Source: an optimization exercise on an open RTL-to-GDS flow (aim: small area). Production flows keep margins and buffers that such runs may drop. RTL that was checked went through simulation tests only; none was proved equivalent to the original. The series may have gaps, and a smaller design here may also do less where the tests do not look. For runs 2 to 5, 8, 14 and 24, only the layout was checked, not whether the RTL still works. No activity file was given, so power comes from the tool's default toggle rates.

**flow/config.mk**
```make
export PLATFORM = sky130hd
export DESIGN_NAME = PicosOmpSsManager
export DESIGN_NICKNAME = PicosOmpSsManager
export VERILOG_FILES = /design/flow/design.v
export SDC_FILE = /design/flow/constraint.sdc
export NUM_CORES = 4
export LEC_CHECK = 0
export CAP_MARGIN = 20
export CORE_MARGIN = 2
export CORE_UTILIZATION = 40
export PLACE_DENSITY = 0.6
export SLEW_MARGIN = 20
```
**flow/constraint.sdc**
```tcl
create_clock -name core_clock -period 6.0 [get_ports {clk}]
set_input_delay 1.2000 -clock core_clock [delete_from_list [all_inputs] [get_ports {clk}]]
set_output_delay 1.2000 -clock core_clock [all_outputs]
set_load 0.01 [all_outputs]
```
**flow/design.v**
```verilog
package OmpSsManager;
    localparam ENTRY_VALID_OFFSET = 63;
    localparam ENTRY_VALID_BYTE_OFFSET = 56;
    localparam DESTID_L = 40;
    localparam DESTID_H = 47;
    localparam COMPF_L = 32;
    localparam COMPF_H = 39;
    localparam CMD_TYPE_L = 0;
    localparam CMD_TYPE_H = 7;
    localparam NUM_ARGS_OFFSET = 8;
    localparam NUM_DEPS_OFFSET = 16;
    localparam NUM_COPS_OFFSET = 24;
    localparam TASK_SEQ_ID_L = 32;
    localparam TASK_SEQ_ID_H = 63;
    localparam EXEC_TASK_CODE_BYTE = 8'h1;
    localparam EXEC_TASK_CODE = 4'h1;
    localparam SETUP_HW_INST_CODE = 4'h2;
    localparam EXEC_PERI_TASK_CODE = 4'h5;
    localparam CMD_LOCK_CODE = 8'h04;
    localparam CMD_UNLOCK_CODE = 8'h06;
    localparam ARG_FLAG_L = 0;
    localparam ARG_FLAG_H = 7;
    localparam ARG_IDX_L = 32;
    localparam ARG_IDX_H = 35;
    localparam DEFAULT_ARG_FLAGS = 2'b11;
    localparam INSTREAM_COMPONENTS_L = 0;
    localparam INSTREAM_COMPONENTS_H = 31;
    localparam TYPE_B = 32;
    localparam ACK_REJECT_CODE = 8'h00;
    localparam ACK_OK_CODE = 8'h01;
    localparam ACK_FINAL_CODE = 8'h02;
    localparam HWR_CMDOUT_ID_BYTE = 8'h0;
    localparam HWR_CMDOUT_ID = 2'h0;
    localparam HWR_LOCK_ID = 2'h1;
    localparam HWR_NEWTASK_ID = 2'h2;
    localparam HWR_TASKWAIT_ID = 2'h3;
    localparam CMD_NEWTASK_ARCHBITS_FPGA_B = 32;  
    localparam CMD_NEWTASK_ARCHBITS_SMP_B = 33;  
    localparam SCHED_ARCHBITS_BITS = 2;
    localparam CMD_NEWTASK_ARCHBITS_L = 32;  
    localparam CMD_NEWTASK_ARCHBITS_H = 33;  
    localparam SCHED_TASKTYPE_BITS = 32;
    localparam CMD_NEWTASK_TASKTYPE_L = 0;  
    localparam CMD_NEWTASK_TASKTYPE_H = 31;  
    localparam SCHED_INSNUM_BITS = 8;
    localparam SCHED_INSNUM_ANY = 8'hFF;  
    localparam CMD_NEWTASK_INSNUM_L = 40;  
    localparam CMD_NEWTASK_INSNUM_H = 47;  
    localparam LOCK_ID_BITS = 8;
    localparam LOCK_ID_L = 8;
    localparam LOCK_ID_H = 15;
    localparam NDBGREGS = 2;
    typedef struct packed {
        logic [31:0] copy_in_opt;
        logic [31:0] copy_out_opt;
    } DbgRegs_t;
endpackage
module Command_In_copy_opt #(
    parameter SUBQUEUE_BITS = 6
) (
    input  clk,
    input  rstn,
    output logic [SUBQUEUE_BITS-1:0] cmdin_queue_addr,
    output logic cmdin_queue_en,
    output logic [7:0] cmdin_queue_we,
    output logic [63:0] cmdin_queue_din,
    input  [63:0] cmdin_queue_dout,
    output logic [SUBQUEUE_BITS-1:0] intcmdin_queue_addr,
    output logic intCmdInQueue_en,
    output logic intCmdInQueue_we,
    output logic [63:0] intCmdInQueue_din,
    input  [63:0] intCmdInQueue_dout,
    input [3:0] num_args,
    input start,
    output reg finished,
    input [SUBQUEUE_BITS-1:0] first_idx,
    input [SUBQUEUE_BITS-1:0] first_next_idx,
    input queue_select,  
    input [1:0] cmd_type  
);
    localparam COPY_IN_B = 4;
    localparam COPY_OUT_B = 5;
    localparam COPY_IN_CHAIN_B = 7;
    localparam FLAG_COPY_IN_B = 0;
    localparam FLAG_COPY_OUT_B = 1;
    localparam FLAG_COPY_IN_CHAIN_B = 2;
    typedef enum bit [2:0] {
        IDLE,
        READ_ARG_0,
        READ_ARG_1,
        READ_FLAG_0,
        READ_FLAG_1,
        WRITE_FLAG_0,
        WRITE_FLAG_1
    } State_t;
    (* fsm_encoding = "one_hot" *)
    State_t state;
    reg [SUBQUEUE_BITS-1:0] idx;  
    reg [SUBQUEUE_BITS-1:0] cmd_next_idx;  
    wire [SUBQUEUE_BITS-1:0] next_arg_idx;
    reg [63:0] arg;
    reg [2:0] flag;
    reg [2:0] flag_d;
    reg [63:0] intCmdInQueue_buf;
    reg [7:0] cmdin_flags_buf;
    wire copyflag_bit;
    wire [SUBQUEUE_BITS-1:0] idx_prev;
    assign next_arg_idx = idx + 2;
    assign copyflag_bit = flag[FLAG_COPY_IN_B] & !flag_d[FLAG_COPY_IN_CHAIN_B] & !flag_d[FLAG_COPY_IN_B];
    assign idx_prev = idx-1;
    always_comb begin
        cmdin_queue_en = !queue_select;
        cmdin_queue_we = 0;
        cmdin_queue_addr = idx;
        cmdin_queue_din = {56'd0, cmdin_flags_buf};
        cmdin_queue_din[COPY_IN_CHAIN_B] = flag[FLAG_COPY_IN_CHAIN_B];
        cmdin_queue_din[COPY_OUT_B] = flag[FLAG_COPY_OUT_B] & !cmdin_queue_dout[COPY_OUT_B];
        cmdin_queue_din[COPY_IN_B] = flag[FLAG_COPY_IN_B];
        intCmdInQueue_en = queue_select;
        intCmdInQueue_we = 0;
        intcmdin_queue_addr = idx;
        intCmdInQueue_din = intCmdInQueue_buf;
        intCmdInQueue_din[COPY_IN_CHAIN_B] = flag[FLAG_COPY_IN_CHAIN_B];
        intCmdInQueue_din[COPY_OUT_B] = flag[FLAG_COPY_OUT_B] & !intCmdInQueue_dout[COPY_OUT_B];
        intCmdInQueue_din[COPY_IN_B] = flag[FLAG_COPY_IN_B];
        case (state)
            IDLE: begin
                cmdin_queue_en = 0;
                intCmdInQueue_en = 0;
            end
            READ_ARG_1: begin
                cmdin_queue_addr = cmd_next_idx;
                intcmdin_queue_addr = cmd_next_idx;
            end
            READ_FLAG_1: begin
                cmdin_queue_addr = cmd_next_idx;
                intcmdin_queue_addr = cmd_next_idx;
            end
            WRITE_FLAG_0: begin
                cmdin_queue_we = 8'h01;
                intCmdInQueue_we = 1;
            end
            WRITE_FLAG_1: begin
                cmdin_queue_we = 8'h01;
                intCmdInQueue_we = 1;
                cmdin_queue_addr = cmd_next_idx;
                cmdin_queue_din[COPY_IN_CHAIN_B] = !copyflag_bit & flag[FLAG_COPY_IN_B];
                cmdin_queue_din[COPY_OUT_B] = flag[FLAG_COPY_OUT_B];
                cmdin_queue_din[COPY_IN_B] = copyflag_bit;
                intcmdin_queue_addr = cmd_next_idx;
                intCmdInQueue_din[COPY_IN_CHAIN_B] = !copyflag_bit & flag[FLAG_COPY_IN_B];
                intCmdInQueue_din[COPY_OUT_B] = flag[FLAG_COPY_OUT_B];
                intCmdInQueue_din[COPY_IN_B] = copyflag_bit;
            end
            default: begin
            end
        endcase
    end
    always_ff @(posedge clk) begin
        finished <= 0;
        arg <= queue_select ? intCmdInQueue_dout : cmdin_queue_dout;
        flag <= queue_select ? {intCmdInQueue_dout[7], intCmdInQueue_dout[5], intCmdInQueue_dout[4]} : {cmdin_queue_dout[7], cmdin_queue_dout[5], cmdin_queue_dout[4]};
        flag_d <= flag;
        intCmdInQueue_buf <= intCmdInQueue_dout;
        cmdin_flags_buf <= cmdin_queue_dout[7:0];
        case (state)
            IDLE: begin
                idx <= first_idx + (cmd_type == 0 ? 4 : 5);
                cmd_next_idx <= first_next_idx + (cmd_type == 0 ? 4 : 5);
                if (start) begin
                    if (num_args > 0) begin
                        state <= READ_ARG_0;
                    end else begin
                        finished <= 1;
                    end
                end
            end
            READ_ARG_0: begin
                idx <= idx - 1;
                state <= READ_ARG_1;
            end
            READ_ARG_1: begin
                cmd_next_idx <= cmd_next_idx - 1;
                state <= READ_FLAG_0;
            end
            READ_FLAG_0: begin
                if ((queue_select && arg == intCmdInQueue_dout) || (!queue_select && arg == cmdin_queue_dout)) begin
                    state <= READ_FLAG_1;
                end else if (next_arg_idx == first_next_idx) begin
                    state <= IDLE;
                    finished <= 1;
                end else begin
                    state <= READ_ARG_0;
                    idx <= idx + 3;
                    cmd_next_idx <= cmd_next_idx + 3;
                end
            end
            READ_FLAG_1: begin
                state <= WRITE_FLAG_0;
            end
            WRITE_FLAG_0: begin
                idx <= idx + 3;
                state <= WRITE_FLAG_1;
            end
            WRITE_FLAG_1: begin
                cmd_next_idx <= cmd_next_idx + 3;
                if (idx_prev == first_next_idx) begin
                    state <= IDLE;
                    finished <= 1;
                end else begin
                    state <= READ_ARG_0;
                end
            end
        endcase
        if (!rstn) begin
            state <= IDLE;
        end
    end
endmodule
import OmpSsManager::*;
module Command_In #(
    parameter MAX_ACCS = 16,
    parameter ACC_BITS = $clog2(MAX_ACCS),
    parameter SUBQUEUE_BITS = 6
) (
    input clk,
    input rstn,
    output logic [31:0] cmdin_queue_addr,
    output logic cmdin_queue_en,
    output logic [7:0] cmdin_queue_we,
    output logic [63:0] cmdin_queue_din,
    input  [63:0] cmdin_queue_dout,
    output cmdin_queue_clk,
    output cmdin_queue_rst,
    output logic [SUBQUEUE_BITS+ACC_BITS-1:0] intCmdInQueue_addr,
    output logic intCmdInQueue_en,
    output logic intCmdInQueue_we,
    output logic [63:0] intCmdInQueue_din,
    input  [63:0] intCmdInQueue_dout,
    output [63:0] outStream_TDATA,
    output logic outStream_TVALID,
    input  outStream_TREADY,
    output [ACC_BITS-1:0] outStream_TDEST,
    output outStream_TLAST,
    input [ACC_BITS-1:0] sched_queue_nempty_address,
    input sched_queue_nempty_write,
    input [ACC_BITS-1:0] acc_avail_wr_address,
    input acc_avail_wr
);
    typedef enum bit [3:0] {
        IDLE,
        GET_QUEUE_IDX,
        ISSUE_CMD_READ,
        CHECK_CMD_QUEUE,
        READ_NEXT_CMD,
        CHECK_NEXT_CMD,
        WAIT_COPY_OPT,
        SEND_CMD,
        CLEAR_HEADER,
        UPDATE_QUEUE_NEMPTY
    } State_t;
    (* fsm_encoding = "one_hot" *)
    State_t state;
    reg [SUBQUEUE_BITS-1:0] subqueue_idx_cmd_in[MAX_ACCS];
    reg [SUBQUEUE_BITS-1:0] subqueue_idx_int_cmd_in[MAX_ACCS];
    reg [MAX_ACCS-1:0] acc_avail;
    reg [MAX_ACCS-1:0] queue_nempty;
    reg [MAX_ACCS-1:0] front_sent;  
    reg [MAX_ACCS-1:0] copy_optimized;  
    reg [MAX_ACCS-1:0] in_flight_queue_sel;  
    reg acc_avail_reg;
    reg front_sent_reg;
    reg copy_optimized_reg;
    reg [ACC_BITS-1:0] cmd_in_acc_id;
    reg [ACC_BITS-1:0] acc_id;
    reg [3:0] num_args;
    reg [5:0] cmd_length;  
    reg [1:0] cmd_type;  
    reg [SUBQUEUE_BITS-1:0] first_idx;
    reg [SUBQUEUE_BITS-1:0] first_next_idx;
    reg [SUBQUEUE_BITS-1:0] first_cmd_in_idx;
    reg [SUBQUEUE_BITS-1:0] first_int_cmd_in_idx;
    reg [SUBQUEUE_BITS-1:0] cmd_in_idx;
    reg [SUBQUEUE_BITS-1:0] int_cmd_in_idx;
    wire [5:0] cmdin_task_num_slots;
    wire [5:0] intcmdin_task_num_slots;
    reg queue_select;  
    wire [SUBQUEUE_BITS-1:0] copy_opt_intCmdInQueue_addr;
    wire copy_opt_intCmdInQueue_en;
    wire copy_opt_intCmdInQueue_we;
    wire [63:0] copy_opt_intCmdInQueue_din;
    wire [SUBQUEUE_BITS-1:0] copy_opt_cmdin_queue_addr;
    wire copy_opt_cmdin_queue_en;
    wire [7:0] copy_opt_cmdin_queue_we;
    wire [63:0] copy_opt_cmdin_queue_din;
    reg copy_opt_start;
    reg copy_opt_finished;
    Command_In_copy_opt #(
        .SUBQUEUE_BITS(SUBQUEUE_BITS)
    ) copy_opt (
        .clk(clk),
        .rstn(rstn),
        .cmdin_queue_addr(copy_opt_cmdin_queue_addr),
        .cmdin_queue_en(copy_opt_cmdin_queue_en),
        .cmdin_queue_we(copy_opt_cmdin_queue_we),
        .cmdin_queue_din(copy_opt_cmdin_queue_din),
        .cmdin_queue_dout(cmdin_queue_dout),
        .intcmdin_queue_addr(copy_opt_intCmdInQueue_addr),
        .intCmdInQueue_en(copy_opt_intCmdInQueue_en),
        .intCmdInQueue_we(copy_opt_intCmdInQueue_we),
        .intCmdInQueue_dout(intCmdInQueue_dout),
        .intCmdInQueue_din(copy_opt_intCmdInQueue_din),
        .num_args(num_args),
        .start(copy_opt_start),
        .finished(copy_opt_finished),
        .first_idx(first_idx),
        .first_next_idx(first_next_idx),
        .queue_select(queue_select),
        .cmd_type(cmd_type)
    );
    assign cmdin_queue_clk = clk;
    assign cmdin_queue_rst = 0;
    assign cmdin_queue_addr[31:3 + SUBQUEUE_BITS+ACC_BITS] = 0;
    assign cmdin_queue_addr[2:0] = 0;
    assign cmdin_queue_addr[3 + SUBQUEUE_BITS+ACC_BITS-1:3 + SUBQUEUE_BITS] = acc_id;
    assign intCmdInQueue_addr[SUBQUEUE_BITS+ACC_BITS-1:SUBQUEUE_BITS] = acc_id;
    assign outStream_TDEST = acc_id;
    assign outStream_TDATA = queue_select ? intCmdInQueue_dout : cmdin_queue_dout;
    assign outStream_TLAST = cmd_length == 0;
    assign cmdin_task_num_slots = (cmdin_queue_dout[CMD_TYPE_L+3:CMD_TYPE_L] == EXEC_TASK_CODE ? 6'd3 : 6'd4) + {1'b0, cmdin_queue_dout[NUM_ARGS_OFFSET+3:NUM_ARGS_OFFSET], 1'b0};
    assign intcmdin_task_num_slots = (intCmdInQueue_dout[CMD_TYPE_L+3:CMD_TYPE_L] == EXEC_TASK_CODE ? 6'd3 : 6'd4) + {1'b0, intCmdInQueue_dout[NUM_ARGS_OFFSET+3:NUM_ARGS_OFFSET], 1'b0};
    always_comb begin
        cmdin_queue_en = 0;
        cmdin_queue_we = 0;
        cmdin_queue_addr[3 + SUBQUEUE_BITS-1:3] = cmd_in_idx;
        cmdin_queue_din = 64'd0;
        cmdin_queue_din[ENTRY_VALID_BYTE_OFFSET+7:ENTRY_VALID_BYTE_OFFSET] = 0;
        intCmdInQueue_en = 0;
        intCmdInQueue_we = 0;
        intCmdInQueue_addr[SUBQUEUE_BITS-1:0] = int_cmd_in_idx;
        intCmdInQueue_din = 64'dX;
        intCmdInQueue_din[ENTRY_VALID_OFFSET] = 0;
        intCmdInQueue_din[NUM_ARGS_OFFSET+3:NUM_ARGS_OFFSET] = num_args;
        outStream_TVALID = 0;
        case (state)
            ISSUE_CMD_READ: begin
                cmdin_queue_en = 1;
                intCmdInQueue_en = 1;
            end
            SEND_CMD: begin
                outStream_TVALID = 1;
                if (outStream_TREADY) begin
                    cmdin_queue_en = 1;
                    intCmdInQueue_en = 1;
                    if (!outStream_TLAST) begin
                        cmdin_queue_we = !queue_select ? 8'h80 : 0;
                        intCmdInQueue_we = queue_select;
                    end
                end
            end
            READ_NEXT_CMD: begin
                intCmdInQueue_addr[SUBQUEUE_BITS-1:0] = first_next_idx;
                cmdin_queue_addr[3 + SUBQUEUE_BITS-1:3] = first_next_idx;
                intCmdInQueue_en = 1;
                cmdin_queue_en = 1;
            end
            CHECK_NEXT_CMD: begin
                cmdin_queue_en = 1;
                intCmdInQueue_en = 1;
            end
            WAIT_COPY_OPT: begin
                if (copy_opt_finished) begin
                    cmdin_queue_en = 1;
                    intCmdInQueue_en = 1;
                end else begin
                    cmdin_queue_en = copy_opt_cmdin_queue_en;
                    intCmdInQueue_en = copy_opt_intCmdInQueue_en;
                    cmdin_queue_addr[3 + SUBQUEUE_BITS-1:3] = copy_opt_cmdin_queue_addr;
                    intCmdInQueue_addr[SUBQUEUE_BITS-1:0] = copy_opt_intCmdInQueue_addr;
                    cmdin_queue_we = copy_opt_cmdin_queue_we;
                    intCmdInQueue_we = copy_opt_intCmdInQueue_we;
                    cmdin_queue_din = copy_opt_cmdin_queue_din;
                    intCmdInQueue_din = copy_opt_intCmdInQueue_din;
                end
            end
            CLEAR_HEADER: begin
                cmdin_queue_addr[3 + SUBQUEUE_BITS-1:3] = first_cmd_in_idx;
                intCmdInQueue_addr[SUBQUEUE_BITS-1:0] = first_int_cmd_in_idx;
                intCmdInQueue_en = 1;
                cmdin_queue_en = 1;
                if (queue_select) begin
                    intCmdInQueue_we = 1;
                end else begin
                    cmdin_queue_we = 8'h80;
                end
            end
            default: begin
            end
        endcase
    end
    always_ff @(posedge clk) begin
        copy_opt_start <= 0;
        case (state)
            IDLE: begin
                acc_id <= cmd_in_acc_id;
                queue_select <= 0;
                for (int i = MAX_ACCS-1; i >= 0; i = i-1) begin
                    if (((queue_nempty[i] || (front_sent[i] && in_flight_queue_sel[i])) && acc_avail[i]) ||
                        (front_sent[i] && queue_nempty[i] && !copy_optimized[i])) begin
                        queue_select <= 1;
                        acc_id <= i[ACC_BITS-1:0];
                    end
                end
                state <= GET_QUEUE_IDX;
            end
            GET_QUEUE_IDX: begin
                if (MAX_ACCS & (MAX_ACCS-1) == 0) begin  
                    cmd_in_acc_id <= cmd_in_acc_id+1;
                end else begin
                    if (cmd_in_acc_id == MAX_ACCS-1) begin
                        cmd_in_acc_id <= 0;
                    end else begin
                        cmd_in_acc_id <= cmd_in_acc_id+1;
                    end
                end
                front_sent_reg <= front_sent[acc_id];
                copy_optimized_reg <= copy_optimized[acc_id];
                acc_avail_reg <= acc_avail[acc_id];
                cmd_in_idx <= subqueue_idx_cmd_in[acc_id];
                int_cmd_in_idx <= subqueue_idx_int_cmd_in[acc_id];
                if ((!front_sent[acc_id] && !acc_avail[acc_id]) || (!queue_select && copy_optimized[acc_id] && !acc_avail[acc_id])) begin
                    state <= IDLE;
                end else begin
                    state <= ISSUE_CMD_READ;
                end
            end
            ISSUE_CMD_READ: begin
                first_cmd_in_idx <= cmd_in_idx;
                first_int_cmd_in_idx <= int_cmd_in_idx;
                state <= CHECK_CMD_QUEUE;
            end
            CHECK_CMD_QUEUE: begin
                if (cmdin_queue_dout[CMD_TYPE_L+3:CMD_TYPE_L] == SETUP_HW_INST_CODE) begin
                    cmd_length <= 1;
                    cmd_type <= 1;
                end else if (cmdin_queue_dout[CMD_TYPE_L+3:CMD_TYPE_L] == EXEC_TASK_CODE) begin
                    cmd_length <= 6'd2 + {1'b0, cmdin_queue_dout[NUM_ARGS_OFFSET+3:NUM_ARGS_OFFSET], 1'b0};
                    cmd_type <= 0;
                end else begin  
                    cmd_length <= 6'd3 + {1'b0, cmdin_queue_dout[NUM_ARGS_OFFSET+3:NUM_ARGS_OFFSET], 1'b0};
                    cmd_type <= 2;
                end
                num_args <= cmdin_queue_dout[NUM_ARGS_OFFSET+3:NUM_ARGS_OFFSET];
                first_idx <= queue_select ? int_cmd_in_idx : cmd_in_idx;
                first_next_idx <= cmd_in_idx + cmdin_task_num_slots;
                if (queue_select) begin
                    first_next_idx <= int_cmd_in_idx + intcmdin_task_num_slots;
                    num_args <= intCmdInQueue_dout[NUM_ARGS_OFFSET+3:NUM_ARGS_OFFSET];
                    if (intCmdInQueue_dout[CMD_TYPE_L+3:CMD_TYPE_L] == EXEC_TASK_CODE) begin
                        cmd_length <= 6'd2 + {1'b0, intCmdInQueue_dout[NUM_ARGS_OFFSET+3:NUM_ARGS_OFFSET], 1'b0};
                        cmd_type <= 0;
                    end else begin  
                        cmd_length <= 6'd3 + {1'b0, intCmdInQueue_dout[NUM_ARGS_OFFSET+3:NUM_ARGS_OFFSET], 1'b0};
                        cmd_type <= 2;
                    end
                    state <= READ_NEXT_CMD;
                end else if (cmdin_queue_dout[ENTRY_VALID_OFFSET]) begin
                    state <= READ_NEXT_CMD;
                end else begin
                    state <= IDLE;
                end
            end
            READ_NEXT_CMD: begin
                if (front_sent_reg) begin
                    if (queue_select) begin
                        int_cmd_in_idx <= first_next_idx;
                    end else begin
                        cmd_in_idx <= first_next_idx;
                    end
                end
                state <= CHECK_NEXT_CMD;
            end
            CHECK_NEXT_CMD: begin
                if (!copy_optimized_reg && cmd_type != 2'd1 && ((!queue_select && cmdin_queue_dout[ENTRY_VALID_OFFSET] && cmdin_queue_dout[CMD_TYPE_L] != 0)
                                       || (queue_select && intCmdInQueue_dout[ENTRY_VALID_OFFSET] && intCmdInQueue_dout[CMD_TYPE_L] != 0))) begin
                    copy_opt_start <= 1;
                    state <= WAIT_COPY_OPT;
                end else begin
                    if (!front_sent_reg) begin
                        if (queue_select) begin
                            int_cmd_in_idx <= int_cmd_in_idx+1;
                        end else begin
                            cmd_in_idx <= cmd_in_idx+1;
                        end
                    end
                    if (!front_sent_reg) begin
                        state <= SEND_CMD;
                    end else if (acc_avail_reg) begin
                        state <= CLEAR_HEADER;
                    end else begin
                        state <= IDLE;
                    end
                end
            end
            WAIT_COPY_OPT: begin
                copy_optimized[acc_id] <= 1'b1;
                if (copy_opt_finished) begin
                    if (!front_sent_reg) begin
                        if (queue_select) begin
                            int_cmd_in_idx <= int_cmd_in_idx+1;
                        end else begin
                            cmd_in_idx <= cmd_in_idx+1;
                        end
                    end
                    if (!front_sent_reg) begin
                        state <= SEND_CMD;
                    end else if (acc_avail_reg) begin
                        state <= CLEAR_HEADER;
                    end else begin
                        state <= IDLE;
                    end
                end
            end
            SEND_CMD: begin
                if (outStream_TREADY) begin
                    cmd_length <= cmd_length - 1;
                    if (outStream_TLAST) begin
                        if (cmd_type == 2'd1) begin
                            state <= CLEAR_HEADER;
                        end else begin
                            state <= UPDATE_QUEUE_NEMPTY;
                        end
                    end else begin
                        if (queue_select) begin
                            int_cmd_in_idx <= int_cmd_in_idx+1;
                        end else begin
                            cmd_in_idx <= cmd_in_idx+1;
                        end
                    end
                end
            end
            CLEAR_HEADER: begin
                copy_optimized[acc_id] <= 1'b0;
                front_sent[acc_id] <= 1'b0;
                subqueue_idx_cmd_in[acc_id] <= cmd_in_idx;
                subqueue_idx_int_cmd_in[acc_id] <= int_cmd_in_idx;
                state <= IDLE;
            end
            UPDATE_QUEUE_NEMPTY: begin
                front_sent[acc_id] <= 1'b1;
                in_flight_queue_sel[acc_id] <= queue_select;
                acc_avail[acc_id] <= 0;
                if (queue_select && !intCmdInQueue_dout[ENTRY_VALID_OFFSET]) begin
                    queue_nempty[acc_id] <= 0;
                end
                state <= IDLE;
            end
        endcase
        if (sched_queue_nempty_write) begin
            queue_nempty[sched_queue_nempty_address] <= 1;
        end
        if (acc_avail_wr) begin
            acc_avail[acc_avail_wr_address] <= 1;
        end
        if (!rstn) begin
            for (int i = 0; i < MAX_ACCS; i = i+1) begin
                subqueue_idx_cmd_in[i] <= 0;
                subqueue_idx_int_cmd_in[i] <= 0;
            end
            state <= IDLE;
            queue_nempty <= 0;
            acc_avail <= {MAX_ACCS{1'b1}};
            front_sent <= {MAX_ACCS{1'b0}};
            copy_optimized <= {MAX_ACCS{1'b0}};
            cmd_in_acc_id <= 0;
        end
    end
endmodule
import OmpSsManager::*;
module Command_Out #(
    parameter MAX_ACCS = 16,
    parameter ACC_BITS = $clog2(MAX_ACCS),
    parameter SUBQUEUE_BITS = 6,
    parameter PTID_WIDTH = 0
) (
    input clk,
    input rstn,
    output [31:0] cmdout_queue_addr,
    output logic cmdout_queue_en,
    output logic [7:0] cmdout_queue_we,
    output logic [63:0] cmdout_queue_din,
    input  [63:0] cmdout_queue_dout,
    output cmdout_queue_clk,
    output cmdout_queue_rst,
    input  [63:0] inStream_TDATA,
    input  inStream_TVALID,
    output logic inStream_TREADY,
    input  [ACC_BITS-1:0] inStream_TID,
    output logic [63:0] outStream_TDATA,
    output logic outStream_TVALID,
    input  outStream_TREADY,
    output outStream_TLAST,
    output [31:0] picosFinishTask_TDATA,
    output logic picosFinishTask_TVALID,
    input  picosFinishTask_TREADY,
    output reg [ACC_BITS-1:0] acc_avail_wr_address,
    output reg acc_avail_wr
);
    reg r_READ_HEADER;
    reg r_READ_TID;
    reg r_READ_PTID;
    reg r_CMD_OUT_WAIT;
    reg r_WRITE_TID;
    reg r_WRITE_HEADER;
    reg r_NOTIFY_PICOS;
    reg r_NOTIFY_TW_1;
    reg r_NOTIFY_TW_2;
    reg [SUBQUEUE_BITS-1:0] wIdx_mem[MAX_ACCS];
    reg [SUBQUEUE_BITS-1:0] wIdx;
    reg [SUBQUEUE_BITS-1:0] wIdx_first;
    wire [SUBQUEUE_BITS-1:0] next_wIdx;
    reg [ACC_BITS-1:0] acc_id;
    reg [63:0] task_id;
    reg [PTID_WIDTH-1:0] parent_task_id;
    assign cmdout_queue_clk = clk;
    assign cmdout_queue_rst = 0;
    assign cmdout_queue_addr[31:3 + SUBQUEUE_BITS+ACC_BITS] = 0;
    assign cmdout_queue_addr[3 + SUBQUEUE_BITS+ACC_BITS-1:3 + SUBQUEUE_BITS] = acc_id;
    assign cmdout_queue_addr[3 + SUBQUEUE_BITS-1:3] = wIdx;
    assign cmdout_queue_addr[2:0] = 0;
    assign outStream_TLAST = r_NOTIFY_TW_2;
    assign picosFinishTask_TDATA = task_id[31:0];
    assign next_wIdx = wIdx + 1;
    always_comb begin
        cmdout_queue_en = r_READ_PTID | r_CMD_OUT_WAIT | r_WRITE_TID | r_WRITE_HEADER;
        cmdout_queue_we = (r_WRITE_TID | r_WRITE_HEADER) ? 8'hFF : 0;
        cmdout_queue_din = task_id;
        inStream_TREADY = r_READ_HEADER | r_READ_TID | r_READ_PTID;
        outStream_TVALID = r_NOTIFY_TW_1 | r_NOTIFY_TW_2;
        picosFinishTask_TVALID = r_NOTIFY_PICOS && !task_id[62];
        outStream_TDATA = 64'h8000001000000001;
        if (r_WRITE_HEADER) begin
            cmdout_queue_din[ENTRY_VALID_BYTE_OFFSET+7:ENTRY_VALID_BYTE_OFFSET] = 8'h80;
            cmdout_queue_din[7:0] = 8'h03;
        end
        if (r_NOTIFY_TW_2) begin
            outStream_TDATA[PTID_WIDTH-1:0] = parent_task_id;
        end
    end
    always_ff @(posedge clk) begin
        acc_avail_wr_address <= inStream_TID;
        acc_avail_wr <= 0;
        if (r_READ_HEADER) begin
            acc_id <= inStream_TID;
            acc_avail_wr <= inStream_TVALID;
            r_READ_TID <= inStream_TVALID;
            r_READ_HEADER <= !inStream_TVALID;
        end
        if (r_READ_TID) begin
            wIdx <= wIdx_mem[acc_id];
            task_id <= inStream_TDATA;
            r_READ_PTID <= inStream_TVALID;
            r_READ_TID <= !inStream_TVALID;
        end
        if (r_READ_PTID) begin
            wIdx_first <= wIdx;
            parent_task_id <= inStream_TDATA[PTID_WIDTH-1:0];
            if (inStream_TVALID) begin
                if (!task_id[63]) begin
                    r_CMD_OUT_WAIT <= 1;
                    r_READ_PTID <= 0;
                end else begin
                    r_NOTIFY_PICOS <= 1;
                    r_READ_PTID <= 0;
                end
            end
        end
        r_WRITE_TID <= 0;
        if (r_CMD_OUT_WAIT) begin
            if (!cmdout_queue_dout[ENTRY_VALID_OFFSET]) begin
                wIdx <= next_wIdx;
                r_WRITE_TID <= 1;
                r_CMD_OUT_WAIT <= 0;
            end
        end
        if (r_WRITE_TID) begin
            wIdx <= wIdx_first;
            wIdx_first <= next_wIdx;
        end
        r_WRITE_HEADER <= r_WRITE_TID;
        if (r_WRITE_HEADER) begin
            r_READ_HEADER <= 1;
            wIdx_mem[acc_id] <= wIdx_first;
        end
        if (r_NOTIFY_PICOS) begin
            if (task_id[62] || picosFinishTask_TREADY) begin
                r_NOTIFY_TW_1 <= 1;
                r_NOTIFY_PICOS <= 0;
            end
        end
        if (r_NOTIFY_TW_1) begin
            if (outStream_TREADY) begin
                r_NOTIFY_TW_2 <= 1;
                r_NOTIFY_TW_1 <= 0;
            end
        end
        if (r_NOTIFY_TW_2) begin
            if (outStream_TREADY) begin
                r_READ_HEADER <= 1;
                r_NOTIFY_TW_2 <= 0;
            end
        end
        if (!rstn) begin
            for (int i = 0; i < MAX_ACCS; i = i+1) begin
                wIdx_mem[i] <= 0;
            end
            r_READ_HEADER <= 1;
            r_READ_TID <= 0;
            r_READ_PTID <= 0;
            r_CMD_OUT_WAIT <= 0;
            r_WRITE_TID <= 0;
            r_WRITE_HEADER <= 0;
            r_NOTIFY_PICOS <= 0;
            r_NOTIFY_TW_1 <= 0;
            r_NOTIFY_TW_2 <= 0;
        end
    end
endmodule
module PicosOmpSsManager #(
    parameter MAX_ACCS = 16,
    parameter MAX_ACC_CREATORS = 16,
    parameter MAX_ACC_TYPES = 16,
    parameter CMDIN_SUBQUEUE_LEN = 64,
    parameter CMDOUT_SUBQUEUE_LEN = 64,
    parameter SPAWNIN_QUEUE_LEN = 1024,
    parameter SPAWNOUT_QUEUE_LEN = 1024,
    parameter LOCK_SUPPORT = 0,
    parameter ENABLE_SPAWN_QUEUES = 0,
    parameter AXILITE_INTF = 0,
    parameter ENABLE_TASK_CREATION = 0,
    parameter DBG_AVAIL_COUNT_EN = 0,
    parameter DBG_AVAIL_COUNT_W = 1,
    parameter [MAX_ACC_TYPES*8-1:0]  SCHED_COUNT = 0,
    parameter [MAX_ACC_TYPES*8-1:0]  SCHED_ACCID = 0,
    parameter [MAX_ACC_TYPES*32-1:0] SCHED_TTYPE = 0,
    parameter MAX_ARGS_PER_TASK = 15,
    parameter MAX_DEPS_PER_TASK = 8,
    parameter MAX_COPS_PER_TASK = 15,
    localparam ACC_BITS = $clog2(MAX_ACCS)
) (
    input  clk,
    input  rstn,
    input  cmdout_in_tvalid,
    output cmdout_in_tready,
    input  [ACC_BITS-1:0] cmdout_in_tid,
    input  [63:0] cmdout_in_tdata,
    output cmdin_out_tvalid,
    input  cmdin_out_tready,
    output [ACC_BITS-1:0] cmdin_out_tdest,
    output [63:0] cmdin_out_tdata,
    output cmdin_out_tlast,
    output cmdin_queue_en,
    output [7:0] cmdin_queue_we,
    output [31:0] cmdin_queue_addr,
    output [63:0] cmdin_queue_din,
    input  [63:0] cmdin_queue_dout,
    output cmdout_queue_en,
    output [7:0] cmdout_queue_we,
    output [31:0] cmdout_queue_addr,
    output [63:0] cmdout_queue_din,
    input  [63:0] cmdout_queue_dout
);
    localparam TW_MEM_BITS = $clog2(MAX_ACC_CREATORS);
    localparam CMDIN_SUBQUEUE_BITS = $clog2(CMDIN_SUBQUEUE_LEN);
    localparam CMDOUT_SUBQUEUE_BITS = $clog2(CMDOUT_SUBQUEUE_LEN);
    localparam CMDIN_QUEUE_BITS = CMDIN_SUBQUEUE_BITS+ACC_BITS;
    wire Command_Out_acc_avail_wr;
    wire [ACC_BITS-1:0] Command_Out_acc_avail_wr_address;
    wire [63:0] Command_Out_outStream_tdata;
    wire Command_Out_outStream_tlast;
    wire Command_Out_outStream_tready;
    wire Command_Out_outStream_tvalid;
    wire [31:0] Command_out_Picos_finish_task_tdata;
    wire Command_out_Picos_finish_task_tready;
    wire Command_out_Picos_finish_task_tvalid;
    wire [CMDIN_QUEUE_BITS-1:0] Command_In_intCmdInQueue_addr;
    wire [63:0] Command_In_intCmdInQueue_din;
    wire [63:0] Command_In_intCmdInQueue_dout;
    wire Command_In_intCmdInQueue_en;
    wire Command_In_intCmdInQueue_we;
    wire [ACC_BITS-1:0] Scheduler_sched_queue_nempty_address;
    wire Scheduler_sched_queue_nempty_write;
    Command_In #(
        .MAX_ACCS(MAX_ACCS),
        .SUBQUEUE_BITS(CMDIN_SUBQUEUE_BITS)
    ) Command_In_I (
        .acc_avail_wr(Command_Out_acc_avail_wr),
        .acc_avail_wr_address(Command_Out_acc_avail_wr_address),
        .clk(clk),
        .cmdin_queue_addr(cmdin_queue_addr),
        .cmdin_queue_clk(),
        .cmdin_queue_din(cmdin_queue_din),
        .cmdin_queue_dout(cmdin_queue_dout),
        .cmdin_queue_en(cmdin_queue_en),
        .cmdin_queue_rst(),
        .cmdin_queue_we(cmdin_queue_we),
        .intCmdInQueue_addr(Command_In_intCmdInQueue_addr),
        .intCmdInQueue_din(Command_In_intCmdInQueue_din),
        .intCmdInQueue_dout(Command_In_intCmdInQueue_dout),
        .intCmdInQueue_en(Command_In_intCmdInQueue_en),
        .intCmdInQueue_we(Command_In_intCmdInQueue_we),
        .outStream_TDATA(cmdin_out_tdata),
        .outStream_TDEST(cmdin_out_tdest),
        .outStream_TLAST(cmdin_out_tlast),
        .outStream_TREADY(cmdin_out_tready),
        .outStream_TVALID(cmdin_out_tvalid),
        .rstn(rstn),
        .sched_queue_nempty_address(Scheduler_sched_queue_nempty_address),
        .sched_queue_nempty_write(Scheduler_sched_queue_nempty_write)
    );
    Command_Out #(
        .MAX_ACCS(MAX_ACCS),
        .SUBQUEUE_BITS(CMDOUT_SUBQUEUE_BITS),
        .PTID_WIDTH(TW_MEM_BITS)
    ) Command_Out_I (
        .acc_avail_wr(Command_Out_acc_avail_wr),
        .acc_avail_wr_address(Command_Out_acc_avail_wr_address),
        .clk(clk),
        .cmdout_queue_addr(cmdout_queue_addr),
        .cmdout_queue_clk(),
        .cmdout_queue_din(cmdout_queue_din),
        .cmdout_queue_dout(cmdout_queue_dout),
        .cmdout_queue_en(cmdout_queue_en),
        .cmdout_queue_rst(),
        .cmdout_queue_we(cmdout_queue_we),
        .inStream_TDATA(cmdout_in_tdata),
        .inStream_TID(cmdout_in_tid),
        .inStream_TREADY(cmdout_in_tready),
        .inStream_TVALID(cmdout_in_tvalid),
        .outStream_TDATA(Command_Out_outStream_tdata),
        .outStream_TLAST(Command_Out_outStream_tlast),
        .outStream_TREADY(Command_Out_outStream_tready),
        .outStream_TVALID(Command_Out_outStream_tvalid),
        .picosFinishTask_TDATA(Command_out_Picos_finish_task_tdata),
        .picosFinishTask_TREADY(Command_out_Picos_finish_task_tready),
        .picosFinishTask_TVALID(Command_out_Picos_finish_task_tvalid),
        .rstn(rstn)
    );
    assign Command_In_intCmdInQueue_dout = '0;
    assign Scheduler_sched_queue_nempty_address = '0;
    assign Scheduler_sched_queue_nempty_write = 1'b0;
    assign Command_Out_outStream_tready = 1'b0;
    assign Command_out_Picos_finish_task_tready = 1'b0;
endmodule
```
**flow/run.sh**
```bash
#!/bin/bash
# synth_recipe.tcl (not shown) runs the flow's synth.tcl, then flattens the netlist and writes it again
# the make line also repeats each setting of config.mk as NAME=value (left out here)
make -C /OpenROAD-flow-scripts/flow DESIGN_CONFIG=/design/flow/config.mk WORK_HOME=/design/flow/orfs CLKGATE_MAP_FILE= SYNTH_SCRIPT=/design/flow/synth_recipe.tcl finish
```
run_1/met1.png
The bar under the picture is 100 um long. Cells faint in the background.
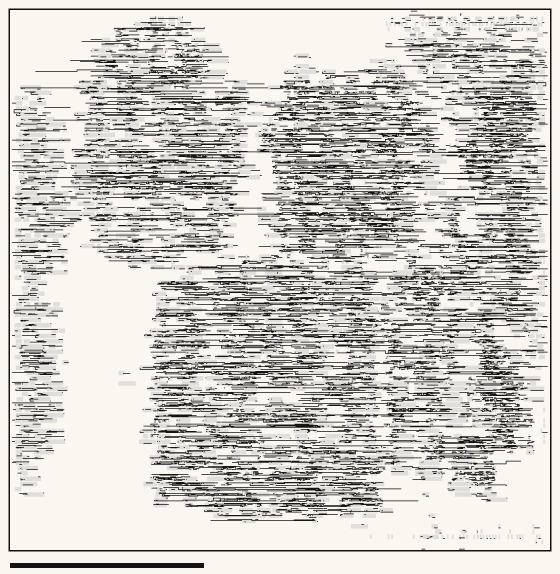
3089 nets have wire on it. The wires run mostly horizontal. The layer carries 35.4 mm of wire. The layer holds 42% of the routed length.
routed vias: 22600
final WL: 83900 um

run_1/met2.png
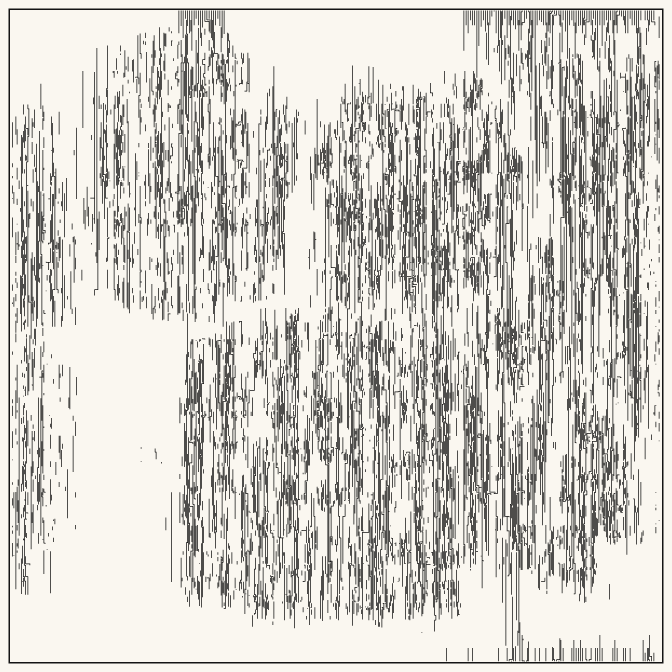
The wires run mostly vertical. The layer carries 40.9 mm of wire. 2829 nets have wire on it.
met2 Use GR: 36.1%

==> metrics.csv, run 1 <==
stage;metric;value;unit
flow_run;max cap viols;0;
layout;biggest regs;Command_In_I.subqueue_idx_cmd_in x96, Command_In_I.subqueue_idx_int_cmd_in x96, Command_Out_I.wIdx_mem x96;
layout;sequential cells;612;
synthesis;post-synth top area share;30.7;%
pwr;Comb power frac;14.1;%
floorplanning;Tap Cells;969;
pwr;internal power;7.45;mW
layout;most common cell after layout, fill and taps aside;dfxtp_1;
synthesis;Top FF cell, synth;dfxtp_1;
global_route;number of global-route vias before repair;22500;
layout;clock buf count;104;
critical_path;Worst setup SP type;flip-flop;
global_route;total congestion overflow;0;
timing;FMAX;208;MHz
placed_design;gpl congestion;0.912;
clocking;Num CTS Buffers;69;
pwr;Psw;2.80;mW
layout;multi-input combinational area share;40.5;%
clocking;CTS root buf;clkbuf_16;
synthesis;mux contribution to synthesized area;11.5;%
floorplanning;Die Y;278;um
timing;Worst Slack Setup Final;1180;ps
layout;total area of sequential cells;0.0138;mm2
status;status;no timing/DRC/antenna violations;
synthesis;Post-Syn Area;0.0300;mm2
timing;RSZ-0062 raised after global routing;no;
global_route;largest net degree at the start of global routing;192;
detailed_routing;Pre-Repair DR Iteration Count;5;
timing;endpoints failing setup;0;
layout;number of fill cells in the layout;6901;
critical_path;Required @ worst endpoint;4800;ps
global_route;initial antenna violation count;1;
critical_path;CP Max Fanout;20;
synthesis;Distinct cells, synth;78;
floorplanning;Die Wd;278;um
layout;Non-clk bufs;338;
timing;Slew headroom;23.5;%
detailed_routing;Routed Antenna Nets;0;
placed_design;port bufs;311;
floorplanning;cell row count;100;
clocking;H-tree depth;3;
floorplanning;Die Area;0.0772;mm2
synthesis;Cells after Synth;3050;
timing;minimum clock period;4820;ps
clocking;clk slew on worst S/H paths;60;ps
placed_design;worst slack, placed;1810;ps
layout;layout cells sized above 1;8.84;%
critical_path;crit path capture type;output port;
detailed_routing;Routed WL per cell;20.0;um
run_1/met3.png
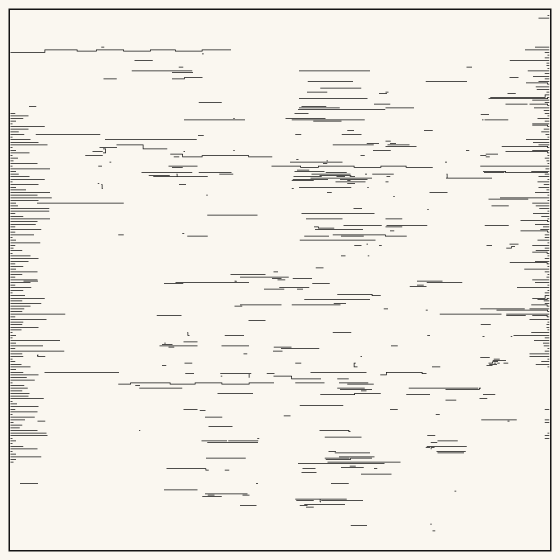
The longest straight run is 46.9 um. The layer carries 5420 um of wire. The wires run mostly horizontal. 415 nets have wire on it.
met3 usage: 4.10%

-- run 1: through the flow --
stage	util, %	cell area [um2]	hold slack (ps)	cells
2_1_floorplan	-	30400	331	3155
3_3_place_gp	44.1	32800	343	4078
3_5_place_dp	44.1	32800	342	4078
4_1_cts	47.2	35100	354	4205
5_1_grt	47.2	35100	368	4205
6_report	47.2	35100	351	4205
-- run 1: layer usage --
metal / track usage [%] / wire length [um] / vias to the layer above
li1: - / - / 10700
met3: 4.10 / 5420 / 128
met2: 36.1 / 40900 / 798
met1: 27.0 / 35400 / 11100
met5: 0 / 0 / -
met4: 6.39 / 2180 / 0
-- run 1: power by group through the flow --
stage	logic, mW	clock network [mW]	registers, mW
4_1_cts	1.44	4.30	4.59
5_1_grt	1.55	4.46	4.61
3_3_place_gp	1.42	0	4.67
6_report	1.44	4.22	4.59
3_5_place_dp	1.43	0	4.68
2_1_floorplan	0.998	0	4.56
-- run 1: worst max-delay path, cell delays in order (launching register included) --
cell,delay (ps)
dfxtp_1,730
nand2b_1,270
or2_2,400
nor2_1,600
a222oi_1,170
o21ai_0,210
clkdlybuf4s50_1,620
==> run 2: a larger rewrite; changed files in full <==
removed: flow/run.sh
==> flow/design.v <==
package OmpSsManager;
    localparam ENTRY_VALID_OFFSET = 63;
    localparam ENTRY_VALID_BYTE_OFFSET = 56;
    localparam DESTID_L = 40;
    localparam DESTID_H = 47;
    localparam COMPF_L = 32;
    localparam COMPF_H = 39;
    localparam CMD_TYPE_L = 0;
    localparam CMD_TYPE_H = 7;
    localparam NUM_ARGS_OFFSET = 8;
    localparam NUM_DEPS_OFFSET = 16;
    localparam NUM_COPS_OFFSET = 24;
    localparam TASK_SEQ_ID_L = 32;
    localparam TASK_SEQ_ID_H = 63;
    localparam EXEC_TASK_CODE_BYTE = 8'h1;
    localparam EXEC_TASK_CODE = 4'h1;
    localparam SETUP_HW_INST_CODE = 4'h2;
    localparam EXEC_PERI_TASK_CODE = 4'h5;
    localparam CMD_LOCK_CODE = 8'h04;
    localparam CMD_UNLOCK_CODE = 8'h06;
    localparam ARG_FLAG_L = 0;
    localparam ARG_FLAG_H = 7;
    localparam ARG_IDX_L = 32;
    localparam ARG_IDX_H = 35;
    localparam DEFAULT_ARG_FLAGS = 2'b11;
    localparam INSTREAM_COMPONENTS_L = 0;
    localparam INSTREAM_COMPONENTS_H = 31;
    localparam TYPE_B = 32;
    localparam ACK_REJECT_CODE = 8'h00;
    localparam ACK_OK_CODE = 8'h01;
    localparam ACK_FINAL_CODE = 8'h02;
    localparam HWR_CMDOUT_ID_BYTE = 8'h0;
    localparam HWR_CMDOUT_ID = 2'h0;
    localparam HWR_LOCK_ID = 2'h1;
    localparam HWR_NEWTASK_ID = 2'h2;
    localparam HWR_TASKWAIT_ID = 2'h3;
    localparam CMD_NEWTASK_ARCHBITS_FPGA_B = 32;  
    localparam CMD_NEWTASK_ARCHBITS_SMP_B = 33;  
    localparam SCHED_ARCHBITS_BITS = 2;
    localparam CMD_NEWTASK_ARCHBITS_L = 32;  
    localparam CMD_NEWTASK_ARCHBITS_H = 33;  
    localparam SCHED_TASKTYPE_BITS = 32;
    localparam CMD_NEWTASK_TASKTYPE_L = 0;  
    localparam CMD_NEWTASK_TASKTYPE_H = 31;  
    localparam SCHED_INSNUM_BITS = 8;
    localparam SCHED_INSNUM_ANY = 8'hFF;  
    localparam CMD_NEWTASK_INSNUM_L = 40;  
    localparam CMD_NEWTASK_INSNUM_H = 47;  
    localparam LOCK_ID_BITS = 8;
    localparam LOCK_ID_L = 8;
    localparam LOCK_ID_H = 15;
    localparam NDBGREGS = 2;
    typedef struct packed {
        logic [31:0] copy_in_opt;
        logic [31:0] copy_out_opt;
    } DbgRegs_t;
endpackage
module Command_In_copy_opt #(
    parameter SUBQUEUE_BITS = 6
) (
    input  clk,
    input  rstn,
    output logic [SUBQUEUE_BITS-1:0] cmdin_queue_addr,
    output logic cmdin_queue_en,
    output logic cmdin_queue_we,
    output logic [7:0] cmdin_queue_din,
    input  [63:0] cmdin_queue_dout,
    input  nz_args,
    input  start,
    output reg finished,
    input  [SUBQUEUE_BITS-1:0] first_idx,
    input  [SUBQUEUE_BITS-1:0] first_next_idx,
    input  exec_task
);
    typedef enum bit [2:0] {
        IDLE,
        READ_ARG_0,
        READ_ARG_1,
        READ_FLAG_0,
        READ_FLAG_1,
        WRITE_FLAG_0,
        WRITE_FLAG_1
    } State_t;
    State_t state;
    reg [SUBQUEUE_BITS-1:0] idx;
    reg [SUBQUEUE_BITS-1:0] cmd_next_idx;
    reg [63:0] arg;         
    reg [1:0] flag_d;       
    wire [2:0] flag = {arg[7], arg[5], arg[4]};
    wire copyflag_bit = flag[0] & !flag_d[1] & !flag_d[0];
    always_comb begin
        cmdin_queue_en = state != IDLE;
        cmdin_queue_we = state == WRITE_FLAG_0 || state == WRITE_FLAG_1;
        cmdin_queue_addr = (state == READ_ARG_1 || state == READ_FLAG_1 || state == WRITE_FLAG_1) ? cmd_next_idx : idx;
        cmdin_queue_din = arg[7:0];
        if (state == WRITE_FLAG_1) begin
            cmdin_queue_din[7] = !copyflag_bit & flag[0];
            cmdin_queue_din[5] = flag[1];
            cmdin_queue_din[4] = copyflag_bit;
        end else begin
            cmdin_queue_din[5] = flag[1] & !cmdin_queue_dout[5];
        end
    end
    always_ff @(posedge clk) begin
        finished <= 0;
        arg <= cmdin_queue_dout;
        flag_d <= {flag[2], flag[0]};
        case (state)
            IDLE: begin
                idx <= first_idx + (exec_task ? 6'd4 : 6'd5);
                cmd_next_idx <= first_next_idx + (exec_task ? 6'd4 : 6'd5);
                if (start) begin
                    if (nz_args) begin
                        state <= READ_ARG_0;
                    end else begin
                        finished <= 1;
                    end
                end
            end
            READ_ARG_0: begin
                idx <= idx - 1;
                state <= READ_ARG_1;
            end
            READ_ARG_1: begin
                cmd_next_idx <= cmd_next_idx - 1;
                state <= READ_FLAG_0;
            end
            READ_FLAG_0: begin
                if (arg == cmdin_queue_dout) begin
                    state <= READ_FLAG_1;
                end else if (idx + 6'd2 == first_next_idx) begin
                    state <= IDLE;
                    finished <= 1;
                end else begin
                    state <= READ_ARG_0;
                    idx <= idx + 3;
                    cmd_next_idx <= cmd_next_idx + 3;
                end
            end
            READ_FLAG_1: begin
                state <= WRITE_FLAG_0;
            end
            WRITE_FLAG_0: begin
                idx <= idx + 3;
                state <= WRITE_FLAG_1;
            end
            WRITE_FLAG_1: begin
                cmd_next_idx <= cmd_next_idx + 3;
                if (idx - 6'd1 == first_next_idx) begin
                    state <= IDLE;
                    finished <= 1;
                end else begin
                    state <= READ_ARG_0;
                end
            end
            default: begin
            end
        endcase
        if (!rstn) begin
            state <= IDLE;
        end
    end
endmodule
import OmpSsManager::*;
module Command_In #(
    parameter MAX_ACCS = 16,
    parameter ACC_BITS = $clog2(MAX_ACCS),
    parameter SUBQUEUE_BITS = 6
) (
    input clk,
    input rstn,
    output logic [31:0] cmdin_queue_addr,
    output logic cmdin_queue_en,
    output logic [7:0] cmdin_queue_we,
    output logic [63:0] cmdin_queue_din,
    input  [63:0] cmdin_queue_dout,
    output [63:0] outStream_TDATA,
    output outStream_TVALID,
    input  outStream_TREADY,
    output [ACC_BITS-1:0] outStream_TDEST,
    output outStream_TLAST,
    input [ACC_BITS-1:0] acc_avail_wr_address,
    input acc_avail_wr
);
    typedef enum bit [3:0] {
        IDLE,
        GET_QUEUE_IDX,
        ISSUE_CMD_READ,
        CHECK_CMD_QUEUE,
        READ_NEXT_CMD,
        CHECK_NEXT_CMD,
        WAIT_COPY_OPT,
        SEND_CMD,
        CLEAR_HEADER,
        UPDATE_QUEUE_NEMPTY
    } State_t;
    State_t state;
    reg [SUBQUEUE_BITS-1:0] subqueue_idx_cmd_in[MAX_ACCS];
    reg [MAX_ACCS-1:0] acc_avail;
    reg [MAX_ACCS-1:0] front_sent;  
    reg [MAX_ACCS-1:0] copy_optimized;  
    reg acc_avail_reg;
    reg [ACC_BITS-1:0] acc_id;
    reg nz_args;
    reg exec_task;   
    reg setup_cmd;   
    reg [SUBQUEUE_BITS-1:0] first_idx;
    reg [SUBQUEUE_BITS-1:0] first_next_idx;
    reg [SUBQUEUE_BITS-1:0] cmd_in_idx;
    wire front_sent_cur = front_sent[acc_id];
    wire copy_optimized_cur = copy_optimized[acc_id];
    wire [5:0] cmdin_task_num_slots = (cmdin_queue_dout[3:0] == EXEC_TASK_CODE ? 6'd3 : 6'd4) + {1'b0, cmdin_queue_dout[NUM_ARGS_OFFSET+3:NUM_ARGS_OFFSET], 1'b0};
    wire [SUBQUEUE_BITS-1:0] copy_opt_addr;
    wire copy_opt_en;
    wire copy_opt_we;
    wire [7:0] copy_opt_din;
    reg copy_opt_start;
    wire copy_opt_finished;
    Command_In_copy_opt #(
        .SUBQUEUE_BITS(SUBQUEUE_BITS)
    ) copy_opt (
        .clk(clk),
        .rstn(rstn),
        .cmdin_queue_addr(copy_opt_addr),
        .cmdin_queue_en(copy_opt_en),
        .cmdin_queue_we(copy_opt_we),
        .cmdin_queue_din(copy_opt_din),
        .cmdin_queue_dout(cmdin_queue_dout),
        .nz_args(nz_args),
        .start(copy_opt_start),
        .finished(copy_opt_finished),
        .first_idx(first_idx),
        .first_next_idx(first_next_idx),
        .exec_task(exec_task)
    );
    assign outStream_TDEST = acc_id;
    assign outStream_TDATA = cmdin_queue_dout;
    assign outStream_TLAST = setup_cmd ? (cmd_in_idx[0] == first_idx[0]) : (cmd_in_idx == first_next_idx);
    assign outStream_TVALID = state == SEND_CMD;
    wire wait_opt = state == WAIT_COPY_OPT && !copy_opt_finished;
    always_comb begin
        cmdin_queue_addr = 32'd0;
        cmdin_queue_addr[3 + SUBQUEUE_BITS+ACC_BITS-1:3 + SUBQUEUE_BITS] = acc_id;
        cmdin_queue_addr[3 + SUBQUEUE_BITS-1:3] = cmd_in_idx;
        if (state == READ_NEXT_CMD) cmdin_queue_addr[3 + SUBQUEUE_BITS-1:3] = first_next_idx;
        if (state == CLEAR_HEADER) cmdin_queue_addr[3 + SUBQUEUE_BITS-1:3] = first_idx;
        if (wait_opt) cmdin_queue_addr[3 + SUBQUEUE_BITS-1:3] = copy_opt_addr;
        cmdin_queue_en = state == ISSUE_CMD_READ || state == READ_NEXT_CMD || state == CHECK_NEXT_CMD || state == CLEAR_HEADER
                      || (state == SEND_CMD && outStream_TREADY) || (state == WAIT_COPY_OPT && (copy_opt_finished || copy_opt_en));
        cmdin_queue_we = 8'd0;
        cmdin_queue_we[7] = (state == SEND_CMD && !outStream_TLAST) || state == CLEAR_HEADER;
        cmdin_queue_we[0] = wait_opt && copy_opt_we;
        cmdin_queue_din = {56'd0, copy_opt_din};
    end
    wire [SUBQUEUE_BITS-1:0] subq_wdata = cmd_in_idx & {SUBQUEUE_BITS{rstn}};
    always_ff @(posedge clk) begin
        for (int i = 0; i < MAX_ACCS; i = i+1) begin
            if (!rstn || (state == CLEAR_HEADER && acc_id == i)) begin
                subqueue_idx_cmd_in[i] <= subq_wdata;
            end
        end
    end
    wire front_sent_wdata = rstn && state == UPDATE_QUEUE_NEMPTY;
    wire copy_optimized_wdata = rstn && state == WAIT_COPY_OPT;
    always_ff @(posedge clk) begin
        for (int i = 0; i < MAX_ACCS; i = i+1) begin
            if (!rstn || ((state == UPDATE_QUEUE_NEMPTY || state == CLEAR_HEADER) && acc_id == i)) begin
                front_sent[i] <= front_sent_wdata;
            end
            if (!rstn || ((state == WAIT_COPY_OPT || state == CLEAR_HEADER) && acc_id == i)) begin
                copy_optimized[i] <= copy_optimized_wdata;
            end
        end
    end
    wire next_valid_task = cmdin_queue_dout[ENTRY_VALID_OFFSET] && cmdin_queue_dout[0];
    always_ff @(posedge clk) begin
        copy_opt_start <= 0;
        case (state)
            IDLE: begin
                acc_id <= acc_id + 1'b1;
                state <= GET_QUEUE_IDX;
            end
            GET_QUEUE_IDX: begin
                acc_avail_reg <= acc_avail[acc_id];
                cmd_in_idx <= subqueue_idx_cmd_in[acc_id];
                if (!acc_avail[acc_id] && (!front_sent_cur || copy_optimized_cur)) begin
                    state <= IDLE;
                end else begin
                    state <= ISSUE_CMD_READ;
                end
            end
            ISSUE_CMD_READ: begin
                state <= CHECK_CMD_QUEUE;
            end
            CHECK_CMD_QUEUE: begin
                setup_cmd <= cmdin_queue_dout[3:0] == SETUP_HW_INST_CODE;
                exec_task <= cmdin_queue_dout[3:0] == EXEC_TASK_CODE;
                nz_args <= cmdin_queue_dout[NUM_ARGS_OFFSET+3:NUM_ARGS_OFFSET] != 0;
                first_idx <= cmd_in_idx;
                first_next_idx <= cmd_in_idx + cmdin_task_num_slots;
                if (cmdin_queue_dout[ENTRY_VALID_OFFSET]) begin
                    state <= READ_NEXT_CMD;
                end else begin
                    state <= IDLE;
                end
            end
            READ_NEXT_CMD: begin
                if (front_sent_cur) begin
                    cmd_in_idx <= first_next_idx;
                end
                state <= CHECK_NEXT_CMD;
            end
            CHECK_NEXT_CMD, WAIT_COPY_OPT: begin
                if (state == CHECK_NEXT_CMD && !copy_optimized_cur && !setup_cmd && next_valid_task) begin
                    copy_opt_start <= 1;
                    state <= WAIT_COPY_OPT;
                end else if (state == CHECK_NEXT_CMD || copy_opt_finished) begin
                    if (!front_sent_cur) begin
                        cmd_in_idx <= cmd_in_idx + 1'b1;
                        state <= SEND_CMD;
                    end else if (acc_avail_reg) begin
                        state <= CLEAR_HEADER;
                    end else begin
                        state <= IDLE;
                    end
                end
            end
            SEND_CMD: begin
                if (outStream_TREADY) begin
                    if (outStream_TLAST) begin
                        if (setup_cmd) begin
                            state <= CLEAR_HEADER;
                        end else begin
                            state <= UPDATE_QUEUE_NEMPTY;
                        end
                    end else begin
                        cmd_in_idx <= cmd_in_idx + 1'b1;
                    end
                end
            end
            CLEAR_HEADER: begin
                state <= IDLE;
            end
            UPDATE_QUEUE_NEMPTY: begin
                acc_avail[acc_id] <= 0;
                state <= IDLE;
            end
            default: begin
            end
        endcase
        if (acc_avail_wr) begin
            acc_avail[acc_avail_wr_address] <= 1;
        end
        if (!rstn) begin
            state <= IDLE;
            acc_avail <= {MAX_ACCS{1'b1}};
            acc_id <= {ACC_BITS{1'b1}};
        end
    end
endmodule
import OmpSsManager::*;
module Command_Out #(
    parameter MAX_ACCS = 16,
    parameter ACC_BITS = $clog2(MAX_ACCS),
    parameter SUBQUEUE_BITS = 6
) (
    input clk,
    input rstn,
    output [31:0] cmdout_queue_addr,
    output cmdout_queue_en,
    output [7:0] cmdout_queue_we,
    output [63:0] cmdout_queue_din,
    input  [63:0] cmdout_queue_dout,
    input  [63:0] inStream_TDATA,
    input  inStream_TVALID,
    output inStream_TREADY,
    input  [ACC_BITS-1:0] inStream_TID,
    output reg [ACC_BITS-1:0] acc_id,
    output reg acc_avail_wr
);
    reg r_READ_HEADER;
    reg r_READ_TID;
    reg r_READ_PTID;
    reg r_CMD_OUT_WAIT;
    reg r_WRITE_TID;
    reg r_WRITE_HEADER;
    reg [SUBQUEUE_BITS-2:0] wIdx_mem[MAX_ACCS];
    wire [SUBQUEUE_BITS-2:0] wIdx = wIdx_mem[acc_id];
    reg [62:0] task_id;  
    assign cmdout_queue_addr[31:3 + SUBQUEUE_BITS+ACC_BITS] = 0;
    assign cmdout_queue_addr[3 + SUBQUEUE_BITS+ACC_BITS-1:3 + SUBQUEUE_BITS] = acc_id;
    assign cmdout_queue_addr[3 + SUBQUEUE_BITS-1:4] = wIdx;
    assign cmdout_queue_addr[3] = r_WRITE_TID;
    assign cmdout_queue_addr[2:0] = 0;
    assign cmdout_queue_en = r_READ_PTID | r_CMD_OUT_WAIT | r_WRITE_TID | r_WRITE_HEADER;
    assign cmdout_queue_we = {8{r_WRITE_TID | r_WRITE_HEADER}};
    assign cmdout_queue_din[63] = r_WRITE_HEADER;
    assign cmdout_queue_din[62:56] = r_WRITE_HEADER ? 7'd0 : task_id[62:56];
    assign cmdout_queue_din[55:8] = task_id[55:8];
    assign cmdout_queue_din[7:0] = r_WRITE_HEADER ? 8'h03 : task_id[7:0];
    assign inStream_TREADY = r_READ_HEADER | r_READ_TID | r_READ_PTID;
    wire [SUBQUEUE_BITS-2:0] wIdx_wdata = (wIdx + 1'b1) & {(SUBQUEUE_BITS-1){rstn}};
    always_ff @(posedge clk) begin
        for (int i = 0; i < MAX_ACCS; i = i+1) begin
            if (!rstn || (r_WRITE_HEADER && acc_id == i)) begin
                wIdx_mem[i] <= wIdx_wdata;
            end
        end
    end
    always_ff @(posedge clk) begin
        acc_avail_wr <= r_READ_HEADER & inStream_TVALID;
        if (r_READ_HEADER) begin
            acc_id <= inStream_TID;
            r_READ_TID <= inStream_TVALID;
            r_READ_HEADER <= !inStream_TVALID;
        end
        if (r_READ_TID) begin
            task_id <= inStream_TDATA[62:0];
            r_READ_PTID <= inStream_TVALID;
            r_READ_TID <= !inStream_TVALID;
        end
        if (r_READ_PTID) begin
            if (inStream_TVALID) begin
                r_CMD_OUT_WAIT <= 1;
                r_READ_PTID <= 0;
            end
        end
        r_WRITE_TID <= 0;
        if (r_CMD_OUT_WAIT) begin
            if (!cmdout_queue_dout[ENTRY_VALID_OFFSET]) begin
                r_WRITE_TID <= 1;
                r_CMD_OUT_WAIT <= 0;
            end
        end
        r_WRITE_HEADER <= r_WRITE_TID;
        if (r_WRITE_HEADER) begin
            r_READ_HEADER <= 1;
        end
        if (!rstn) begin
            r_READ_HEADER <= 1;
            r_READ_TID <= 0;
            r_READ_PTID <= 0;
            r_CMD_OUT_WAIT <= 0;
            r_WRITE_TID <= 0;
            r_WRITE_HEADER <= 0;
        end
    end
endmodule
module PicosOmpSsManager #(
    parameter MAX_ACCS = 16,
    parameter MAX_ACC_CREATORS = 16,
    parameter MAX_ACC_TYPES = 16,
    parameter CMDIN_SUBQUEUE_LEN = 64,
    parameter CMDOUT_SUBQUEUE_LEN = 64,
    parameter SPAWNIN_QUEUE_LEN = 1024,
    parameter SPAWNOUT_QUEUE_LEN = 1024,
    parameter LOCK_SUPPORT = 0,
    parameter ENABLE_SPAWN_QUEUES = 0,
    parameter AXILITE_INTF = 0,
    parameter ENABLE_TASK_CREATION = 0,
    parameter DBG_AVAIL_COUNT_EN = 0,
    parameter DBG_AVAIL_COUNT_W = 1,
    parameter [MAX_ACC_TYPES*8-1:0]  SCHED_COUNT = 0,
    parameter [MAX_ACC_TYPES*8-1:0]  SCHED_ACCID = 0,
    parameter [MAX_ACC_TYPES*32-1:0] SCHED_TTYPE = 0,
    parameter MAX_ARGS_PER_TASK = 15,
    parameter MAX_DEPS_PER_TASK = 8,
    parameter MAX_COPS_PER_TASK = 15,
    localparam ACC_BITS = $clog2(MAX_ACCS)
) (
    input  clk,
    input  rstn,
    input  cmdout_in_tvalid,
    output cmdout_in_tready,
    input  [ACC_BITS-1:0] cmdout_in_tid,
    input  [63:0] cmdout_in_tdata,
    output cmdin_out_tvalid,
    input  cmdin_out_tready,
    output [ACC_BITS-1:0] cmdin_out_tdest,
    output [63:0] cmdin_out_tdata,
    output cmdin_out_tlast,
    output cmdin_queue_en,
    output [7:0] cmdin_queue_we,
    output [31:0] cmdin_queue_addr,
    output [63:0] cmdin_queue_din,
    input  [63:0] cmdin_queue_dout,
    output cmdout_queue_en,
    output [7:0] cmdout_queue_we,
    output [31:0] cmdout_queue_addr,
    output [63:0] cmdout_queue_din,
    input  [63:0] cmdout_queue_dout
);
    localparam CMDIN_SUBQUEUE_BITS = $clog2(CMDIN_SUBQUEUE_LEN);
    localparam CMDOUT_SUBQUEUE_BITS = $clog2(CMDOUT_SUBQUEUE_LEN);
    wire Command_Out_acc_avail_wr;
    wire [ACC_BITS-1:0] Command_Out_acc_id;
    Command_In #(
        .MAX_ACCS(MAX_ACCS),
        .SUBQUEUE_BITS(CMDIN_SUBQUEUE_BITS)
    ) Command_In_I (
        .clk(clk),
        .rstn(rstn),
        .cmdin_queue_addr(cmdin_queue_addr),
        .cmdin_queue_en(cmdin_queue_en),
        .cmdin_queue_we(cmdin_queue_we),
        .cmdin_queue_din(cmdin_queue_din),
        .cmdin_queue_dout(cmdin_queue_dout),
        .outStream_TDATA(cmdin_out_tdata),
        .outStream_TVALID(cmdin_out_tvalid),
        .outStream_TREADY(cmdin_out_tready),
        .outStream_TDEST(cmdin_out_tdest),
        .outStream_TLAST(cmdin_out_tlast),
        .acc_avail_wr_address(Command_Out_acc_id),
        .acc_avail_wr(Command_Out_acc_avail_wr)
    );
    Command_Out #(
        .MAX_ACCS(MAX_ACCS),
        .SUBQUEUE_BITS(CMDOUT_SUBQUEUE_BITS)
    ) Command_Out_I (
        .clk(clk),
        .rstn(rstn),
        .cmdout_queue_addr(cmdout_queue_addr),
        .cmdout_queue_en(cmdout_queue_en),
        .cmdout_queue_we(cmdout_queue_we),
        .cmdout_queue_din(cmdout_queue_din),
        .cmdout_queue_dout(cmdout_queue_dout),
        .inStream_TDATA(cmdout_in_tdata),
        .inStream_TVALID(cmdout_in_tvalid),
        .inStream_TREADY(cmdout_in_tready),
        .inStream_TID(cmdout_in_tid),
        .acc_id(Command_Out_acc_id),
        .acc_avail_wr(Command_Out_acc_avail_wr)
    );
endmodule
==> flow/flow/run.sh <==
#!/bin/bash
# Standard ORFS layout, with the port buffers made of the smallest buffer cell.
set -euo pipefail
export BUFFER_PORTS_ARGS="-buffer_cell sky130_fd_sc_hd__buf_1"
bash standard.sh "BUFFER_PORTS_ARGS=$BUFFER_PORTS_ARGS" finish > standard.log 2>&1
==> flow/standard.sh <==
#!/bin/bash
# synth_recipe.tcl (not shown) runs the flow's synth.tcl, then flattens the netlist and writes it again
# the make line also repeats each setting of config.mk as NAME=value (left out here)
make -C /OpenROAD-flow-scripts/flow DESIGN_CONFIG=/design/flow/config.mk WORK_HOME=/design/flow/orfs CLKGATE_MAP_FILE= SYNTH_SCRIPT=/design/flow/synth_recipe.tcl "${@:-finish}"
==> run 2 against run 1 <==
- register-to-register slack gained 60 ps
- clock skew shrank 2.2 ps
- combinational power shrank 17%
- flip-flop and latch count shrank 201
- power shrank 27%
- clock power shrank 34%
- sequential share of layout area grew 13 points
- routed wire length shrank 44%
- global-route usage shrank 2.9 points
- worst hold slack gained 37 ps
- core utilization shrank 2.4 points
- count of clock-buffer cells in the layout shrank 34
==> metrics.csv, run 2 <==
stage;metric;value;unit
clocking;CTS root buf;clkbuf_16;
synthesis;mux contribution to synthesized area;3.81;%
pwr;Clk. pwr;2.78;mW
global_route;number of global-route vias before repair;12500;
critical_path;Required @ worst endpoint;4800;ps
pwr;Psw;2.02;mW
pwr;Top Consumer;sequential cells;
pwr;Comb power frac;16.0;%
critical_path;Worst setup SP type;flip-flop;
critical_path;CP Max Fanout;15;
placed_design;gpl congestion;0.888;
global_route;initial antenna violation count;0;
flow_run;max cap viols;0;
timing;Slew headroom;33.0;%
pwr;sequential power;3.49;mW
timing;endpoints failing setup;0;
timing;minimum clock period;4510;ps
floorplanning;cell row count;80;
placed_design;worst slack, placed;1700;ps
synthesis;post-synth top area share;47.5;%
synthesis;Post-Syn Area;0.0195;mm2
clocking;clk slew on worst S/H paths;60;ps
layout;biggest regs;Command_In_I.subqueue_idx_cmd_in x96, Command_Out_I.wIdx_mem x80, Command_In_I.copy_opt.arg x64;
timing;FMAX;222;MHz
global_route;met1 usage;24.8;%
global_route;total congestion overflow;0;
floorplanning;Die Wd;225;um
clocking;Num CTS Buffers;45;
status;status;no timing/DRC/antenna violations;
timing;final hold slack;389;ps
-- run 2: cell types whose count changed in the layout (fill, tap and decap cells not counted), moves of 92 or more --
cell,previous run,this run
buf_1,0,309
dfxtp_1,459,100
edfxtp_1,152,309
nand3_1,220,19
mux4_2,104,12
nand2_1,392,98
a21boi_0,187,1
nor2b_1,192,32
clkdlybuf4s50_1,310,0
-- run 2: routing by layer --
| metal | share of wire [%] | vias to the layer above |
|---|---|---|
| met2 | 47 | 535 |
| met3 | 6.8 | 84 |
| met4 | 2.7 | 0 |
| li1 | - | 5955 |
| met1 | 43 | 6196 |
| met5 | 0 | - |
-- run 2: cell type report --
cell class / instances / area, um2
Multi-Input combinational cell: 956 / 6350
Timing Repair Buffer: 330 / 1320
Tap cell: 615 / 769
Inverter: 56 / 210
Clock inverter: 14 / 155
Sequential cell: 411 / 11300
Fill cell: 4405 / 26500
Clock buffer: 70 / 1360
-- run 2: worst max-delay path, cell delays in order, from the launching register on --
cell and delay [ps]:
dfxtp_1 670, nand2b_1 330, or2_2 460, nor2_1 580, a21oi_1 100, a211oi_1 350, a21oi_1 90, buf_1 150
run_2/met4.png
Cells faint in the background.
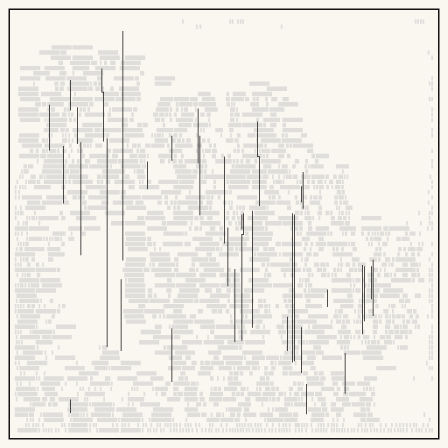
The layer holds 2.7% of the routed length. The longest straight run is 120 um. The layer carries 1260 um of wire. The wires run mostly vertical. 25 nets have wire on it.
final WL: 46800 um
routed vias: 12800

run_2/met3.png
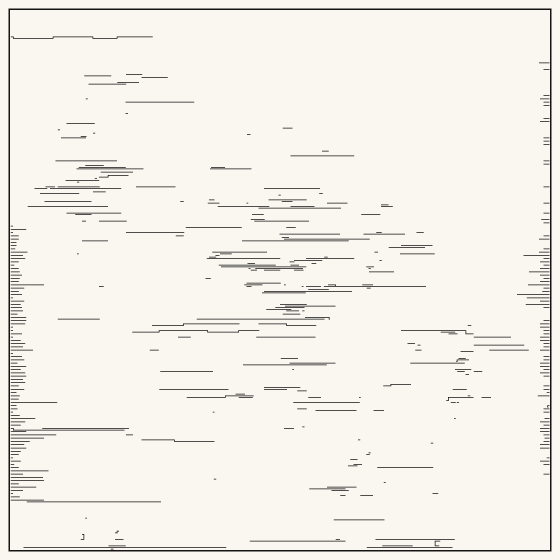
The wires run mostly horizontal. The layer holds 6.8% of the routed length. The layer carries 3190 um of wire. 285 nets have wire on it.
met3 usage: 3.08%

run_2/final_routing.png
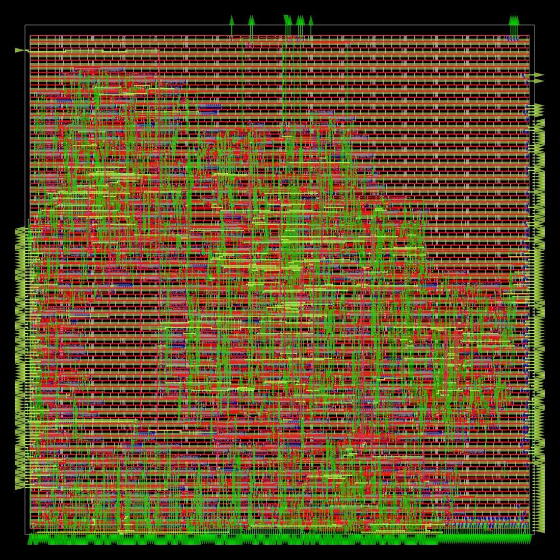
metal2 WL: 22200 um
wire length on met1: 20200 um
highest routed layer: met4
Routed WL per cell: 19.1 um

run_2/met2.png
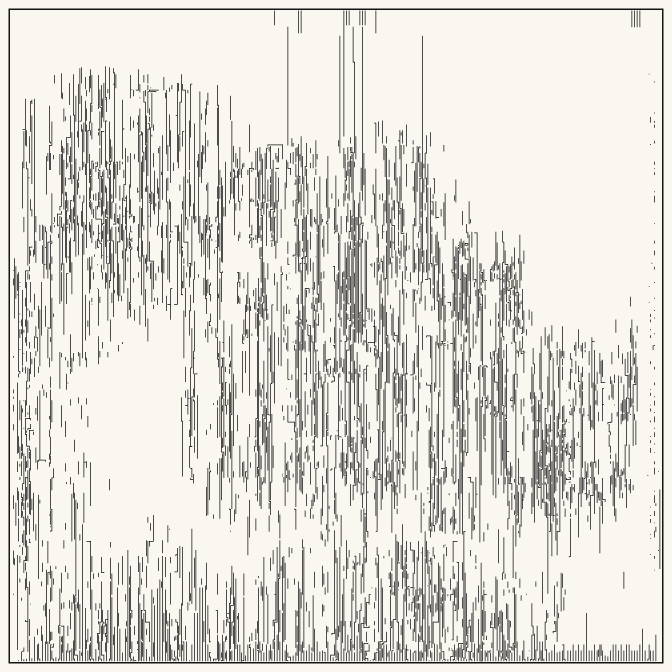
The longest straight run is 76.2 um. The wires run mostly vertical. The layer carries 22.2 mm of wire. The layer holds 47% of the routed length.
met2 Use GR: 29.6%

==> run 3: changes to the inputs <==
--- a/flow/config.mk
+++ b/flow/config.mk
@@ -8,5 +8,6 @@
 export CAP_MARGIN = 20
 export CORE_MARGIN = 2
 export CORE_UTILIZATION = 40
+export CTS_BUF_LIST = sky130_fd_sc_hd__clkbuf_8
 export PLACE_DENSITY = 0.6
 export SLEW_MARGIN = 20
==> run 3 against run 2 <==
- synthesized cell count stayed put
- clock skew up 10 ps
- combinational power barely moved
- maximum frequency shrank 4.0%
- critical path depth up 1
- sequential power barely moved
- non-clock buffer count did not move
- die area stayed put
- flip-flop and latch count unchanged
- global-route usage rose by 0.26 points
- largest cell class unchanged
- core utilization is 0.24 points lower
- register-to-register slack got worse by 80 ps
==> metrics.csv, run 3 <==
stage;metric;value;unit
clocking;Num CTS Buffers;71;
critical_path;crit path capture type;output port;
timing;final hold slack;389;ps
critical_path;critical path's largest stage delay;560;ps
synthesis;Cells after Synth;1631;
placed_design;port bufs;310;
pwr;sequential power;3.50;mW
global_route;total congestion overflow;0;
synthesis;mux contribution to synthesized area;3.81;%
status;status;no timing/DRC/antenna violations;
global_route;initial antenna violation count;0;
critical_path;Buffers & Inverters on Critical Path;3;
layout;Final Non-Filler Cells;2498;
floorplanning;Die Area;0.0506;mm2
pwr;combinational power;1.19;mW
placed_design;placed cell count;2368;
detailed_routing;Pre-Repair DR Iteration Count;6;
pwr;Top Consumer;sequential cells;
synthesis;post-synth top area share;47.5;%
pwr;Psw;2.04;mW
pwr;internal power;5.12;mW
floorplanning;cell row count;80;
detailed_routing;Routed WL per cell;18.9;um
clocking;H-tree depth;3;
critical_path;Required @ worst endpoint;4800;ps
pwr;Clk. pwr;2.48;mW
synthesis;Post-Syn Area;0.0195;mm2
critical_path;CP Depth;8;
timing;minimum clock period;4700;ps
critical_path;Worst setup SP type;flip-flop;
critical_path;crit path cell chain;inv_1 -> ha_1 -> buf_4 -> a222oi_1 -> mux2i_1 -> a211oi_1 -> o21ai_1 -> buf_1;
pwr;Comb power frac;16.6;%
global_route;number of global-route vias before repair;12800;
global_route;largest net degree at the start of global routing;68;
[run 3: stage by stage]
step                power [mW]  area, um2  setup WS, ps
floorplan                 4.42      19900          2410
global placement          4.72      19900          1800
detailed placement        4.74      20000          1700
CTS                       7.23      21400          1360
global route              7.50      21400          1150
finish                    7.16      21400          1300
[run 3: cell families after synthesis]
family / after synthesis
multiplexers: 53
other: 1
adder cells (fa/ha/maj): 36
XOR/XNOR: 95
AND/OR/NAND/NOR: 322
AO/OA/AOI/OAI: 344
buffers and inverters: 369
flip-flops: 411
[run 3: routing by layer]
metal	vias up	wire length (um)	global-route usage, %
li1	6014	-	-
met1	6269	20300	24.6
met2	573	22400	29.8
met3	90	3320	4.11
met4	0	1270	6.81
met5	-	0	0
[run 3: final cells by class]
class	count	area, um2
clock inverters	49	282
multi-input cells	956	6350
clock buffers	81	1110
flip-flops and latches	411	11300
fillers	4460	26600
well taps	615	769
inverters	56	210
repair buffers	330	1320
[run 3: worst reg2reg max path, stage by stage, from the launching register on]
cell	delay (ps)
edfxtp_1	560
inv_1	130
ha_1	400
buf_4	290
a222oi_1	390
mux2i_1	140
a211oi_1	460
o21ai_1	280
a31o_2	310
a21oi_2	610
run_3/met1.png
The bar under the picture is 50 um long. Cells faint in the background.
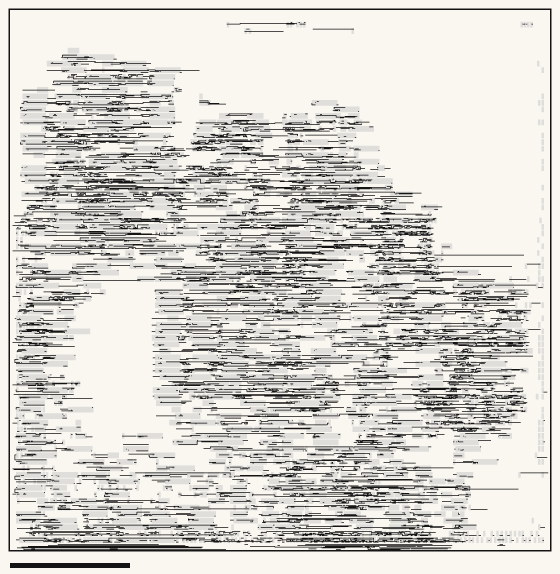
The longest straight run is 84.2 um. The wires run mostly horizontal. The layer holds 43% of the routed length.
routed vias: 12900
final WL: 47300 um

run_3/final_routing.png
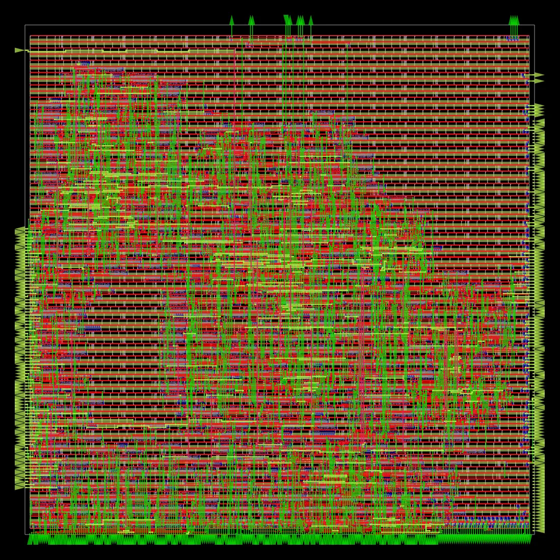
metal2 WL: 22400 um
DR WL met3: 3320 um

run_3/met2.png
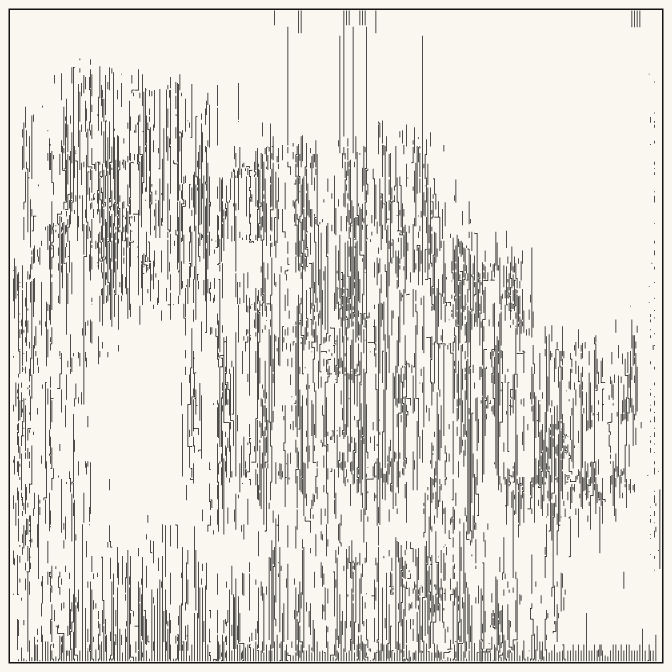
1705 nets have wire on it. The longest straight run is 86.0 um.
met2 Use GR: 29.8%

run_3/met4.png
Cells faint in the background.
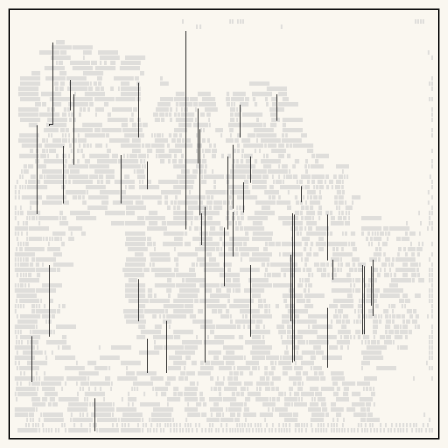
The layer holds 2.7% of the routed length. The wires run mostly vertical. 29 nets have wire on it. The longest straight run is 104 um. The layer carries 1270 um of wire.

==> run 4: changes to the inputs <==
--- a/flow/config.mk
+++ b/flow/config.mk
@@ -8,6 +8,8 @@
 export CAP_MARGIN = 20
 export CORE_MARGIN = 2
 export CORE_UTILIZATION = 40
-export CTS_BUF_LIST = sky130_fd_sc_hd__clkbuf_8
+export CTS_BUF_LIST = sky130_fd_sc_hd__clkbuf_4
+export CTS_CLUSTER_DIAMETER = 50
+export CTS_CLUSTER_SIZE = 8
 export PLACE_DENSITY = 0.6
 export SLEW_MARGIN = 20
==> run 4 against run 3 <==
- critical path depth is the same
- final area down 2.7%
- setup slack worse by 150 ps
- first-iteration DRC count grew 6.5%
- sequential power barely moved
- synthesized cell count is the same
- largest power group unchanged
- non-clock buffer count unchanged
- die area did not move
- combinational power is essentially flat
- sequential share of layout area grew 1.5 points
- flip-flop and latch count is the same
- largest cell class unchanged
==> metrics.csv, run 4 <==
stage;metric;value;unit
clocking;clk slew on worst S/H paths;90;ps
layout;total area of sequential cells;0.0113;mm2
pwr;Top Consumer;sequential cells;
synthesis;post-synth top area share;47.5;%
timing;minimum clock period;4850;ps
synthesis;Distinct cells, synth;71;
layout;Multi-In Gates;956;
placed_design;worst slack, placed;1700;ps
layout;largest class;registers;
critical_path;crit path capture type;output port;
layout;multi-input combinational area share;30.5;%
global_route;number of global-route vias before repair;12600;
layout;Multi-input gate area;0.00635;mm2
floorplanning;Die Wd;225;um
layout;Final Non-Filler Cells;2480;
timing;Worst Slack Setup Final;1150;ps
floorplanning;Tap Cells;615;
pwr;sequential power;3.49;mW
clocking;CTS root buf;clkbuf_4;
status;status;no timing/DRC/antenna violations;
global_route;total congestion overflow;0;
placed_design;placed cell count;2368;
global_route;initial antenna violation count;1;
timing;FMAX;206;MHz
layout;Non-clk bufs;330;
layout;invs w/o clock;56;
floorplanning;cell row count;80;
placed_design;port bufs;310;
critical_path;Buffers & Inverters on Critical Path;3;
timing;endpoints failing setup;0;
timing;final hold slack;399;ps
layout;signal buffers share of area;6.33;%
layout;number of fill cells in the layout;4540;
synthesis;Top FF cell, synth;edfxtp_1;
critical_path;slowest CP cell;edfxtp_1;
flow_run;max cap viols;0;
timing;Slew headroom;32.2;%
synthesis;Post-Syn Area;0.0195;mm2
layout;clock buf count;100;
pwr;Clk. pwr;1.77;mW
floorplanning;Die Y;225;um
layout;biggest regs;Command_In_I.subqueue_idx_cmd_in x96, Command_Out_I.wIdx_mem x80, Command_In_I.copy_opt.arg x64;
critical_path;crit path cell chain;inv_1 -> ha_1 -> buf_4 -> a222oi_1 -> mux2i_1 -> a211oi_1 -> o21ai_1 -> buf_1;
pwr;Comb power frac;18.4;%
layout;fraction of area in registers;54.5;%
pwr;internal power;4.54;mW
critical_path;Required @ worst endpoint;4800;ps
global_route;met1 usage;24.6;%
clocking;Num CTS Buffers;60;
==> run 4: cell counts after synthesis <==
No cell type changed its count.
==> run 4: metrics by stage <==
stage               instance area, um2  total power, mW
global route                     20800             6.76
floorplan                        19900             4.42
detailed placement               20000             4.74
global placement                 19900             4.72
CTS                              20800             6.50
finish                           20800             6.44
==> run 4: metal layers <==
metal / routed length [um] / share of wire (%)
met5: 0 / 0
met4: 1230 / 2.6
met3: 3480 / 7.4
met2: 22300 / 47
met1: 20000 / 43
==> run 4: cell families (layout without fill, tap and decap cells) <==
group,after synthesis,count (layout),synth area share (%)
buf+inv,369,497,11.7
fa+ha+maj,36,36,2.42
compound gates,344,344,11.6
xor+xnor,95,95,4.26
other cells,1,107,0.0192
simple gates,322,322,8.27
mux,53,53,3.81
flops,411,411,57.9
==> run 4: worst paths after layout <==
path | endpoint | slack [ps]
setup reg to reg | Command_Out_I.wIdx_mem[4][4] | 2100
hold reg to reg | Command_In_I.copy_opt.flag_d[0] | 400
setup / recovery | cmdout_queue_addr[6] | 1150
hold / removal | Command_In_I.copy_opt.flag_d[0] | 400
run_4/met3.png
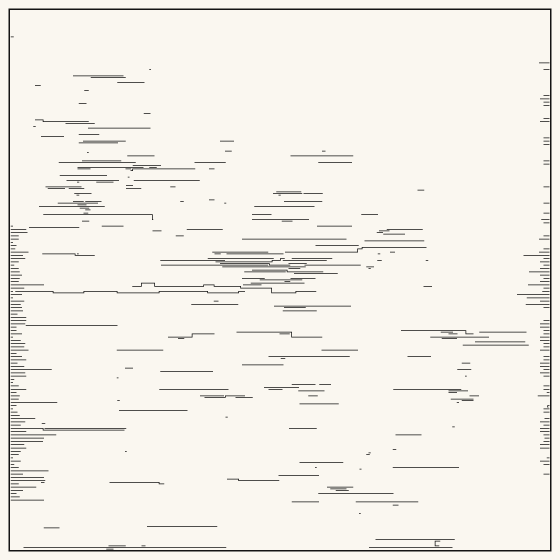
The longest straight run is 84.2 um. The layer holds 7.4% of the routed length. The layer carries 3480 um of wire. 268 nets have wire on it.
final WL: 47000 um
met3 usage: 3.32%
routed vias: 12800

run_4/final_routing.png
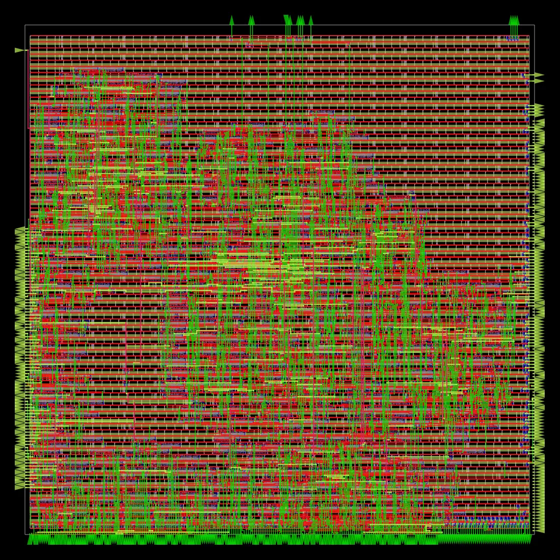
metal2 WL: 22300 um
total global-route track usage: 18.3%
Routed WL per cell: 19.0 um
wire length on met1: 20000 um
DR WL met3: 3480 um

run_4/met2.png
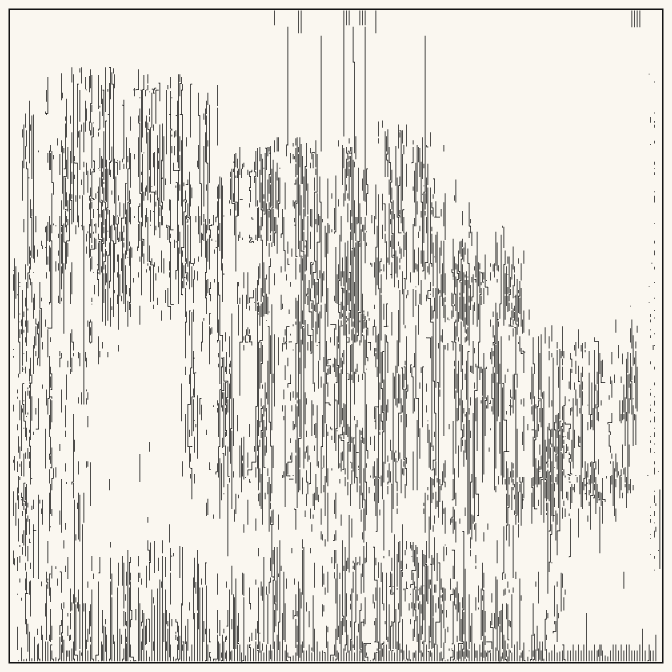
The layer carries 22.3 mm of wire. The wires run mostly vertical.
met2 Use GR: 29.7%

run_4/met4.png
Cells faint in the background.
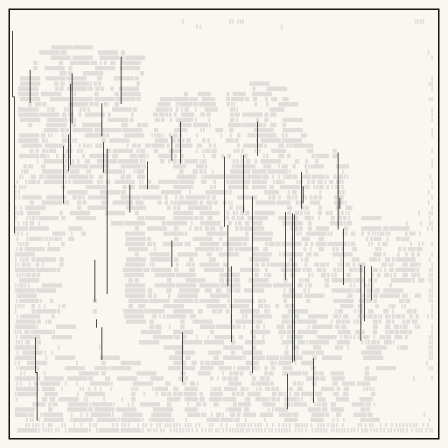
The wires run mostly vertical. The longest straight run is 92.5 um.

==> run 5: changes to the inputs <==
--- a/flow/config.mk
+++ b/flow/config.mk
@@ -7,9 +7,9 @@
 export LEC_CHECK = 0
 export CAP_MARGIN = 20
 export CORE_MARGIN = 2
-export CORE_UTILIZATION = 40
+export CORE_UTILIZATION = 60
 export CTS_BUF_LIST = sky130_fd_sc_hd__clkbuf_4
 export CTS_CLUSTER_DIAMETER = 50
-export CTS_CLUSTER_SIZE = 8
-export PLACE_DENSITY = 0.6
+export CTS_CLUSTER_SIZE = 10
+export PLACE_DENSITY = 0.75
 export SLEW_MARGIN = 20
==> run 5 against run 4 <==
- routed wire length is 0.58% lower
- still clean
- synthesized cell count stayed put
- clock skew is 32 ps lower
- flip-flop and latch count stayed put
- sequential power hardly changed
- setup slack better by 12 ps
- critical path depth is 1 lower
- cell count is 8.1% lower
- via count is 1.3% higher
- count of clock-buffer cells in the layout is 19 lower
==> metrics.csv, run 5 <==
stage;metric;value;unit
detailed_routing;DR WL met3;4260;um
timing;final hold slack;390;ps
clocking;H-tree depth;2;
pwr;internal power;4.48;mW
layout;layout cells sized above 1;8.00;%
layout;Multi-input gate area;0.00635;mm2
global_route;GR peak layer;met2;
pwr;Comb power frac;18.9;%
layout;total area of sequential cells;0.0113;mm2
floorplanning;Die Area;0.0340;mm2
global_route;met2 Use GR;45.4;%
synthesis;Cells after Synth;1631;
pwr;Psw;1.81;mW
pwr;Top Consumer;sequential cells;
layout;signal buffers share of area;6.29;%
clocking;clk slew on worst S/H paths;110;ps
global_route;initial antenna violation count;2;
global_route;total congestion overflow;0;
critical_path;crit path cell chain;inv_1 -> ha_1 -> a222oi_1 -> a311oi_1 -> nor2_1 -> a31oi_1 -> buf_1;
layout;sequential cells;411;
pwr;Power Total;6.28;mW
timing;minimum clock period;4840;ps
layout;Multi-In Gates;956;
layout;clock buf count;81;
layout;largest class;registers;
layout;Final Instance Area;0.0204;mm2
critical_path;Required @ worst endpoint;4800;ps
detailed_routing;wire length on met1;18600;um
layout;multi-input combinational area share;31.1;%
synthesis;Post-Syn Area;0.0195;mm2
detailed_routing;Routed Antenna Nets;0;
pwr;sequential power;3.49;mW
timing;Slew headroom;33.6;%
global_route;number of global-route vias before repair;12100;
critical_path;slowest CP cell;ha_1;
critical_path;crit path capture type;output port;
critical_path;CP Max Fanout;22;
detailed_routing;Pre-Repair DR Iteration Count;7;
status;status;no timing/DRC/antenna violations;
floorplanning;Tap Cells;442;
flow_run;max cap viols;0;
pwr;Clk. pwr;1.61;mW
critical_path;critical path's top delay family;compound AO/OA/AOI/OAI gates;
## run 5: cell counts after synthesis
Identical to the previous run, type by type.
## run 5: worst max path at each step
stage | startpoint | end | slack, ps | cells past startpoint
6_report | Command_Out_I.acc_id[0] | cmdout_queue_addr[7] | 1160 | 7
5_1_grt | Command_Out_I.acc_id[0] | cmdout_queue_addr[7] | 910 | 7
4_1_cts | Command_Out_I.acc_id[0] | cmdout_queue_addr[7] | 1160 | 7
3_5_place_dp | Command_Out_I.acc_id[0] | Command_Out_I.wIdx_mem[7][4] | 1610 | 8
3_3_place_gp | cmdin_queue_dout[35] | Command_In_I.copy_opt.cmd_next_idx[2] | 1760 | 7
2_1_floorplan | cmdin_queue_dout[1] | Command_In_I.first_next_idx[5] | 2410 | 9
## run 5: logic make-up after synthesis
logic type      Yosys count  share of synthesized area, %
compound gates          344                          11.6
buf+inv                 369                          11.7
fa+ha+maj                36                          2.42
simple gates            322                          8.27
flops                   411                          57.9
other cells               1                        0.0192
xor+xnor                 95                          4.26
mux                      53                          3.81
run_5/met4.png
Cells faint in the background.
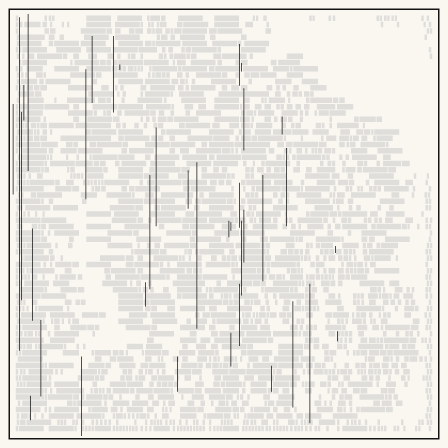
26 nets have wire on it. The wires run mostly vertical. The layer carries 1170 um of wire. The longest straight run is 144 um. The layer holds 2.5% of the routed length.
final WL: 46700 um
routed vias: 13000

run_5/met3.png
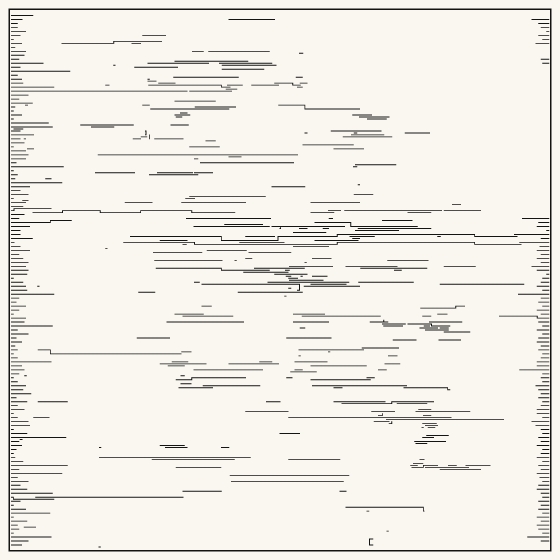
The longest straight run is 68.1 um. The wires run mostly horizontal. The layer carries 4260 um of wire. The layer holds 9.1% of the routed length. 372 nets have wire on it.
met3 usage: 5.93%

run_5/final_routing.png
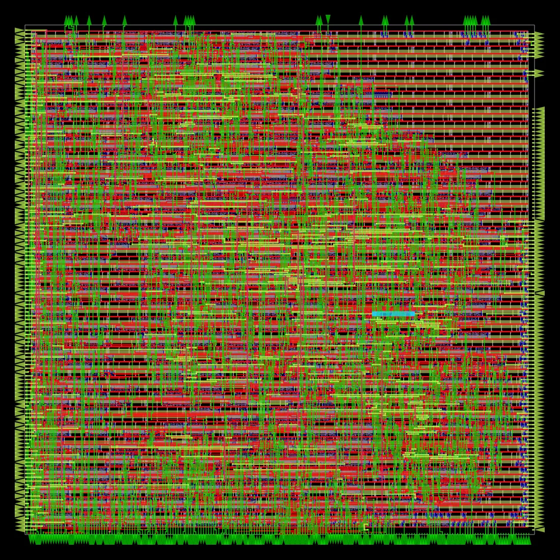
total global-route track usage: 27.3%
metal2 WL: 22700 um

run_5/met1.png
The bar under the picture is 50 um long. Cells faint in the background.
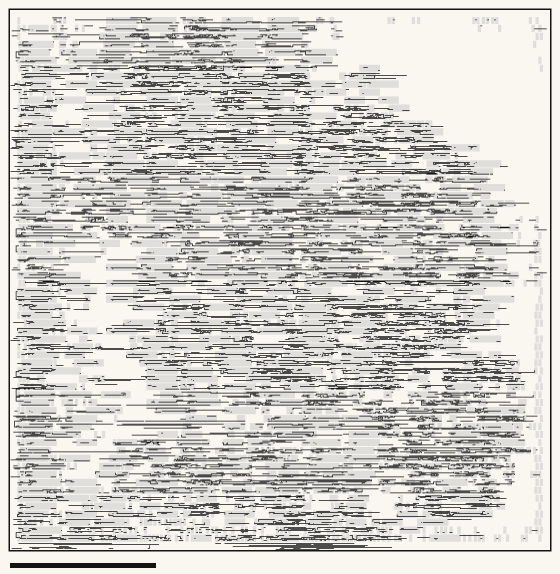
The longest straight run is 45.1 um. 1698 nets have wire on it.
met1 usage: 36.2%

==> run 6: changes to the inputs <==
--- a/flow/design.v
+++ b/flow/design.v
@@ -252,26 +252,6 @@
         cmdin_queue_we[0] = wait_opt && copy_opt_we;
         cmdin_queue_din = {56'd0, copy_opt_din};
     end
-    wire [SUBQUEUE_BITS-1:0] subq_wdata = cmd_in_idx & {SUBQUEUE_BITS{rstn}};
-    always_ff @(posedge clk) begin
-        for (int i = 0; i < MAX_ACCS; i = i+1) begin
-            if (!rstn || (state == CLEAR_HEADER && acc_id == i)) begin
-                subqueue_idx_cmd_in[i] <= subq_wdata;
-            end
-        end
-    end
-    wire front_sent_wdata = rstn && state == UPDATE_QUEUE_NEMPTY;
-    wire copy_optimized_wdata = rstn && state == WAIT_COPY_OPT;
-    always_ff @(posedge clk) begin
-        for (int i = 0; i < MAX_ACCS; i = i+1) begin
-            if (!rstn || ((state == UPDATE_QUEUE_NEMPTY || state == CLEAR_HEADER) && acc_id == i)) begin
-                front_sent[i] <= front_sent_wdata;
-            end
-            if (!rstn || ((state == WAIT_COPY_OPT || state == CLEAR_HEADER) && acc_id == i)) begin
-                copy_optimized[i] <= copy_optimized_wdata;
-            end
-        end
-    end
     wire next_valid_task = cmdin_queue_dout[ENTRY_VALID_OFFSET] && cmdin_queue_dout[0];
     always_ff @(posedge clk) begin
         copy_opt_start <= 0;
@@ -311,6 +291,9 @@
                 state <= CHECK_NEXT_CMD;
             end
             CHECK_NEXT_CMD, WAIT_COPY_OPT: begin
+                if (state == WAIT_COPY_OPT) begin
+                    copy_optimized[acc_id] <= 1'b1;
+                end
                 if (state == CHECK_NEXT_CMD && !copy_optimized_cur && !setup_cmd && next_valid_task) begin
                     copy_opt_start <= 1;
                     state <= WAIT_COPY_OPT;
@@ -339,9 +322,13 @@
                 end
             end
             CLEAR_HEADER: begin
+                copy_optimized[acc_id] <= 1'b0;
+                front_sent[acc_id] <= 1'b0;
+                subqueue_idx_cmd_in[acc_id] <= cmd_in_idx;
                 state <= IDLE;
             end
             UPDATE_QUEUE_NEMPTY: begin
+                front_sent[acc_id] <= 1'b1;
                 acc_avail[acc_id] <= 0;
                 state <= IDLE;
             end
@@ -352,8 +339,13 @@
             acc_avail[acc_avail_wr_address] <= 1;
         end
         if (!rstn) begin
+            for (int i = 0; i < MAX_ACCS; i = i+1) begin
+                subqueue_idx_cmd_in[i] <= 0;
+            end
             state <= IDLE;
             acc_avail <= {MAX_ACCS{1'b1}};
+            front_sent <= {MAX_ACCS{1'b0}};
+            copy_optimized <= {MAX_ACCS{1'b0}};
             acc_id <= {ACC_BITS{1'b1}};
         end
     end
@@ -399,14 +391,6 @@
     assign cmdout_queue_din[55:8] = task_id[55:8];
     assign cmdout_queue_din[7:0] = r_WRITE_HEADER ? 8'h03 : task_id[7:0];
     assign inStream_TREADY = r_READ_HEADER | r_READ_TID | r_READ_PTID;
-    wire [SUBQUEUE_BITS-2:0] wIdx_wdata = (wIdx + 1'b1) & {(SUBQUEUE_BITS-1){rstn}};
-    always_ff @(posedge clk) begin
-        for (int i = 0; i < MAX_ACCS; i = i+1) begin
-            if (!rstn || (r_WRITE_HEADER && acc_id == i)) begin
-                wIdx_mem[i] <= wIdx_wdata;
-            end
-        end
-    end
     always_ff @(posedge clk) begin
         acc_avail_wr <= r_READ_HEADER & inStream_TVALID;
         if (r_READ_HEADER) begin
@@ -435,8 +419,12 @@
         r_WRITE_HEADER <= r_WRITE_TID;
         if (r_WRITE_HEADER) begin
             r_READ_HEADER <= 1;
+            wIdx_mem[acc_id] <= wIdx + 1'b1;
         end
         if (!rstn) begin
+            for (int i = 0; i < MAX_ACCS; i = i+1) begin
+                wIdx_mem[i] <= 0;
+            end
             r_READ_HEADER <= 1;
             r_READ_TID <= 0;
             r_READ_PTID <= 0;
==> flow/run.sh (new file) <==
#!/bin/bash
# synth_recipe.tcl (not shown) runs the flow's synth.tcl, then flattens the netlist and writes it again
# the make line also repeats each setting of config.mk as NAME=value (left out here)
make -C /OpenROAD-flow-scripts/flow DESIGN_CONFIG=/design/flow/config.mk WORK_HOME=/design/flow/orfs CLKGATE_MAP_FILE= SYNTH_SCRIPT=/design/flow/synth_recipe.tcl finish
==> flow/config.mk (replaced) <==
export PLATFORM = sky130hd
export DESIGN_NAME = PicosOmpSsManager
export DESIGN_NICKNAME = PicosOmpSsManager
export VERILOG_FILES = /design/flow/design.v
export SDC_FILE = /design/flow/constraint.sdc
export NUM_CORES = 4
export LEC_CHECK = 0
export CAP_MARGIN = 20
export CORE_MARGIN = 2
export CORE_UTILIZATION = 40
export PLACE_DENSITY = 0.6
export SLEW_MARGIN = 20
removed: flow/flow/run.sh
removed: flow/standard.sh
==> run 6 against run 5 <==
- via count increased by 8.9%
- clock skew decreased by 14 ps
- synthesized cell count increased by 20%
- synthesized area increased by 3.3%
- setup slack improved by 55 ps
- critical endpoint is now cmdin_queue_we[7]
==> metrics.csv, run 6 <==
stage;metric;value;unit
synthesis;Post-Syn Area;0.0202;mm2
global_route;GR peak layer;met2;
pwr;Power Total;6.99;mW
layout;Final Non-Filler Cells;2807;
floorplanning;Die Wd;229;um
detailed_routing;Routed Antenna Nets;0;
synthesis;Adder-Cell Fraction of Synth Area;2.34;%
synthesis;Compound-Gate Fraction of Synth Area;10.1;%
synthesis;mux contribution to synthesized area;13.5;%
synthesis;Top FF cell, synth;dfxtp_1;
critical_path;critical path's top delay family;compound AO/OA/AOI/OAI gates;
critical_path;Required @ worst endpoint;4800;ps
synthesis;Synth Area in Simple Gates;10.9;%
synthesis;Distinct cells, synth;71;
floorplanning;Die Area;0.0522;mm2
critical_path;CP Max Fanout;22;
status;status;no timing/DRC/antenna violations;
placed_design;gpl congestion;0.845;
detailed_routing;Pre-Repair DR Iteration Count;6;
synthesis;largest family of logic cells by synthesized area;multiplexers;
layout;largest class;registers;
synthesis;xor/xnor share of the synthesized area;4.47;%
timing;endpoints failing setup;0;
global_route;initial antenna violation count;0;
layout;most common cell after layout, fill and taps aside;dfxtp_1;
global_route;total congestion overflow;0;
layout;Multi-In Gates;1247;
global_route;met1 usage;24.2;%
layout;clock-cell share of area;6.13;%
critical_path;crit path cell chain;xnor2_1 -> nand4_1 -> o41ai_1 -> o21ai_0 -> clkdlybuf4s50_1;
layout;Multi-input gate area;0.00875;mm2
timing;final hold slack;366;ps
layout;total area of sequential cells;0.00940;mm2
layout;invs w/o clock;57;
synthesis;Cells after Synth;1955;
layout;Final Instance Area;0.0239;mm2
placed_design;DP Area;0.0224;mm2
layout;utilization after layout;47.8;%
layout;layout cells sized above 1;8.20;%
global_route;number of global-route vias before repair;13900;
floorplanning;Tap Cells;672;
synthesis;post-synth top area share;31.6;%
flow_run;max cap viols;0;
floorplanning;cell row count;82;
[run 6: cell count changes in the layout (fill, tap and decap cells not counted), moves of 15 or more]
cell,before,now
clkdlybuf4s50_1,0,309
a22oi_1,39,1
a211oi_1,15,32
clkbuf_1,0,15
a21oi_1,60,124
clkbuf_4,81,0
mux4_2,12,56
dfxtp_1,100,316
edfxtp_1,309,101
clkbuf_16,0,48
nor2_1,58,230
mux2i_1,26,113
buf_1,309,0
and2_1,29,14
[run 6: worst paths after layout]
| path | startpoint | cells after the start | end |
|---|---|---|---|
| setup / recovery | Command_In_I.cmd_in_idx[1] | 5 | cmdin_queue_we[7] |
| hold / removal | Command_In_I.copy_opt.arg[7] | 0 | Command_In_I.copy_opt.flag_d[1] |
| setup reg to reg | Command_In_I.acc_id[0] | 6 | Command_In_I.cmd_in_idx[0] |
| hold reg to reg | Command_In_I.copy_opt.arg[7] | 0 | Command_In_I.copy_opt.flag_d[1] |
[run 6: power breakdown]
part           switching, mW  internal (mW)  total (mW)  leakage, nW
registers              0.150           3.01        3.16         3.54
logic                  0.592          0.495        1.09         5.14
clock network           1.15           1.59        2.74        0.724
run_6/met3.png
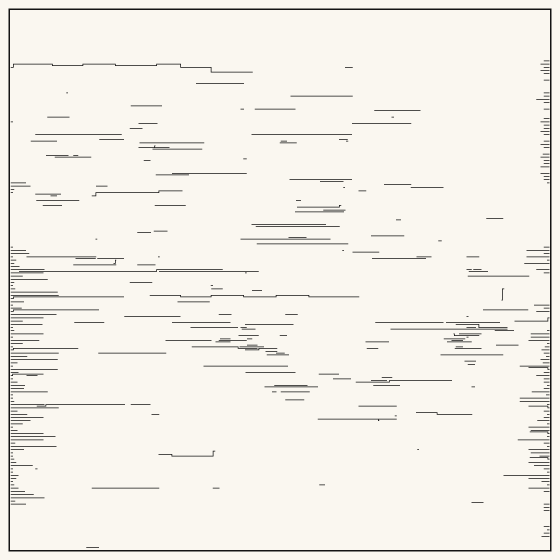
The layer carries 3330 um of wire. 273 nets have wire on it. The longest straight run is 58.2 um. The layer holds 6.8% of the routed length. The wires run mostly horizontal.
routed vias: 14200
final WL: 49200 um
met3 usage: 3.82%

run_6/final_routing.png
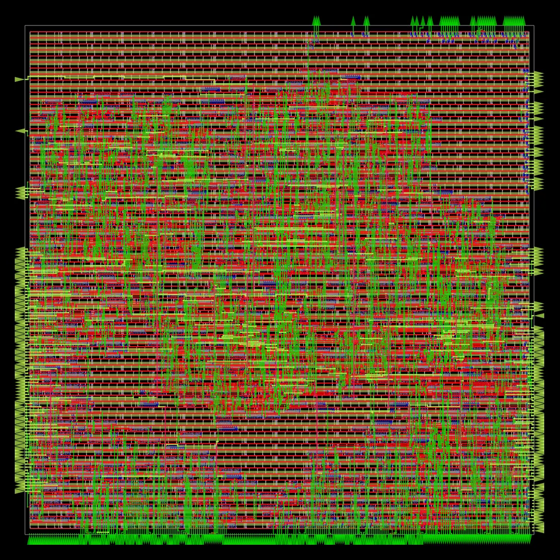
total global-route track usage: 18.4%
metal2 WL: 23800 um
wire length on met1: 21100 um
DR WL met3: 3330 um

run_6/met4.png
Cells faint in the background.
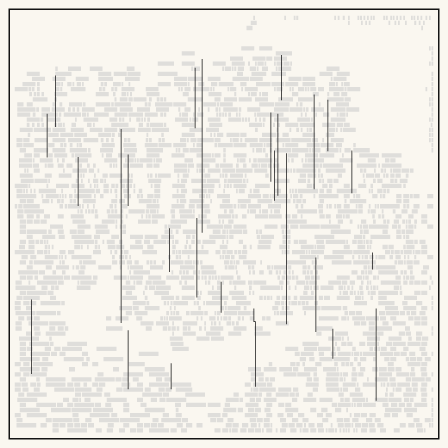
The longest straight run is 103 um. The wires run mostly vertical. The layer holds 2.0% of the routed length. The layer carries 974 um of wire.

run_6/met2.png
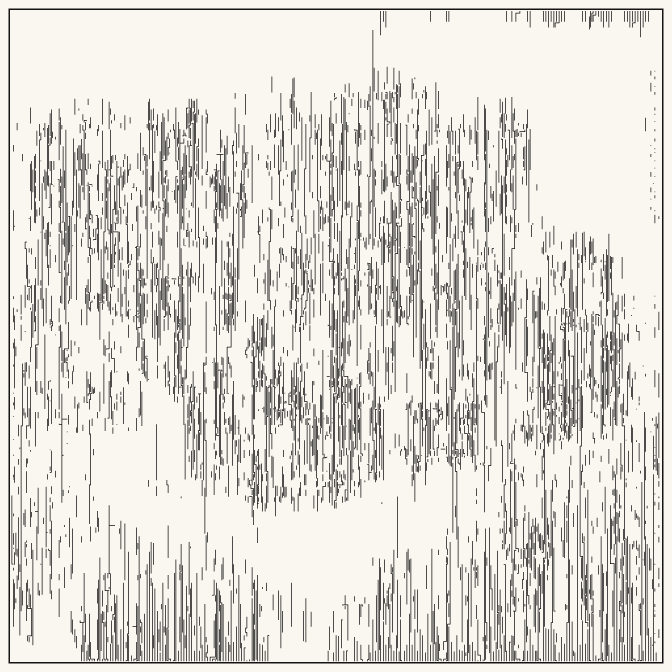
The layer holds 48% of the routed length. The layer carries 23.8 mm of wire. The longest straight run is 87.7 um. 1947 nets have wire on it. The wires run mostly vertical.
met2 Use GR: 30.5%

==> run 7: changes to the inputs <==
--- a/flow/config.mk
+++ b/flow/config.mk
@@ -7,6 +7,6 @@
 export LEC_CHECK = 0
 export CAP_MARGIN = 20
 export CORE_MARGIN = 2
-export CORE_UTILIZATION = 40
-export PLACE_DENSITY = 0.6
+export CORE_UTILIZATION = 65
+export PLACE_DENSITY = 0.75
 export SLEW_MARGIN = 20
==> run 7 against run 6 <==
- die area is 38% lower
- combinational power barely moved
- flip-flop and latch count did not move
- final area shrank 1.3%
- clock skew down 13 ps
- still clean
- sequential power about the same
- global-route usage increased by 11 points
==> metrics.csv, run 7 <==
stage;metric;value;unit
status;status;no timing/DRC/antenna violations;
pwr;Clk network pwr share;39.1;%
global_route;number of global-route vias before repair;14200;
critical_path;Buffers & Inverters on Critical Path;1;
timing;RSZ-0062 raised after global routing;no;
pwr;Clk. pwr;2.74;mW
layout;layout cells sized above 1;8.77;%
critical_path;critical path's largest stage delay;660;ps
pwr;sw frac;27.1;%
clocking;Num CTS Buffers;44;
critical_path;Required @ worst endpoint;4800;ps
critical_path;end point of the critical path;cmdin_queue_addr[3];
synthesis;post-synth top area share;31.6;%
floorplanning;Die Y;180;um
clocking;CTS root buf;clkbuf_16;
pwr;Top Consumer;sequential cells;
critical_path;Crit. Startpoint;Command_In_I.state[2];
timing;FMAX;215;MHz
floorplanning;Die Wd;180;um
synthesis;Cells after Synth;1955;
pwr;Psw;1.90;mW
clocking;H-tree depth;2;
pwr;sequential power share;45.2;%
timing;minimum clock period;4660;ps
critical_path;crit path capture type;output port;
global_route;largest net degree at the start of global routing;75;
pwr;combinational power;1.10;mW
floorplanning;cell row count;64;
critical_path;Worst R2R Setup Slack;2320;ps
pwr;Comb power frac;15.7;%
layout;Final Instance Area;0.0236;mm2
pwr;sequential power;3.17;mW
critical_path;FF-to-FF Start;Command_In_I.acc_id[0];
layout;utilization after layout;77.1;%
critical_path;reg2reg end;Command_In_I.cmd_in_idx[3];
placed_design;placed cell count;2447;
==> run 7: cell counts after synthesis <==
No cell type changed its count.
==> run 7: cell families after synthesis <==
family	after synthesis	synth area share, %
simple gates	484	10.9
flops	419	46.6
buf+inv	394	12.1
compound gates	336	10.1
mux	186	13.5
xor+xnor	99	4.47
fa+ha+maj	36	2.34
other cells	1	0.0186
==> run 7: cell type report <==
type                       count  area, um2
clock buffer                  59       1280
clock inverter                22        205
fill                        2084       7010
inverter                      57        216
multi-input combinational   1247       8750
sequential                   419       9400
tap                          396        495
timing repair buffer         328       3230
==> run 7: routing by layer <==
layer	vias to the layer above	track usage [%]	wire length [um]
met5	-	0	0
met4	0	7.55	1090
met3	85	7.01	3950
met2	604	49.5	24200
met1	6932	38.0	20200
li1	6801	-	-
==> run 7: metrics by stage <==
stage	hold WS [ps]	worst slack, ps	total power, mW
2_1_floorplan	351	2430	3.97
4_1_cts	385	1060	7.04
3_5_place_dp	363	1360	4.31
5_1_grt	403	1150	7.26
6_report	381	1340	7.01
3_3_place_gp	361	1510	4.29
run_7/final_routing.png
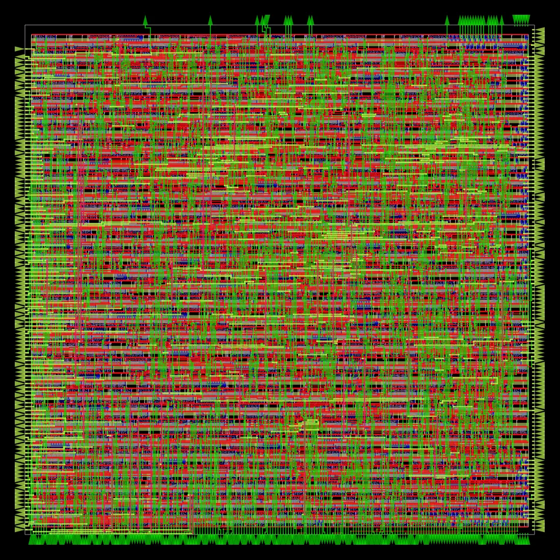
routed vias: 14400
Routed WL per cell: 19.5 um
metal2 WL: 24200 um
DR WL met3: 3950 um
total global-route track usage: 29.3%

run_7/met1.png
The bar under the picture is 50 um long. Cells faint in the background.
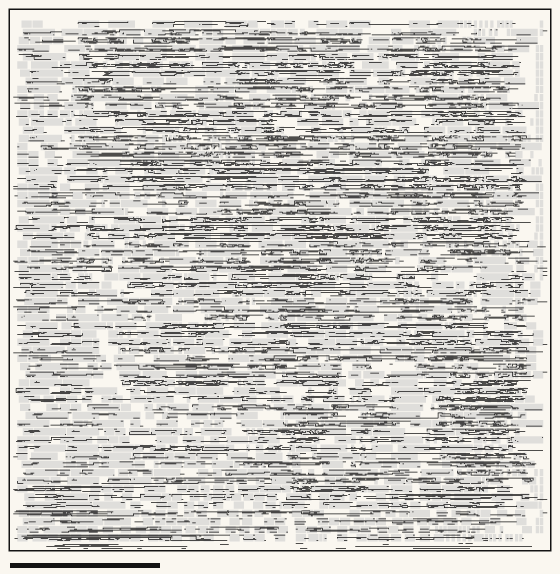
The layer carries 20.2 mm of wire. The wires run mostly horizontal.
final WL: 49400 um
met1 usage: 38.0%

run_7/met4.png
Cells faint in the background.
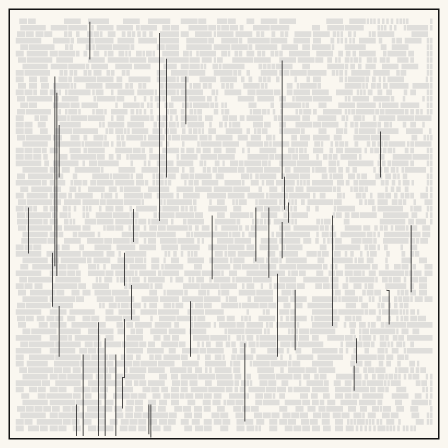
The layer holds 2.2% of the routed length. The wires run mostly vertical. 26 nets have wire on it. The layer carries 1090 um of wire.

run_7/met2.png
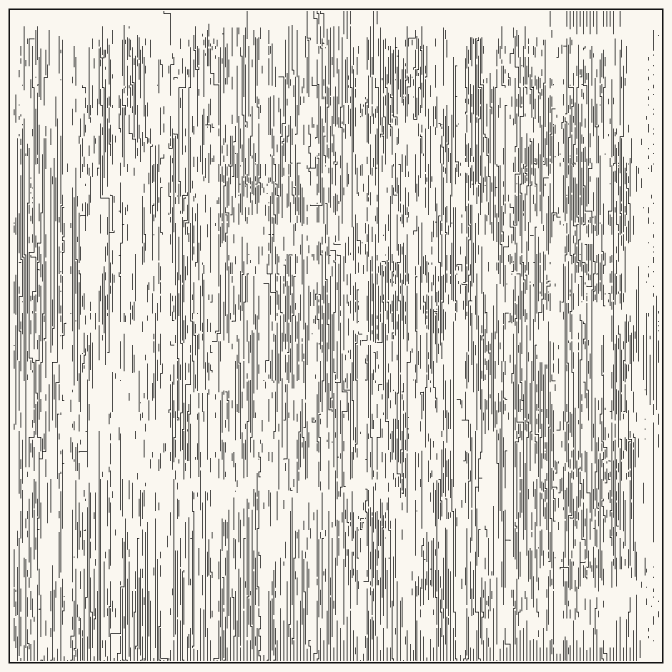
The longest straight run is 67.3 um. The layer holds 49% of the routed length. The layer carries 24.2 mm of wire. The wires run mostly vertical.
met2 Use GR: 49.5%

==> run 8: changes to the inputs <==
--- a/flow/design.v
+++ b/flow/design.v
@@ -82,16 +82,19 @@
         WRITE_FLAG_1
     } State_t;
     State_t state;
-    reg [SUBQUEUE_BITS-1:0] idx;
-    reg [SUBQUEUE_BITS-1:0] cmd_next_idx;
+    reg [SUBQUEUE_BITS-1:0] val_idx;
+    reg [SUBQUEUE_BITS-1:0] nval_idx;
     reg [63:0] arg;         
     reg [1:0] flag_d;       
     wire [2:0] flag = {arg[7], arg[5], arg[4]};
     wire copyflag_bit = flag[0] & !flag_d[1] & !flag_d[0];
+    wire next_side = state == READ_ARG_1 || state == READ_FLAG_1 || state == WRITE_FLAG_1;
+    wire [SUBQUEUE_BITS-1:0] base_idx = next_side ? nval_idx : val_idx;
+    wire last_arg = val_idx + 1'b1 == first_next_idx;
     always_comb begin
         cmdin_queue_en = state != IDLE;
         cmdin_queue_we = state == WRITE_FLAG_0 || state == WRITE_FLAG_1;
-        cmdin_queue_addr = (state == READ_ARG_1 || state == READ_FLAG_1 || state == WRITE_FLAG_1) ? cmd_next_idx : idx;
+        cmdin_queue_addr = base_idx - (state != READ_ARG_0 && state != READ_ARG_1);
         cmdin_queue_din = arg[7:0];
         if (state == WRITE_FLAG_1) begin
             cmdin_queue_din[7] = !copyflag_bit & flag[0];
@@ -107,8 +110,8 @@
         flag_d <= {flag[2], flag[0]};
         case (state)
             IDLE: begin
-                idx <= first_idx + (exec_task ? 6'd4 : 6'd5);
-                cmd_next_idx <= first_next_idx + (exec_task ? 6'd4 : 6'd5);
+                val_idx <= first_idx + (exec_task ? 6'd4 : 6'd5);
+                nval_idx <= first_next_idx + (exec_task ? 6'd4 : 6'd5);
                 if (start) begin
                     if (nz_args) begin
                         state <= READ_ARG_0;
@@ -118,35 +121,33 @@
                 end
             end
             READ_ARG_0: begin
-                idx <= idx - 1;
                 state <= READ_ARG_1;
             end
             READ_ARG_1: begin
-                cmd_next_idx <= cmd_next_idx - 1;
                 state <= READ_FLAG_0;
             end
             READ_FLAG_0: begin
                 if (arg == cmdin_queue_dout) begin
                     state <= READ_FLAG_1;
-                end else if (idx + 6'd2 == first_next_idx) begin
+                end else if (last_arg) begin
                     state <= IDLE;
                     finished <= 1;
                 end else begin
                     state <= READ_ARG_0;
-                    idx <= idx + 3;
-                    cmd_next_idx <= cmd_next_idx + 3;
+                    val_idx <= val_idx + 6'd2;
+                    nval_idx <= nval_idx + 6'd2;
                 end
             end
             READ_FLAG_1: begin
                 state <= WRITE_FLAG_0;
             end
             WRITE_FLAG_0: begin
-                idx <= idx + 3;
                 state <= WRITE_FLAG_1;
             end
             WRITE_FLAG_1: begin
-                cmd_next_idx <= cmd_next_idx + 3;
-                if (idx - 6'd1 == first_next_idx) begin
+                val_idx <= val_idx + 6'd2;
+                nval_idx <= nval_idx + 6'd2;
+                if (last_arg) begin
                     state <= IDLE;
                     finished <= 1;
                 end else begin
@@ -252,6 +253,26 @@
         cmdin_queue_we[0] = wait_opt && copy_opt_we;
         cmdin_queue_din = {56'd0, copy_opt_din};
     end
+    wire [SUBQUEUE_BITS-1:0] subq_wdata = cmd_in_idx & {SUBQUEUE_BITS{rstn}};
+    always_ff @(posedge clk) begin
+        for (int i = 0; i < MAX_ACCS; i = i+1) begin
+            if (!rstn || (state == CLEAR_HEADER && acc_id == i)) begin
+                subqueue_idx_cmd_in[i] <= subq_wdata;
+            end
+        end
+    end
+    wire front_sent_wdata = rstn && state == UPDATE_QUEUE_NEMPTY;
+    wire copy_optimized_wdata = rstn && state == WAIT_COPY_OPT;
+    always_ff @(posedge clk) begin
+        for (int i = 0; i < MAX_ACCS; i = i+1) begin
+            if (!rstn || ((state == UPDATE_QUEUE_NEMPTY || state == CLEAR_HEADER) && acc_id == i)) begin
+                front_sent[i] <= front_sent_wdata;
+            end
+            if (!rstn || ((state == WAIT_COPY_OPT || state == CLEAR_HEADER) && acc_id == i)) begin
+                copy_optimized[i] <= copy_optimized_wdata;
+            end
+        end
+    end
     wire next_valid_task = cmdin_queue_dout[ENTRY_VALID_OFFSET] && cmdin_queue_dout[0];
     always_ff @(posedge clk) begin
         copy_opt_start <= 0;
@@ -291,9 +312,6 @@
                 state <= CHECK_NEXT_CMD;
             end
             CHECK_NEXT_CMD, WAIT_COPY_OPT: begin
-                if (state == WAIT_COPY_OPT) begin
-                    copy_optimized[acc_id] <= 1'b1;
-                end
                 if (state == CHECK_NEXT_CMD && !copy_optimized_cur && !setup_cmd && next_valid_task) begin
                     copy_opt_start <= 1;
                     state <= WAIT_COPY_OPT;
@@ -322,13 +340,9 @@
                 end
             end
             CLEAR_HEADER: begin
-                copy_optimized[acc_id] <= 1'b0;
-                front_sent[acc_id] <= 1'b0;
-                subqueue_idx_cmd_in[acc_id] <= cmd_in_idx;
                 state <= IDLE;
             end
             UPDATE_QUEUE_NEMPTY: begin
-                front_sent[acc_id] <= 1'b1;
                 acc_avail[acc_id] <= 0;
                 state <= IDLE;
             end
@@ -339,13 +353,8 @@
             acc_avail[acc_avail_wr_address] <= 1;
         end
         if (!rstn) begin
-            for (int i = 0; i < MAX_ACCS; i = i+1) begin
-                subqueue_idx_cmd_in[i] <= 0;
-            end
             state <= IDLE;
             acc_avail <= {MAX_ACCS{1'b1}};
-            front_sent <= {MAX_ACCS{1'b0}};
-            copy_optimized <= {MAX_ACCS{1'b0}};
             acc_id <= {ACC_BITS{1'b1}};
         end
     end
@@ -391,6 +400,14 @@
     assign cmdout_queue_din[55:8] = task_id[55:8];
     assign cmdout_queue_din[7:0] = r_WRITE_HEADER ? 8'h03 : task_id[7:0];
     assign inStream_TREADY = r_READ_HEADER | r_READ_TID | r_READ_PTID;
+    wire [SUBQUEUE_BITS-2:0] wIdx_wdata = (wIdx + 1'b1) & {(SUBQUEUE_BITS-1){rstn}};
+    always_ff @(posedge clk) begin
+        for (int i = 0; i < MAX_ACCS; i = i+1) begin
+            if (!rstn || (r_WRITE_HEADER && acc_id == i)) begin
+                wIdx_mem[i] <= wIdx_wdata;
+            end
+        end
+    end
     always_ff @(posedge clk) begin
         acc_avail_wr <= r_READ_HEADER & inStream_TVALID;
         if (r_READ_HEADER) begin
@@ -419,12 +436,8 @@
         r_WRITE_HEADER <= r_WRITE_TID;
         if (r_WRITE_HEADER) begin
             r_READ_HEADER <= 1;
-            wIdx_mem[acc_id] <= wIdx + 1'b1;
         end
         if (!rstn) begin
-            for (int i = 0; i < MAX_ACCS; i = i+1) begin
-                wIdx_mem[i] <= 0;
-            end
             r_READ_HEADER <= 1;
             r_READ_TID <= 0;
             r_READ_PTID <= 0;
==> flow/flow/run.sh (new file) <==
#!/bin/bash
# Standard ORFS layout, with the port buffers made of the smallest buffer cell
# and one tie cell shared by the constant outputs.
set -euo pipefail
export BUFFER_PORTS_ARGS="-buffer_cell sky130_fd_sc_hd__buf_1"
export SKIP_REPAIR_TIE_FANOUT=1
bash standard.sh "BUFFER_PORTS_ARGS=$BUFFER_PORTS_ARGS" SKIP_REPAIR_TIE_FANOUT=1 finish > standard.log 2>&1
==> flow/standard.sh (new file) <==
#!/bin/bash
# synth_recipe.tcl (not shown) runs the flow's synth.tcl, then flattens the netlist and writes it again
# the make line also repeats each setting of config.mk as NAME=value (left out here)
make -C /OpenROAD-flow-scripts/flow DESIGN_CONFIG=/design/flow/config.mk WORK_HOME=/design/flow/orfs CLKGATE_MAP_FILE= SYNTH_SCRIPT=/design/flow/synth_recipe.tcl "${@:-finish}"
--- a/flow/config.mk
+++ b/flow/config.mk
@@ -7,6 +7,9 @@
 export LEC_CHECK = 0
 export CAP_MARGIN = 20
 export CORE_MARGIN = 2
-export CORE_UTILIZATION = 65
-export PLACE_DENSITY = 0.75
+export CORE_UTILIZATION = 40
+export CTS_BUF_LIST = sky130_fd_sc_hd__clkbuf_4
+export CTS_CLUSTER_DIAMETER = 50
+export CTS_CLUSTER_SIZE = 8
+export PLACE_DENSITY = 0.6
 export SLEW_MARGIN = 20
removed: flow/run.sh
==> run 8 against run 7 <==
- worst hold slack better by 7.8 ps
- core utilization down 35 points
- sequential power up 13%
- first-iteration DRC count down 14%
- global-route usage down 12 points
- flip-flop and latch count down 8
- critical path type unchanged
- clock power down 33%
- critical endpoint is now cmdout_queue_addr[6]
- largest cell class unchanged
- non-clock buffer count up 1
- highest routed layer unchanged
- register-to-register slack worse by 120 ps
- clock skew up 28 ps
==> metrics.csv, run 8 <==
stage;metric;value;unit
layout;layout cells sized above 1;9.31;%
detailed_routing;metal2 WL;21600;um
layout;largest class;registers;
clocking;clk slew on worst S/H paths;90;ps
placed_design;DP Area;0.0192;mm2
pwr;Power Total;6.71;mW
timing;FMAX;207;MHz
critical_path;CP Depth;6;
critical_path;crit path cell chain;inv_1 -> ha_1 -> a222oi_1 -> mux4_2 -> nand4_1 -> buf_1;
detailed_routing;highest routed layer;met4;
layout;fraction of area in registers;56.3;%
synthesis;largest family of logic cells by synthesized area;buffers and inverters;
placed_design;port bufs;310;
layout;number of fill cells in the layout;4559;
clocking;CTS root buf;clkbuf_4;
synthesis;post-synth top area share;48.2;%
status;status;no timing/DRC/antenna violations;
synthesis;mux contribution to synthesized area;3.17;%
timing;RSZ-0062 raised after global routing;no;
synthesis;Top FF cell, synth;edfxtp_1;
clocking;H-tree depth;2;
timing;Slew headroom;22.6;%
critical_path;critical path's largest stage delay;850;ps
layout;signal buffers share of area;6.54;%
critical_path;Worst setup SP type;flip-flop;
## run 8: cell types whose count changed in the layout (fill, tap and decap cells not counted), moves of 29 or more
cell	before	now
clkbuf_16	45	0
buf_1	0	309
mux4_2	56	14
dfxtp_1	316	100
xnor2_1	55	84
nand2_1	94	139
mux2i_1	113	25
nor2_1	230	49
edfxtp_1	101	309
conb_1	106	1
clkbuf_4	0	98
clkdlybuf4s50_1	309	0
a21oi_1	124	42
## run 8: logic make-up after synthesis
| group | Yosys count |
|---|---|
| DFF | 411 |
| and+or+nand+nor | 373 |
| buffers and inverters | 363 |
| AOI/OAI and AO/OA | 289 |
| xor gates and xnor gates | 98 |
| muxes | 43 |
| adders and majority gates | 33 |
| other | 1 |
## run 8: per-stage QoR
stage | utilization [%] | cells | setup WS (ps)
floorplan | - | 1611 | 2410
global placement | 40.4 | 2238 | 1850
detailed placement | 40.4 | 2238 | 1880
CTS | 42.1 | 2343 | 1140
global route | 42.2 | 2346 | 933
finish | 42.2 | 2346 | 1160
## run 8: power breakdown
part,internal [mW],switching (mW)
sequential,3.40,0.169
clock,0.859,0.970
combinational,0.466,0.849
total,4.73,1.99
run_8/met2.png
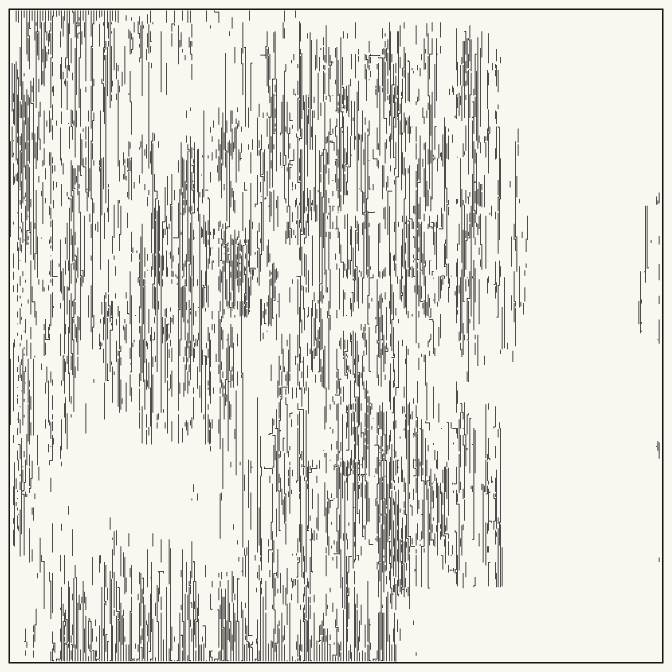
1595 nets have wire on it. The layer carries 21.6 mm of wire. The longest straight run is 59.7 um.
met2 Use GR: 29.0%
final WL: 45100 um

run_8/met1.png
The bar under the picture is 50 um long. Cells faint in the background.
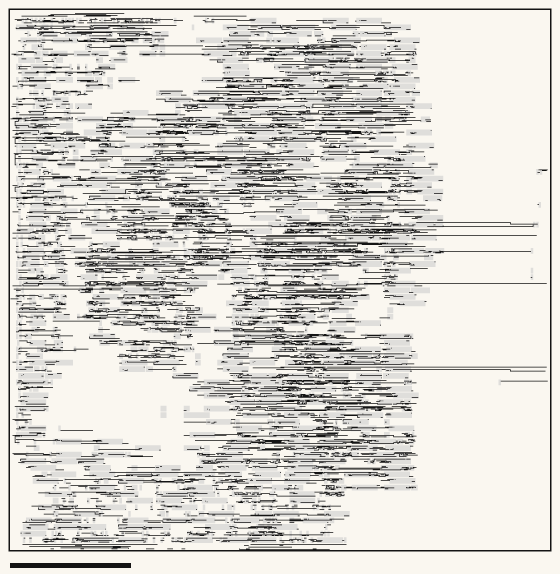
The layer holds 43% of the routed length. The layer carries 19400 um of wire. The longest straight run is 90.6 um. 1681 nets have wire on it.
routed vias: 12300
met1 usage: 23.7%

run_8/met4.png
Cells faint in the background.
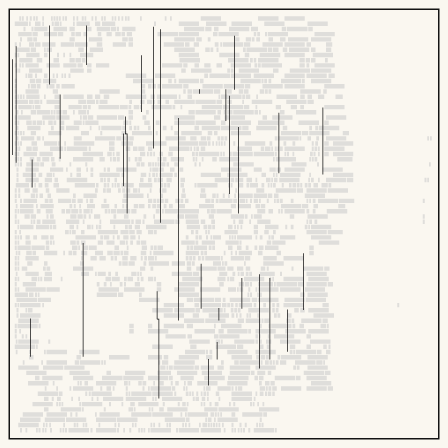
16 nets have wire on it. The wires run mostly vertical. The longest straight run is 105 um. The layer carries 1140 um of wire. The layer holds 2.5% of the routed length.

run_8/met3.png
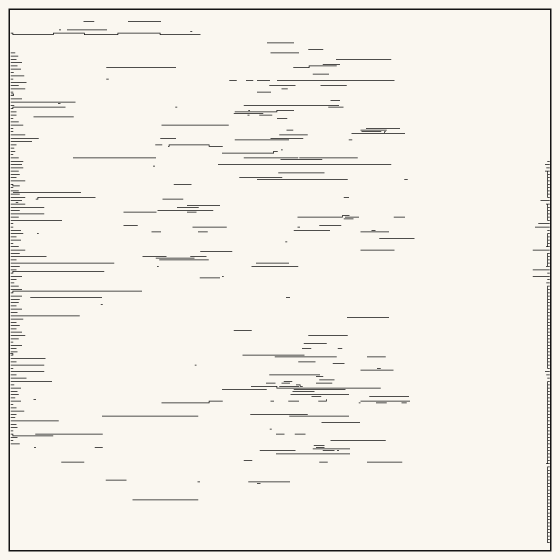
The longest straight run is 71.3 um. 220 nets have wire on it. The layer carries 2910 um of wire. The layer holds 6.5% of the routed length. The wires run mostly horizontal.
met3 usage: 3.20%

==> run 9: changes to the inputs <==
--- a/flow/design.v
+++ b/flow/design.v
@@ -196,10 +196,10 @@
         UPDATE_QUEUE_NEMPTY
     } State_t;
     State_t state;
-    reg [SUBQUEUE_BITS-1:0] subqueue_idx_cmd_in[MAX_ACCS];
+    localparam ENTRY_BITS = SUBQUEUE_BITS+2;
+    reg [MAX_ACCS-1:0][ENTRY_BITS-1:0] ring;
+    reg first_lap;  
     reg [MAX_ACCS-1:0] acc_avail;
-    reg [MAX_ACCS-1:0] front_sent;  
-    reg [MAX_ACCS-1:0] copy_optimized;  
     reg acc_avail_reg;
     reg [ACC_BITS-1:0] acc_id;
     reg nz_args;
@@ -208,8 +208,9 @@
     reg [SUBQUEUE_BITS-1:0] first_idx;
     reg [SUBQUEUE_BITS-1:0] first_next_idx;
     reg [SUBQUEUE_BITS-1:0] cmd_in_idx;
-    wire front_sent_cur = front_sent[acc_id];
-    wire copy_optimized_cur = copy_optimized[acc_id];
+    wire [SUBQUEUE_BITS-1:0] subqueue_idx_cur = ring[0][SUBQUEUE_BITS-1:0];
+    wire front_sent_cur = ring[0][SUBQUEUE_BITS];  
+    wire copy_optimized_cur = ring[0][SUBQUEUE_BITS+1];  
     wire [5:0] cmdin_task_num_slots = (cmdin_queue_dout[3:0] == EXEC_TASK_CODE ? 6'd3 : 6'd4) + {1'b0, cmdin_queue_dout[NUM_ARGS_OFFSET+3:NUM_ARGS_OFFSET], 1'b0};
     wire [SUBQUEUE_BITS-1:0] copy_opt_addr;
     wire copy_opt_en;
@@ -253,25 +254,29 @@
         cmdin_queue_we[0] = wait_opt && copy_opt_we;
         cmdin_queue_din = {56'd0, copy_opt_din};
     end
-    wire [SUBQUEUE_BITS-1:0] subq_wdata = cmd_in_idx & {SUBQUEUE_BITS{rstn}};
     always_ff @(posedge clk) begin
-        for (int i = 0; i < MAX_ACCS; i = i+1) begin
-            if (!rstn || (state == CLEAR_HEADER && acc_id == i)) begin
-                subqueue_idx_cmd_in[i] <= subq_wdata;
+        if (state == IDLE) begin
+            for (int i = 1; i < MAX_ACCS-1; i = i+1) begin
+                ring[i] <= ring[i+1];
             end
-        end
-    end
-    wire front_sent_wdata = rstn && state == UPDATE_QUEUE_NEMPTY;
-    wire copy_optimized_wdata = rstn && state == WAIT_COPY_OPT;
-    always_ff @(posedge clk) begin
-        for (int i = 0; i < MAX_ACCS; i = i+1) begin
-            if (!rstn || ((state == UPDATE_QUEUE_NEMPTY || state == CLEAR_HEADER) && acc_id == i)) begin
-                front_sent[i] <= front_sent_wdata;
-            end
-            if (!rstn || ((state == WAIT_COPY_OPT || state == CLEAR_HEADER) && acc_id == i)) begin
-                copy_optimized[i] <= copy_optimized_wdata;
+            ring[MAX_ACCS-1] <= ring[0];
+            ring[0] <= first_lap ? {ENTRY_BITS{1'b0}} : ring[1];
+            if (acc_id == MAX_ACCS-2) begin
+                first_lap <= 1'b0;
             end
         end
+        if (state == CLEAR_HEADER) begin
+            ring[0] <= {2'b00, cmd_in_idx};
+        end
+        if (state == UPDATE_QUEUE_NEMPTY) begin
+            ring[0][SUBQUEUE_BITS] <= 1'b1;
+        end
+        if (state == WAIT_COPY_OPT) begin
+            ring[0][SUBQUEUE_BITS+1] <= 1'b1;
+        end
+        if (!rstn) begin
+            first_lap <= 1'b1;
+        end
     end
     wire next_valid_task = cmdin_queue_dout[ENTRY_VALID_OFFSET] && cmdin_queue_dout[0];
     always_ff @(posedge clk) begin
@@ -283,7 +288,7 @@
             end
             GET_QUEUE_IDX: begin
                 acc_avail_reg <= acc_avail[acc_id];
-                cmd_in_idx <= subqueue_idx_cmd_in[acc_id];
+                cmd_in_idx <= subqueue_idx_cur;
                 if (!acc_avail[acc_id] && (!front_sent_cur || copy_optimized_cur)) begin
                     state <= IDLE;
                 end else begin
==> flow/flow/run.sh (replaced) <==
#!/bin/bash
# Standard ORFS layout, with the port buffers made of the smallest buffer cell.
set -euo pipefail
export BUFFER_PORTS_ARGS="-buffer_cell sky130_fd_sc_hd__buf_1"
bash standard.sh "BUFFER_PORTS_ARGS=$BUFFER_PORTS_ARGS" finish > standard.log 2>&1
==> run 9 against run 8 <==
- still clean
- core utilization is 1.3 points higher
- synthesized area is 6.0% lower
- count of clock-buffer cells in the layout is 4 lower
- largest cell class unchanged
==> metrics.csv, run 9 <==
stage;metric;value;unit
status;status;no timing/DRC/antenna violations;
timing;Slew headroom;28.2;%
pwr;Clk network pwr share;28.5;%
layout;total area of sequential cells;0.0113;mm2
critical_path;Buffers & Inverters on Critical Path;2;
layout;clock buf count;94;
timing;final hold slack;373;ps
synthesis;Synth Area in Simple Gates;8.68;%
synthesis;xor/xnor share of the synthesized area;4.74;%
layout;Non-clk bufs;321;
layout;largest class;registers;
layout;multi-input combinational area share;26.1;%
placed_design;worst slack, placed;1940;ps
clocking;H-tree depth;2;
pwr;Power Total;6.15;mW
synthesis;largest family of logic cells by synthesized area;buffers and inverters;
timing;minimum clock period;4910;ps
synthesis;Cells after Synth;1435;
critical_path;r2r worst-path depth;9;
pwr;sequential power;3.63;mW
floorplanning;Die Wd;217;um
layout;Final Non-Filler Cells;2264;
timing;RSZ-0062 raised after global routing;no;
timing;endpoints failing setup;0;
layout;number of fill cells in the layout;4161;
critical_path;slowest CP cell;ha_1;
critical_path;CP Depth;7;
critical_path;Required @ worst endpoint;4800;ps
placed_design;DP Area;0.0185;mm2
pwr;Comb power frac;12.5;%
[run 9: cell types whose count changed in the layout (fill, tap and decap cells not counted), moves of 10 or more]
| cell | delta |
|---|---|
| mux2i_1 | -12 |
| a222oi_1 | -10 |
| nand2_1 | -39 |
| conb_1 | +105 |
| o21ai_1 | -26 |
| a221oi_1 | -16 |
[run 9: worst max-delay path by stage]
stage / to / slack, ps / from
after floorplan: Command_In_I.acc_id[3] / 1570 / Command_In_I.state[0]
after global placement: cmdout_queue_addr[7] / 1970 / Command_Out_I.acc_id[1]
after detailed placement: cmdout_queue_addr[7] / 1940 / Command_Out_I.acc_id[1]
after CTS: cmdout_queue_addr[7] / 920 / Command_Out_I.acc_id[1]
after global routing: cmdout_queue_addr[7] / 810 / Command_Out_I.acc_id[1]
final: cmdout_queue_addr[7] / 1090 / Command_Out_I.acc_id[1]
[run 9: routing by layer]
layer | vias up | wire length [um] | global-route usage, %
met5 | - | 0 | 0
met1 | 5222 | 16500 | 21.2
met4 | 0 | 1010 | 5.96
met2 | 415 | 19100 | 26.8
met3 | 68 | 2500 | 3.47
li1 | 5210 | - | -
run_9/met4.png
Cells faint in the background.
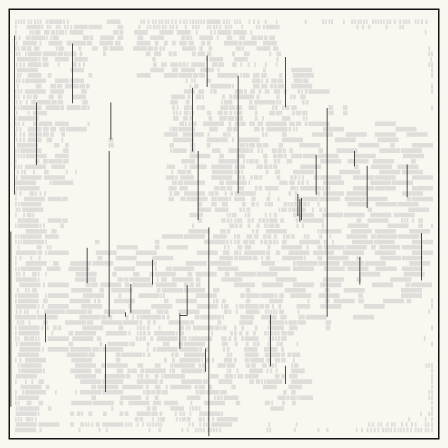
The layer holds 2.6% of the routed length. The layer carries 1010 um of wire. The longest straight run is 105 um. 12 nets have wire on it.
routed vias: 10900
final WL: 39100 um

run_9/met3.png
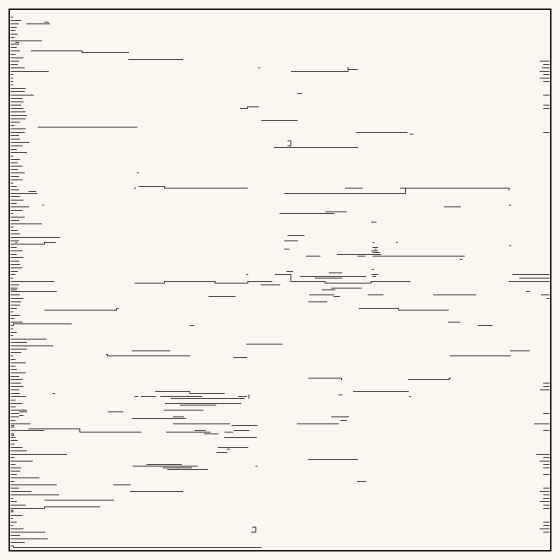
The layer carries 2500 um of wire. The longest straight run is 99.4 um. 260 nets have wire on it. The wires run mostly horizontal. The layer holds 6.4% of the routed length.
met3 usage: 3.47%

run_9/met1.png
The bar under the picture is 50 um long. Cells faint in the background.
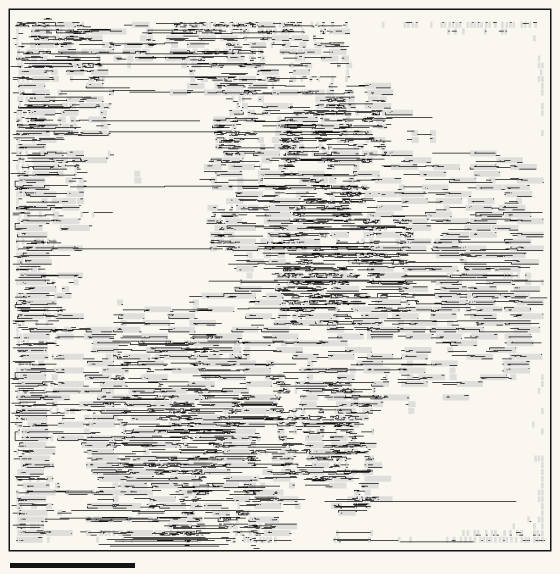
The longest straight run is 58.4 um. 1534 nets have wire on it. The layer holds 42% of the routed length. The layer carries 16500 um of wire. The wires run mostly horizontal.
met1 usage: 21.2%

run_9/final_routing.png
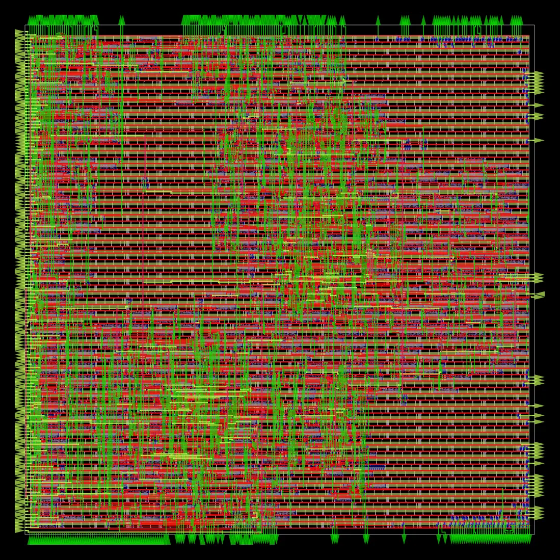
total global-route track usage: 16.3%
metal2 WL: 19100 um
Routed WL per cell: 17.3 um
DR WL met3: 2500 um

==> run 10: changes to the inputs <==
==> flow/flow/run.sh (replaced) <==
#!/bin/bash
# Standard ORFS layout with three changes:
#  - port buffers use the smallest buffer cell (buf_1);
#  - one tie cell drives all constant outputs (no tie fan-out repair);
#  - clock tree from clkbuf_4 in small sink clusters, without dummy loads.
set -euo pipefail
export BUFFER_PORTS_ARGS="-buffer_cell sky130_fd_sc_hd__buf_1"
export SKIP_REPAIR_TIE_FANOUT=1
export CTS_ARGS="-sink_clustering_enable -repair_clock_nets -buf_list sky130_fd_sc_hd__clkbuf_4 -sink_clustering_size 8 -sink_clustering_max_diameter 50 -dont_use_dummy_load"
bash standard.sh "BUFFER_PORTS_ARGS=$BUFFER_PORTS_ARGS" SKIP_REPAIR_TIE_FANOUT=1 "CTS_ARGS=$CTS_ARGS" finish > standard.log 2>&1
==> flow/config.mk (replaced) <==
export PLATFORM = sky130hd
export DESIGN_NAME = PicosOmpSsManager
export DESIGN_NICKNAME = PicosOmpSsManager
export VERILOG_FILES = /design/flow/design.v
export SDC_FILE = /design/flow/constraint.sdc
export NUM_CORES = 4
export LEC_CHECK = 0
export ABC_AREA = 1
export CAP_MARGIN = 20
export CORE_MARGIN = 2
export CORE_UTILIZATION = 40
export PLACE_DENSITY = 0.6
export SLEW_MARGIN = 20
==> run 10 against run 9 <==
- non-clock buffer count down 7
- critical path depth up 4
- register-to-register slack better by 260 ps
- via count up 9.9%
- highest routed layer unchanged
- count of clock-buffer cells in the layout down 33
- sequential power up 8.0%
- clock power down 22%
- still clean on timing, DRC and antenna
- flip-flop and latch count unchanged
- final area down 0.16%
- global-route usage down 0.29 points
- combinational power up 15%
- largest cell class unchanged
- first-iteration DRC count down 16%
==> metrics.csv, run 10 <==
stage;metric;value;unit
status;status;no timing/DRC/antenna violations;
synthesis;Cells after Synth;1829;
layout;layout cells sized above 1;6.53;%
timing;Worst Slack Setup Final;1700;ps
floorplanning;Die Y;220;um
layout;most common cell after layout, fill and taps aside;nand2_1;
synthesis;Synth Area in Simple Gates;16.5;%
synthesis;mux contribution to synthesized area;0;%
global_route;initial antenna violation count;3;
global_route;number of global-route vias before repair;11600;
floorplanning;Die Wd;220;um
synthesis;Post-Syn Area;0.0187;mm2
clocking;H-tree depth;2;
critical_path;critical path's top delay family;simple AND/OR/NAND/NOR gates;
clocking;Num CTS Buffers;61;
critical_path;slowest CP cell;edfxtp_1;
placed_design;port bufs;310;
placed_design;gpl congestion;0.887;
timing;minimum clock period;4300;ps
detailed_routing;Routed Antenna Nets;0;
placed_design;worst slack, placed;1870;ps
clocking;CTS root buf;clkbuf_4;
timing;final hold slack;392;ps
flow_run;max cap viols;0;
synthesis;xor/xnor share of the synthesized area;1.72;%
critical_path;Required @ worst endpoint;4800;ps
hold_path;hold worst-path end;Command_In_I.ring[42];
global_route;largest net degree at the start of global routing;107;
critical_path;critical path's largest stage delay;510;ps
critical_path;FF-to-FF Start;Command_Out_I.acc_id[3];
layout;Final Instance Area;0.0193;mm2
detailed_routing;Pre-Repair DR Iteration Count;5;
critical_path;Worst R2R Setup Slack;2500;ps
synthesis;Top FF cell, synth;edfxtp_1;
pwr;Power Total;6.16;mW
clocking;clk slew on worst S/H paths;90;ps
layout;Final Non-Filler Cells;2554;
critical_path;r2r worst-path depth;13;
layout;biggest regs;Command_In_I.ring x128, Command_Out_I.wIdx_mem x80, Command_In_I.copy_opt.arg x64;
placed_design;placed cell count;2490;
synthesis;Distinct cells, synth;50;
layout;utilization after layout;41.6;%
global_route;total global-route track usage;16.0;%
timing;endpoints failing setup;0;
detailed_routing;Routed WL per cell;15.3;um
placed_design;DP Area;0.0188;mm2
synthesis;Adder-Cell Fraction of Synth Area;2.32;%
[run 10: worst max path at each step]
stage / depth (start not counted) / slack, ps / end
3_3_place_gp: 10 / 1920 / Command_In_I.first_next_idx[5]
3_5_place_dp: 10 / 1870 / Command_In_I.first_next_idx[5]
4_1_cts: 11 / 1610 / cmdout_queue_addr[8]
5_1_grt: 11 / 1480 / cmdout_queue_addr[8]
2_1_floorplan: 7 / 1350 / Command_In_I.first_lap
6_report: 11 / 1700 / cmdout_queue_addr[8]
[run 10: area by class of cell]
cell class                 instances  area [um2]
inverter                         210         803
fill                            4466       27100
clock buffer                      61         458
antenna                            3        7.51
sequential                       412       11300
multi-input combinational        947        4710
tap                              607         759
timing repair buffer             314        1210
[run 10: power by group]
group	total, mW	internal (mW)	switching, mW
sequential	3.92	3.71	0.211
combinational	0.884	0.255	0.628
clock	1.36	0.462	0.895
total	6.16	4.42	1.73
[run 10: layer usage]
metal | vias up | GRT usage, % | share of wire [%]
met2 | 394 | 27.1 | 48
li1 | 5954 | - | -
met4 | 0 | 6.78 | 3.6
met3 | 78 | 3.59 | 6.6
met5 | - | 0 | 0
met1 | 5575 | 19.6 | 42
run_10/met2.png
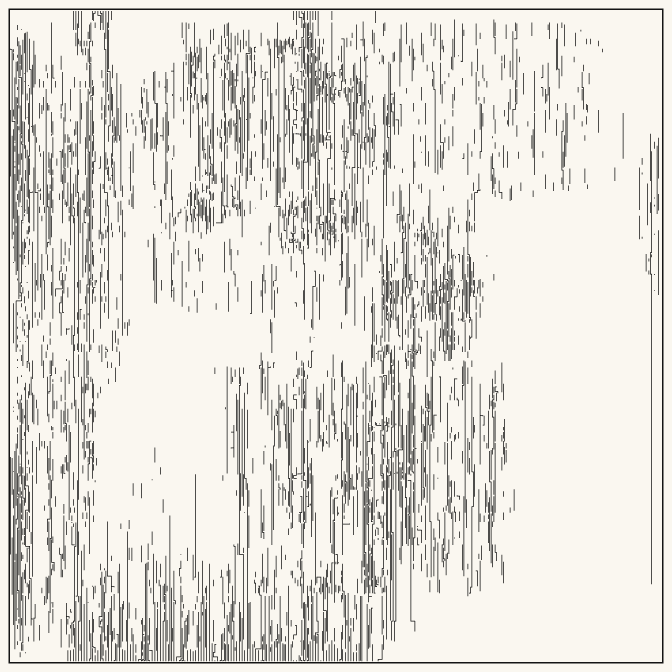
The layer carries 18700 um of wire. 1737 nets have wire on it.
met2 Use GR: 27.1%
final WL: 39100 um
routed vias: 12000

run_10/met1.png
The bar under the picture is 50 um long. Cells faint in the background.
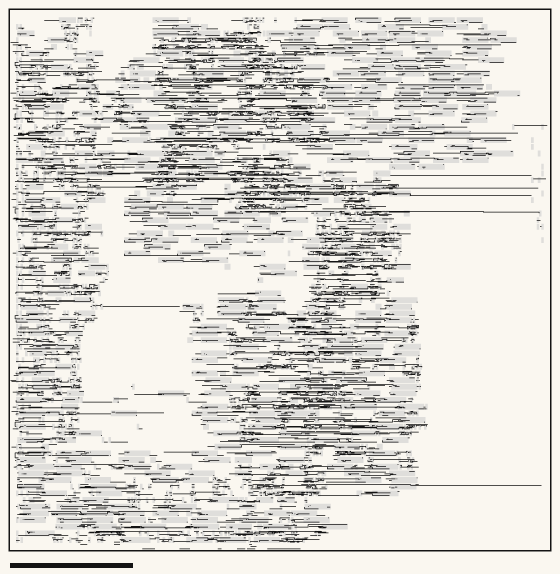
The layer holds 42% of the routed length. The longest straight run is 84.0 um. 1888 nets have wire on it. The layer carries 16400 um of wire.
met1 usage: 19.6%

run_10/met3.png
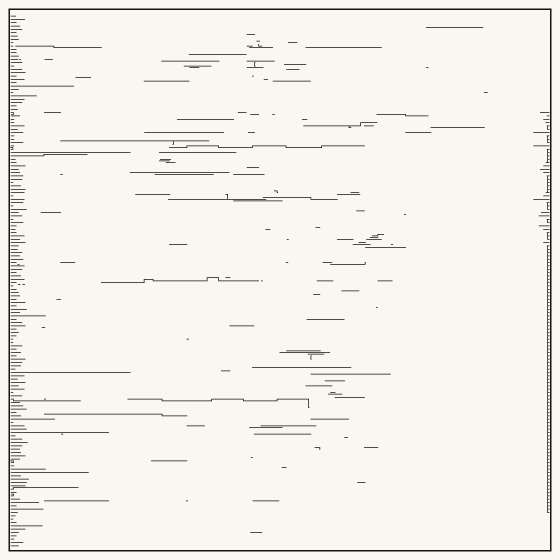
237 nets have wire on it. The layer holds 6.6% of the routed length. The wires run mostly horizontal. The longest straight run is 109 um. The layer carries 2570 um of wire.
met3 usage: 3.59%

run_10/met4.png
Cells faint in the background.
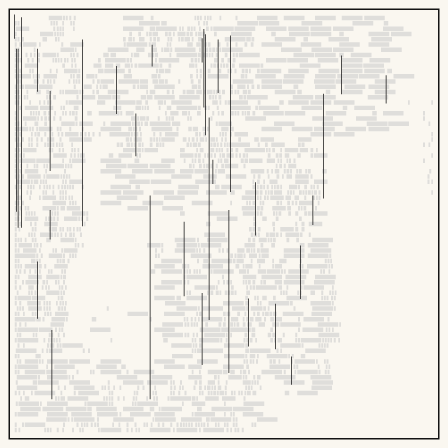
The layer holds 3.6% of the routed length. 18 nets have wire on it. The layer carries 1400 um of wire. The wires run mostly vertical.

==> run 11: changes to the inputs <==
--- a/flow/config.mk
+++ b/flow/config.mk
@@ -5,7 +5,6 @@
 export SDC_FILE = /design/flow/constraint.sdc
 export NUM_CORES = 4
 export LEC_CHECK = 0
-export ABC_AREA = 1
 export CAP_MARGIN = 20
 export CORE_MARGIN = 2
 export CORE_UTILIZATION = 40
==> run 11 against run 10 <==
- sequential share of layout area rose by 2.3 points
- combinational power fell by 14%
- maximum frequency fell by 9.5%
- critical path type unchanged
- highest routed layer is now met5
==> metrics.csv, run 11 <==
stage;metric;value;unit
critical_path;slowest CP cell;ha_1;
floorplanning;Die Wd;217;um
pwr;Clk network pwr share;23.4;%
pwr;Power Total;5.74;mW
flow_run;max cap viols;0;
synthesis;post-synth top area share;50.9;%
placed_design;port bufs;310;
pwr;combinational power;0.762;mW
layout;most common cell after layout, fill and taps aside;buf_1;
layout;biggest regs;Command_In_I.ring x128, Command_Out_I.wIdx_mem x80, Command_In_I.copy_opt.arg x64;
critical_path;critical path's top delay family;compound AO/OA/AOI/OAI gates;
status;status;no timing/DRC/antenna violations;
critical_path;CP Depth;7;
synthesis;xor/xnor share of the synthesized area;4.74;%
critical_path;r2r worst-path depth;9;
detailed_routing;Pre-Repair DR Iteration Count;6;
pwr;sequential power;3.64;mW
synthesis;Distinct cells, synth;76;
placed_design;placed cell count;2053;
synthesis;mux contribution to synthesized area;1.34;%
timing;Slew headroom;28.5;%
synthesis;Top FF cell, synth;edfxtp_1;
clocking;clk slew on worst S/H paths;90;ps
critical_path;crit path capture type;output port;
floorplanning;cell row count;77;
detailed_routing;Routed Antenna Nets;0;
pwr;Psw;1.57;mW
critical_path;crit path cell chain;inv_1 -> ha_1 -> a22oi_1 -> a21boi_0 -> o311ai_0 -> a31oi_1 -> buf_1;
layout;Final Non-Filler Cells;2114;
clocking;H-tree depth;2;
floorplanning;Die Y;217;um
pwr;Comb power frac;13.3;%
hold_path;hold worst-path end;Command_In_I.ring[87];
hold_path;hold path depth;0;
critical_path;FF-to-FF Start;Command_Out_I.acc_id[0];
critical_path;Worst R2R Setup Slack;2230;ps
global_route;largest net degree at the start of global routing;107;
layout;utilization after layout;41.8;%
pwr;internal power;4.17;mW
pwr;Top Consumer;sequential cells;
synthesis;largest family of logic cells by synthesized area;buffers and inverters;
run 11: cell types whose count changed after synthesis, moves of 15 or more:
| cell | before | now |
|---|---|---|
| nand2_1 | 398 | 100 |
| inv_1 | 196 | 33 |
| nor2_1 | 176 | 55 |
| xnor2_1 | 12 | 79 |
| nand3_1 | 79 | 36 |
| nor2b_1 | 0 | 33 |
| clkbuf_1 | 12 | 35 |
| o211ai_1 | 4 | 19 |
| o21ai_0 | 95 | 80 |
run 11: layer usage:
layer | routed length (um) | track usage, % | up-vias
li1 | - | - | 5065
met1 | 16800 | 21.5 | 5123
met2 | 18100 | 25.9 | 395
met3 | 2780 | 3.69 | 80
met4 | 1340 | 6.94 | 2
met5 | 19 | 0 | -
run 11: final cells by class:
| class | instances | area [um2] | area share [%] |
|---|---|---|---|
| antenna | 1 | 2.50 | 0.0135 |
| timing repair buffer | 323 | 1270 | 6.87 |
| tap | 592 | 741 | 3.99 |
| inverter | 34 | 128 | 0.688 |
| multi-input combinational | 693 | 4650 | 25.0 |
| sequential | 412 | 11300 | 61.0 |
| clock buffer | 59 | 443 | 2.39 |
run_11/met4.png
Cells faint in the background.
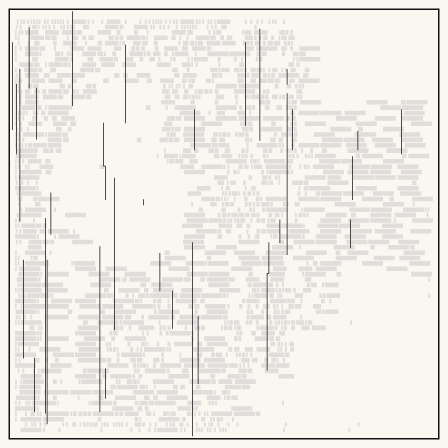
The layer carries 1340 um of wire. The wires run mostly vertical. The longest straight run is 98.6 um. The layer holds 3.4% of the routed length. 15 nets have wire on it.
final WL: 39100 um
routed vias: 10700

run_11/final_routing.png
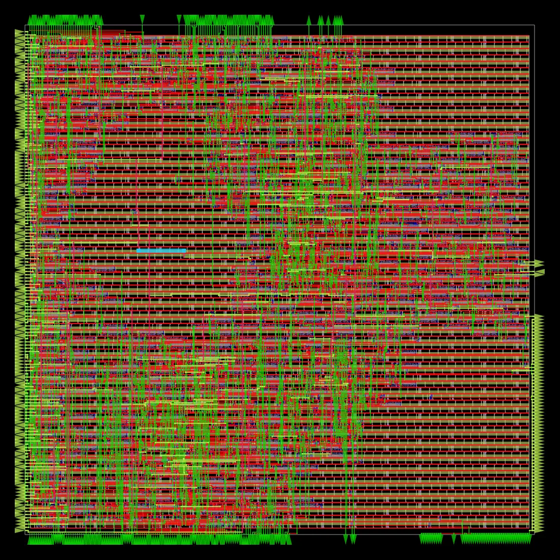
wire length on met1: 16800 um
Routed WL per cell: 18.5 um

run_11/met2.png
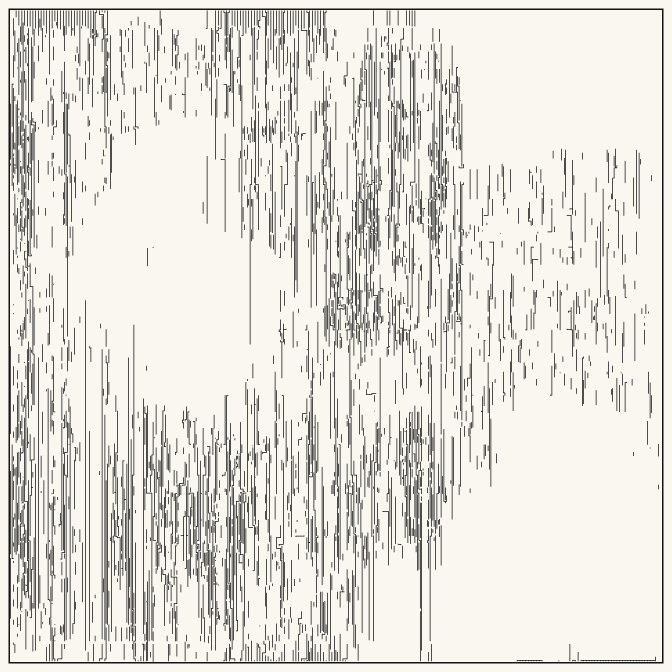
The longest straight run is 116 um. The layer holds 46% of the routed length. The layer carries 18100 um of wire. 1434 nets have wire on it.
met2 Use GR: 25.9%

run_11/met1.png
The bar under the picture is 50 um long. Cells faint in the background.
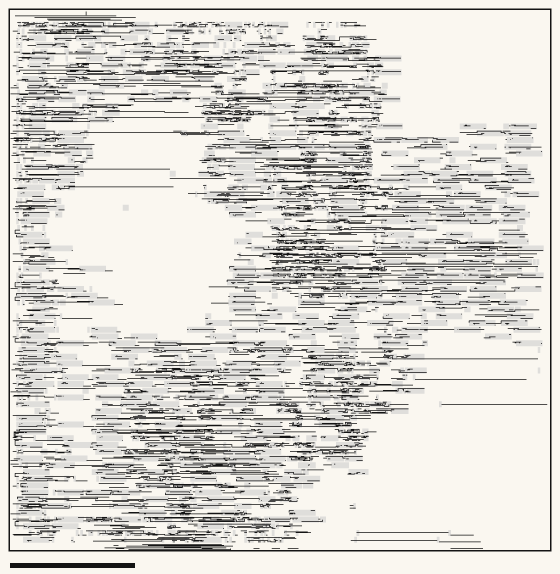
The longest straight run is 58.4 um. The layer holds 43% of the routed length.
met1 usage: 21.5%

==> run 12: changes to the inputs <==
--- a/flow/flow/run.sh
+++ b/flow/flow/run.sh
@@ -6,5 +6,5 @@
 set -euo pipefail
 export BUFFER_PORTS_ARGS="-buffer_cell sky130_fd_sc_hd__buf_1"
 export SKIP_REPAIR_TIE_FANOUT=1
-export CTS_ARGS="-sink_clustering_enable -repair_clock_nets -buf_list sky130_fd_sc_hd__clkbuf_4 -sink_clustering_size 8 -sink_clustering_max_diameter 50 -dont_use_dummy_load"
+export CTS_ARGS="-sink_clustering_enable -repair_clock_nets -buf_list sky130_fd_sc_hd__clkbuf_4 -sink_clustering_size 10 -sink_clustering_max_diameter 50 -dont_use_dummy_load"
 bash standard.sh "BUFFER_PORTS_ARGS=$BUFFER_PORTS_ARGS" SKIP_REPAIR_TIE_FANOUT=1 "CTS_ARGS=$CTS_ARGS" finish > standard.log 2>&1
==> run 12 against run 11 <==
- global-route usage down 0.088 points
- clock power decreased by 7%
- power down 1.8%
- first-iteration DRC count grew 2.3%
- largest power group unchanged
==> metrics.csv, run 12 <==
stage;metric;value;unit
status;status;no timing/DRC/antenna violations;
critical_path;crit path capture type;output port;
detailed_routing;Pre-Repair DR Iteration Count;5;
global_route;largest net degree at the start of global routing;107;
critical_path;Crit. Startpoint;Command_Out_I.acc_id[1];
synthesis;Distinct cells, synth;76;
synthesis;Post-Syn Area;0.0181;mm2
critical_path;crit path cell chain;inv_1 -> ha_1 -> a22oi_1 -> a21boi_0 -> o311ai_0 -> a31oi_1 -> buf_1;
critical_path;Worst setup SP type;flip-flop;
timing;Slew headroom;28.8;%
pwr;Clk network pwr share;22.0;%
critical_path;Required @ worst endpoint;4800;ps
placed_design;DP Area;0.0181;mm2
critical_path;Buffers & Inverters on Critical Path;2;
detailed_routing;highest routed layer;met4;
layout;Final Instance Area;0.0185;mm2
clocking;H-tree depth;2;
clocking;clk slew on worst S/H paths;100;ps
clocking;CTS root buf;clkbuf_4;
hold_path;hold worst-path end;Command_In_I.ring[27];
timing;FMAX;212;MHz
global_route;GR peak layer;met2;
floorplanning;Die Y;217;um
layout;most common cell after layout, fill and taps aside;buf_1;
hold_path;hold path depth;0;
global_route;number of global-route vias before repair;10400;
timing;minimum clock period;4710;ps
layout;layout cells sized above 1;5.82;%
critical_path;r2r worst-path depth;8;
flow_run;max cap viols;0;
pwr;Power Total;5.64;mW
placed_design;gpl congestion;0.832;
global_route;total congestion overflow;0;
floorplanning;Die Wd;217;um
timing;final hold slack;376;ps
critical_path;critical path's top delay family;compound AO/OA/AOI/OAI gates;
critical_path;critical path's largest stage delay;830;ps
global_route;initial antenna violation count;2;
detailed_routing;wire length on met1;16600;um
synthesis;Top FF cell, synth;edfxtp_1;
critical_path;end point of the critical path;cmdout_queue_addr[7];
hold_path;hold_sp;Command_In_I.ring[35];
detailed_routing;Routed Antenna Nets;0;
timing;Worst Slack Setup Final;1290;ps
pwr;sw frac;27.2;%
placed_design;worst slack, placed;1980;ps
critical_path;FF-to-FF Start;Command_Out_I.acc_id[1];
critical_path;CP Max Fanout;22;
pwr;Psw;1.54;mW
timing;RSZ-0062 raised after global routing;no;
-- run 12: cell counts after synthesis --
No cell type changed its count.
-- run 12: cell families (layout without fill, tap and decap cells) --
family / count (synthesis) / count (layout) / share of synthesized area (%)
other cells: 1 / 2 / 0.0207
simple gates: 317 / 317 / 8.68
mux: 18 / 18 / 1.34
xor+xnor: 98 / 98 / 4.74
buf+inv: 330 / 407 / 11.9
compound gates: 226 / 226 / 8.35
fa+ha+maj: 33 / 33 / 2.41
flops: 412 / 412 / 62.6
-- run 12: area by class of cell --
cell class	instances	area [um2]
antenna	1	2.50
clock buffer	50	375
fill	4180	25900
inverter	34	128
multi-input combinational	693	4650
sequential	412	11300
tap	592	741
timing repair buffer	323	1270
-- run 12: metrics by stage --
stage                     utilization (%)  std cells
after floorplan                         -       1435
after global placement               40.7       2053
after detailed placement             40.7       2053
after CTS                            41.6       2103
after global routing                 41.6       2105
final                                41.6       2105
-- run 12: power by group through the flow --
stage / Clock, mW / Sequential [mW] / Combinational (mW)
floorplan: 0 / 3.61 / 0.671
global placement: 0 / 3.70 / 0.752
detailed placement: 0 / 3.71 / 0.761
CTS: 1.31 / 3.65 / 0.765
global route: 1.41 / 3.68 / 0.850
finish: 1.24 / 3.64 / 0.763
run_12/final_routing.png
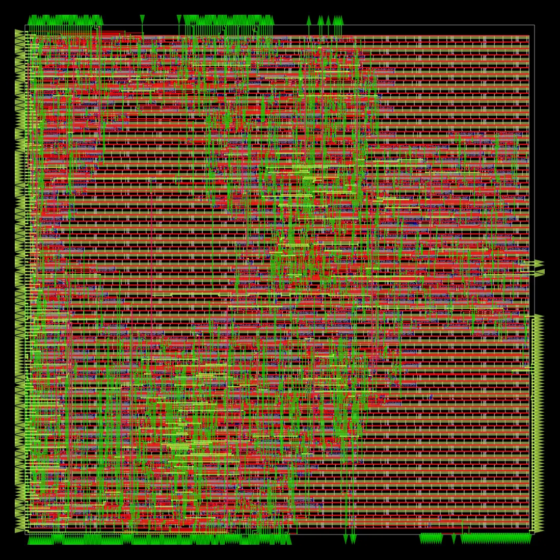
final WL: 38700 um
total global-route track usage: 16.2%
Routed WL per cell: 18.4 um
routed vias: 10600

run_12/met4.png
Cells faint in the background.
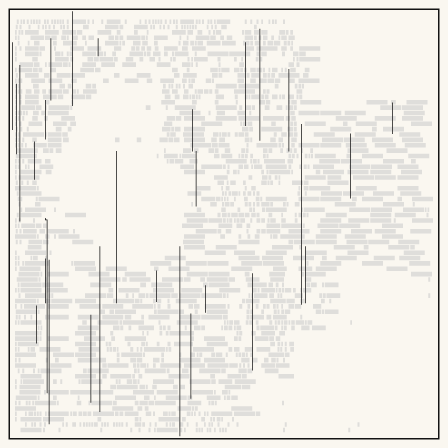
The layer holds 3.3% of the routed length. The wires run mostly vertical. 15 nets have wire on it. The layer carries 1280 um of wire. The longest straight run is 95.9 um.

run_12/met3.png
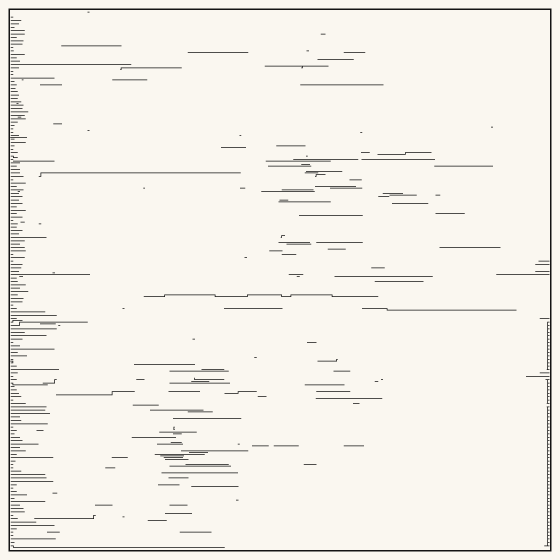
The layer holds 7.1% of the routed length. The wires run mostly horizontal. 243 nets have wire on it. The longest straight run is 84.6 um.
met3 usage: 3.59%

run_12/met2.png
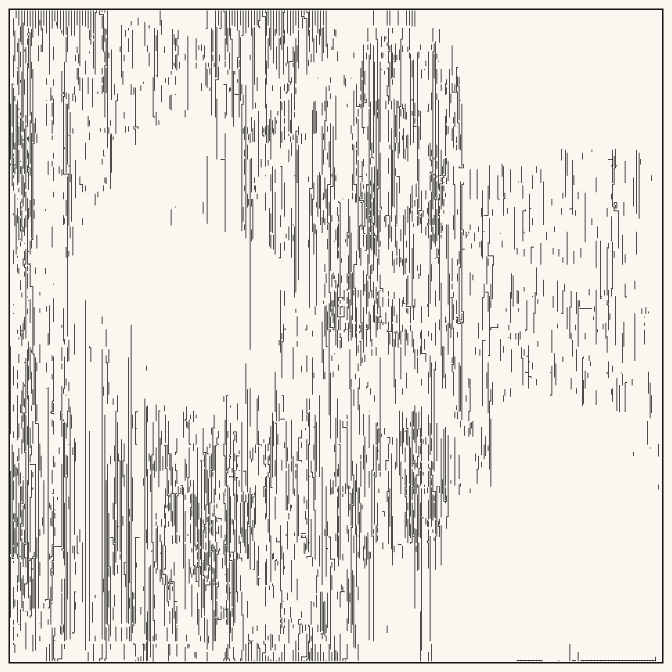
1415 nets have wire on it. The longest straight run is 116 um.
met2 Use GR: 25.8%

==> run 13: changes to the inputs <==
--- a/flow/flow/run.sh
+++ b/flow/flow/run.sh
@@ -6,5 +6,5 @@
 set -euo pipefail
 export BUFFER_PORTS_ARGS="-buffer_cell sky130_fd_sc_hd__buf_1"
 export SKIP_REPAIR_TIE_FANOUT=1
-export CTS_ARGS="-sink_clustering_enable -repair_clock_nets -buf_list sky130_fd_sc_hd__clkbuf_4 -sink_clustering_size 10 -sink_clustering_max_diameter 50 -dont_use_dummy_load"
+export CTS_ARGS="-sink_clustering_enable -repair_clock_nets -buf_list sky130_fd_sc_hd__clkbuf_8 -sink_clustering_size 16 -sink_clustering_max_diameter 60 -dont_use_dummy_load"
 bash standard.sh "BUFFER_PORTS_ARGS=$BUFFER_PORTS_ARGS" SKIP_REPAIR_TIE_FANOUT=1 "CTS_ARGS=$CTS_ARGS" finish > standard.log 2>&1
==> run 13 against run 12 <==
- sequential share of layout area is 0.43 points lower
- highest routed layer unchanged
- largest power group unchanged
- clock power is 15% higher
- setup slack better by 130 ps
- global-route usage is 0.053 points lower
- die area stayed put
- non-clock buffer count stayed put
- largest cell class unchanged
- clock skew is 59 ps lower
==> metrics.csv, run 13 <==
stage;metric;value;unit
status;status;no timing/DRC/antenna violations;
pwr;sequential power;3.64;mW
global_route;initial antenna violation count;1;
layout;Final Instance Area;0.0186;mm2
critical_path;Required @ worst endpoint;4800;ps
pwr;sw frac;26.6;%
layout;most common cell after layout, fill and taps aside;buf_1;
critical_path;crit path cell chain;inv_1 -> ha_1 -> a22oi_1 -> a21boi_0 -> o311ai_0 -> a31oi_1 -> buf_1;
timing;Slew headroom;29.3;%
pwr;Comb power frac;13.1;%
global_route;GR peak layer;met2;
timing;RSZ-0062 raised after global routing;no;
placed_design;placed cell count;2053;
critical_path;slowest CP cell;ha_1;
clocking;CTS root buf;clkbuf_8;
synthesis;Post-Syn Area;0.0181;mm2
timing;minimum clock period;4580;ps
timing;endpoints failing setup;0;
pwr;Clk network pwr share;24.4;%
pwr;combinational power;0.762;mW
critical_path;crit path capture type;output port;
critical_path;CP Depth;7;
floorplanning;cell row count;77;
synthesis;post-synth top area share;50.9;%
pwr;Top Consumer;sequential cells;
timing;Worst Slack Setup Final;1420;ps
pwr;Psw;1.55;mW
-- run 13: cell counts after synthesis --
Identical to the previous run, type by type.
-- run 13: final cells by class --
cell class	count	area, um2
multi-input cells	693	4650
repair buffers	323	1270
well taps	592	741
fillers	4154	25800
inverters	34	128
flip-flops and latches	412	11300
clock buffers	37	509
-- run 13: metrics by stage --
step                util, %  total power [mW]
floorplan                 -              4.28
global placement       40.7              4.45
detailed placement     40.7              4.47
CTS                    41.9              5.90
global route           41.9              6.11
finish                 41.9              5.82
-- run 13: worst min path at each step --
stage	to
2_1_floorplan	Command_In_I.copy_opt.flag_d[1]
3_3_place_gp	Command_In_I.copy_opt.flag_d[1]
3_5_place_dp	Command_In_I.copy_opt.flag_d[1]
4_1_cts	Command_In_I.ring[87]
5_1_grt	Command_In_I.ring[87]
6_report	Command_In_I.ring[87]
-- run 13: kinds of logic (layout without fill, tap and decap cells) --
family	Yosys count	after routing	share of synthesized area, %
and+or+nand+nor	317	317	8.68
AOI/OAI and AO/OA	226	226	8.35
buffers and inverters	330	394	11.9
xor gates and xnor gates	98	98	4.74
DFF	412	412	62.6
other	1	1	0.0207
adders and majority gates	33	33	2.41
muxes	18	18	1.34
run_13/met3.png
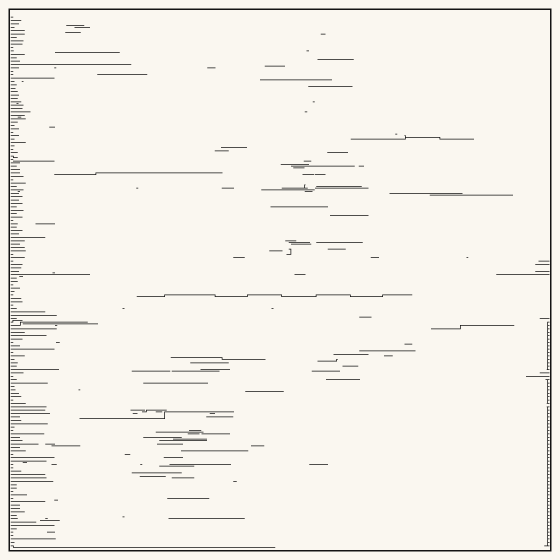
The layer holds 6.6% of the routed length. The longest straight run is 105 um. 231 nets have wire on it. The wires run mostly horizontal. The layer carries 2540 um of wire.
met3 usage: 3.33%
routed vias: 10500
final WL: 38700 um

run_13/met2.png
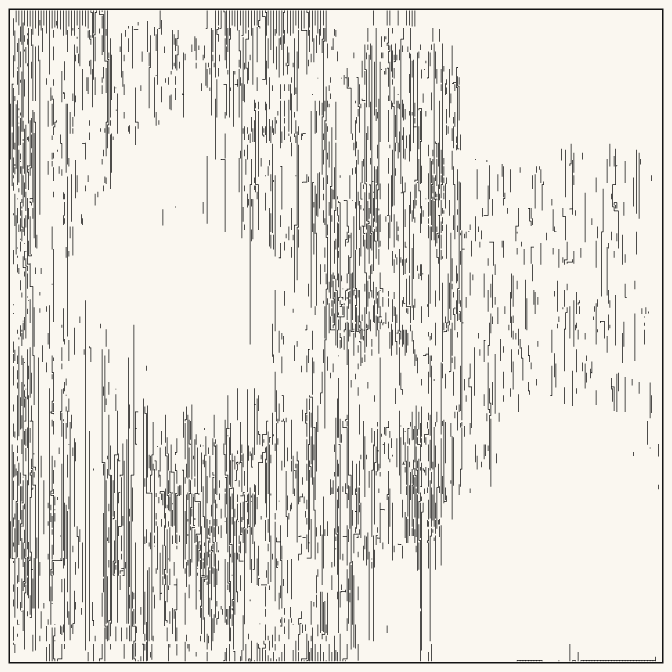
The longest straight run is 116 um. The layer holds 47% of the routed length. The layer carries 18000 um of wire.
met2 Use GR: 25.8%

run_13/final_routing.png
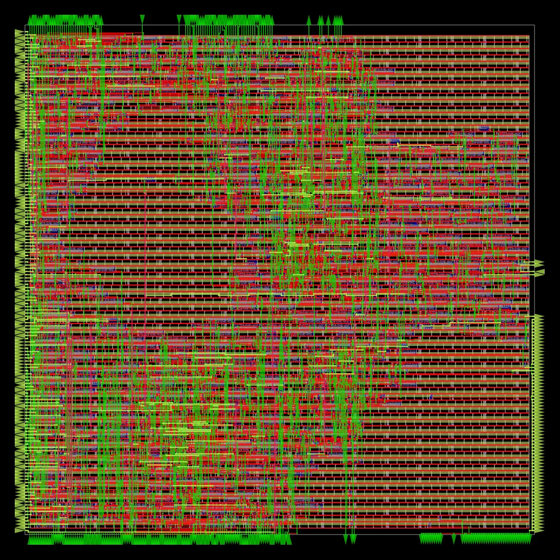
Routed WL per cell: 18.5 um
wire length on met1: 16800 um
total global-route track usage: 16.2%

run_13/met1.png
The bar under the picture is 50 um long. Cells faint in the background.
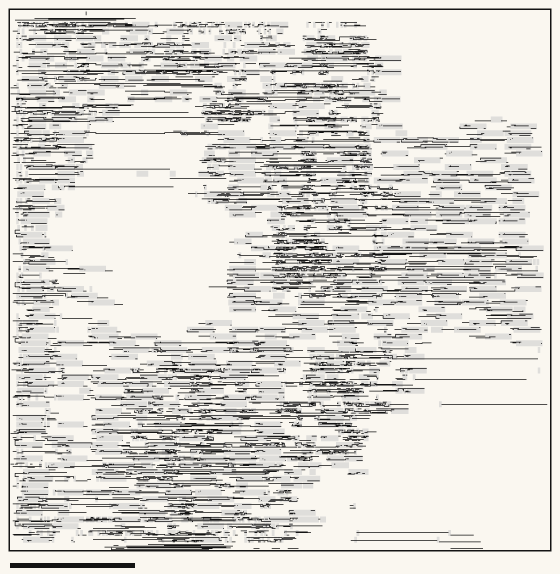
The longest straight run is 58.4 um. The wires run mostly horizontal. The layer carries 16800 um of wire. The layer holds 44% of the routed length. 1493 nets have wire on it.
met1 usage: 21.4%

==> run 14: changes to the inputs <==
--- a/flow/design.v
+++ b/flow/design.v
@@ -205,7 +205,6 @@
     reg nz_args;
     reg exec_task;   
     reg setup_cmd;   
-    reg [SUBQUEUE_BITS-1:0] first_idx;
     reg [SUBQUEUE_BITS-1:0] first_next_idx;
     reg [SUBQUEUE_BITS-1:0] cmd_in_idx;
     wire [SUBQUEUE_BITS-1:0] subqueue_idx_cur = ring[0][SUBQUEUE_BITS-1:0];
@@ -231,13 +230,13 @@
         .nz_args(nz_args),
         .start(copy_opt_start),
         .finished(copy_opt_finished),
-        .first_idx(first_idx),
+        .first_idx(subqueue_idx_cur),
         .first_next_idx(first_next_idx),
         .exec_task(exec_task)
     );
     assign outStream_TDEST = acc_id;
     assign outStream_TDATA = cmdin_queue_dout;
-    assign outStream_TLAST = setup_cmd ? (cmd_in_idx[0] == first_idx[0]) : (cmd_in_idx == first_next_idx);
+    assign outStream_TLAST = setup_cmd ? (cmd_in_idx[0] == subqueue_idx_cur[0]) : (cmd_in_idx == first_next_idx);
     assign outStream_TVALID = state == SEND_CMD;
     wire wait_opt = state == WAIT_COPY_OPT && !copy_opt_finished;
     always_comb begin
@@ -245,7 +244,7 @@
         cmdin_queue_addr[3 + SUBQUEUE_BITS+ACC_BITS-1:3 + SUBQUEUE_BITS] = acc_id;
         cmdin_queue_addr[3 + SUBQUEUE_BITS-1:3] = cmd_in_idx;
         if (state == READ_NEXT_CMD) cmdin_queue_addr[3 + SUBQUEUE_BITS-1:3] = first_next_idx;
-        if (state == CLEAR_HEADER) cmdin_queue_addr[3 + SUBQUEUE_BITS-1:3] = first_idx;
+        if (state == CLEAR_HEADER) cmdin_queue_addr[3 + SUBQUEUE_BITS-1:3] = subqueue_idx_cur;
         if (wait_opt) cmdin_queue_addr[3 + SUBQUEUE_BITS-1:3] = copy_opt_addr;
         cmdin_queue_en = state == ISSUE_CMD_READ || state == READ_NEXT_CMD || state == CHECK_NEXT_CMD || state == CLEAR_HEADER
                       || (state == SEND_CMD && outStream_TREADY) || (state == WAIT_COPY_OPT && (copy_opt_finished || copy_opt_en));
@@ -302,7 +301,6 @@
                 setup_cmd <= cmdin_queue_dout[3:0] == SETUP_HW_INST_CODE;
                 exec_task <= cmdin_queue_dout[3:0] == EXEC_TASK_CODE;
                 nz_args <= cmdin_queue_dout[NUM_ARGS_OFFSET+3:NUM_ARGS_OFFSET] != 0;
-                first_idx <= cmd_in_idx;
                 first_next_idx <= cmd_in_idx + cmdin_task_num_slots;
                 if (cmdin_queue_dout[ENTRY_VALID_OFFSET]) begin
                     state <= READ_NEXT_CMD;
==> flow/flow/run.sh (replaced) <==
#!/bin/bash
# Standard ORFS layout with four changes:
#  - synthesis maps with an area-oriented abc script (flow/synth.tcl, flow/abc_area_nf.script);
#    everything else in it is synth_recipe.tcl, so the registers are the standard synthesis's;
#  - port buffers use the smallest buffer cell (buf_1);
#  - one tie cell drives all constant outputs (no tie fan-out repair);
#  - clock tree from clkbuf_4 in small sink clusters, without dummy loads.
set -euo pipefail
here=$(pwd)
export MY_ABC_SCRIPT="$here/flow/abc_area_nf.script"
export BUFFER_PORTS_ARGS="-buffer_cell sky130_fd_sc_hd__buf_1"
export SKIP_REPAIR_TIE_FANOUT=1
export CTS_ARGS="-sink_clustering_enable -repair_clock_nets -buf_list sky130_fd_sc_hd__clkbuf_4 -sink_clustering_size 9 -sink_clustering_max_diameter 50 -dont_use_dummy_load"
bash standard.sh "SYNTH_SCRIPT=$here/flow/synth.tcl" "BUFFER_PORTS_ARGS=$BUFFER_PORTS_ARGS" SKIP_REPAIR_TIE_FANOUT=1 "CTS_ARGS=$CTS_ARGS" finish > standard.log 2>&1
==> flow/flow/abc_area_nf.script (new file) <==
&get -n
&st
&fraig -x
&st
&dch -f
&nf -a -R 1000
&put
==> flow/flow/synth.tcl (new file) <==
# The standard flow's synthesis script (synth_recipe.tcl) with one change: abc maps with
# flow/abc_area_nf.script (area-oriented mapping, no buffering or upsizing).
proc synth {args} { yosys synth -nofsm -noshare {*}$args }
proc abc {args} {
  set i [lsearch $args -script]
  if { $i >= 0 } { lset args [expr {$i + 1}] $::env(MY_ABC_SCRIPT) }
  yosys abc {*}$args
}
source $::env(SCRIPTS_DIR)/synth.tcl
# left out here: clear keep_hierarchy, flatten, clean up, hide names made inside functions, write 1_2_yosys.v
==> run 14 against run 13 <==
- critical path type unchanged
- sequential share of layout area increased by 2.1 points
- largest power group unchanged
- count of clock-buffer cells in the layout up 17
- routed wire length fell by 3.2%
- synthesized area fell by 5.4%
- global-route usage is 0.52 points higher
- flip-flop and latch count shrank 6
==> metrics.csv, run 14 <==
stage;metric;value;unit
status;status;no timing/DRC/antenna violations;
placed_design;port bufs;310;
timing;Slew headroom;40.7;%
pwr;Top Consumer;sequential cells;
timing;minimum clock period;4900;ps
synthesis;largest family of logic cells by synthesized area;buffers and inverters;
critical_path;FF-to-FF Start;Command_Out_I.acc_id[0];
hold_path;hold path depth;0;
pwr;sequential power;4.49;mW
synthesis;Top FF cell, synth;edfxtp_1;
layout;layout cells sized above 1;5.31;%
pwr;internal power;5.00;mW
clocking;Num CTS Buffers;54;
critical_path;Crit. Startpoint;Command_Out_I.acc_id[0];
synthesis;post-synth top area share;52.8;%
placed_design;worst slack, placed;1690;ps
layout;biggest regs;Command_In_I.ring x128, Command_Out_I.wIdx_mem x80, Command_In_I.copy_opt.arg x64;
critical_path;CP Max Fanout;8;
pwr;sw frac;31.1;%
critical_path;crit path cell chain;clkinv_1 -> ha_1 -> and2_0 -> a2111oi_0 -> nand3_1 -> o21ai_0 -> buf_1;
pwr;Clk network pwr share;17.7;%
critical_path;critical path's largest stage delay;520;ps
timing;RSZ-0062 raised after global routing;no;
hold_path;hold_sp;Command_In_I.ring[72];
layout;most common cell after layout, fill and taps aside;buf_1;
global_route;largest net degree at the start of global routing;107;
flow_run;max cap viols;0;
global_route;total global-route track usage;16.7;%
clocking;CTS root buf;clkbuf_4;
synthesis;mux contribution to synthesized area;0.935;%
layout;number of fill cells in the layout;3957;
floorplanning;Die Y;211;um
floorplanning;Die Wd;211;um
critical_path;slowest CP cell;o21ai_0;
placed_design;DP Area;0.0173;mm2
synthesis;Distinct cells, synth;43;
floorplanning;cell row count;75;
critical_path;Buffers & Inverters on Critical Path;2;
synthesis;Compound-Gate Fraction of Synth Area;5.46;%
floorplanning;Die Area;0.0445;mm2
pwr;Psw;2.26;mW
synthesis;Cells after Synth;1293;
critical_path;Worst R2R Setup Slack;1900;ps
clocking;H-tree depth;2;
critical_path;CP Depth;7;
synthesis;Adder-Cell Fraction of Synth Area;2.54;%
global_route;initial antenna violation count;8;
critical_path;r2r worst-path depth;10;
detailed_routing;Pre-Repair DR Iteration Count;5;
pwr;Comb power frac;20.4;%
detailed_routing;Routed WL per cell;19.0;um
placed_design;gpl congestion;0.853;
timing;Worst Slack Setup Final;1100;ps
timing;FMAX;204;MHz
pwr;combinational power;1.48;mW
synthesis;xor/xnor share of the synthesized area;5.83;%
critical_path;reg2reg end;Command_Out_I.wIdx_mem[13][4];
layout;Final Instance Area;0.0177;mm2
synthesis;Post-Syn Area;0.0171;mm2
run 14: cell types whose count changed in the layout (fill, tap and decap cells not counted), moves of 16 or more:
| cell | delta |
|---|---|
| inv_1 | -33 |
| and2_0 | +16 |
| clkbuf_8 | -37 |
| o21ai_0 | -29 |
| clkbuf_4 | +54 |
| xnor2_1 | +16 |
| clkinv_1 | +22 |
| nand4_1 | +21 |
run 14: cell type report:
type                            instances  area, um2  area share, %
Antenna cell                            3       7.51         0.0424
Clock buffer                           54        405           2.29
Inverter                               23       86.3          0.488
Multi-Input combinational cell        628       4150           23.4
Sequential cell                       406      11100           62.9
Tap cell                              539        674           3.81
Timing Repair Buffer                  320       1240           7.00
run 14: metal layers:
layer	global-route usage, %	routed length (um)	vias to the layer above
met4	5.39	1010	8
li1	-	-	4720
met3	4.48	2520	78
met5	0	53	-
met1	21.1	15700	4729
met2	27.9	18100	321
run 14: metrics by stage:
stage / power (mW) / util (%) / hold slack, ps
2_1_floorplan: 5.60 / - / 364
3_5_place_dp: 6.05 / 41.0 / 389
3_3_place_gp: 6.00 / 41.0 / 385
5_1_grt: 7.69 / 42.0 / 370
6_report: 7.26 / 42.0 / 373
4_1_cts: 7.35 / 42.0 / 355
run_14/met3.png
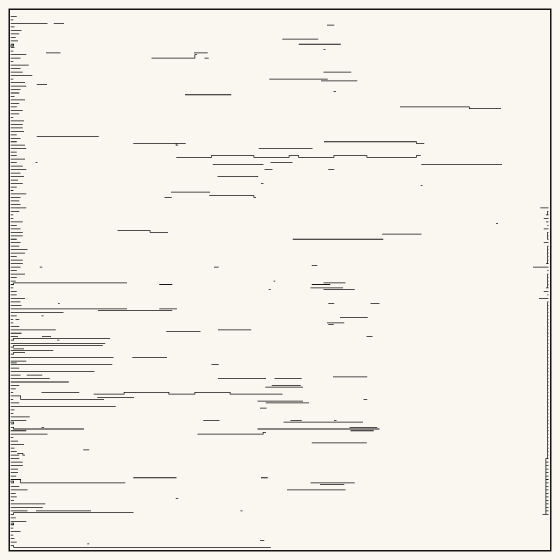
The layer holds 6.7% of the routed length. 206 nets have wire on it.
routed vias: 9856
final WL: 37400 um
met3 usage: 4.48%

run_14/met4.png
Cells faint in the background.
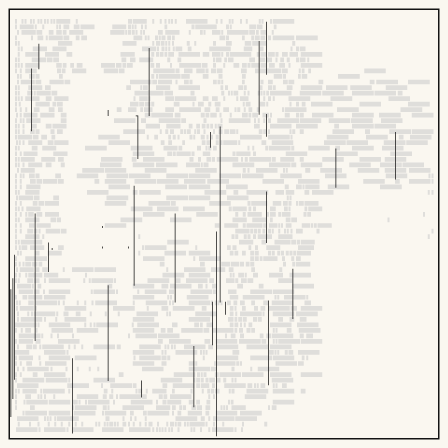
The layer carries 1010 um of wire. 16 nets have wire on it. The longest straight run is 101 um.

run_14/met2.png
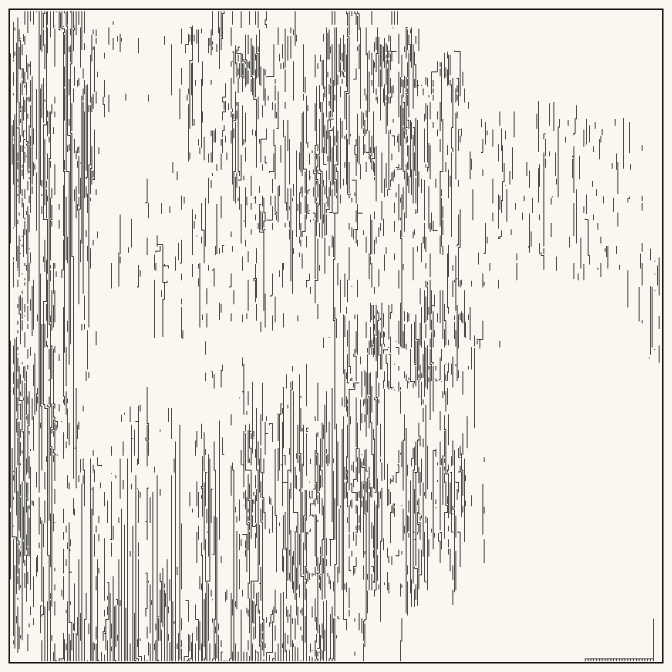
1380 nets have wire on it. The layer carries 18100 um of wire. The wires run mostly vertical. The longest straight run is 156 um. The layer holds 48% of the routed length.
met2 Use GR: 27.9%

run_14/met1.png
The bar under the picture is 50 um long. Cells faint in the background.
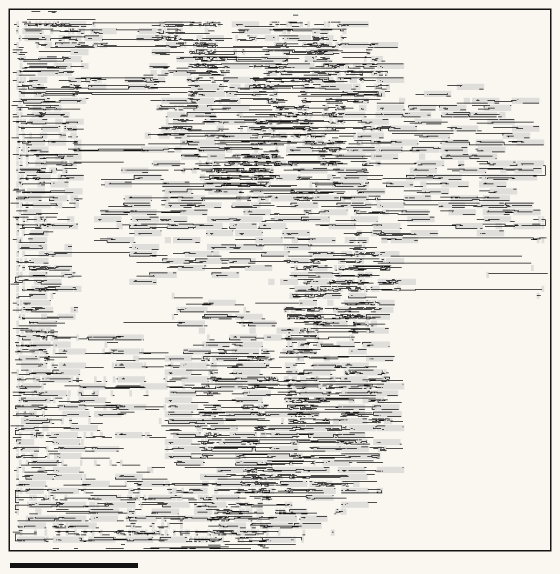
The longest straight run is 69.9 um. The layer holds 42% of the routed length. 1432 nets have wire on it. The wires run mostly horizontal. The layer carries 15700 um of wire.
met1 usage: 21.1%

==> run 15: changes to the inputs <==
--- a/flow/design.v
+++ b/flow/design.v
@@ -382,27 +382,28 @@
     output reg [ACC_BITS-1:0] acc_id,
     output reg acc_avail_wr
 );
-    reg r_READ_HEADER;
-    reg r_READ_TID;
-    reg r_READ_PTID;
-    reg r_CMD_OUT_WAIT;
-    reg r_WRITE_TID;
-    reg r_WRITE_HEADER;
+    reg [2:0] st;
+    wire r_READ_HEADER = st == 3'b000;
+    wire r_READ_TID = st == 3'b001;
+    wire r_READ_PTID = st == 3'b011;
+    wire r_CMD_OUT_WAIT = st == 3'b010;
+    wire r_WRITE_TID = st == 3'b110;
+    wire r_WRITE_HEADER = st == 3'b100;
     reg [SUBQUEUE_BITS-2:0] wIdx_mem[MAX_ACCS];
     wire [SUBQUEUE_BITS-2:0] wIdx = wIdx_mem[acc_id];
     reg [62:0] task_id;  
     assign cmdout_queue_addr[31:3 + SUBQUEUE_BITS+ACC_BITS] = 0;
     assign cmdout_queue_addr[3 + SUBQUEUE_BITS+ACC_BITS-1:3 + SUBQUEUE_BITS] = acc_id;
     assign cmdout_queue_addr[3 + SUBQUEUE_BITS-1:4] = wIdx;
-    assign cmdout_queue_addr[3] = r_WRITE_TID;
+    assign cmdout_queue_addr[3] = st[2] & st[1];  
     assign cmdout_queue_addr[2:0] = 0;
-    assign cmdout_queue_en = r_READ_PTID | r_CMD_OUT_WAIT | r_WRITE_TID | r_WRITE_HEADER;
-    assign cmdout_queue_we = {8{r_WRITE_TID | r_WRITE_HEADER}};
-    assign cmdout_queue_din[63] = r_WRITE_HEADER;
-    assign cmdout_queue_din[62:56] = r_WRITE_HEADER ? 7'd0 : task_id[62:56];
+    assign cmdout_queue_en = st[1] | st[2];
+    assign cmdout_queue_we = {8{st[2]}};
+    assign cmdout_queue_din[63] = !st[1];
+    assign cmdout_queue_din[62:56] = st[1] ? task_id[62:56] : 7'd0;
     assign cmdout_queue_din[55:8] = task_id[55:8];
-    assign cmdout_queue_din[7:0] = r_WRITE_HEADER ? 8'h03 : task_id[7:0];
-    assign inStream_TREADY = r_READ_HEADER | r_READ_TID | r_READ_PTID;
+    assign cmdout_queue_din[7:0] = st[1] ? task_id[7:0] : 8'h03;
+    assign inStream_TREADY = !st[2] & (st[0] | !st[1]);
     wire [SUBQUEUE_BITS-2:0] wIdx_wdata = (wIdx + 1'b1) & {(SUBQUEUE_BITS-1){rstn}};
     always_ff @(posedge clk) begin
         for (int i = 0; i < MAX_ACCS; i = i+1) begin
@@ -415,38 +416,21 @@
         acc_avail_wr <= r_READ_HEADER & inStream_TVALID;
         if (r_READ_HEADER) begin
             acc_id <= inStream_TID;
-            r_READ_TID <= inStream_TVALID;
-            r_READ_HEADER <= !inStream_TVALID;
         end
         if (r_READ_TID) begin
             task_id <= inStream_TDATA[62:0];
-            r_READ_PTID <= inStream_TVALID;
-            r_READ_TID <= !inStream_TVALID;
-        end
-        if (r_READ_PTID) begin
-            if (inStream_TVALID) begin
-                r_CMD_OUT_WAIT <= 1;
-                r_READ_PTID <= 0;
-            end
-        end
-        r_WRITE_TID <= 0;
-        if (r_CMD_OUT_WAIT) begin
-            if (!cmdout_queue_dout[ENTRY_VALID_OFFSET]) begin
-                r_WRITE_TID <= 1;
-                r_CMD_OUT_WAIT <= 0;
-            end
-        end
-        r_WRITE_HEADER <= r_WRITE_TID;
-        if (r_WRITE_HEADER) begin
-            r_READ_HEADER <= 1;
         end
+        case (st)
+            3'b000: if (inStream_TVALID) st <= 3'b001;
+            3'b001: if (inStream_TVALID) st <= 3'b011;
+            3'b011: if (inStream_TVALID) st <= 3'b010;
+            3'b010: if (!cmdout_queue_dout[ENTRY_VALID_OFFSET]) st <= 3'b110;
+            3'b110: st <= 3'b100;
+            3'b100: st <= 3'b000;
+            default: st <= 3'b000;
+        endcase
         if (!rstn) begin
-            r_READ_HEADER <= 1;
-            r_READ_TID <= 0;
-            r_READ_PTID <= 0;
-            r_CMD_OUT_WAIT <= 0;
-            r_WRITE_TID <= 0;
-            r_WRITE_HEADER <= 0;
+            st <= 3'b000;
         end
     end
 endmodule
--- a/flow/flow/run.sh
+++ b/flow/flow/run.sh
@@ -10,5 +10,5 @@
 export MY_ABC_SCRIPT="$here/flow/abc_area_nf.script"
 export BUFFER_PORTS_ARGS="-buffer_cell sky130_fd_sc_hd__buf_1"
 export SKIP_REPAIR_TIE_FANOUT=1
-export CTS_ARGS="-sink_clustering_enable -repair_clock_nets -buf_list sky130_fd_sc_hd__clkbuf_4 -sink_clustering_size 9 -sink_clustering_max_diameter 50 -dont_use_dummy_load"
+export CTS_ARGS="-sink_clustering_enable -repair_clock_nets -buf_list sky130_fd_sc_hd__clkbuf_4 -sink_clustering_size 10 -sink_clustering_max_diameter 50 -dont_use_dummy_load"
 bash standard.sh "SYNTH_SCRIPT=$here/flow/synth.tcl" "BUFFER_PORTS_ARGS=$BUFFER_PORTS_ARGS" SKIP_REPAIR_TIE_FANOUT=1 "CTS_ARGS=$CTS_ARGS" finish > standard.log 2>&1
==> flow/flow/abc_area_nf.script (replaced) <==
&get -n
&st
&dch -f
&nf -a
&st
&syn2
&dch -f
&nf -a
&st
&synch2
&nf -a
&put
==> run 15 against run 14 <==
- still clean
- sequential share of layout area fell by 1.6 points
- clock skew grew 20 ps
- final area is 2.0% higher
- global-route usage grew 0.36 points
- sequential power decreased by 18%
- synthesized area grew 1.8%
- die area is 1.8% higher
- largest cell class unchanged
- highest routed layer is now met4
==> metrics.csv, run 15 <==
stage;metric;value;unit
status;status;no timing/DRC/antenna violations;
placed_design;worst slack, placed;1710;ps
global_route;total congestion overflow;0;
global_route;number of global-route vias before repair;10300;
clocking;H-tree depth;2;
layout;Multi-input gate area;0.00433;mm2
timing;final hold slack;339;ps
global_route;initial antenna violation count;1;
layout;multi-input combinational area share;24.0;%
critical_path;critical path's largest stage delay;710;ps
layout;Final Non-Filler Cells;2079;
layout;# diodes;2;
layout;Multi-In Gates;642;
detailed_routing;wire length on met1;17800;um
detailed_routing;Routed Antenna Nets;0;
placed_design;DP Area;0.0177;mm2
critical_path;Worst R2R Setup Slack;2110;ps
synthesis;Post-Syn Area;0.0174;mm2
timing;FMAX;202;MHz
layout;biggest regs;Command_In_I.ring x128, Command_Out_I.wIdx_mem x80, Command_In_I.copy_opt.arg x64;
placed_design;placed cell count;2027;
timing;Slew headroom;27.2;%
layout;invs w/o clock;74;
critical_path;r2r worst-path depth;9;
critical_path;Worst setup SP type;flip-flop;
floorplanning;Die Wd;213;um
clocking;clk slew on worst S/H paths;100;ps
layout;utilization after layout;41.9;%
floorplanning;cell row count;76;
critical_path;crit path capture type;output port;
floorplanning;Tap Cells;585;
layout;Non-clk bufs;324;
critical_path;critical path's top delay family;compound AO/OA/AOI/OAI gates;
detailed_routing;Pre-Repair DR Iteration Count;5;
synthesis;Cells after Synth;1354;
==> run 15: power by group <==
| part | leakage [nW] | internal, mW | switching (mW) |
|---|---|---|---|
| Clock | 0.225 | 0.375 | 0.855 |
| Combinational | 2.06 | 0.261 | 0.525 |
| Sequential | 3.85 | 3.47 | 0.195 |
| Total | 6.13 | 4.11 | 1.57 |
==> run 15: kinds of logic (layout without fill, tap and decap cells) <==
logic type / Yosys count / in the layout / share of synthesized area (%)
buf+inv: 309 / 447 / 11.7
flops: 403 / 403 / 63.5
simple gates: 299 / 299 / 8.84
xor+xnor: 57 / 57 / 2.86
other cells: 1 / 3 / 0.0215
mux: 15 / 15 / 1.31
compound gates: 237 / 237 / 9.22
fa+ha+maj: 33 / 33 / 2.50
==> run 15: worst paths after layout <==
| path | startpoint | endpoint |
|---|---|---|
| setup / recovery | Command_Out_I.acc_id[0] | cmdout_queue_addr[6] |
| hold reg to reg | Command_In_I.ring[46] | Command_In_I.ring[38] |
| setup reg to reg | Command_Out_I.acc_id[0] | Command_Out_I.wIdx_mem[7][3] |
| hold / removal | Command_In_I.ring[46] | Command_In_I.ring[38] |
run_15/met3.png
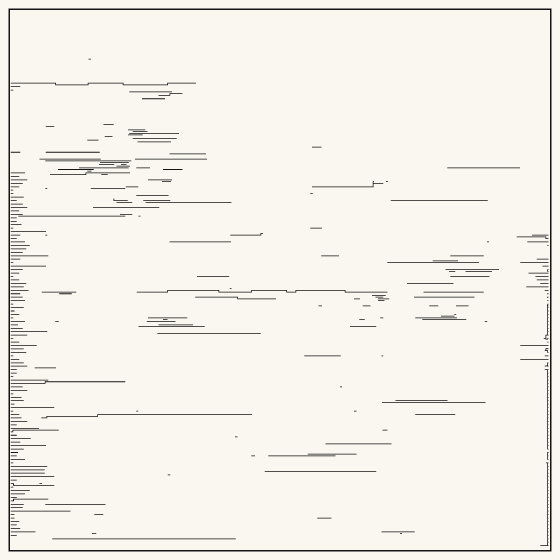
The wires run mostly horizontal. The layer carries 2500 um of wire. The longest straight run is 72.0 um. 199 nets have wire on it.
final WL: 38900 um
met3 usage: 3.19%
routed vias: 10500

run_15/final_routing.png
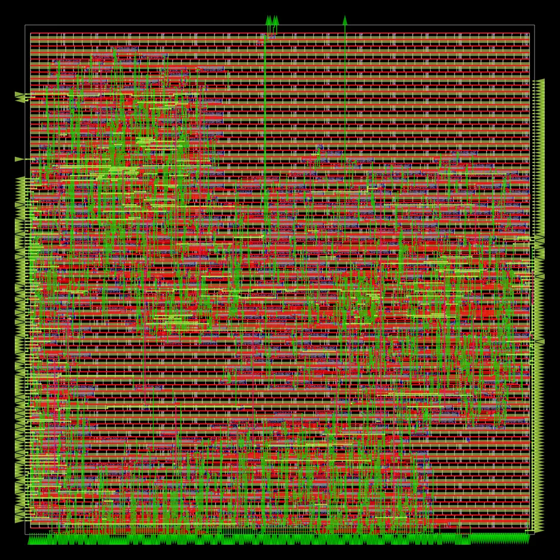
total global-route track usage: 17.1%
metal2 WL: 17600 um
Routed WL per cell: 18.7 um

run_15/met2.png
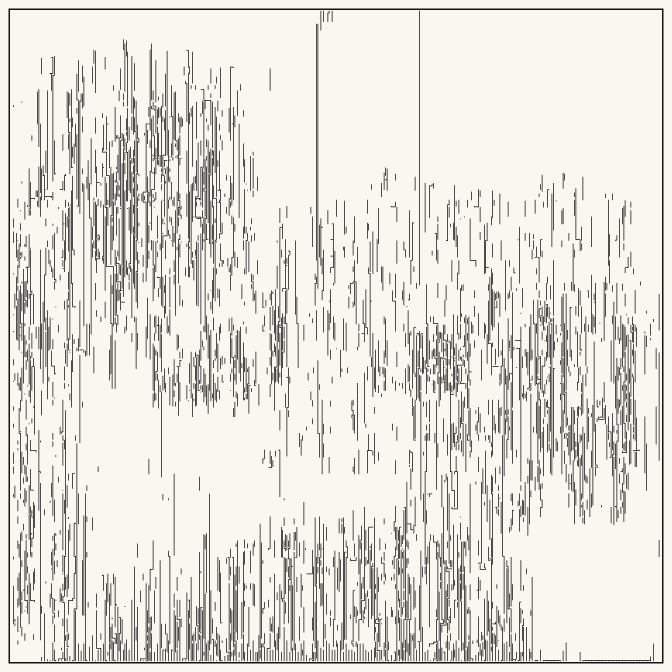
The longest straight run is 89.6 um. The layer carries 17600 um of wire. The layer holds 45% of the routed length.
met2 Use GR: 26.2%

run_15/met1.png
The bar under the picture is 50 um long. Cells faint in the background.
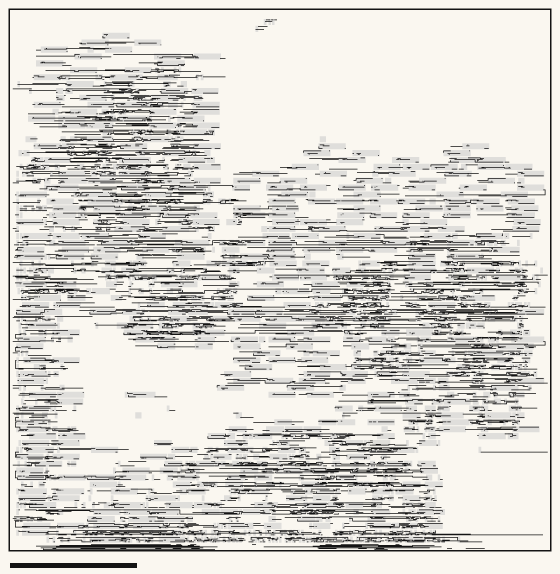
The wires run mostly horizontal. The layer carries 17800 um of wire. The longest straight run is 82.8 um.
met1 usage: 24.3%

==> run 16: changes to the inputs <==
--- a/flow/config.mk
+++ b/flow/config.mk
@@ -7,6 +7,6 @@
 export LEC_CHECK = 0
 export CAP_MARGIN = 20
 export CORE_MARGIN = 2
-export CORE_UTILIZATION = 40
-export PLACE_DENSITY = 0.6
+export CORE_UTILIZATION = 60
+export PLACE_DENSITY = 0.75
 export SLEW_MARGIN = 20
==> run 16 against run 15 <==
- power shrank 0.76%
- maximum frequency grew 6.4%
- global-route usage grew 8.5 points
- sequential power is essentially flat
- final area shrank 1.3%
- register-to-register slack lost 50 ps
- setup slack gained 300 ps
- clock skew shrank 9.2 ps
- flip-flop and latch count is the same
- still clean
- synthesized area is the same
- core utilization grew 20 points
- critical path type unchanged
==> metrics.csv, run 16 <==
stage;metric;value;unit
status;status;no timing/DRC/antenna violations;
clocking;Num CTS Buffers;48;
critical_path;Worst R2R Setup Slack;2060;ps
global_route;met1 usage;35.9;%
hold_path;hold_sp;Command_In_I.ring[104];
flow_run;max cap viols;0;
floorplanning;cell row count;62;
pwr;Comb power frac;14.0;%
timing;minimum clock period;4650;ps
layout;utilization after layout;62.3;%
layout;total area of sequential cells;0.0111;mm2
detailed_routing;Routed Antenna Nets;0;
pwr;Clk network pwr share;21.0;%
synthesis;mux contribution to synthesized area;1.31;%
critical_path;reg2reg end;Command_Out_I.wIdx_mem[7][4];
critical_path;Worst setup SP type;flip-flop;
timing;Slew headroom;23.9;%
layout;biggest regs;Command_In_I.ring x128, Command_Out_I.wIdx_mem x80, Command_In_I.copy_opt.arg x64;
pwr;combinational power;0.790;mW
critical_path;crit path capture type;output port;
placed_design;port bufs;310;
critical_path;r2r worst-path depth;10;
floorplanning;Die Wd;174;um
hold_path;hold worst-path end;Command_In_I.ring[96];
timing;endpoints failing setup;0;
synthesis;post-synth top area share;51.8;%
synthesis;Adder-Cell Fraction of Synth Area;2.50;%
run 16: kinds of logic after synthesis:
family,Yosys count
AO/OA/AOI/OAI,237
XOR/XNOR,57
adder cells (fa/ha/maj),33
buffers and inverters,309
flip-flops,403
multiplexers,15
other,1
AND/OR/NAND/NOR,299
run 16: final cells by class:
class,instances,area share [%]
repair buffers,324,7.23
clock buffers,48,2.02
multi-input cells,642,24.4
flip-flops and latches,403,62.1
inverters,74,1.56
well taps,384,2.69
diodes,1,0.0140
run 16: worst max-delay path by stage:
stage	startpoint	endpoint	cells past startpoint	slack (ps)
final	Command_Out_I.acc_id[1]	cmdout_queue_addr[5]	7	1350
after global routing	Command_Out_I.acc_id[0]	cmdout_queue_addr[4]	8	1080
after CTS	Command_Out_I.acc_id[1]	cmdout_queue_addr[5]	7	1330
after detailed placement	cmdin_queue_dout[0]	Command_In_I.first_next_idx[5]	11	1590
after global placement	cmdin_queue_dout[0]	Command_In_I.first_next_idx[5]	11	1740
after floorplan	Command_In_I.state[1]	Command_In_I.acc_id[3]	6	1720
run_16/met1.png
The bar under the picture is 50 um long. Cells faint in the background.
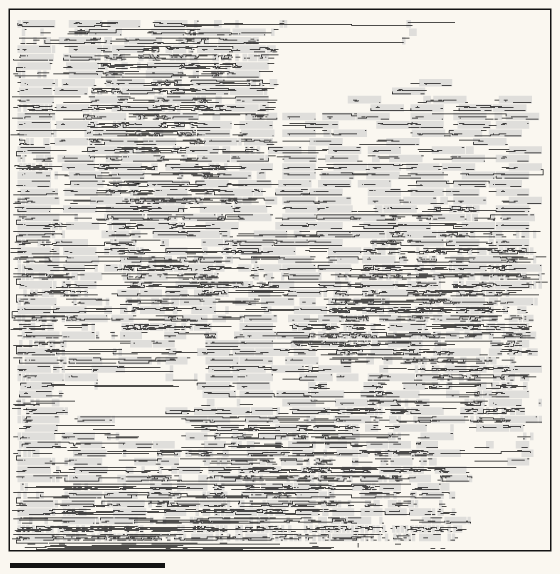
The layer carries 16500 um of wire. The layer holds 42% of the routed length.
routed vias: 10800
final WL: 39400 um

run_16/met2.png
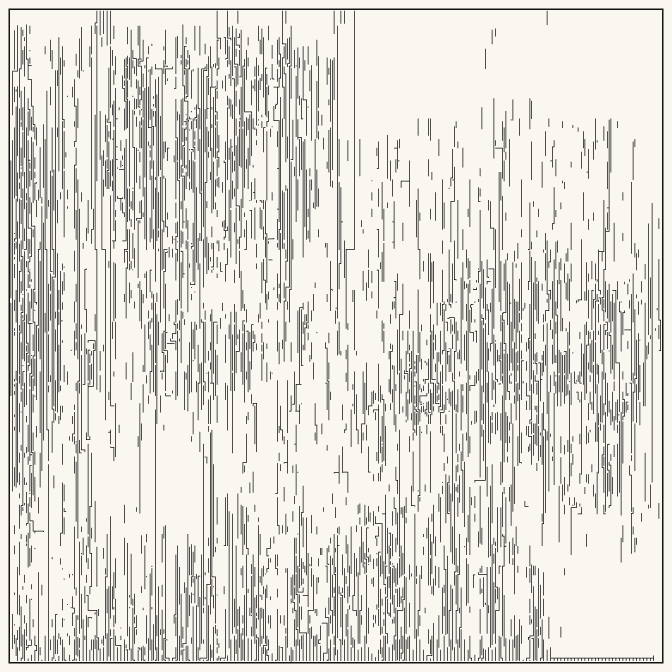
The layer holds 47% of the routed length. The layer carries 18300 um of wire.
met2 Use GR: 40.7%

run_16/met3.png
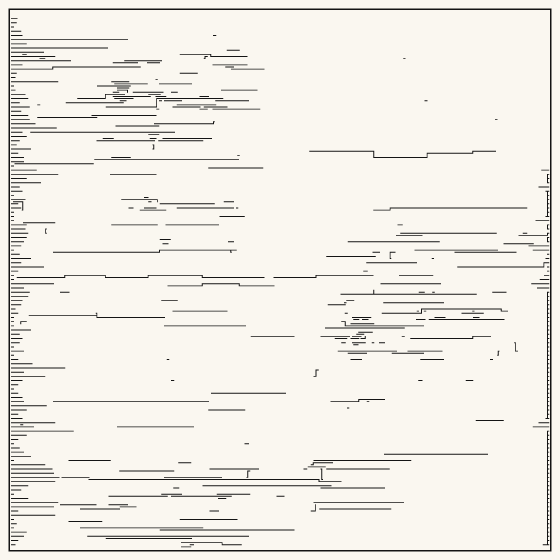
The longest straight run is 74.3 um. The layer holds 8.9% of the routed length. The wires run mostly horizontal. 273 nets have wire on it. The layer carries 3510 um of wire.
met3 usage: 5.21%

run_16/final_routing.png
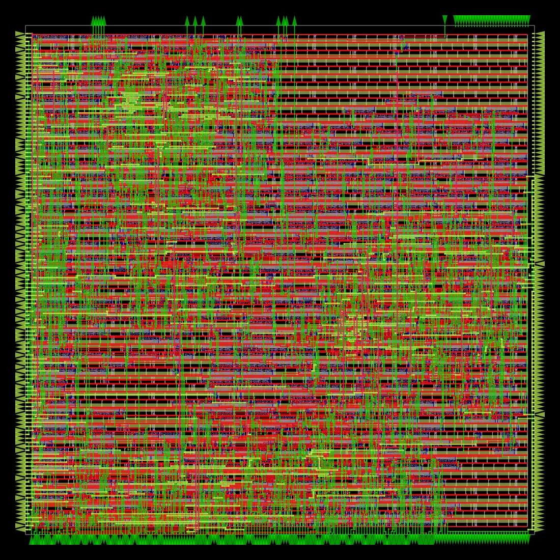
total global-route track usage: 25.6%
DR WL met3: 3510 um
metal2 WL: 18300 um

==> run 17: changes to the inputs <==
--- a/flow/flow/run.sh
+++ b/flow/flow/run.sh
@@ -10,5 +10,5 @@
 export MY_ABC_SCRIPT="$here/flow/abc_area_nf.script"
 export BUFFER_PORTS_ARGS="-buffer_cell sky130_fd_sc_hd__buf_1"
 export SKIP_REPAIR_TIE_FANOUT=1
-export CTS_ARGS="-sink_clustering_enable -repair_clock_nets -buf_list sky130_fd_sc_hd__clkbuf_4 -sink_clustering_size 10 -sink_clustering_max_diameter 50 -dont_use_dummy_load"
+export CTS_ARGS="-sink_clustering_enable -repair_clock_nets -buf_list sky130_fd_sc_hd__clkbuf_4 -sink_clustering_size 8 -sink_clustering_max_diameter 50 -dont_use_dummy_load"
 bash standard.sh "SYNTH_SCRIPT=$here/flow/synth.tcl" "BUFFER_PORTS_ARGS=$BUFFER_PORTS_ARGS" SKIP_REPAIR_TIE_FANOUT=1 "CTS_ARGS=$CTS_ARGS" finish > standard.log 2>&1
==> flow/flow/abc_area_nf.script (replaced) <==
&get -n
&st
&dch -f
&nf -a -R 1000
&put
--- a/flow/config.mk
+++ b/flow/config.mk
@@ -7,6 +7,6 @@
 export LEC_CHECK = 0
 export CAP_MARGIN = 20
 export CORE_MARGIN = 2
-export CORE_UTILIZATION = 60
-export PLACE_DENSITY = 0.75
+export CORE_UTILIZATION = 40
+export PLACE_DENSITY = 0.6
 export SLEW_MARGIN = 20
==> run 17 against run 16 <==
- worst hold slack worse by 26 ps
- highest routed layer unchanged
- synthesized cell count is 4.5% lower
- critical path depth is 2 higher
- final area is 0.77% lower
- largest cell class unchanged
==> metrics.csv, run 17 <==
stage;metric;value;unit
status;status;no timing/DRC/antenna violations;
placed_design;gpl congestion;0.855;
placed_design;port bufs;310;
layout;biggest regs;Command_In_I.ring x128, Command_Out_I.wIdx_mem x80, Command_In_I.copy_opt.arg x64;
critical_path;CP Depth;9;
critical_path;Worst R2R Setup Slack;2000;ps
critical_path;r2r worst-path depth;9;
global_route;largest net degree at the start of global routing;107;
pwr;Power Total;7.48;mW
timing;endpoints failing setup;0;
detailed_routing;DR WL met3;2550;um
layout;most common cell after layout, fill and taps aside;buf_1;
layout;Final Instance Area;0.0177;mm2
critical_path;slowest CP cell;edfxtp_1;
timing;minimum clock period;4700;ps
layout;Final Non-Filler Cells;1973;
critical_path;reg2reg end;Command_Out_I.wIdx_mem[1][1];
critical_path;FF-to-FF Start;Command_Out_I.acc_id[0];
critical_path;Required @ worst endpoint;4800;ps
detailed_routing;Pre-Repair DR Iteration Count;4;
detailed_routing;highest routed layer;met4;
global_route;met3 usage;4.07;%
placed_design;DP Area;0.0172;mm2
timing;final hold slack;361;ps
layout;number of fill cells in the layout;3943;
critical_path;Buffers & Inverters on Critical Path;2;
critical_path;crit path capture type;output port;
critical_path;crit path cell chain;clkinv_1 -> ha_1 -> and2_0 -> a222oi_1 -> and3_1 -> nand4_1 -> a221oi_1 -> a31oi_1 -> buf_1;
floorplanning;Die Y;211;um
clocking;Num CTS Buffers;58;
synthesis;Distinct cells, synth;46;
hold_path;hold worst-path end;Command_In_I.ring[15];
synthesis;Post-Syn Area;0.0171;mm2
critical_path;critical path's top delay family;compound AO/OA/AOI/OAI gates;
global_route;initial antenna violation count;1;
placed_design;worst slack, placed;2120;ps
timing;FMAX;213;MHz
critical_path;CP Max Fanout;8;
critical_path;end point of the critical path;cmdout_queue_addr[8];
synthesis;Top FF cell, synth;edfxtp_1;
timing;Slew headroom;29.3;%
global_route;number of global-route vias before repair;9889;
synthesis;post-synth top area share;52.8;%
floorplanning;Die Area;0.0444;mm2
layout;utilization after layout;42.1;%
synthesis;Cells after Synth;1293;
global_route;GR peak layer;met2;
detailed_routing;Routed Antenna Nets;0;
clocking;H-tree depth;2;
floorplanning;cell row count;75;
timing;RSZ-0062 raised after global routing;no;
detailed_routing;Routed WL per cell;18.3;um
placed_design;placed cell count;1913;
flow_run;max cap viols;0;
synthesis;Avg Inst Size Synth;13.2;um2
layout;layout cells sized above 1;5.23;%
run 17: changes by cell type after synthesis, sizes merged, moves of 15 or more:
| cell | delta |
|---|---|
| a22oi | +18 |
| nand3 | +17 |
| o211ai | -17 |
| clkinv | -53 |
| xnor2 | +65 |
| nand4 | +25 |
| nor2b | -15 |
run 17: cells by family after synthesis:
group                    synth area share, %
other                                 0.0219
AND/OR/NAND/NOR                         9.32
multiplexers                            1.05
adder cells (fa/ha/maj)                 2.55
flip-flops                              64.8
XOR/XNOR                                5.89
AO/OA/AOI/OAI                           5.62
buffers and inverters                   10.8
run 17: report_power, final:
part / internal [mW] / leakage (nW) / switching, mW
combinational: 0.543 / 1.85 / 1.06
clock: 0.441 / 0.267 / 0.852
sequential: 4.14 / 3.82 / 0.445
total: 5.13 / 5.94 / 2.35
run 17: cell type report:
class | count | area [um2] | share of cell area (%)
inverter | 21 | 78.8 | 0.445
antenna | 1 | 2.50 | 0.0141
multi-input combinational | 634 | 4210 | 23.8
timing repair buffer | 317 | 1220 | 6.88
tap | 539 | 674 | 3.81
sequential | 403 | 11100 | 62.6
clock buffer | 58 | 435 | 2.46
run_17/met2.png
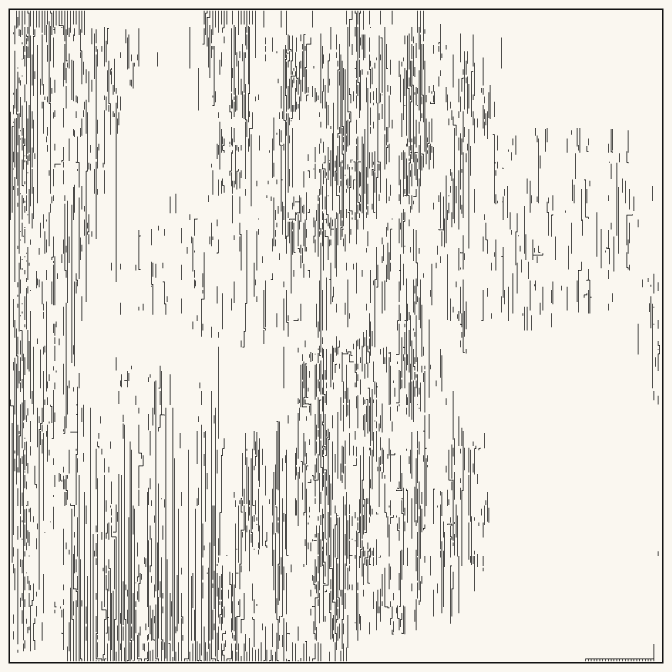
The layer holds 47% of the routed length. 1424 nets have wire on it. The wires run mostly vertical.
final WL: 36100 um
met2 Use GR: 25.8%
routed vias: 9990

run_17/met4.png
Cells faint in the background.
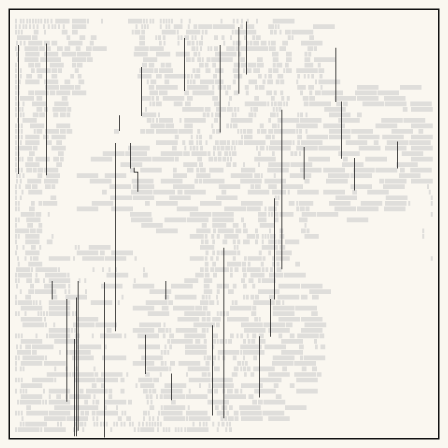
15 nets have wire on it. The longest straight run is 92.5 um. The layer carries 1170 um of wire. The wires run mostly vertical.

run_17/final_routing.png
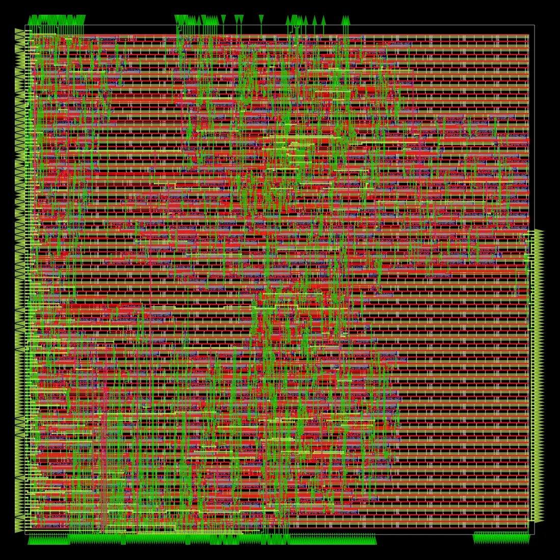
metal2 WL: 16900 um
wire length on met1: 15500 um
total global-route track usage: 16.1%

run_17/met1.png
The bar under the picture is 50 um long. Cells faint in the background.
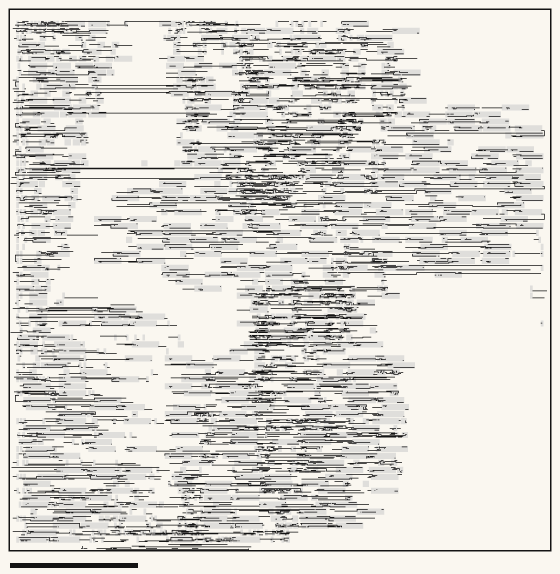
The layer holds 43% of the routed length. 1419 nets have wire on it.
met1 usage: 20.8%

==> run 18: changes to the inputs <==
==> flow/flow/abc_area_nf.script (replaced) <==
&get -n
&st
&fraig -x
&st
&dch -f
&nf -a -R 1000
&put
==> run 18 against run 17 <==
- still clean
- flip-flop and latch count unchanged
- synthesized cell count down 0.23%
- die area down 0.19%
- via count about the same
- critical path type unchanged
- critical endpoint unchanged
==> metrics.csv, run 18 <==
stage;metric;value;unit
status;status;no timing/DRC/antenna violations;
timing;minimum clock period;4410;ps
placed_design;port bufs;310;
critical_path;crit path capture type;output port;
clocking;Num CTS Buffers;59;
timing;RSZ-0062 raised after global routing;no;
global_route;total global-route track usage;15.9;%
detailed_routing;Pre-Repair DR Iteration Count;5;
critical_path;CP Max Fanout;12;
pwr;Power Total;7.82;mW
synthesis;largest family of logic cells by synthesized area;buffers and inverters;
layout;signal buffers share of area;6.96;%
layout;clock-cell share of area;2.50;%
critical_path;critical path's top delay family;compound AO/OA/AOI/OAI gates;
global_route;initial antenna violation count;6;
timing;Worst Slack Setup Final;1590;ps
layout;Non-clk bufs;319;
layout;fraction of area in registers;62.5;%
timing;Slew headroom;33.3;%
synthesis;Cells after Synth;1290;
layout;# diodes;7;
layout;invs w/o clock;26;
layout;Multi-In Gates;626;
timing;endpoints failing setup;0;
global_route;number of global-route vias before repair;9837;
detailed_routing;Routed Antenna Nets;0;
clocking;H-tree depth;2;
layout;biggest regs;Command_In_I.ring x128, Command_Out_I.wIdx_mem x80, Command_In_I.copy_opt.arg x64;
layout;Final Instance Area;0.0177;mm2
synthesis;Distinct cells, synth;48;
critical_path;slowest CP cell;edfxtp_1;
clocking;CTS root buf;clkbuf_4;
placed_design;gpl congestion;0.864;
synthesis;post-synth top area share;52.9;%
floorplanning;Die Y;211;um
synthesis;Top FF cell, synth;edfxtp_1;
layout;most common cell after layout, fill and taps aside;buf_1;
floorplanning;Tap Cells;539;
critical_path;Required @ worst endpoint;4800;ps
global_route;largest net degree at the start of global routing;107;
layout;multi-input combinational area share;23.5;%
timing;final hold slack;345;ps
layout;number of fill cells in the layout;3949;
layout;utilization after layout;42.1;%
synthesis;mux contribution to synthesized area;1.00;%
timing;FMAX;227;MHz
critical_path;crit path cell chain;clkinv_1 -> ha_1 -> and2_0 -> a22oi_1 -> nand2_1 -> a221oi_1 -> nand4_1 -> o22a_1 -> buf_1;
synthesis;Post-Syn Area;0.0171;mm2
critical_path;Buffers & Inverters on Critical Path;2;
==> run 18: path summary, 6_finish.rpt <==
path                           startpoint                           end  slack (ps)  cells past startpoint
setup / recovery  Command_Out_I.acc_id[1]          cmdout_queue_addr[8]        1590                      9
hold reg to reg     Command_In_I.ring[78]         Command_In_I.ring[70]         340                      0
hold / removal      Command_In_I.ring[78]         Command_In_I.ring[70]         340                      0
setup reg to reg  Command_Out_I.acc_id[1]  Command_Out_I.wIdx_mem[2][1]        2350                      9
==> run 18: metal layers <==
| metal | part of all wire, % | up-vias |
|---|---|---|
| met5 | 0.077 | - |
| met4 | 2.8 | 4 |
| met3 | 7.6 | 81 |
| met2 | 48 | 403 |
| met1 | 42 | 4744 |
| li1 | - | 4750 |
==> run 18: kinds of logic after synthesis <==
family,after synthesis
buffers and inverters,261
XOR/XNOR,116
adder cells (fa/ha/maj),33
multiplexers,12
other,1
AO/OA/AOI/OAI,167
AND/OR/NAND/NOR,297
flip-flops,403
==> run 18: power breakdown <==
group          total (mW)  switching [mW]  internal, mW
clock network        1.30           0.854         0.448
logic                1.80            1.21         0.592
registers            4.71           0.470          4.24
total                7.82            2.54          5.28
run_18/met3.png
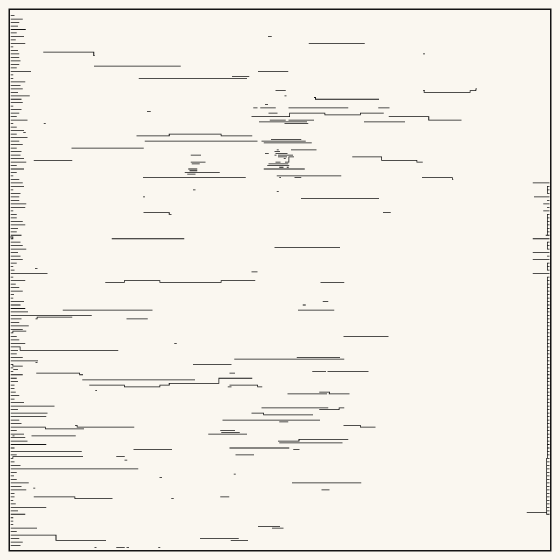
The wires run mostly horizontal. The layer holds 7.6% of the routed length. The longest straight run is 70.7 um.
final WL: 35300 um
met3 usage: 4.05%
routed vias: 9982

run_18/met2.png
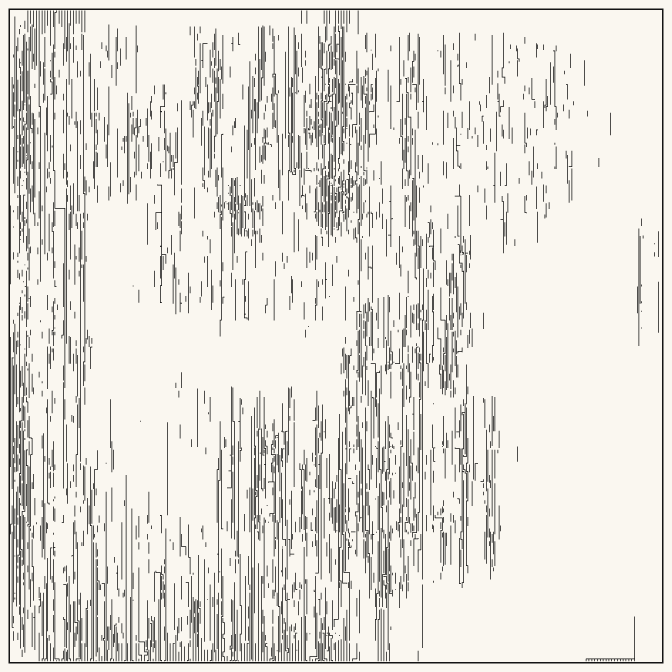
1410 nets have wire on it. The layer carries 16800 um of wire.
met2 Use GR: 26.1%

run_18/final_routing.png
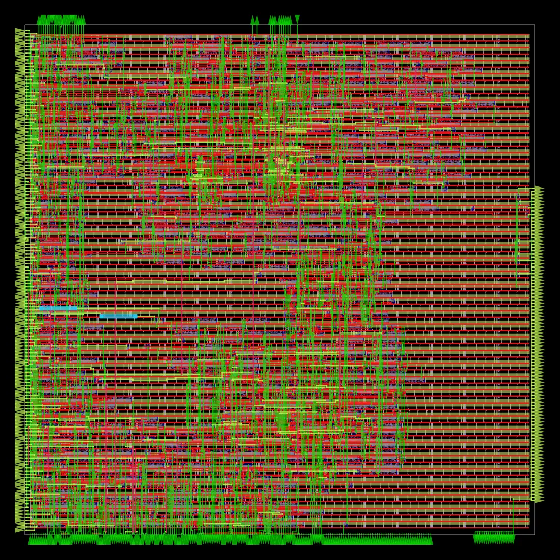
metal2 WL: 16800 um
highest routed layer: met5
Routed WL per cell: 17.8 um

run_18/met1.png
The bar under the picture is 50 um long. Cells faint in the background.
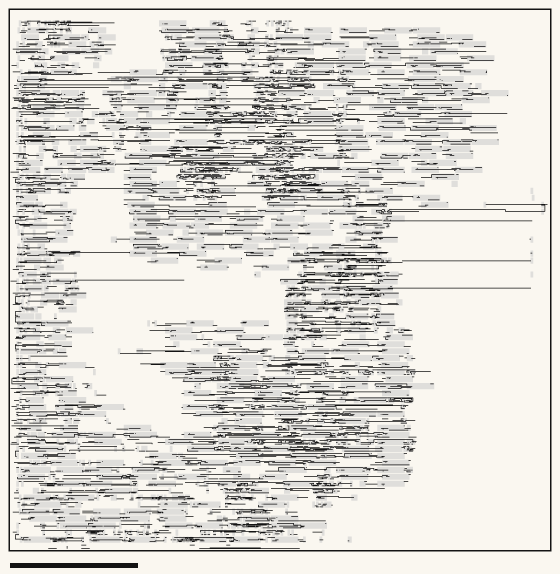
The wires run mostly horizontal. The layer holds 42% of the routed length. The layer carries 14700 um of wire. 1434 nets have wire on it. The longest straight run is 58.0 um.
met1 usage: 20.4%

==> run 19: changes to the inputs <==
==> flow/flow/abc_area_nf.script (replaced) <==
&get -n
&st
&fraig -x
&st
&dch -f
&nf -a -p -R 1000 -F 8 -A 8 -C 32
&put
==> run 19 against run 18 <==
- critical endpoint unchanged
- largest cell class unchanged
- first-iteration DRC count fell by 3.9%
- highest routed layer unchanged
- critical path type unchanged
- maximum frequency fell by 1.9%
- count of clock-buffer cells in the layout fell by 1
==> metrics.csv, run 19 <==
stage;metric;value;unit
timing;Worst Slack Setup Final;1500;ps
detailed_routing;Routed Antenna Nets;0;
detailed_routing;highest routed layer;met5;
global_route;met2 Use GR;26.9;%
layout;number of fill cells in the layout;3969;
synthesis;Post-Syn Area;0.0171;mm2
layout;biggest regs;Command_In_I.ring x128, Command_Out_I.wIdx_mem x80, Command_In_I.copy_opt.arg x64;
floorplanning;Die Area;0.0443;mm2
synthesis;post-synth top area share;53.0;%
layout;Final Instance Area;0.0177;mm2
timing;Slew headroom;31.2;%
critical_path;slowest CP cell;a222oi_1;
synthesis;Cells after Synth;1278;
critical_path;Worst R2R Setup Slack;2240;ps
timing;RSZ-0062 raised after global routing;no;
pwr;sequential power share;60.4;%
critical_path;crit path cell chain;clkinv_1 -> ha_1 -> and2_0 -> a222oi_1 -> nand4_1 -> o22a_1 -> buf_1;
synthesis;Synth Area in Simple Gates;8.58;%
synthesis;Avg Inst Size Synth;13.4;um2
pwr;Psw;2.52;mW
pwr;internal power;5.23;mW
global_route;largest net degree at the start of global routing;107;
pwr;Clk network pwr share;16.9;%
critical_path;Buffers & Inverters on Critical Path;2;
global_route;number of global-route vias before repair;9829;
critical_path;Worst setup SP type;flip-flop;
pwr;Power Total;7.75;mW
critical_path;critical path's largest stage delay;550;ps
status;status;no timing/DRC/antenna violations;
clocking;H-tree depth;2;
placed_design;port bufs;310;
global_route;GR peak layer;met2;
-- run 19: cell count changes in the layout (fill, tap and decap cells not counted), moves of 4 or more --
cell      previous run  this run
a21oi_1             36        31
diode_2              7         2
nand3_1             49        45
nor2_1              41        29
a222oi_1             9        19
nand2_1             82        93
a22oi_1             22         8
-- run 19: final timing paths --
path / cells after the start / end / startpoint
worst max-delay path: 7 / cmdout_queue_addr[8] / Command_Out_I.acc_id[0]
worst min-delay path: 0 / Command_In_I.ring[10] / Command_In_I.ring[18]
worst max register to register: 9 / Command_Out_I.wIdx_mem[4][4] / Command_Out_I.acc_id[0]
worst min register to register: 0 / Command_In_I.ring[10] / Command_In_I.ring[18]
-- run 19: final cells by class --
type	count	area share, %
sequential	403	62.6
multi-input combinational	613	23.5
timing repair buffer	320	7.01
tap	539	3.81
clock buffer	58	2.46
inverter	27	0.573
antenna	2	0.0283
-- run 19: power groups by stage --
stage | clock network [mW] | logic, mW | registers (mW)
6_report | 1.31 | 1.76 | 4.69
5_1_grt | 1.47 | 1.97 | 4.80
4_1_cts | 1.38 | 1.77 | 4.70
3_5_place_dp | 0 | 1.77 | 4.75
3_3_place_gp | 0 | 1.72 | 4.72
2_1_floorplan | 0 | 1.37 | 4.62
run_19/met4.png
Cells faint in the background.
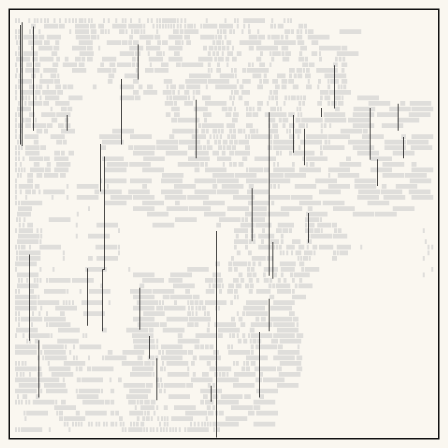
The layer holds 2.5% of the routed length. The longest straight run is 101 um.
routed vias: 9946
final WL: 36900 um

run_19/met1.png
The bar under the picture is 50 um long. Cells faint in the background.
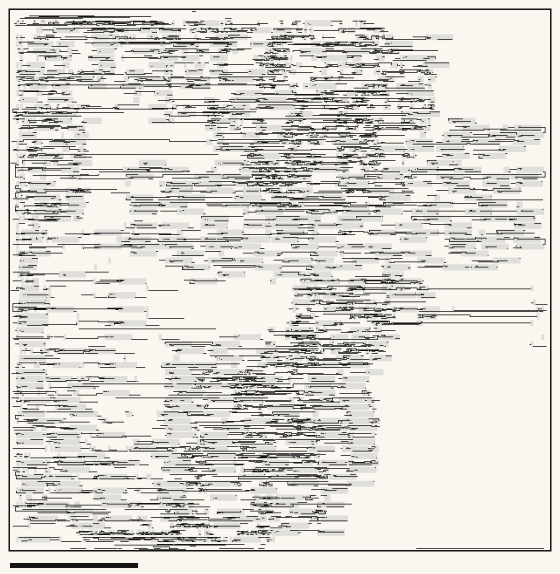
The longest straight run is 67.4 um. The layer holds 43% of the routed length.
met1 usage: 21.7%

run_19/final_routing.png
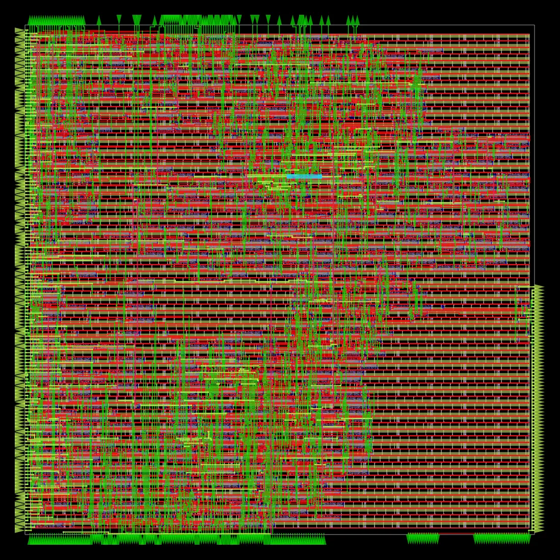
total global-route track usage: 16.5%
Routed WL per cell: 18.8 um
wire length on met1: 15900 um

run_19/met3.png
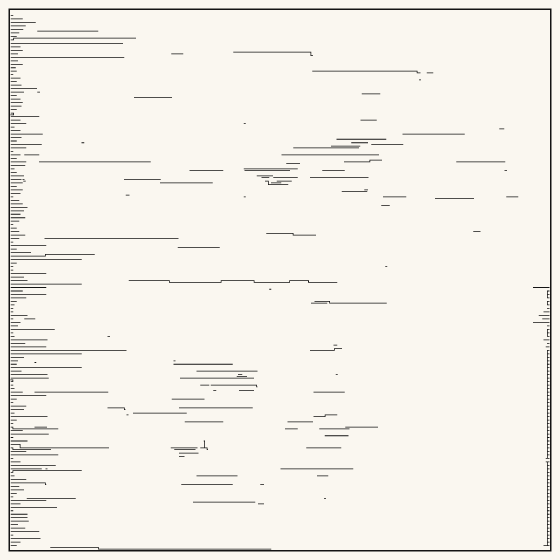
The layer carries 2610 um of wire. The wires run mostly horizontal.
met3 usage: 4.10%

==> run 20: changes to the inputs <==
--- a/flow/flow/run.sh
+++ b/flow/flow/run.sh
@@ -10,5 +10,5 @@
 export MY_ABC_SCRIPT="$here/flow/abc_area_nf.script"
 export BUFFER_PORTS_ARGS="-buffer_cell sky130_fd_sc_hd__buf_1"
 export SKIP_REPAIR_TIE_FANOUT=1
-export CTS_ARGS="-sink_clustering_enable -repair_clock_nets -buf_list sky130_fd_sc_hd__clkbuf_4 -sink_clustering_size 8 -sink_clustering_max_diameter 50 -dont_use_dummy_load"
+export CTS_ARGS="-sink_clustering_enable -repair_clock_nets -buf_list sky130_fd_sc_hd__clkbuf_4 -sink_clustering_size 9 -sink_clustering_max_diameter 50 -dont_use_dummy_load"
 bash standard.sh "SYNTH_SCRIPT=$here/flow/synth.tcl" "BUFFER_PORTS_ARGS=$BUFFER_PORTS_ARGS" SKIP_REPAIR_TIE_FANOUT=1 "CTS_ARGS=$CTS_ARGS" finish > standard.log 2>&1
==> flow/flow/abc_area_nf.script (replaced) <==
&get -n
&st
&fraig -x
&st
&dch -f
&nf -a -R 1000
&put
==> run 20 against run 19 <==
- largest power group unchanged
- setup slack improved by 62 ps
- synthesized area barely moved
- non-clock buffer count is 1 lower
- critical endpoint is now cmdin_queue_addr[8]
- cell count up 0.36%
- critical path depth rose by 3
- sequential power barely moved
- die area barely moved
- core utilization down 0.095 points
- maximum frequency increased by 1.4%
- combinational power increased by 2%
- via count fell by 0.18%
- still clean
==> metrics.csv, run 20 <==
stage;metric;value;unit
detailed_routing;highest routed layer;met5;
layout;Final Instance Area;0.0177;mm2
layout;Non-clk bufs;319;
layout;sequential cells;403;
layout;invs w/o clock;26;
detailed_routing;Pre-Repair DR Iteration Count;5;
global_route;total global-route track usage;15.8;%
synthesis;Top FF cell, synth;edfxtp_1;
synthesis;Post-Syn Area;0.0171;mm2
floorplanning;Die Wd;211;um
flow_run;max cap viols;0;
clocking;CTS root buf;clkbuf_4;
floorplanning;Tap Cells;539;
timing;Worst Slack Setup Final;1560;ps
synthesis;post-synth top area share;52.9;%
layout;number of fill cells in the layout;3957;
pwr;Power Total;7.76;mW
critical_path;Buffers & Inverters on Critical Path;2;
timing;FMAX;225;MHz
critical_path;Crit. Startpoint;Command_In_I.copy_opt.state[2];
floorplanning;Die Y;211;um
placed_design;port bufs;310;
critical_path;slowest CP cell;dfxtp_1;
layout;total area of sequential cells;0.0111;mm2
placed_design;DP Area;0.0172;mm2
clocking;clk slew on worst S/H paths;120;ps
critical_path;crit path cell chain;clkinv_1 -> nor3_1 -> nor2_1 -> mux2i_1 -> ha_1 -> nand3_1 -> nand3b_1 -> xnor2_1 -> o22ai_1 -> buf_1;
synthesis;Distinct cells, synth;48;
critical_path;Worst setup SP type;flip-flop;
timing;endpoints failing setup;0;
global_route;number of global-route vias before repair;9756;
floorplanning;Die Area;0.0443;mm2
critical_path;crit path capture type;output port;
global_route;initial antenna violation count;5;
layout;Multi-input gate area;0.00417;mm2
layout;largest class;registers;
layout;most common cell after layout, fill and taps aside;buf_1;
detailed_routing;Routed Antenna Nets;0;
global_route;GR peak layer;met2;
status;status;no timing/DRC/antenna violations;
synthesis;Avg Inst Size Synth;13.2;um2
critical_path;CP Max Fanout;10;
clocking;Num CTS Buffers;53;
critical_path;Required @ worst endpoint;4800;ps
run 20: changes by cell type after synthesis, sizes merged, moves of 4 or more:
cell and change:
a222oi -10, nand3 +4, nor2 +15, a22oi +14, nand2 -11
run 20: report_power, final:
part / internal, mW / leakage (nW) / switching [mW]
Sequential: 4.24 / 3.82 / 0.471
Combinational: 0.593 / 1.86 / 1.21
Clock: 0.404 / 0.244 / 0.839
Total: 5.24 / 5.92 / 2.52
run 20: logic make-up after synthesis:
logic type	after synthesis	share of synthesized area (%)
other	1	0.0220
adder cells (fa/ha/maj)	33	2.55
multiplexers	12	1.00
flip-flops	403	64.9
buffers and inverters	261	10.9
XOR/XNOR	116	5.95
AO/OA/AOI/OAI	167	5.97
AND/OR/NAND/NOR	297	8.69
run 20: worst paths after layout:
| check | endpoint | slack (ps) | depth (start not counted) |
|---|---|---|---|
| worst min register to register | Command_In_I.ring[38] | 380 | 0 |
| worst max-delay path | cmdin_queue_addr[8] | 1560 | 10 |
| worst max register to register | Command_Out_I.wIdx_mem[2][1] | 2320 | 9 |
| worst min-delay path | Command_In_I.ring[38] | 380 | 0 |
run_20/met3.png
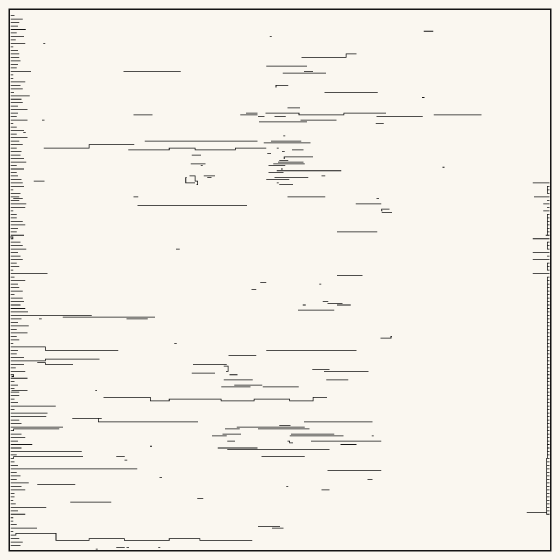
225 nets have wire on it. The layer holds 7.1% of the routed length. The wires run mostly horizontal. The layer carries 2500 um of wire.
met3 usage: 3.75%
routed vias: 9928
final WL: 35100 um

run_20/met1.png
The bar under the picture is 50 um long. Cells faint in the background.
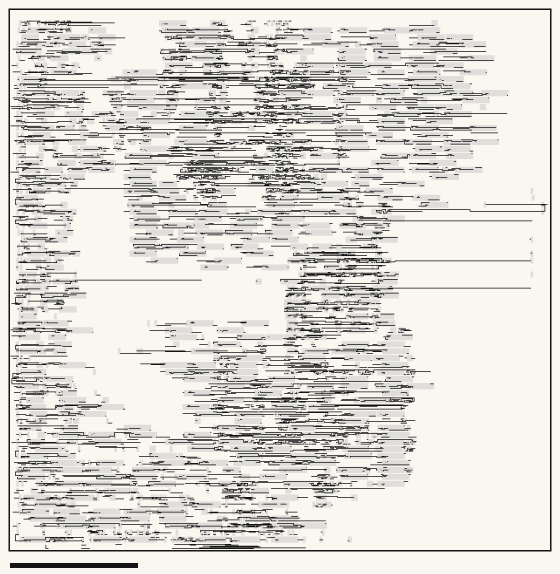
The layer holds 42% of the routed length. 1417 nets have wire on it. The wires run mostly horizontal. The layer carries 14700 um of wire. The longest straight run is 58.0 um.
met1 usage: 20.2%

run_20/met4.png
Cells faint in the background.
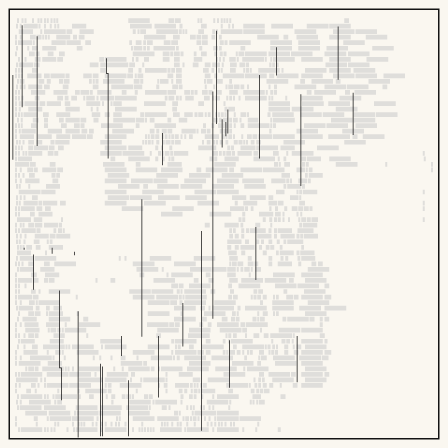
The longest straight run is 112 um. 19 nets have wire on it. The wires run mostly vertical. The layer carries 1070 um of wire. The layer holds 3.0% of the routed length.

run_20/met2.png
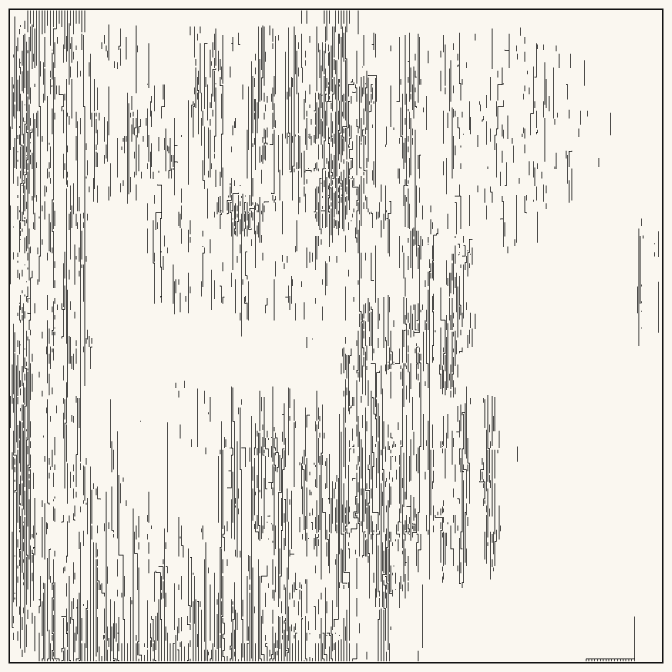
The longest straight run is 99.4 um. The layer carries 16800 um of wire. 1404 nets have wire on it. The wires run mostly vertical. The layer holds 48% of the routed length.
met2 Use GR: 26.2%

==> run 21: changes to the inputs <==
--- a/flow/flow/run.sh
+++ b/flow/flow/run.sh
@@ -10,5 +10,5 @@
 export MY_ABC_SCRIPT="$here/flow/abc_area_nf.script"
 export BUFFER_PORTS_ARGS="-buffer_cell sky130_fd_sc_hd__buf_1"
 export SKIP_REPAIR_TIE_FANOUT=1
-export CTS_ARGS="-sink_clustering_enable -repair_clock_nets -buf_list sky130_fd_sc_hd__clkbuf_4 -sink_clustering_size 9 -sink_clustering_max_diameter 50 -dont_use_dummy_load"
+export CTS_ARGS="-sink_clustering_enable -repair_clock_nets -buf_list sky130_fd_sc_hd__clkbuf_4 -sink_clustering_size 9 -sink_clustering_max_diameter 70 -dont_use_dummy_load"
 bash standard.sh "SYNTH_SCRIPT=$here/flow/synth.tcl" "BUFFER_PORTS_ARGS=$BUFFER_PORTS_ARGS" SKIP_REPAIR_TIE_FANOUT=1 "CTS_ARGS=$CTS_ARGS" finish > standard.log 2>&1
==> run 21 against run 20 <==
- still clean on timing, DRC and antenna
- count of clock-buffer cells in the layout fell by 3
- critical path depth fell by 1
- synthesized cell count did not move
- clock power barely moved
- worst hold slack got worse by 21 ps
- core utilization barely moved
- power barely moved
- first-iteration DRC count rose by 10%
- maximum frequency fell by 0.71%
- critical path type unchanged
- critical endpoint is now cmdin_queue_addr[5]
- largest power group unchanged
==> metrics.csv, run 21 <==
stage;metric;value;unit
global_route;met2 Use GR;26.2;%
detailed_routing;Routed Antenna Nets;0;
critical_path;crit path cell chain;clkinv_1 -> nor3_1 -> nor2_1 -> mux2i_1 -> ha_1 -> ha_1 -> xor2_1 -> o21ai_0 -> buf_1;
layout;biggest regs;Command_In_I.ring x128, Command_Out_I.wIdx_mem x80, Command_In_I.copy_opt.arg x64;
status;status;no timing/DRC/antenna violations;
pwr;combinational power;1.81;mW
floorplanning;cell row count;75;
clocking;clk slew on worst S/H paths;120;ps
pwr;Clk. pwr;1.23;mW
synthesis;Avg Inst Size Synth;13.2;um2
critical_path;Worst setup SP type;flip-flop;
synthesis;mux contribution to synthesized area;1.00;%
critical_path;critical path's largest stage delay;510;ps
clocking;CTS root buf;clkbuf_4;
synthesis;Cells after Synth;1290;
pwr;internal power;5.22;mW
critical_path;most numerous cell on the critical path;ha_1;
synthesis;xor/xnor share of the synthesized area;5.95;%
pwr;Comb power frac;23.3;%
critical_path;crit path capture type;output port;
detailed_routing;highest routed layer;met5;
synthesis;Synth Area in Simple Gates;8.69;%
synthesis;largest family of logic cells by synthesized area;buffers and inverters;
flow_run;max cap viols;0;
pwr;Top Consumer;sequential cells;
critical_path;Required @ worst endpoint;4800;ps
layout;most common cell after layout, fill and taps aside;buf_1;
pwr;Clk network pwr share;15.9;%
## run 21: per-stage QoR
step / cell area [um2] / std cells / hold WS [ps] / utilization, %
2_1_floorplan: 17100 / 1290 / 364 / -
3_3_place_gp: 17200 / 1913 / 373 / 41.0
3_5_place_dp: 17200 / 1913 / 378 / 41.0
4_1_cts: 17600 / 1963 / 338 / 41.9
5_1_grt: 17600 / 1966 / 367 / 42.0
6_report: 17600 / 1968 / 358 / 42.0
## run 21: final cells by class
| class | count | area [um2] |
|---|---|---|
| Multi-Input combinational cell | 626 | 4170 |
| Timing Repair Buffer | 319 | 1230 |
| Clock buffer | 50 | 375 |
| Inverter | 26 | 97.6 |
| Sequential cell | 403 | 11100 |
| Tap cell | 539 | 674 |
| Fill cell | 3946 | 24400 |
| Antenna cell | 5 | 12.5 |
## run 21: final timing paths
kind,start,endpoint,slack [ps],cells after the start
worst max-delay path,Command_In_I.copy_opt.state[2],cmdin_queue_addr[5],1530,9
worst min register to register,Command_In_I.ring[78],Command_In_I.ring[70],360,0
worst max register to register,Command_Out_I.acc_id[1],Command_Out_I.wIdx_mem[6][1],2340,9
worst min-delay path,Command_In_I.ring[78],Command_In_I.ring[70],360,0
run_21/met4.png
Cells faint in the background.
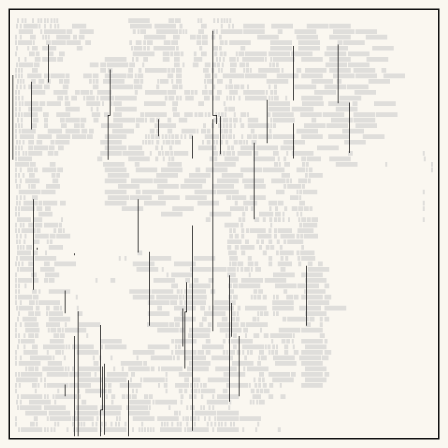
The layer carries 1140 um of wire. The layer holds 3.2% of the routed length. The longest straight run is 104 um.
final WL: 35500 um
routed vias: 9923

run_21/final_routing.png
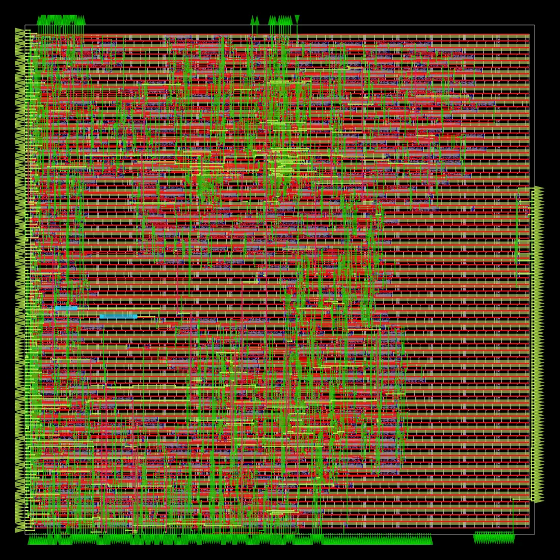
wire length on met1: 14900 um
metal2 WL: 17000 um
total global-route track usage: 15.9%
DR WL met3: 2410 um
Routed WL per cell: 18.0 um

run_21/met1.png
The bar under the picture is 50 um long. Cells faint in the background.
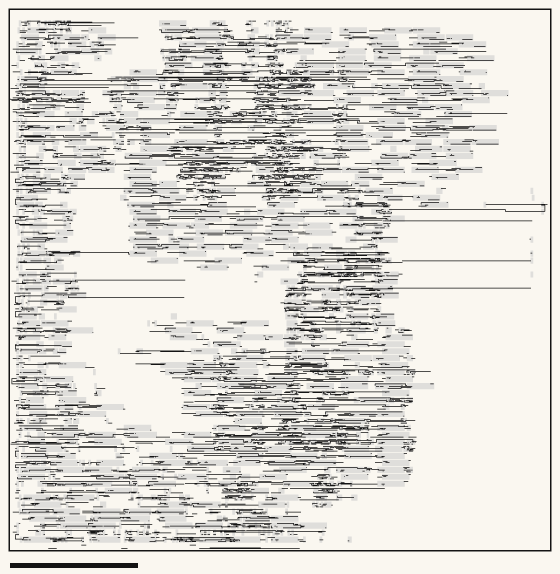
The layer carries 14900 um of wire. The layer holds 42% of the routed length. The wires run mostly horizontal. 1419 nets have wire on it. The longest straight run is 57.5 um.
met1 usage: 20.2%

run_21/met3.png
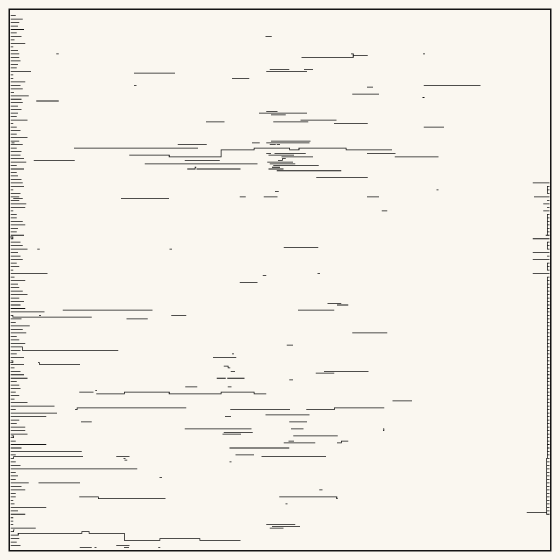
The layer holds 6.8% of the routed length. The wires run mostly horizontal.
met3 usage: 3.83%

==> run 22: changes to the inputs <==
--- a/flow/config.mk
+++ b/flow/config.mk
@@ -5,8 +5,8 @@
 export SDC_FILE = /design/flow/constraint.sdc
 export NUM_CORES = 4
 export LEC_CHECK = 0
-export CAP_MARGIN = 20
+export CAP_MARGIN = 5
 export CORE_MARGIN = 2
 export CORE_UTILIZATION = 40
 export PLACE_DENSITY = 0.6
-export SLEW_MARGIN = 20
+export SLEW_MARGIN = 5
==> run 22 against run 21 <==
- final area is essentially flat
- register-to-register slack lost 170 ps
- first-iteration DRC count shrank 12%
- sequential share of layout area is essentially flat
- routed wire length is essentially flat
- critical path depth shrank 2
- non-clock buffer count is the same
- via count shrank 0.11%
- global-route usage is the same
- synthesized cell count is the same
- maximum frequency shrank 3.9%
- clock power is essentially flat
==> metrics.csv, run 22 <==
stage;metric;value;unit
detailed_routing;Routed WL per cell;18.0;um
critical_path;crit path cell chain;nand2b_1 -> nor3_1 -> nand2_1 -> a21oi_1 -> a211oi_1 -> a21oi_1 -> buf_1;
timing;FMAX;215;MHz
pwr;sequential power share;60.9;%
layout;clock buf count;50;
critical_path;critical path's top delay family;simple AND/OR/NAND/NOR gates;
floorplanning;Die Y;211;um
placed_design;placed cell count;1913;
critical_path;most numerous cell on the critical path;a21oi_1;
critical_path;critical path's largest stage delay;920;ps
layout;multi-input combinational area share;23.6;%
detailed_routing;Pre-Repair DR Iteration Count;5;
status;status;no timing/DRC/antenna violations;
placed_design;worst slack, placed;2130;ps
global_route;total congestion overflow;0;
pwr;Power Total;7.75;mW
layout;utilization after layout;41.9;%
pwr;Psw;2.53;mW
clocking;CTS root buf;clkbuf_4;
placed_design;port bufs;310;
detailed_routing;Routed Antenna Nets;0;
critical_path;Required @ worst endpoint;4800;ps
pwr;sw frac;32.7;%
critical_path;r2r worst-path depth;11;
critical_path;reg2reg end;Command_Out_I.wIdx_mem[6][4];
synthesis;Cells after Synth;1290;
timing;endpoints failing setup;0;
==> run 22: metal layers <==
| metal | GRT usage [%] | share of wire (%) | up-vias |
|---|---|---|---|
| met5 | 0 | 0.059 | - |
| met4 | 6.17 | 3.5 | 4 |
| met3 | 3.83 | 6.8 | 91 |
| met2 | 26.2 | 48 | 369 |
| met1 | 20.2 | 42 | 4733 |
| li1 | - | - | 4715 |
==> run 22: how the worst min path moves through the flow <==
| stage | startpoint | end | slack, ps | cells after the start |
|---|---|---|---|---|
| after global routing | Command_In_I.ring[78] | Command_In_I.ring[70] | 370 | 0 |
| after floorplan | Command_In_I.copy_opt.arg[7] | Command_In_I.copy_opt.flag_d[1] | 360 | 0 |
| final | Command_In_I.ring[78] | Command_In_I.ring[70] | 350 | 0 |
| after detailed placement | Command_In_I.copy_opt.arg[7] | Command_In_I.copy_opt.flag_d[1] | 380 | 0 |
| after global placement | Command_In_I.copy_opt.arg[7] | Command_In_I.copy_opt.flag_d[1] | 370 | 0 |
| after CTS | Command_In_I.ring[78] | Command_In_I.ring[70] | 340 | 0 |
==> run 22: kinds of logic after synthesis <==
group	after synthesis
flops	403
simple gates	297
buf+inv	261
compound gates	167
xor+xnor	116
fa+ha+maj	33
mux	12
other cells	1
run_22/met4.png
Cells faint in the background.
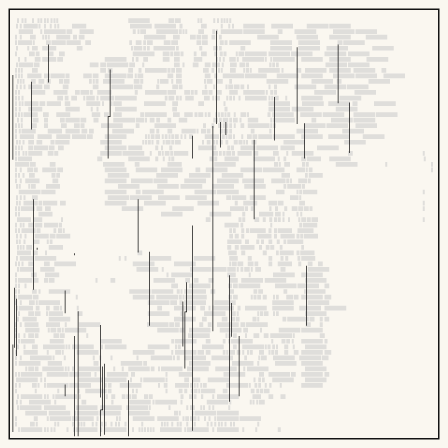
The wires run mostly vertical. The layer carries 1240 um of wire. 22 nets have wire on it. The layer holds 3.5% of the routed length. The longest straight run is 101 um.
routed vias: 9912
final WL: 35500 um

run_22/met3.png
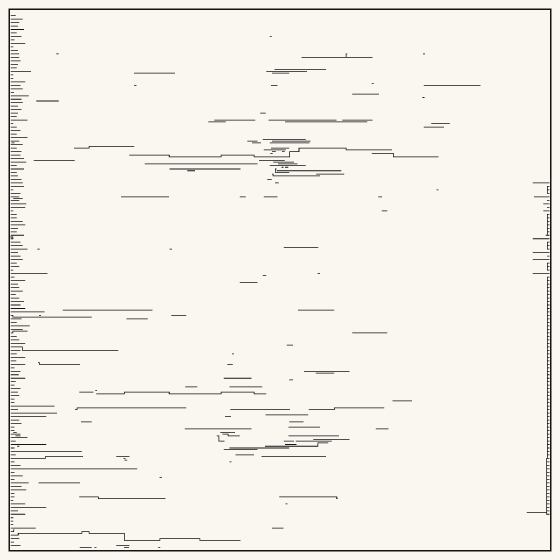
The wires run mostly horizontal. The longest straight run is 70.7 um. 220 nets have wire on it.

run_22/met1.png
The bar under the picture is 50 um long. Cells faint in the background.
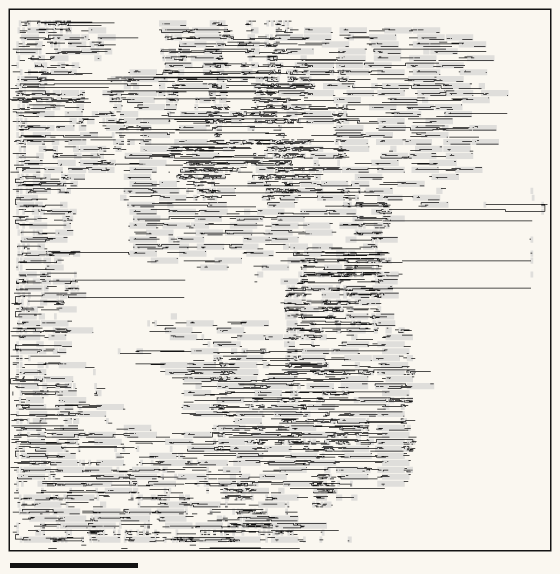
The layer holds 42% of the routed length. The wires run mostly horizontal. The layer carries 14800 um of wire. The longest straight run is 58.4 um. 1420 nets have wire on it.

run_22/met2.png
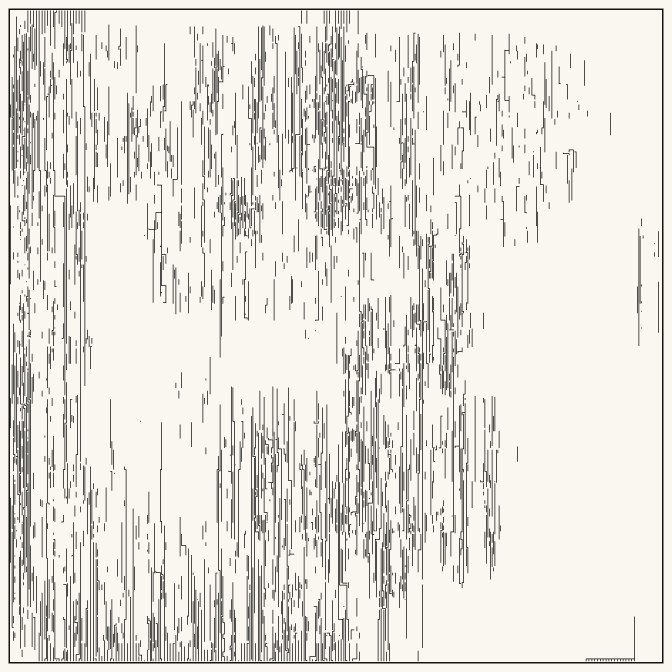
The layer carries 16900 um of wire. 1397 nets have wire on it.
met2 Use GR: 26.2%

==> run 23: changes to the inputs <==
==> flow/flow/run.sh (replaced) <==
#!/bin/bash
# Standard ORFS layout with three changes:
#  - port buffers use the smallest buffer cell (buf_1);
#  - one tie cell drives all constant outputs (no tie fan-out repair);
#  - clock tree from clkbuf_4 in small sink clusters, without dummy loads.
set -euo pipefail
export BUFFER_PORTS_ARGS="-buffer_cell sky130_fd_sc_hd__buf_1"
export SKIP_REPAIR_TIE_FANOUT=1
export CTS_ARGS="-sink_clustering_enable -repair_clock_nets -buf_list sky130_fd_sc_hd__clkbuf_4 -sink_clustering_size 10 -sink_clustering_max_diameter 50 -dont_use_dummy_load"
bash standard.sh "BUFFER_PORTS_ARGS=$BUFFER_PORTS_ARGS" SKIP_REPAIR_TIE_FANOUT=1 "CTS_ARGS=$CTS_ARGS" finish > standard.log 2>&1
--- a/flow/config.mk
+++ b/flow/config.mk
@@ -5,8 +5,8 @@
 export SDC_FILE = /design/flow/constraint.sdc
 export NUM_CORES = 4
 export LEC_CHECK = 0
-export CAP_MARGIN = 5
+export CAP_MARGIN = 20
 export CORE_MARGIN = 2
 export CORE_UTILIZATION = 40
 export PLACE_DENSITY = 0.6
-export SLEW_MARGIN = 5
+export SLEW_MARGIN = 20
removed: flow/flow/abc_area_nf.script
removed: flow/flow/synth.tcl
==> run 23 against run 22 <==
- still clean on timing, DRC and antenna
- via count increased by 8.6%
- combinational power shrank 19%
- register-to-register slack got worse by 260 ps
- sequential power decreased by 7.2%
- worst hold slack improved by 40 ps
- count of clock-buffer cells in the layout decreased by 2
- die area grew 5.8%
- global-route usage up 0.068 points
- maximum frequency is 2.0% lower
==> metrics.csv, run 23 <==
stage;metric;value;unit
critical_path;Buffers & Inverters on Critical Path;2;
synthesis;Avg Inst Size Synth;12.5;um2
global_route;largest net degree at the start of global routing;128;
layout;clock-cell share of area;1.95;%
critical_path;Worst R2R Setup Slack;1910;ps
layout;clock buf count;48;
critical_path;FF-to-FF Start;Command_Out_I.acc_id[0];
timing;minimum clock period;4740;ps
clocking;Num CTS Buffers;48;
layout;layout cells sized above 1;4.91;%
placed_design;port bufs;310;
layout;Multi-input gate area;0.00486;mm2
layout;signal buffers share of area;6.83;%
floorplanning;Die Y;217;um
placed_design;gpl congestion;0.865;
detailed_routing;highest routed layer;met4;
pwr;Psw;2.18;mW
critical_path;r2r worst-path depth;10;
pwr;sequential power share;62.2;%
synthesis;Compound-Gate Fraction of Synth Area;8.65;%
layout;fraction of area in registers;60.1;%
pwr;combinational power;1.45;mW
pwr;Power Total;7.05;mW
global_route;total global-route track usage;15.9;%
critical_path;critical path's top delay family;compound AO/OA/AOI/OAI gates;
timing;endpoints failing setup;0;
critical_path;Required @ worst endpoint;4800;ps
status;status;no timing/DRC/antenna violations;
timing;FMAX;211;MHz
layout;most common cell after layout, fill and taps aside;buf_1;
timing;final hold slack;393;ps
layout;sequential cells;403;
synthesis;Distinct cells, synth;72;
layout;Multi-In Gates;718;
global_route;GR peak layer;met2;
pwr;internal power;4.87;mW
==> run 23: cell count changes in the layout (fill, tap and decap cells not counted), moves of 25 or more <==
| cell | previous run | this run |
|---|---|---|
| inv_1 | 0 | 38 |
| nand3_1 | 49 | 20 |
| xnor2_1 | 97 | 68 |
| and2_0 | 27 | 0 |
| nor2_1 | 44 | 70 |
| clkinv_1 | 26 | 1 |
==> run 23: worst min path at each step <==
| stage | depth (start not counted) | slack (ps) | startpoint | end |
|---|---|---|---|---|
| floorplan | 0 | 360 | Command_In_I.copy_opt.arg[7] | Command_In_I.copy_opt.flag_d[1] |
| global placement | 0 | 370 | Command_In_I.copy_opt.arg[7] | Command_In_I.copy_opt.flag_d[1] |
| detailed placement | 0 | 370 | Command_In_I.copy_opt.arg[7] | Command_In_I.copy_opt.flag_d[1] |
| CTS | 0 | 390 | Command_In_I.ring[64] | Command_In_I.ring[56] |
| global route | 0 | 400 | Command_In_I.ring[86] | Command_In_I.ring[78] |
| finish | 0 | 390 | Command_In_I.ring[95] | Command_In_I.ring[87] |
run_23/met4.png
Cells faint in the background.
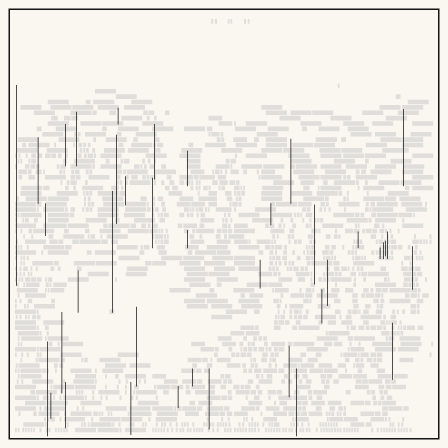
The layer holds 2.6% of the routed length. The longest straight run is 101 um. The wires run mostly vertical. The layer carries 1010 um of wire. 22 nets have wire on it.
final WL: 38500 um
routed vias: 10800

run_23/met3.png
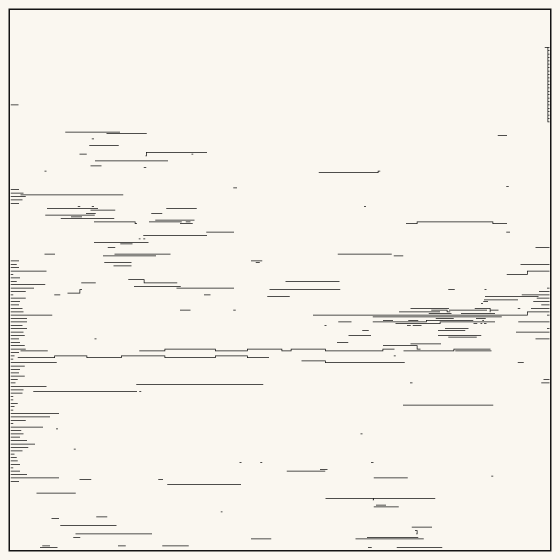
169 nets have wire on it. The layer holds 6.3% of the routed length.
met3 usage: 3.28%

run_23/final_routing.png
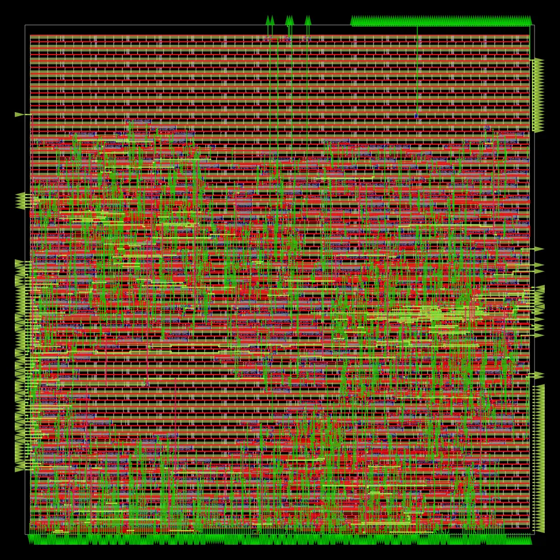
metal2 WL: 17800 um
DR WL met3: 2430 um

run_23/met1.png
The bar under the picture is 50 um long. Cells faint in the background.
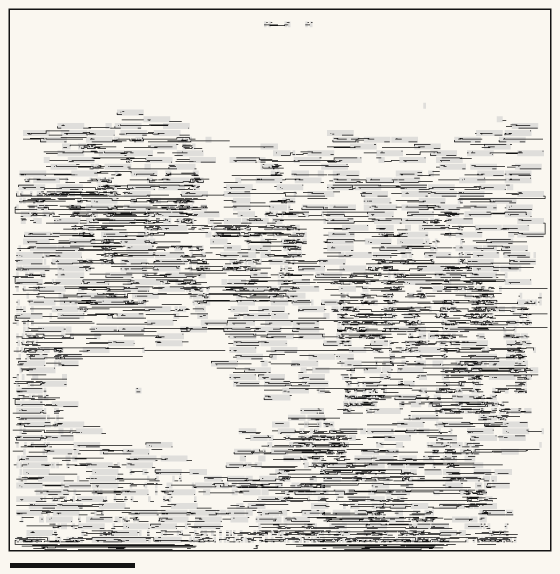
The wires run mostly horizontal. The layer holds 45% of the routed length.
met1 usage: 22.0%

==> run 24: changes to the inputs <==
--- a/flow/design.v
+++ b/flow/design.v
@@ -205,6 +205,7 @@
     reg nz_args;
     reg exec_task;   
     reg setup_cmd;   
+    reg [SUBQUEUE_BITS-1:0] first_idx;
     reg [SUBQUEUE_BITS-1:0] first_next_idx;
     reg [SUBQUEUE_BITS-1:0] cmd_in_idx;
     wire [SUBQUEUE_BITS-1:0] subqueue_idx_cur = ring[0][SUBQUEUE_BITS-1:0];
@@ -230,13 +231,13 @@
         .nz_args(nz_args),
         .start(copy_opt_start),
         .finished(copy_opt_finished),
-        .first_idx(subqueue_idx_cur),
+        .first_idx(first_idx),
         .first_next_idx(first_next_idx),
         .exec_task(exec_task)
     );
     assign outStream_TDEST = acc_id;
     assign outStream_TDATA = cmdin_queue_dout;
-    assign outStream_TLAST = setup_cmd ? (cmd_in_idx[0] == subqueue_idx_cur[0]) : (cmd_in_idx == first_next_idx);
+    assign outStream_TLAST = setup_cmd ? (cmd_in_idx[0] == first_idx[0]) : (cmd_in_idx == first_next_idx);
     assign outStream_TVALID = state == SEND_CMD;
     wire wait_opt = state == WAIT_COPY_OPT && !copy_opt_finished;
     always_comb begin
@@ -244,7 +245,7 @@
         cmdin_queue_addr[3 + SUBQUEUE_BITS+ACC_BITS-1:3 + SUBQUEUE_BITS] = acc_id;
         cmdin_queue_addr[3 + SUBQUEUE_BITS-1:3] = cmd_in_idx;
         if (state == READ_NEXT_CMD) cmdin_queue_addr[3 + SUBQUEUE_BITS-1:3] = first_next_idx;
-        if (state == CLEAR_HEADER) cmdin_queue_addr[3 + SUBQUEUE_BITS-1:3] = subqueue_idx_cur;
+        if (state == CLEAR_HEADER) cmdin_queue_addr[3 + SUBQUEUE_BITS-1:3] = first_idx;
         if (wait_opt) cmdin_queue_addr[3 + SUBQUEUE_BITS-1:3] = copy_opt_addr;
         cmdin_queue_en = state == ISSUE_CMD_READ || state == READ_NEXT_CMD || state == CHECK_NEXT_CMD || state == CLEAR_HEADER
                       || (state == SEND_CMD && outStream_TREADY) || (state == WAIT_COPY_OPT && (copy_opt_finished || copy_opt_en));
@@ -301,6 +302,7 @@
                 setup_cmd <= cmdin_queue_dout[3:0] == SETUP_HW_INST_CODE;
                 exec_task <= cmdin_queue_dout[3:0] == EXEC_TASK_CODE;
                 nz_args <= cmdin_queue_dout[NUM_ARGS_OFFSET+3:NUM_ARGS_OFFSET] != 0;
+                first_idx <= cmd_in_idx;
                 first_next_idx <= cmd_in_idx + cmdin_task_num_slots;
                 if (cmdin_queue_dout[ENTRY_VALID_OFFSET]) begin
                     state <= READ_NEXT_CMD;
==> run 24 against run 23 <==
- via count fell by 1.5%
- global-route usage rose by 0.94 points
- die area fell by 0.11%
- maximum frequency fell by 7.3%
- power fell by 17%
- synthesized area fell by 0.11%
- core utilization barely moved
- clock skew rose by 110 ps
- critical path depth did not move
- synthesized cell count fell by 2.8%
- combinational power fell by 41%
- critical path type unchanged
- largest power group unchanged
==> metrics.csv, run 24 <==
stage;metric;value;unit
placed_design;port bufs;310;
critical_path;critical path's top delay family;adder cells;
placed_design;DP Area;0.0180;mm2
pwr;internal power;4.21;mW
global_route;number of global-route vias before repair;10600;
placed_design;placed cell count;2030;
pwr;sequential power;3.74;mW
pwr;Clk. pwr;1.26;mW
clocking;clk slew on worst S/H paths;100;ps
global_route;largest net degree at the start of global routing;107;
status;status;no timing/DRC/antenna violations;
clocking;CTS root buf;clkbuf_4;
critical_path;crit path cell chain;inv_1 -> ha_1 -> o21ai_1 -> and2_1 -> a221oi_1 -> and2_1 -> inv_1 -> buf_1;
hold_path;hold path depth;0;
detailed_routing;Pre-Repair DR Iteration Count;5;
synthesis;Top FF cell, synth;edfxtp_1;
placed_design;gpl congestion;0.958;
synthesis;Avg Inst Size Synth;12.8;um2
layout;Final Instance Area;0.0184;mm2
critical_path;r2r worst-path depth;10;
run 24: cells by family (layout without fill, tap and decap cells):
| logic type | count (synthesis) | in the layout | share of synthesized area (%) |
|---|---|---|---|
| fa+ha+maj | 33 | 33 | 2.41 |
| flops | 409 | 409 | 62.4 |
| mux | 23 | 23 | 1.77 |
| other cells | 1 | 4 | 0.0208 |
| simple gates | 277 | 277 | 7.99 |
| compound gates | 233 | 233 | 8.47 |
| xor+xnor | 100 | 100 | 4.93 |
| buf+inv | 334 | 413 | 12.0 |
run 24: per-stage QoR:
stage                     hold slack [ps]  setup slack (ps)
final                                 302               887
after global routing                  347               674
after CTS                             315               822
after detailed placement              372              1740
after global placement                371              1750
after floorplan                       362              1420
run 24: layout make-up:
class	instances	area, um2	share of cell area (%)
antenna	3	7.51	0.0407
timing repair buffer	322	1250	6.80
multi-input combinational	667	4650	25.2
clock buffer	50	375	2.04
tap	592	741	4.02
inverter	41	154	0.834
sequential	409	11300	61.1
run 24: per-layer routing:
metal / GRT usage [%] / routed length (um)
met4: 7.58 / 1550
met5: 0 / 0
met2: 28.0 / 19500
met3: 3.75 / 2830
met1: 21.1 / 16300
run_24/met4.png
Cells faint in the background.
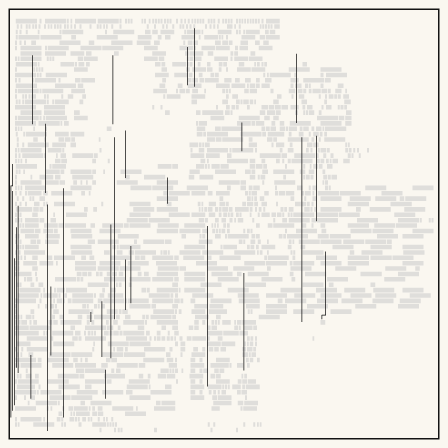
The layer holds 3.9% of the routed length. 18 nets have wire on it. The longest straight run is 117 um.
final WL: 40200 um
routed vias: 10600

run_24/met1.png
The bar under the picture is 50 um long. Cells faint in the background.
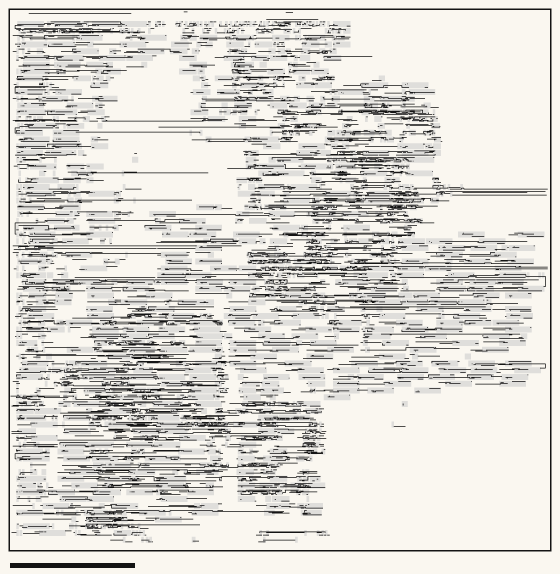
1483 nets have wire on it. The layer holds 41% of the routed length.
met1 usage: 21.1%

run_24/final_routing.png
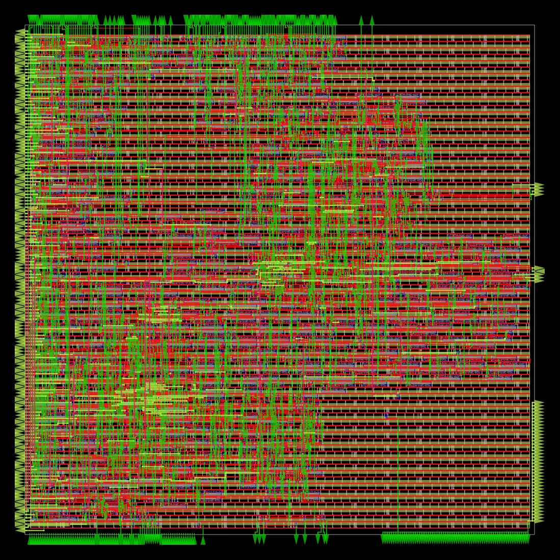
metal2 WL: 19500 um
total global-route track usage: 16.9%
wire length on met1: 16300 um
highest routed layer: met4
DR WL met3: 2830 um

run_24/met2.png
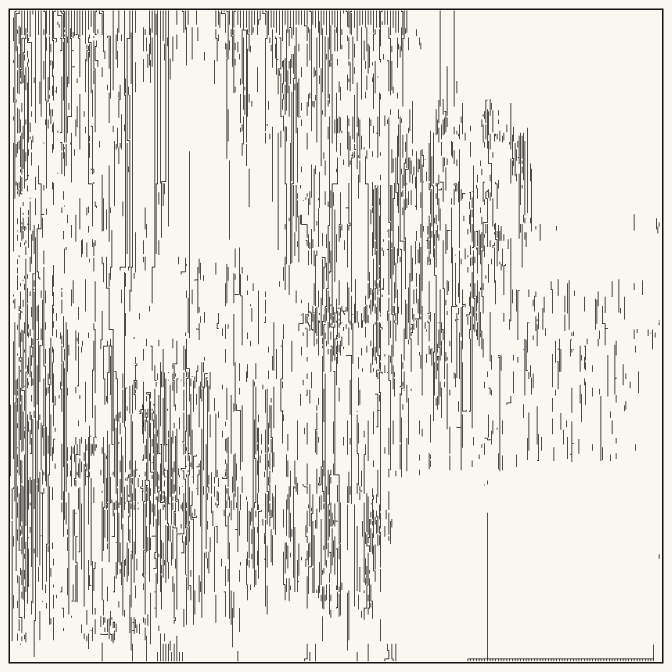
1434 nets have wire on it. The layer carries 19500 um of wire. The wires run mostly vertical. The layer holds 49% of the routed length.
met2 Use GR: 28.0%

Re-timed with assumed drivers on the ports (clkbuf_16 on the clock, buf_2 on other inputs), run 24 has 0.834 ns of setup slack against 0.887 ns with ideal ports, and 1.618 ns once port delays also move by the mid clock arrival of 0.823 ns.
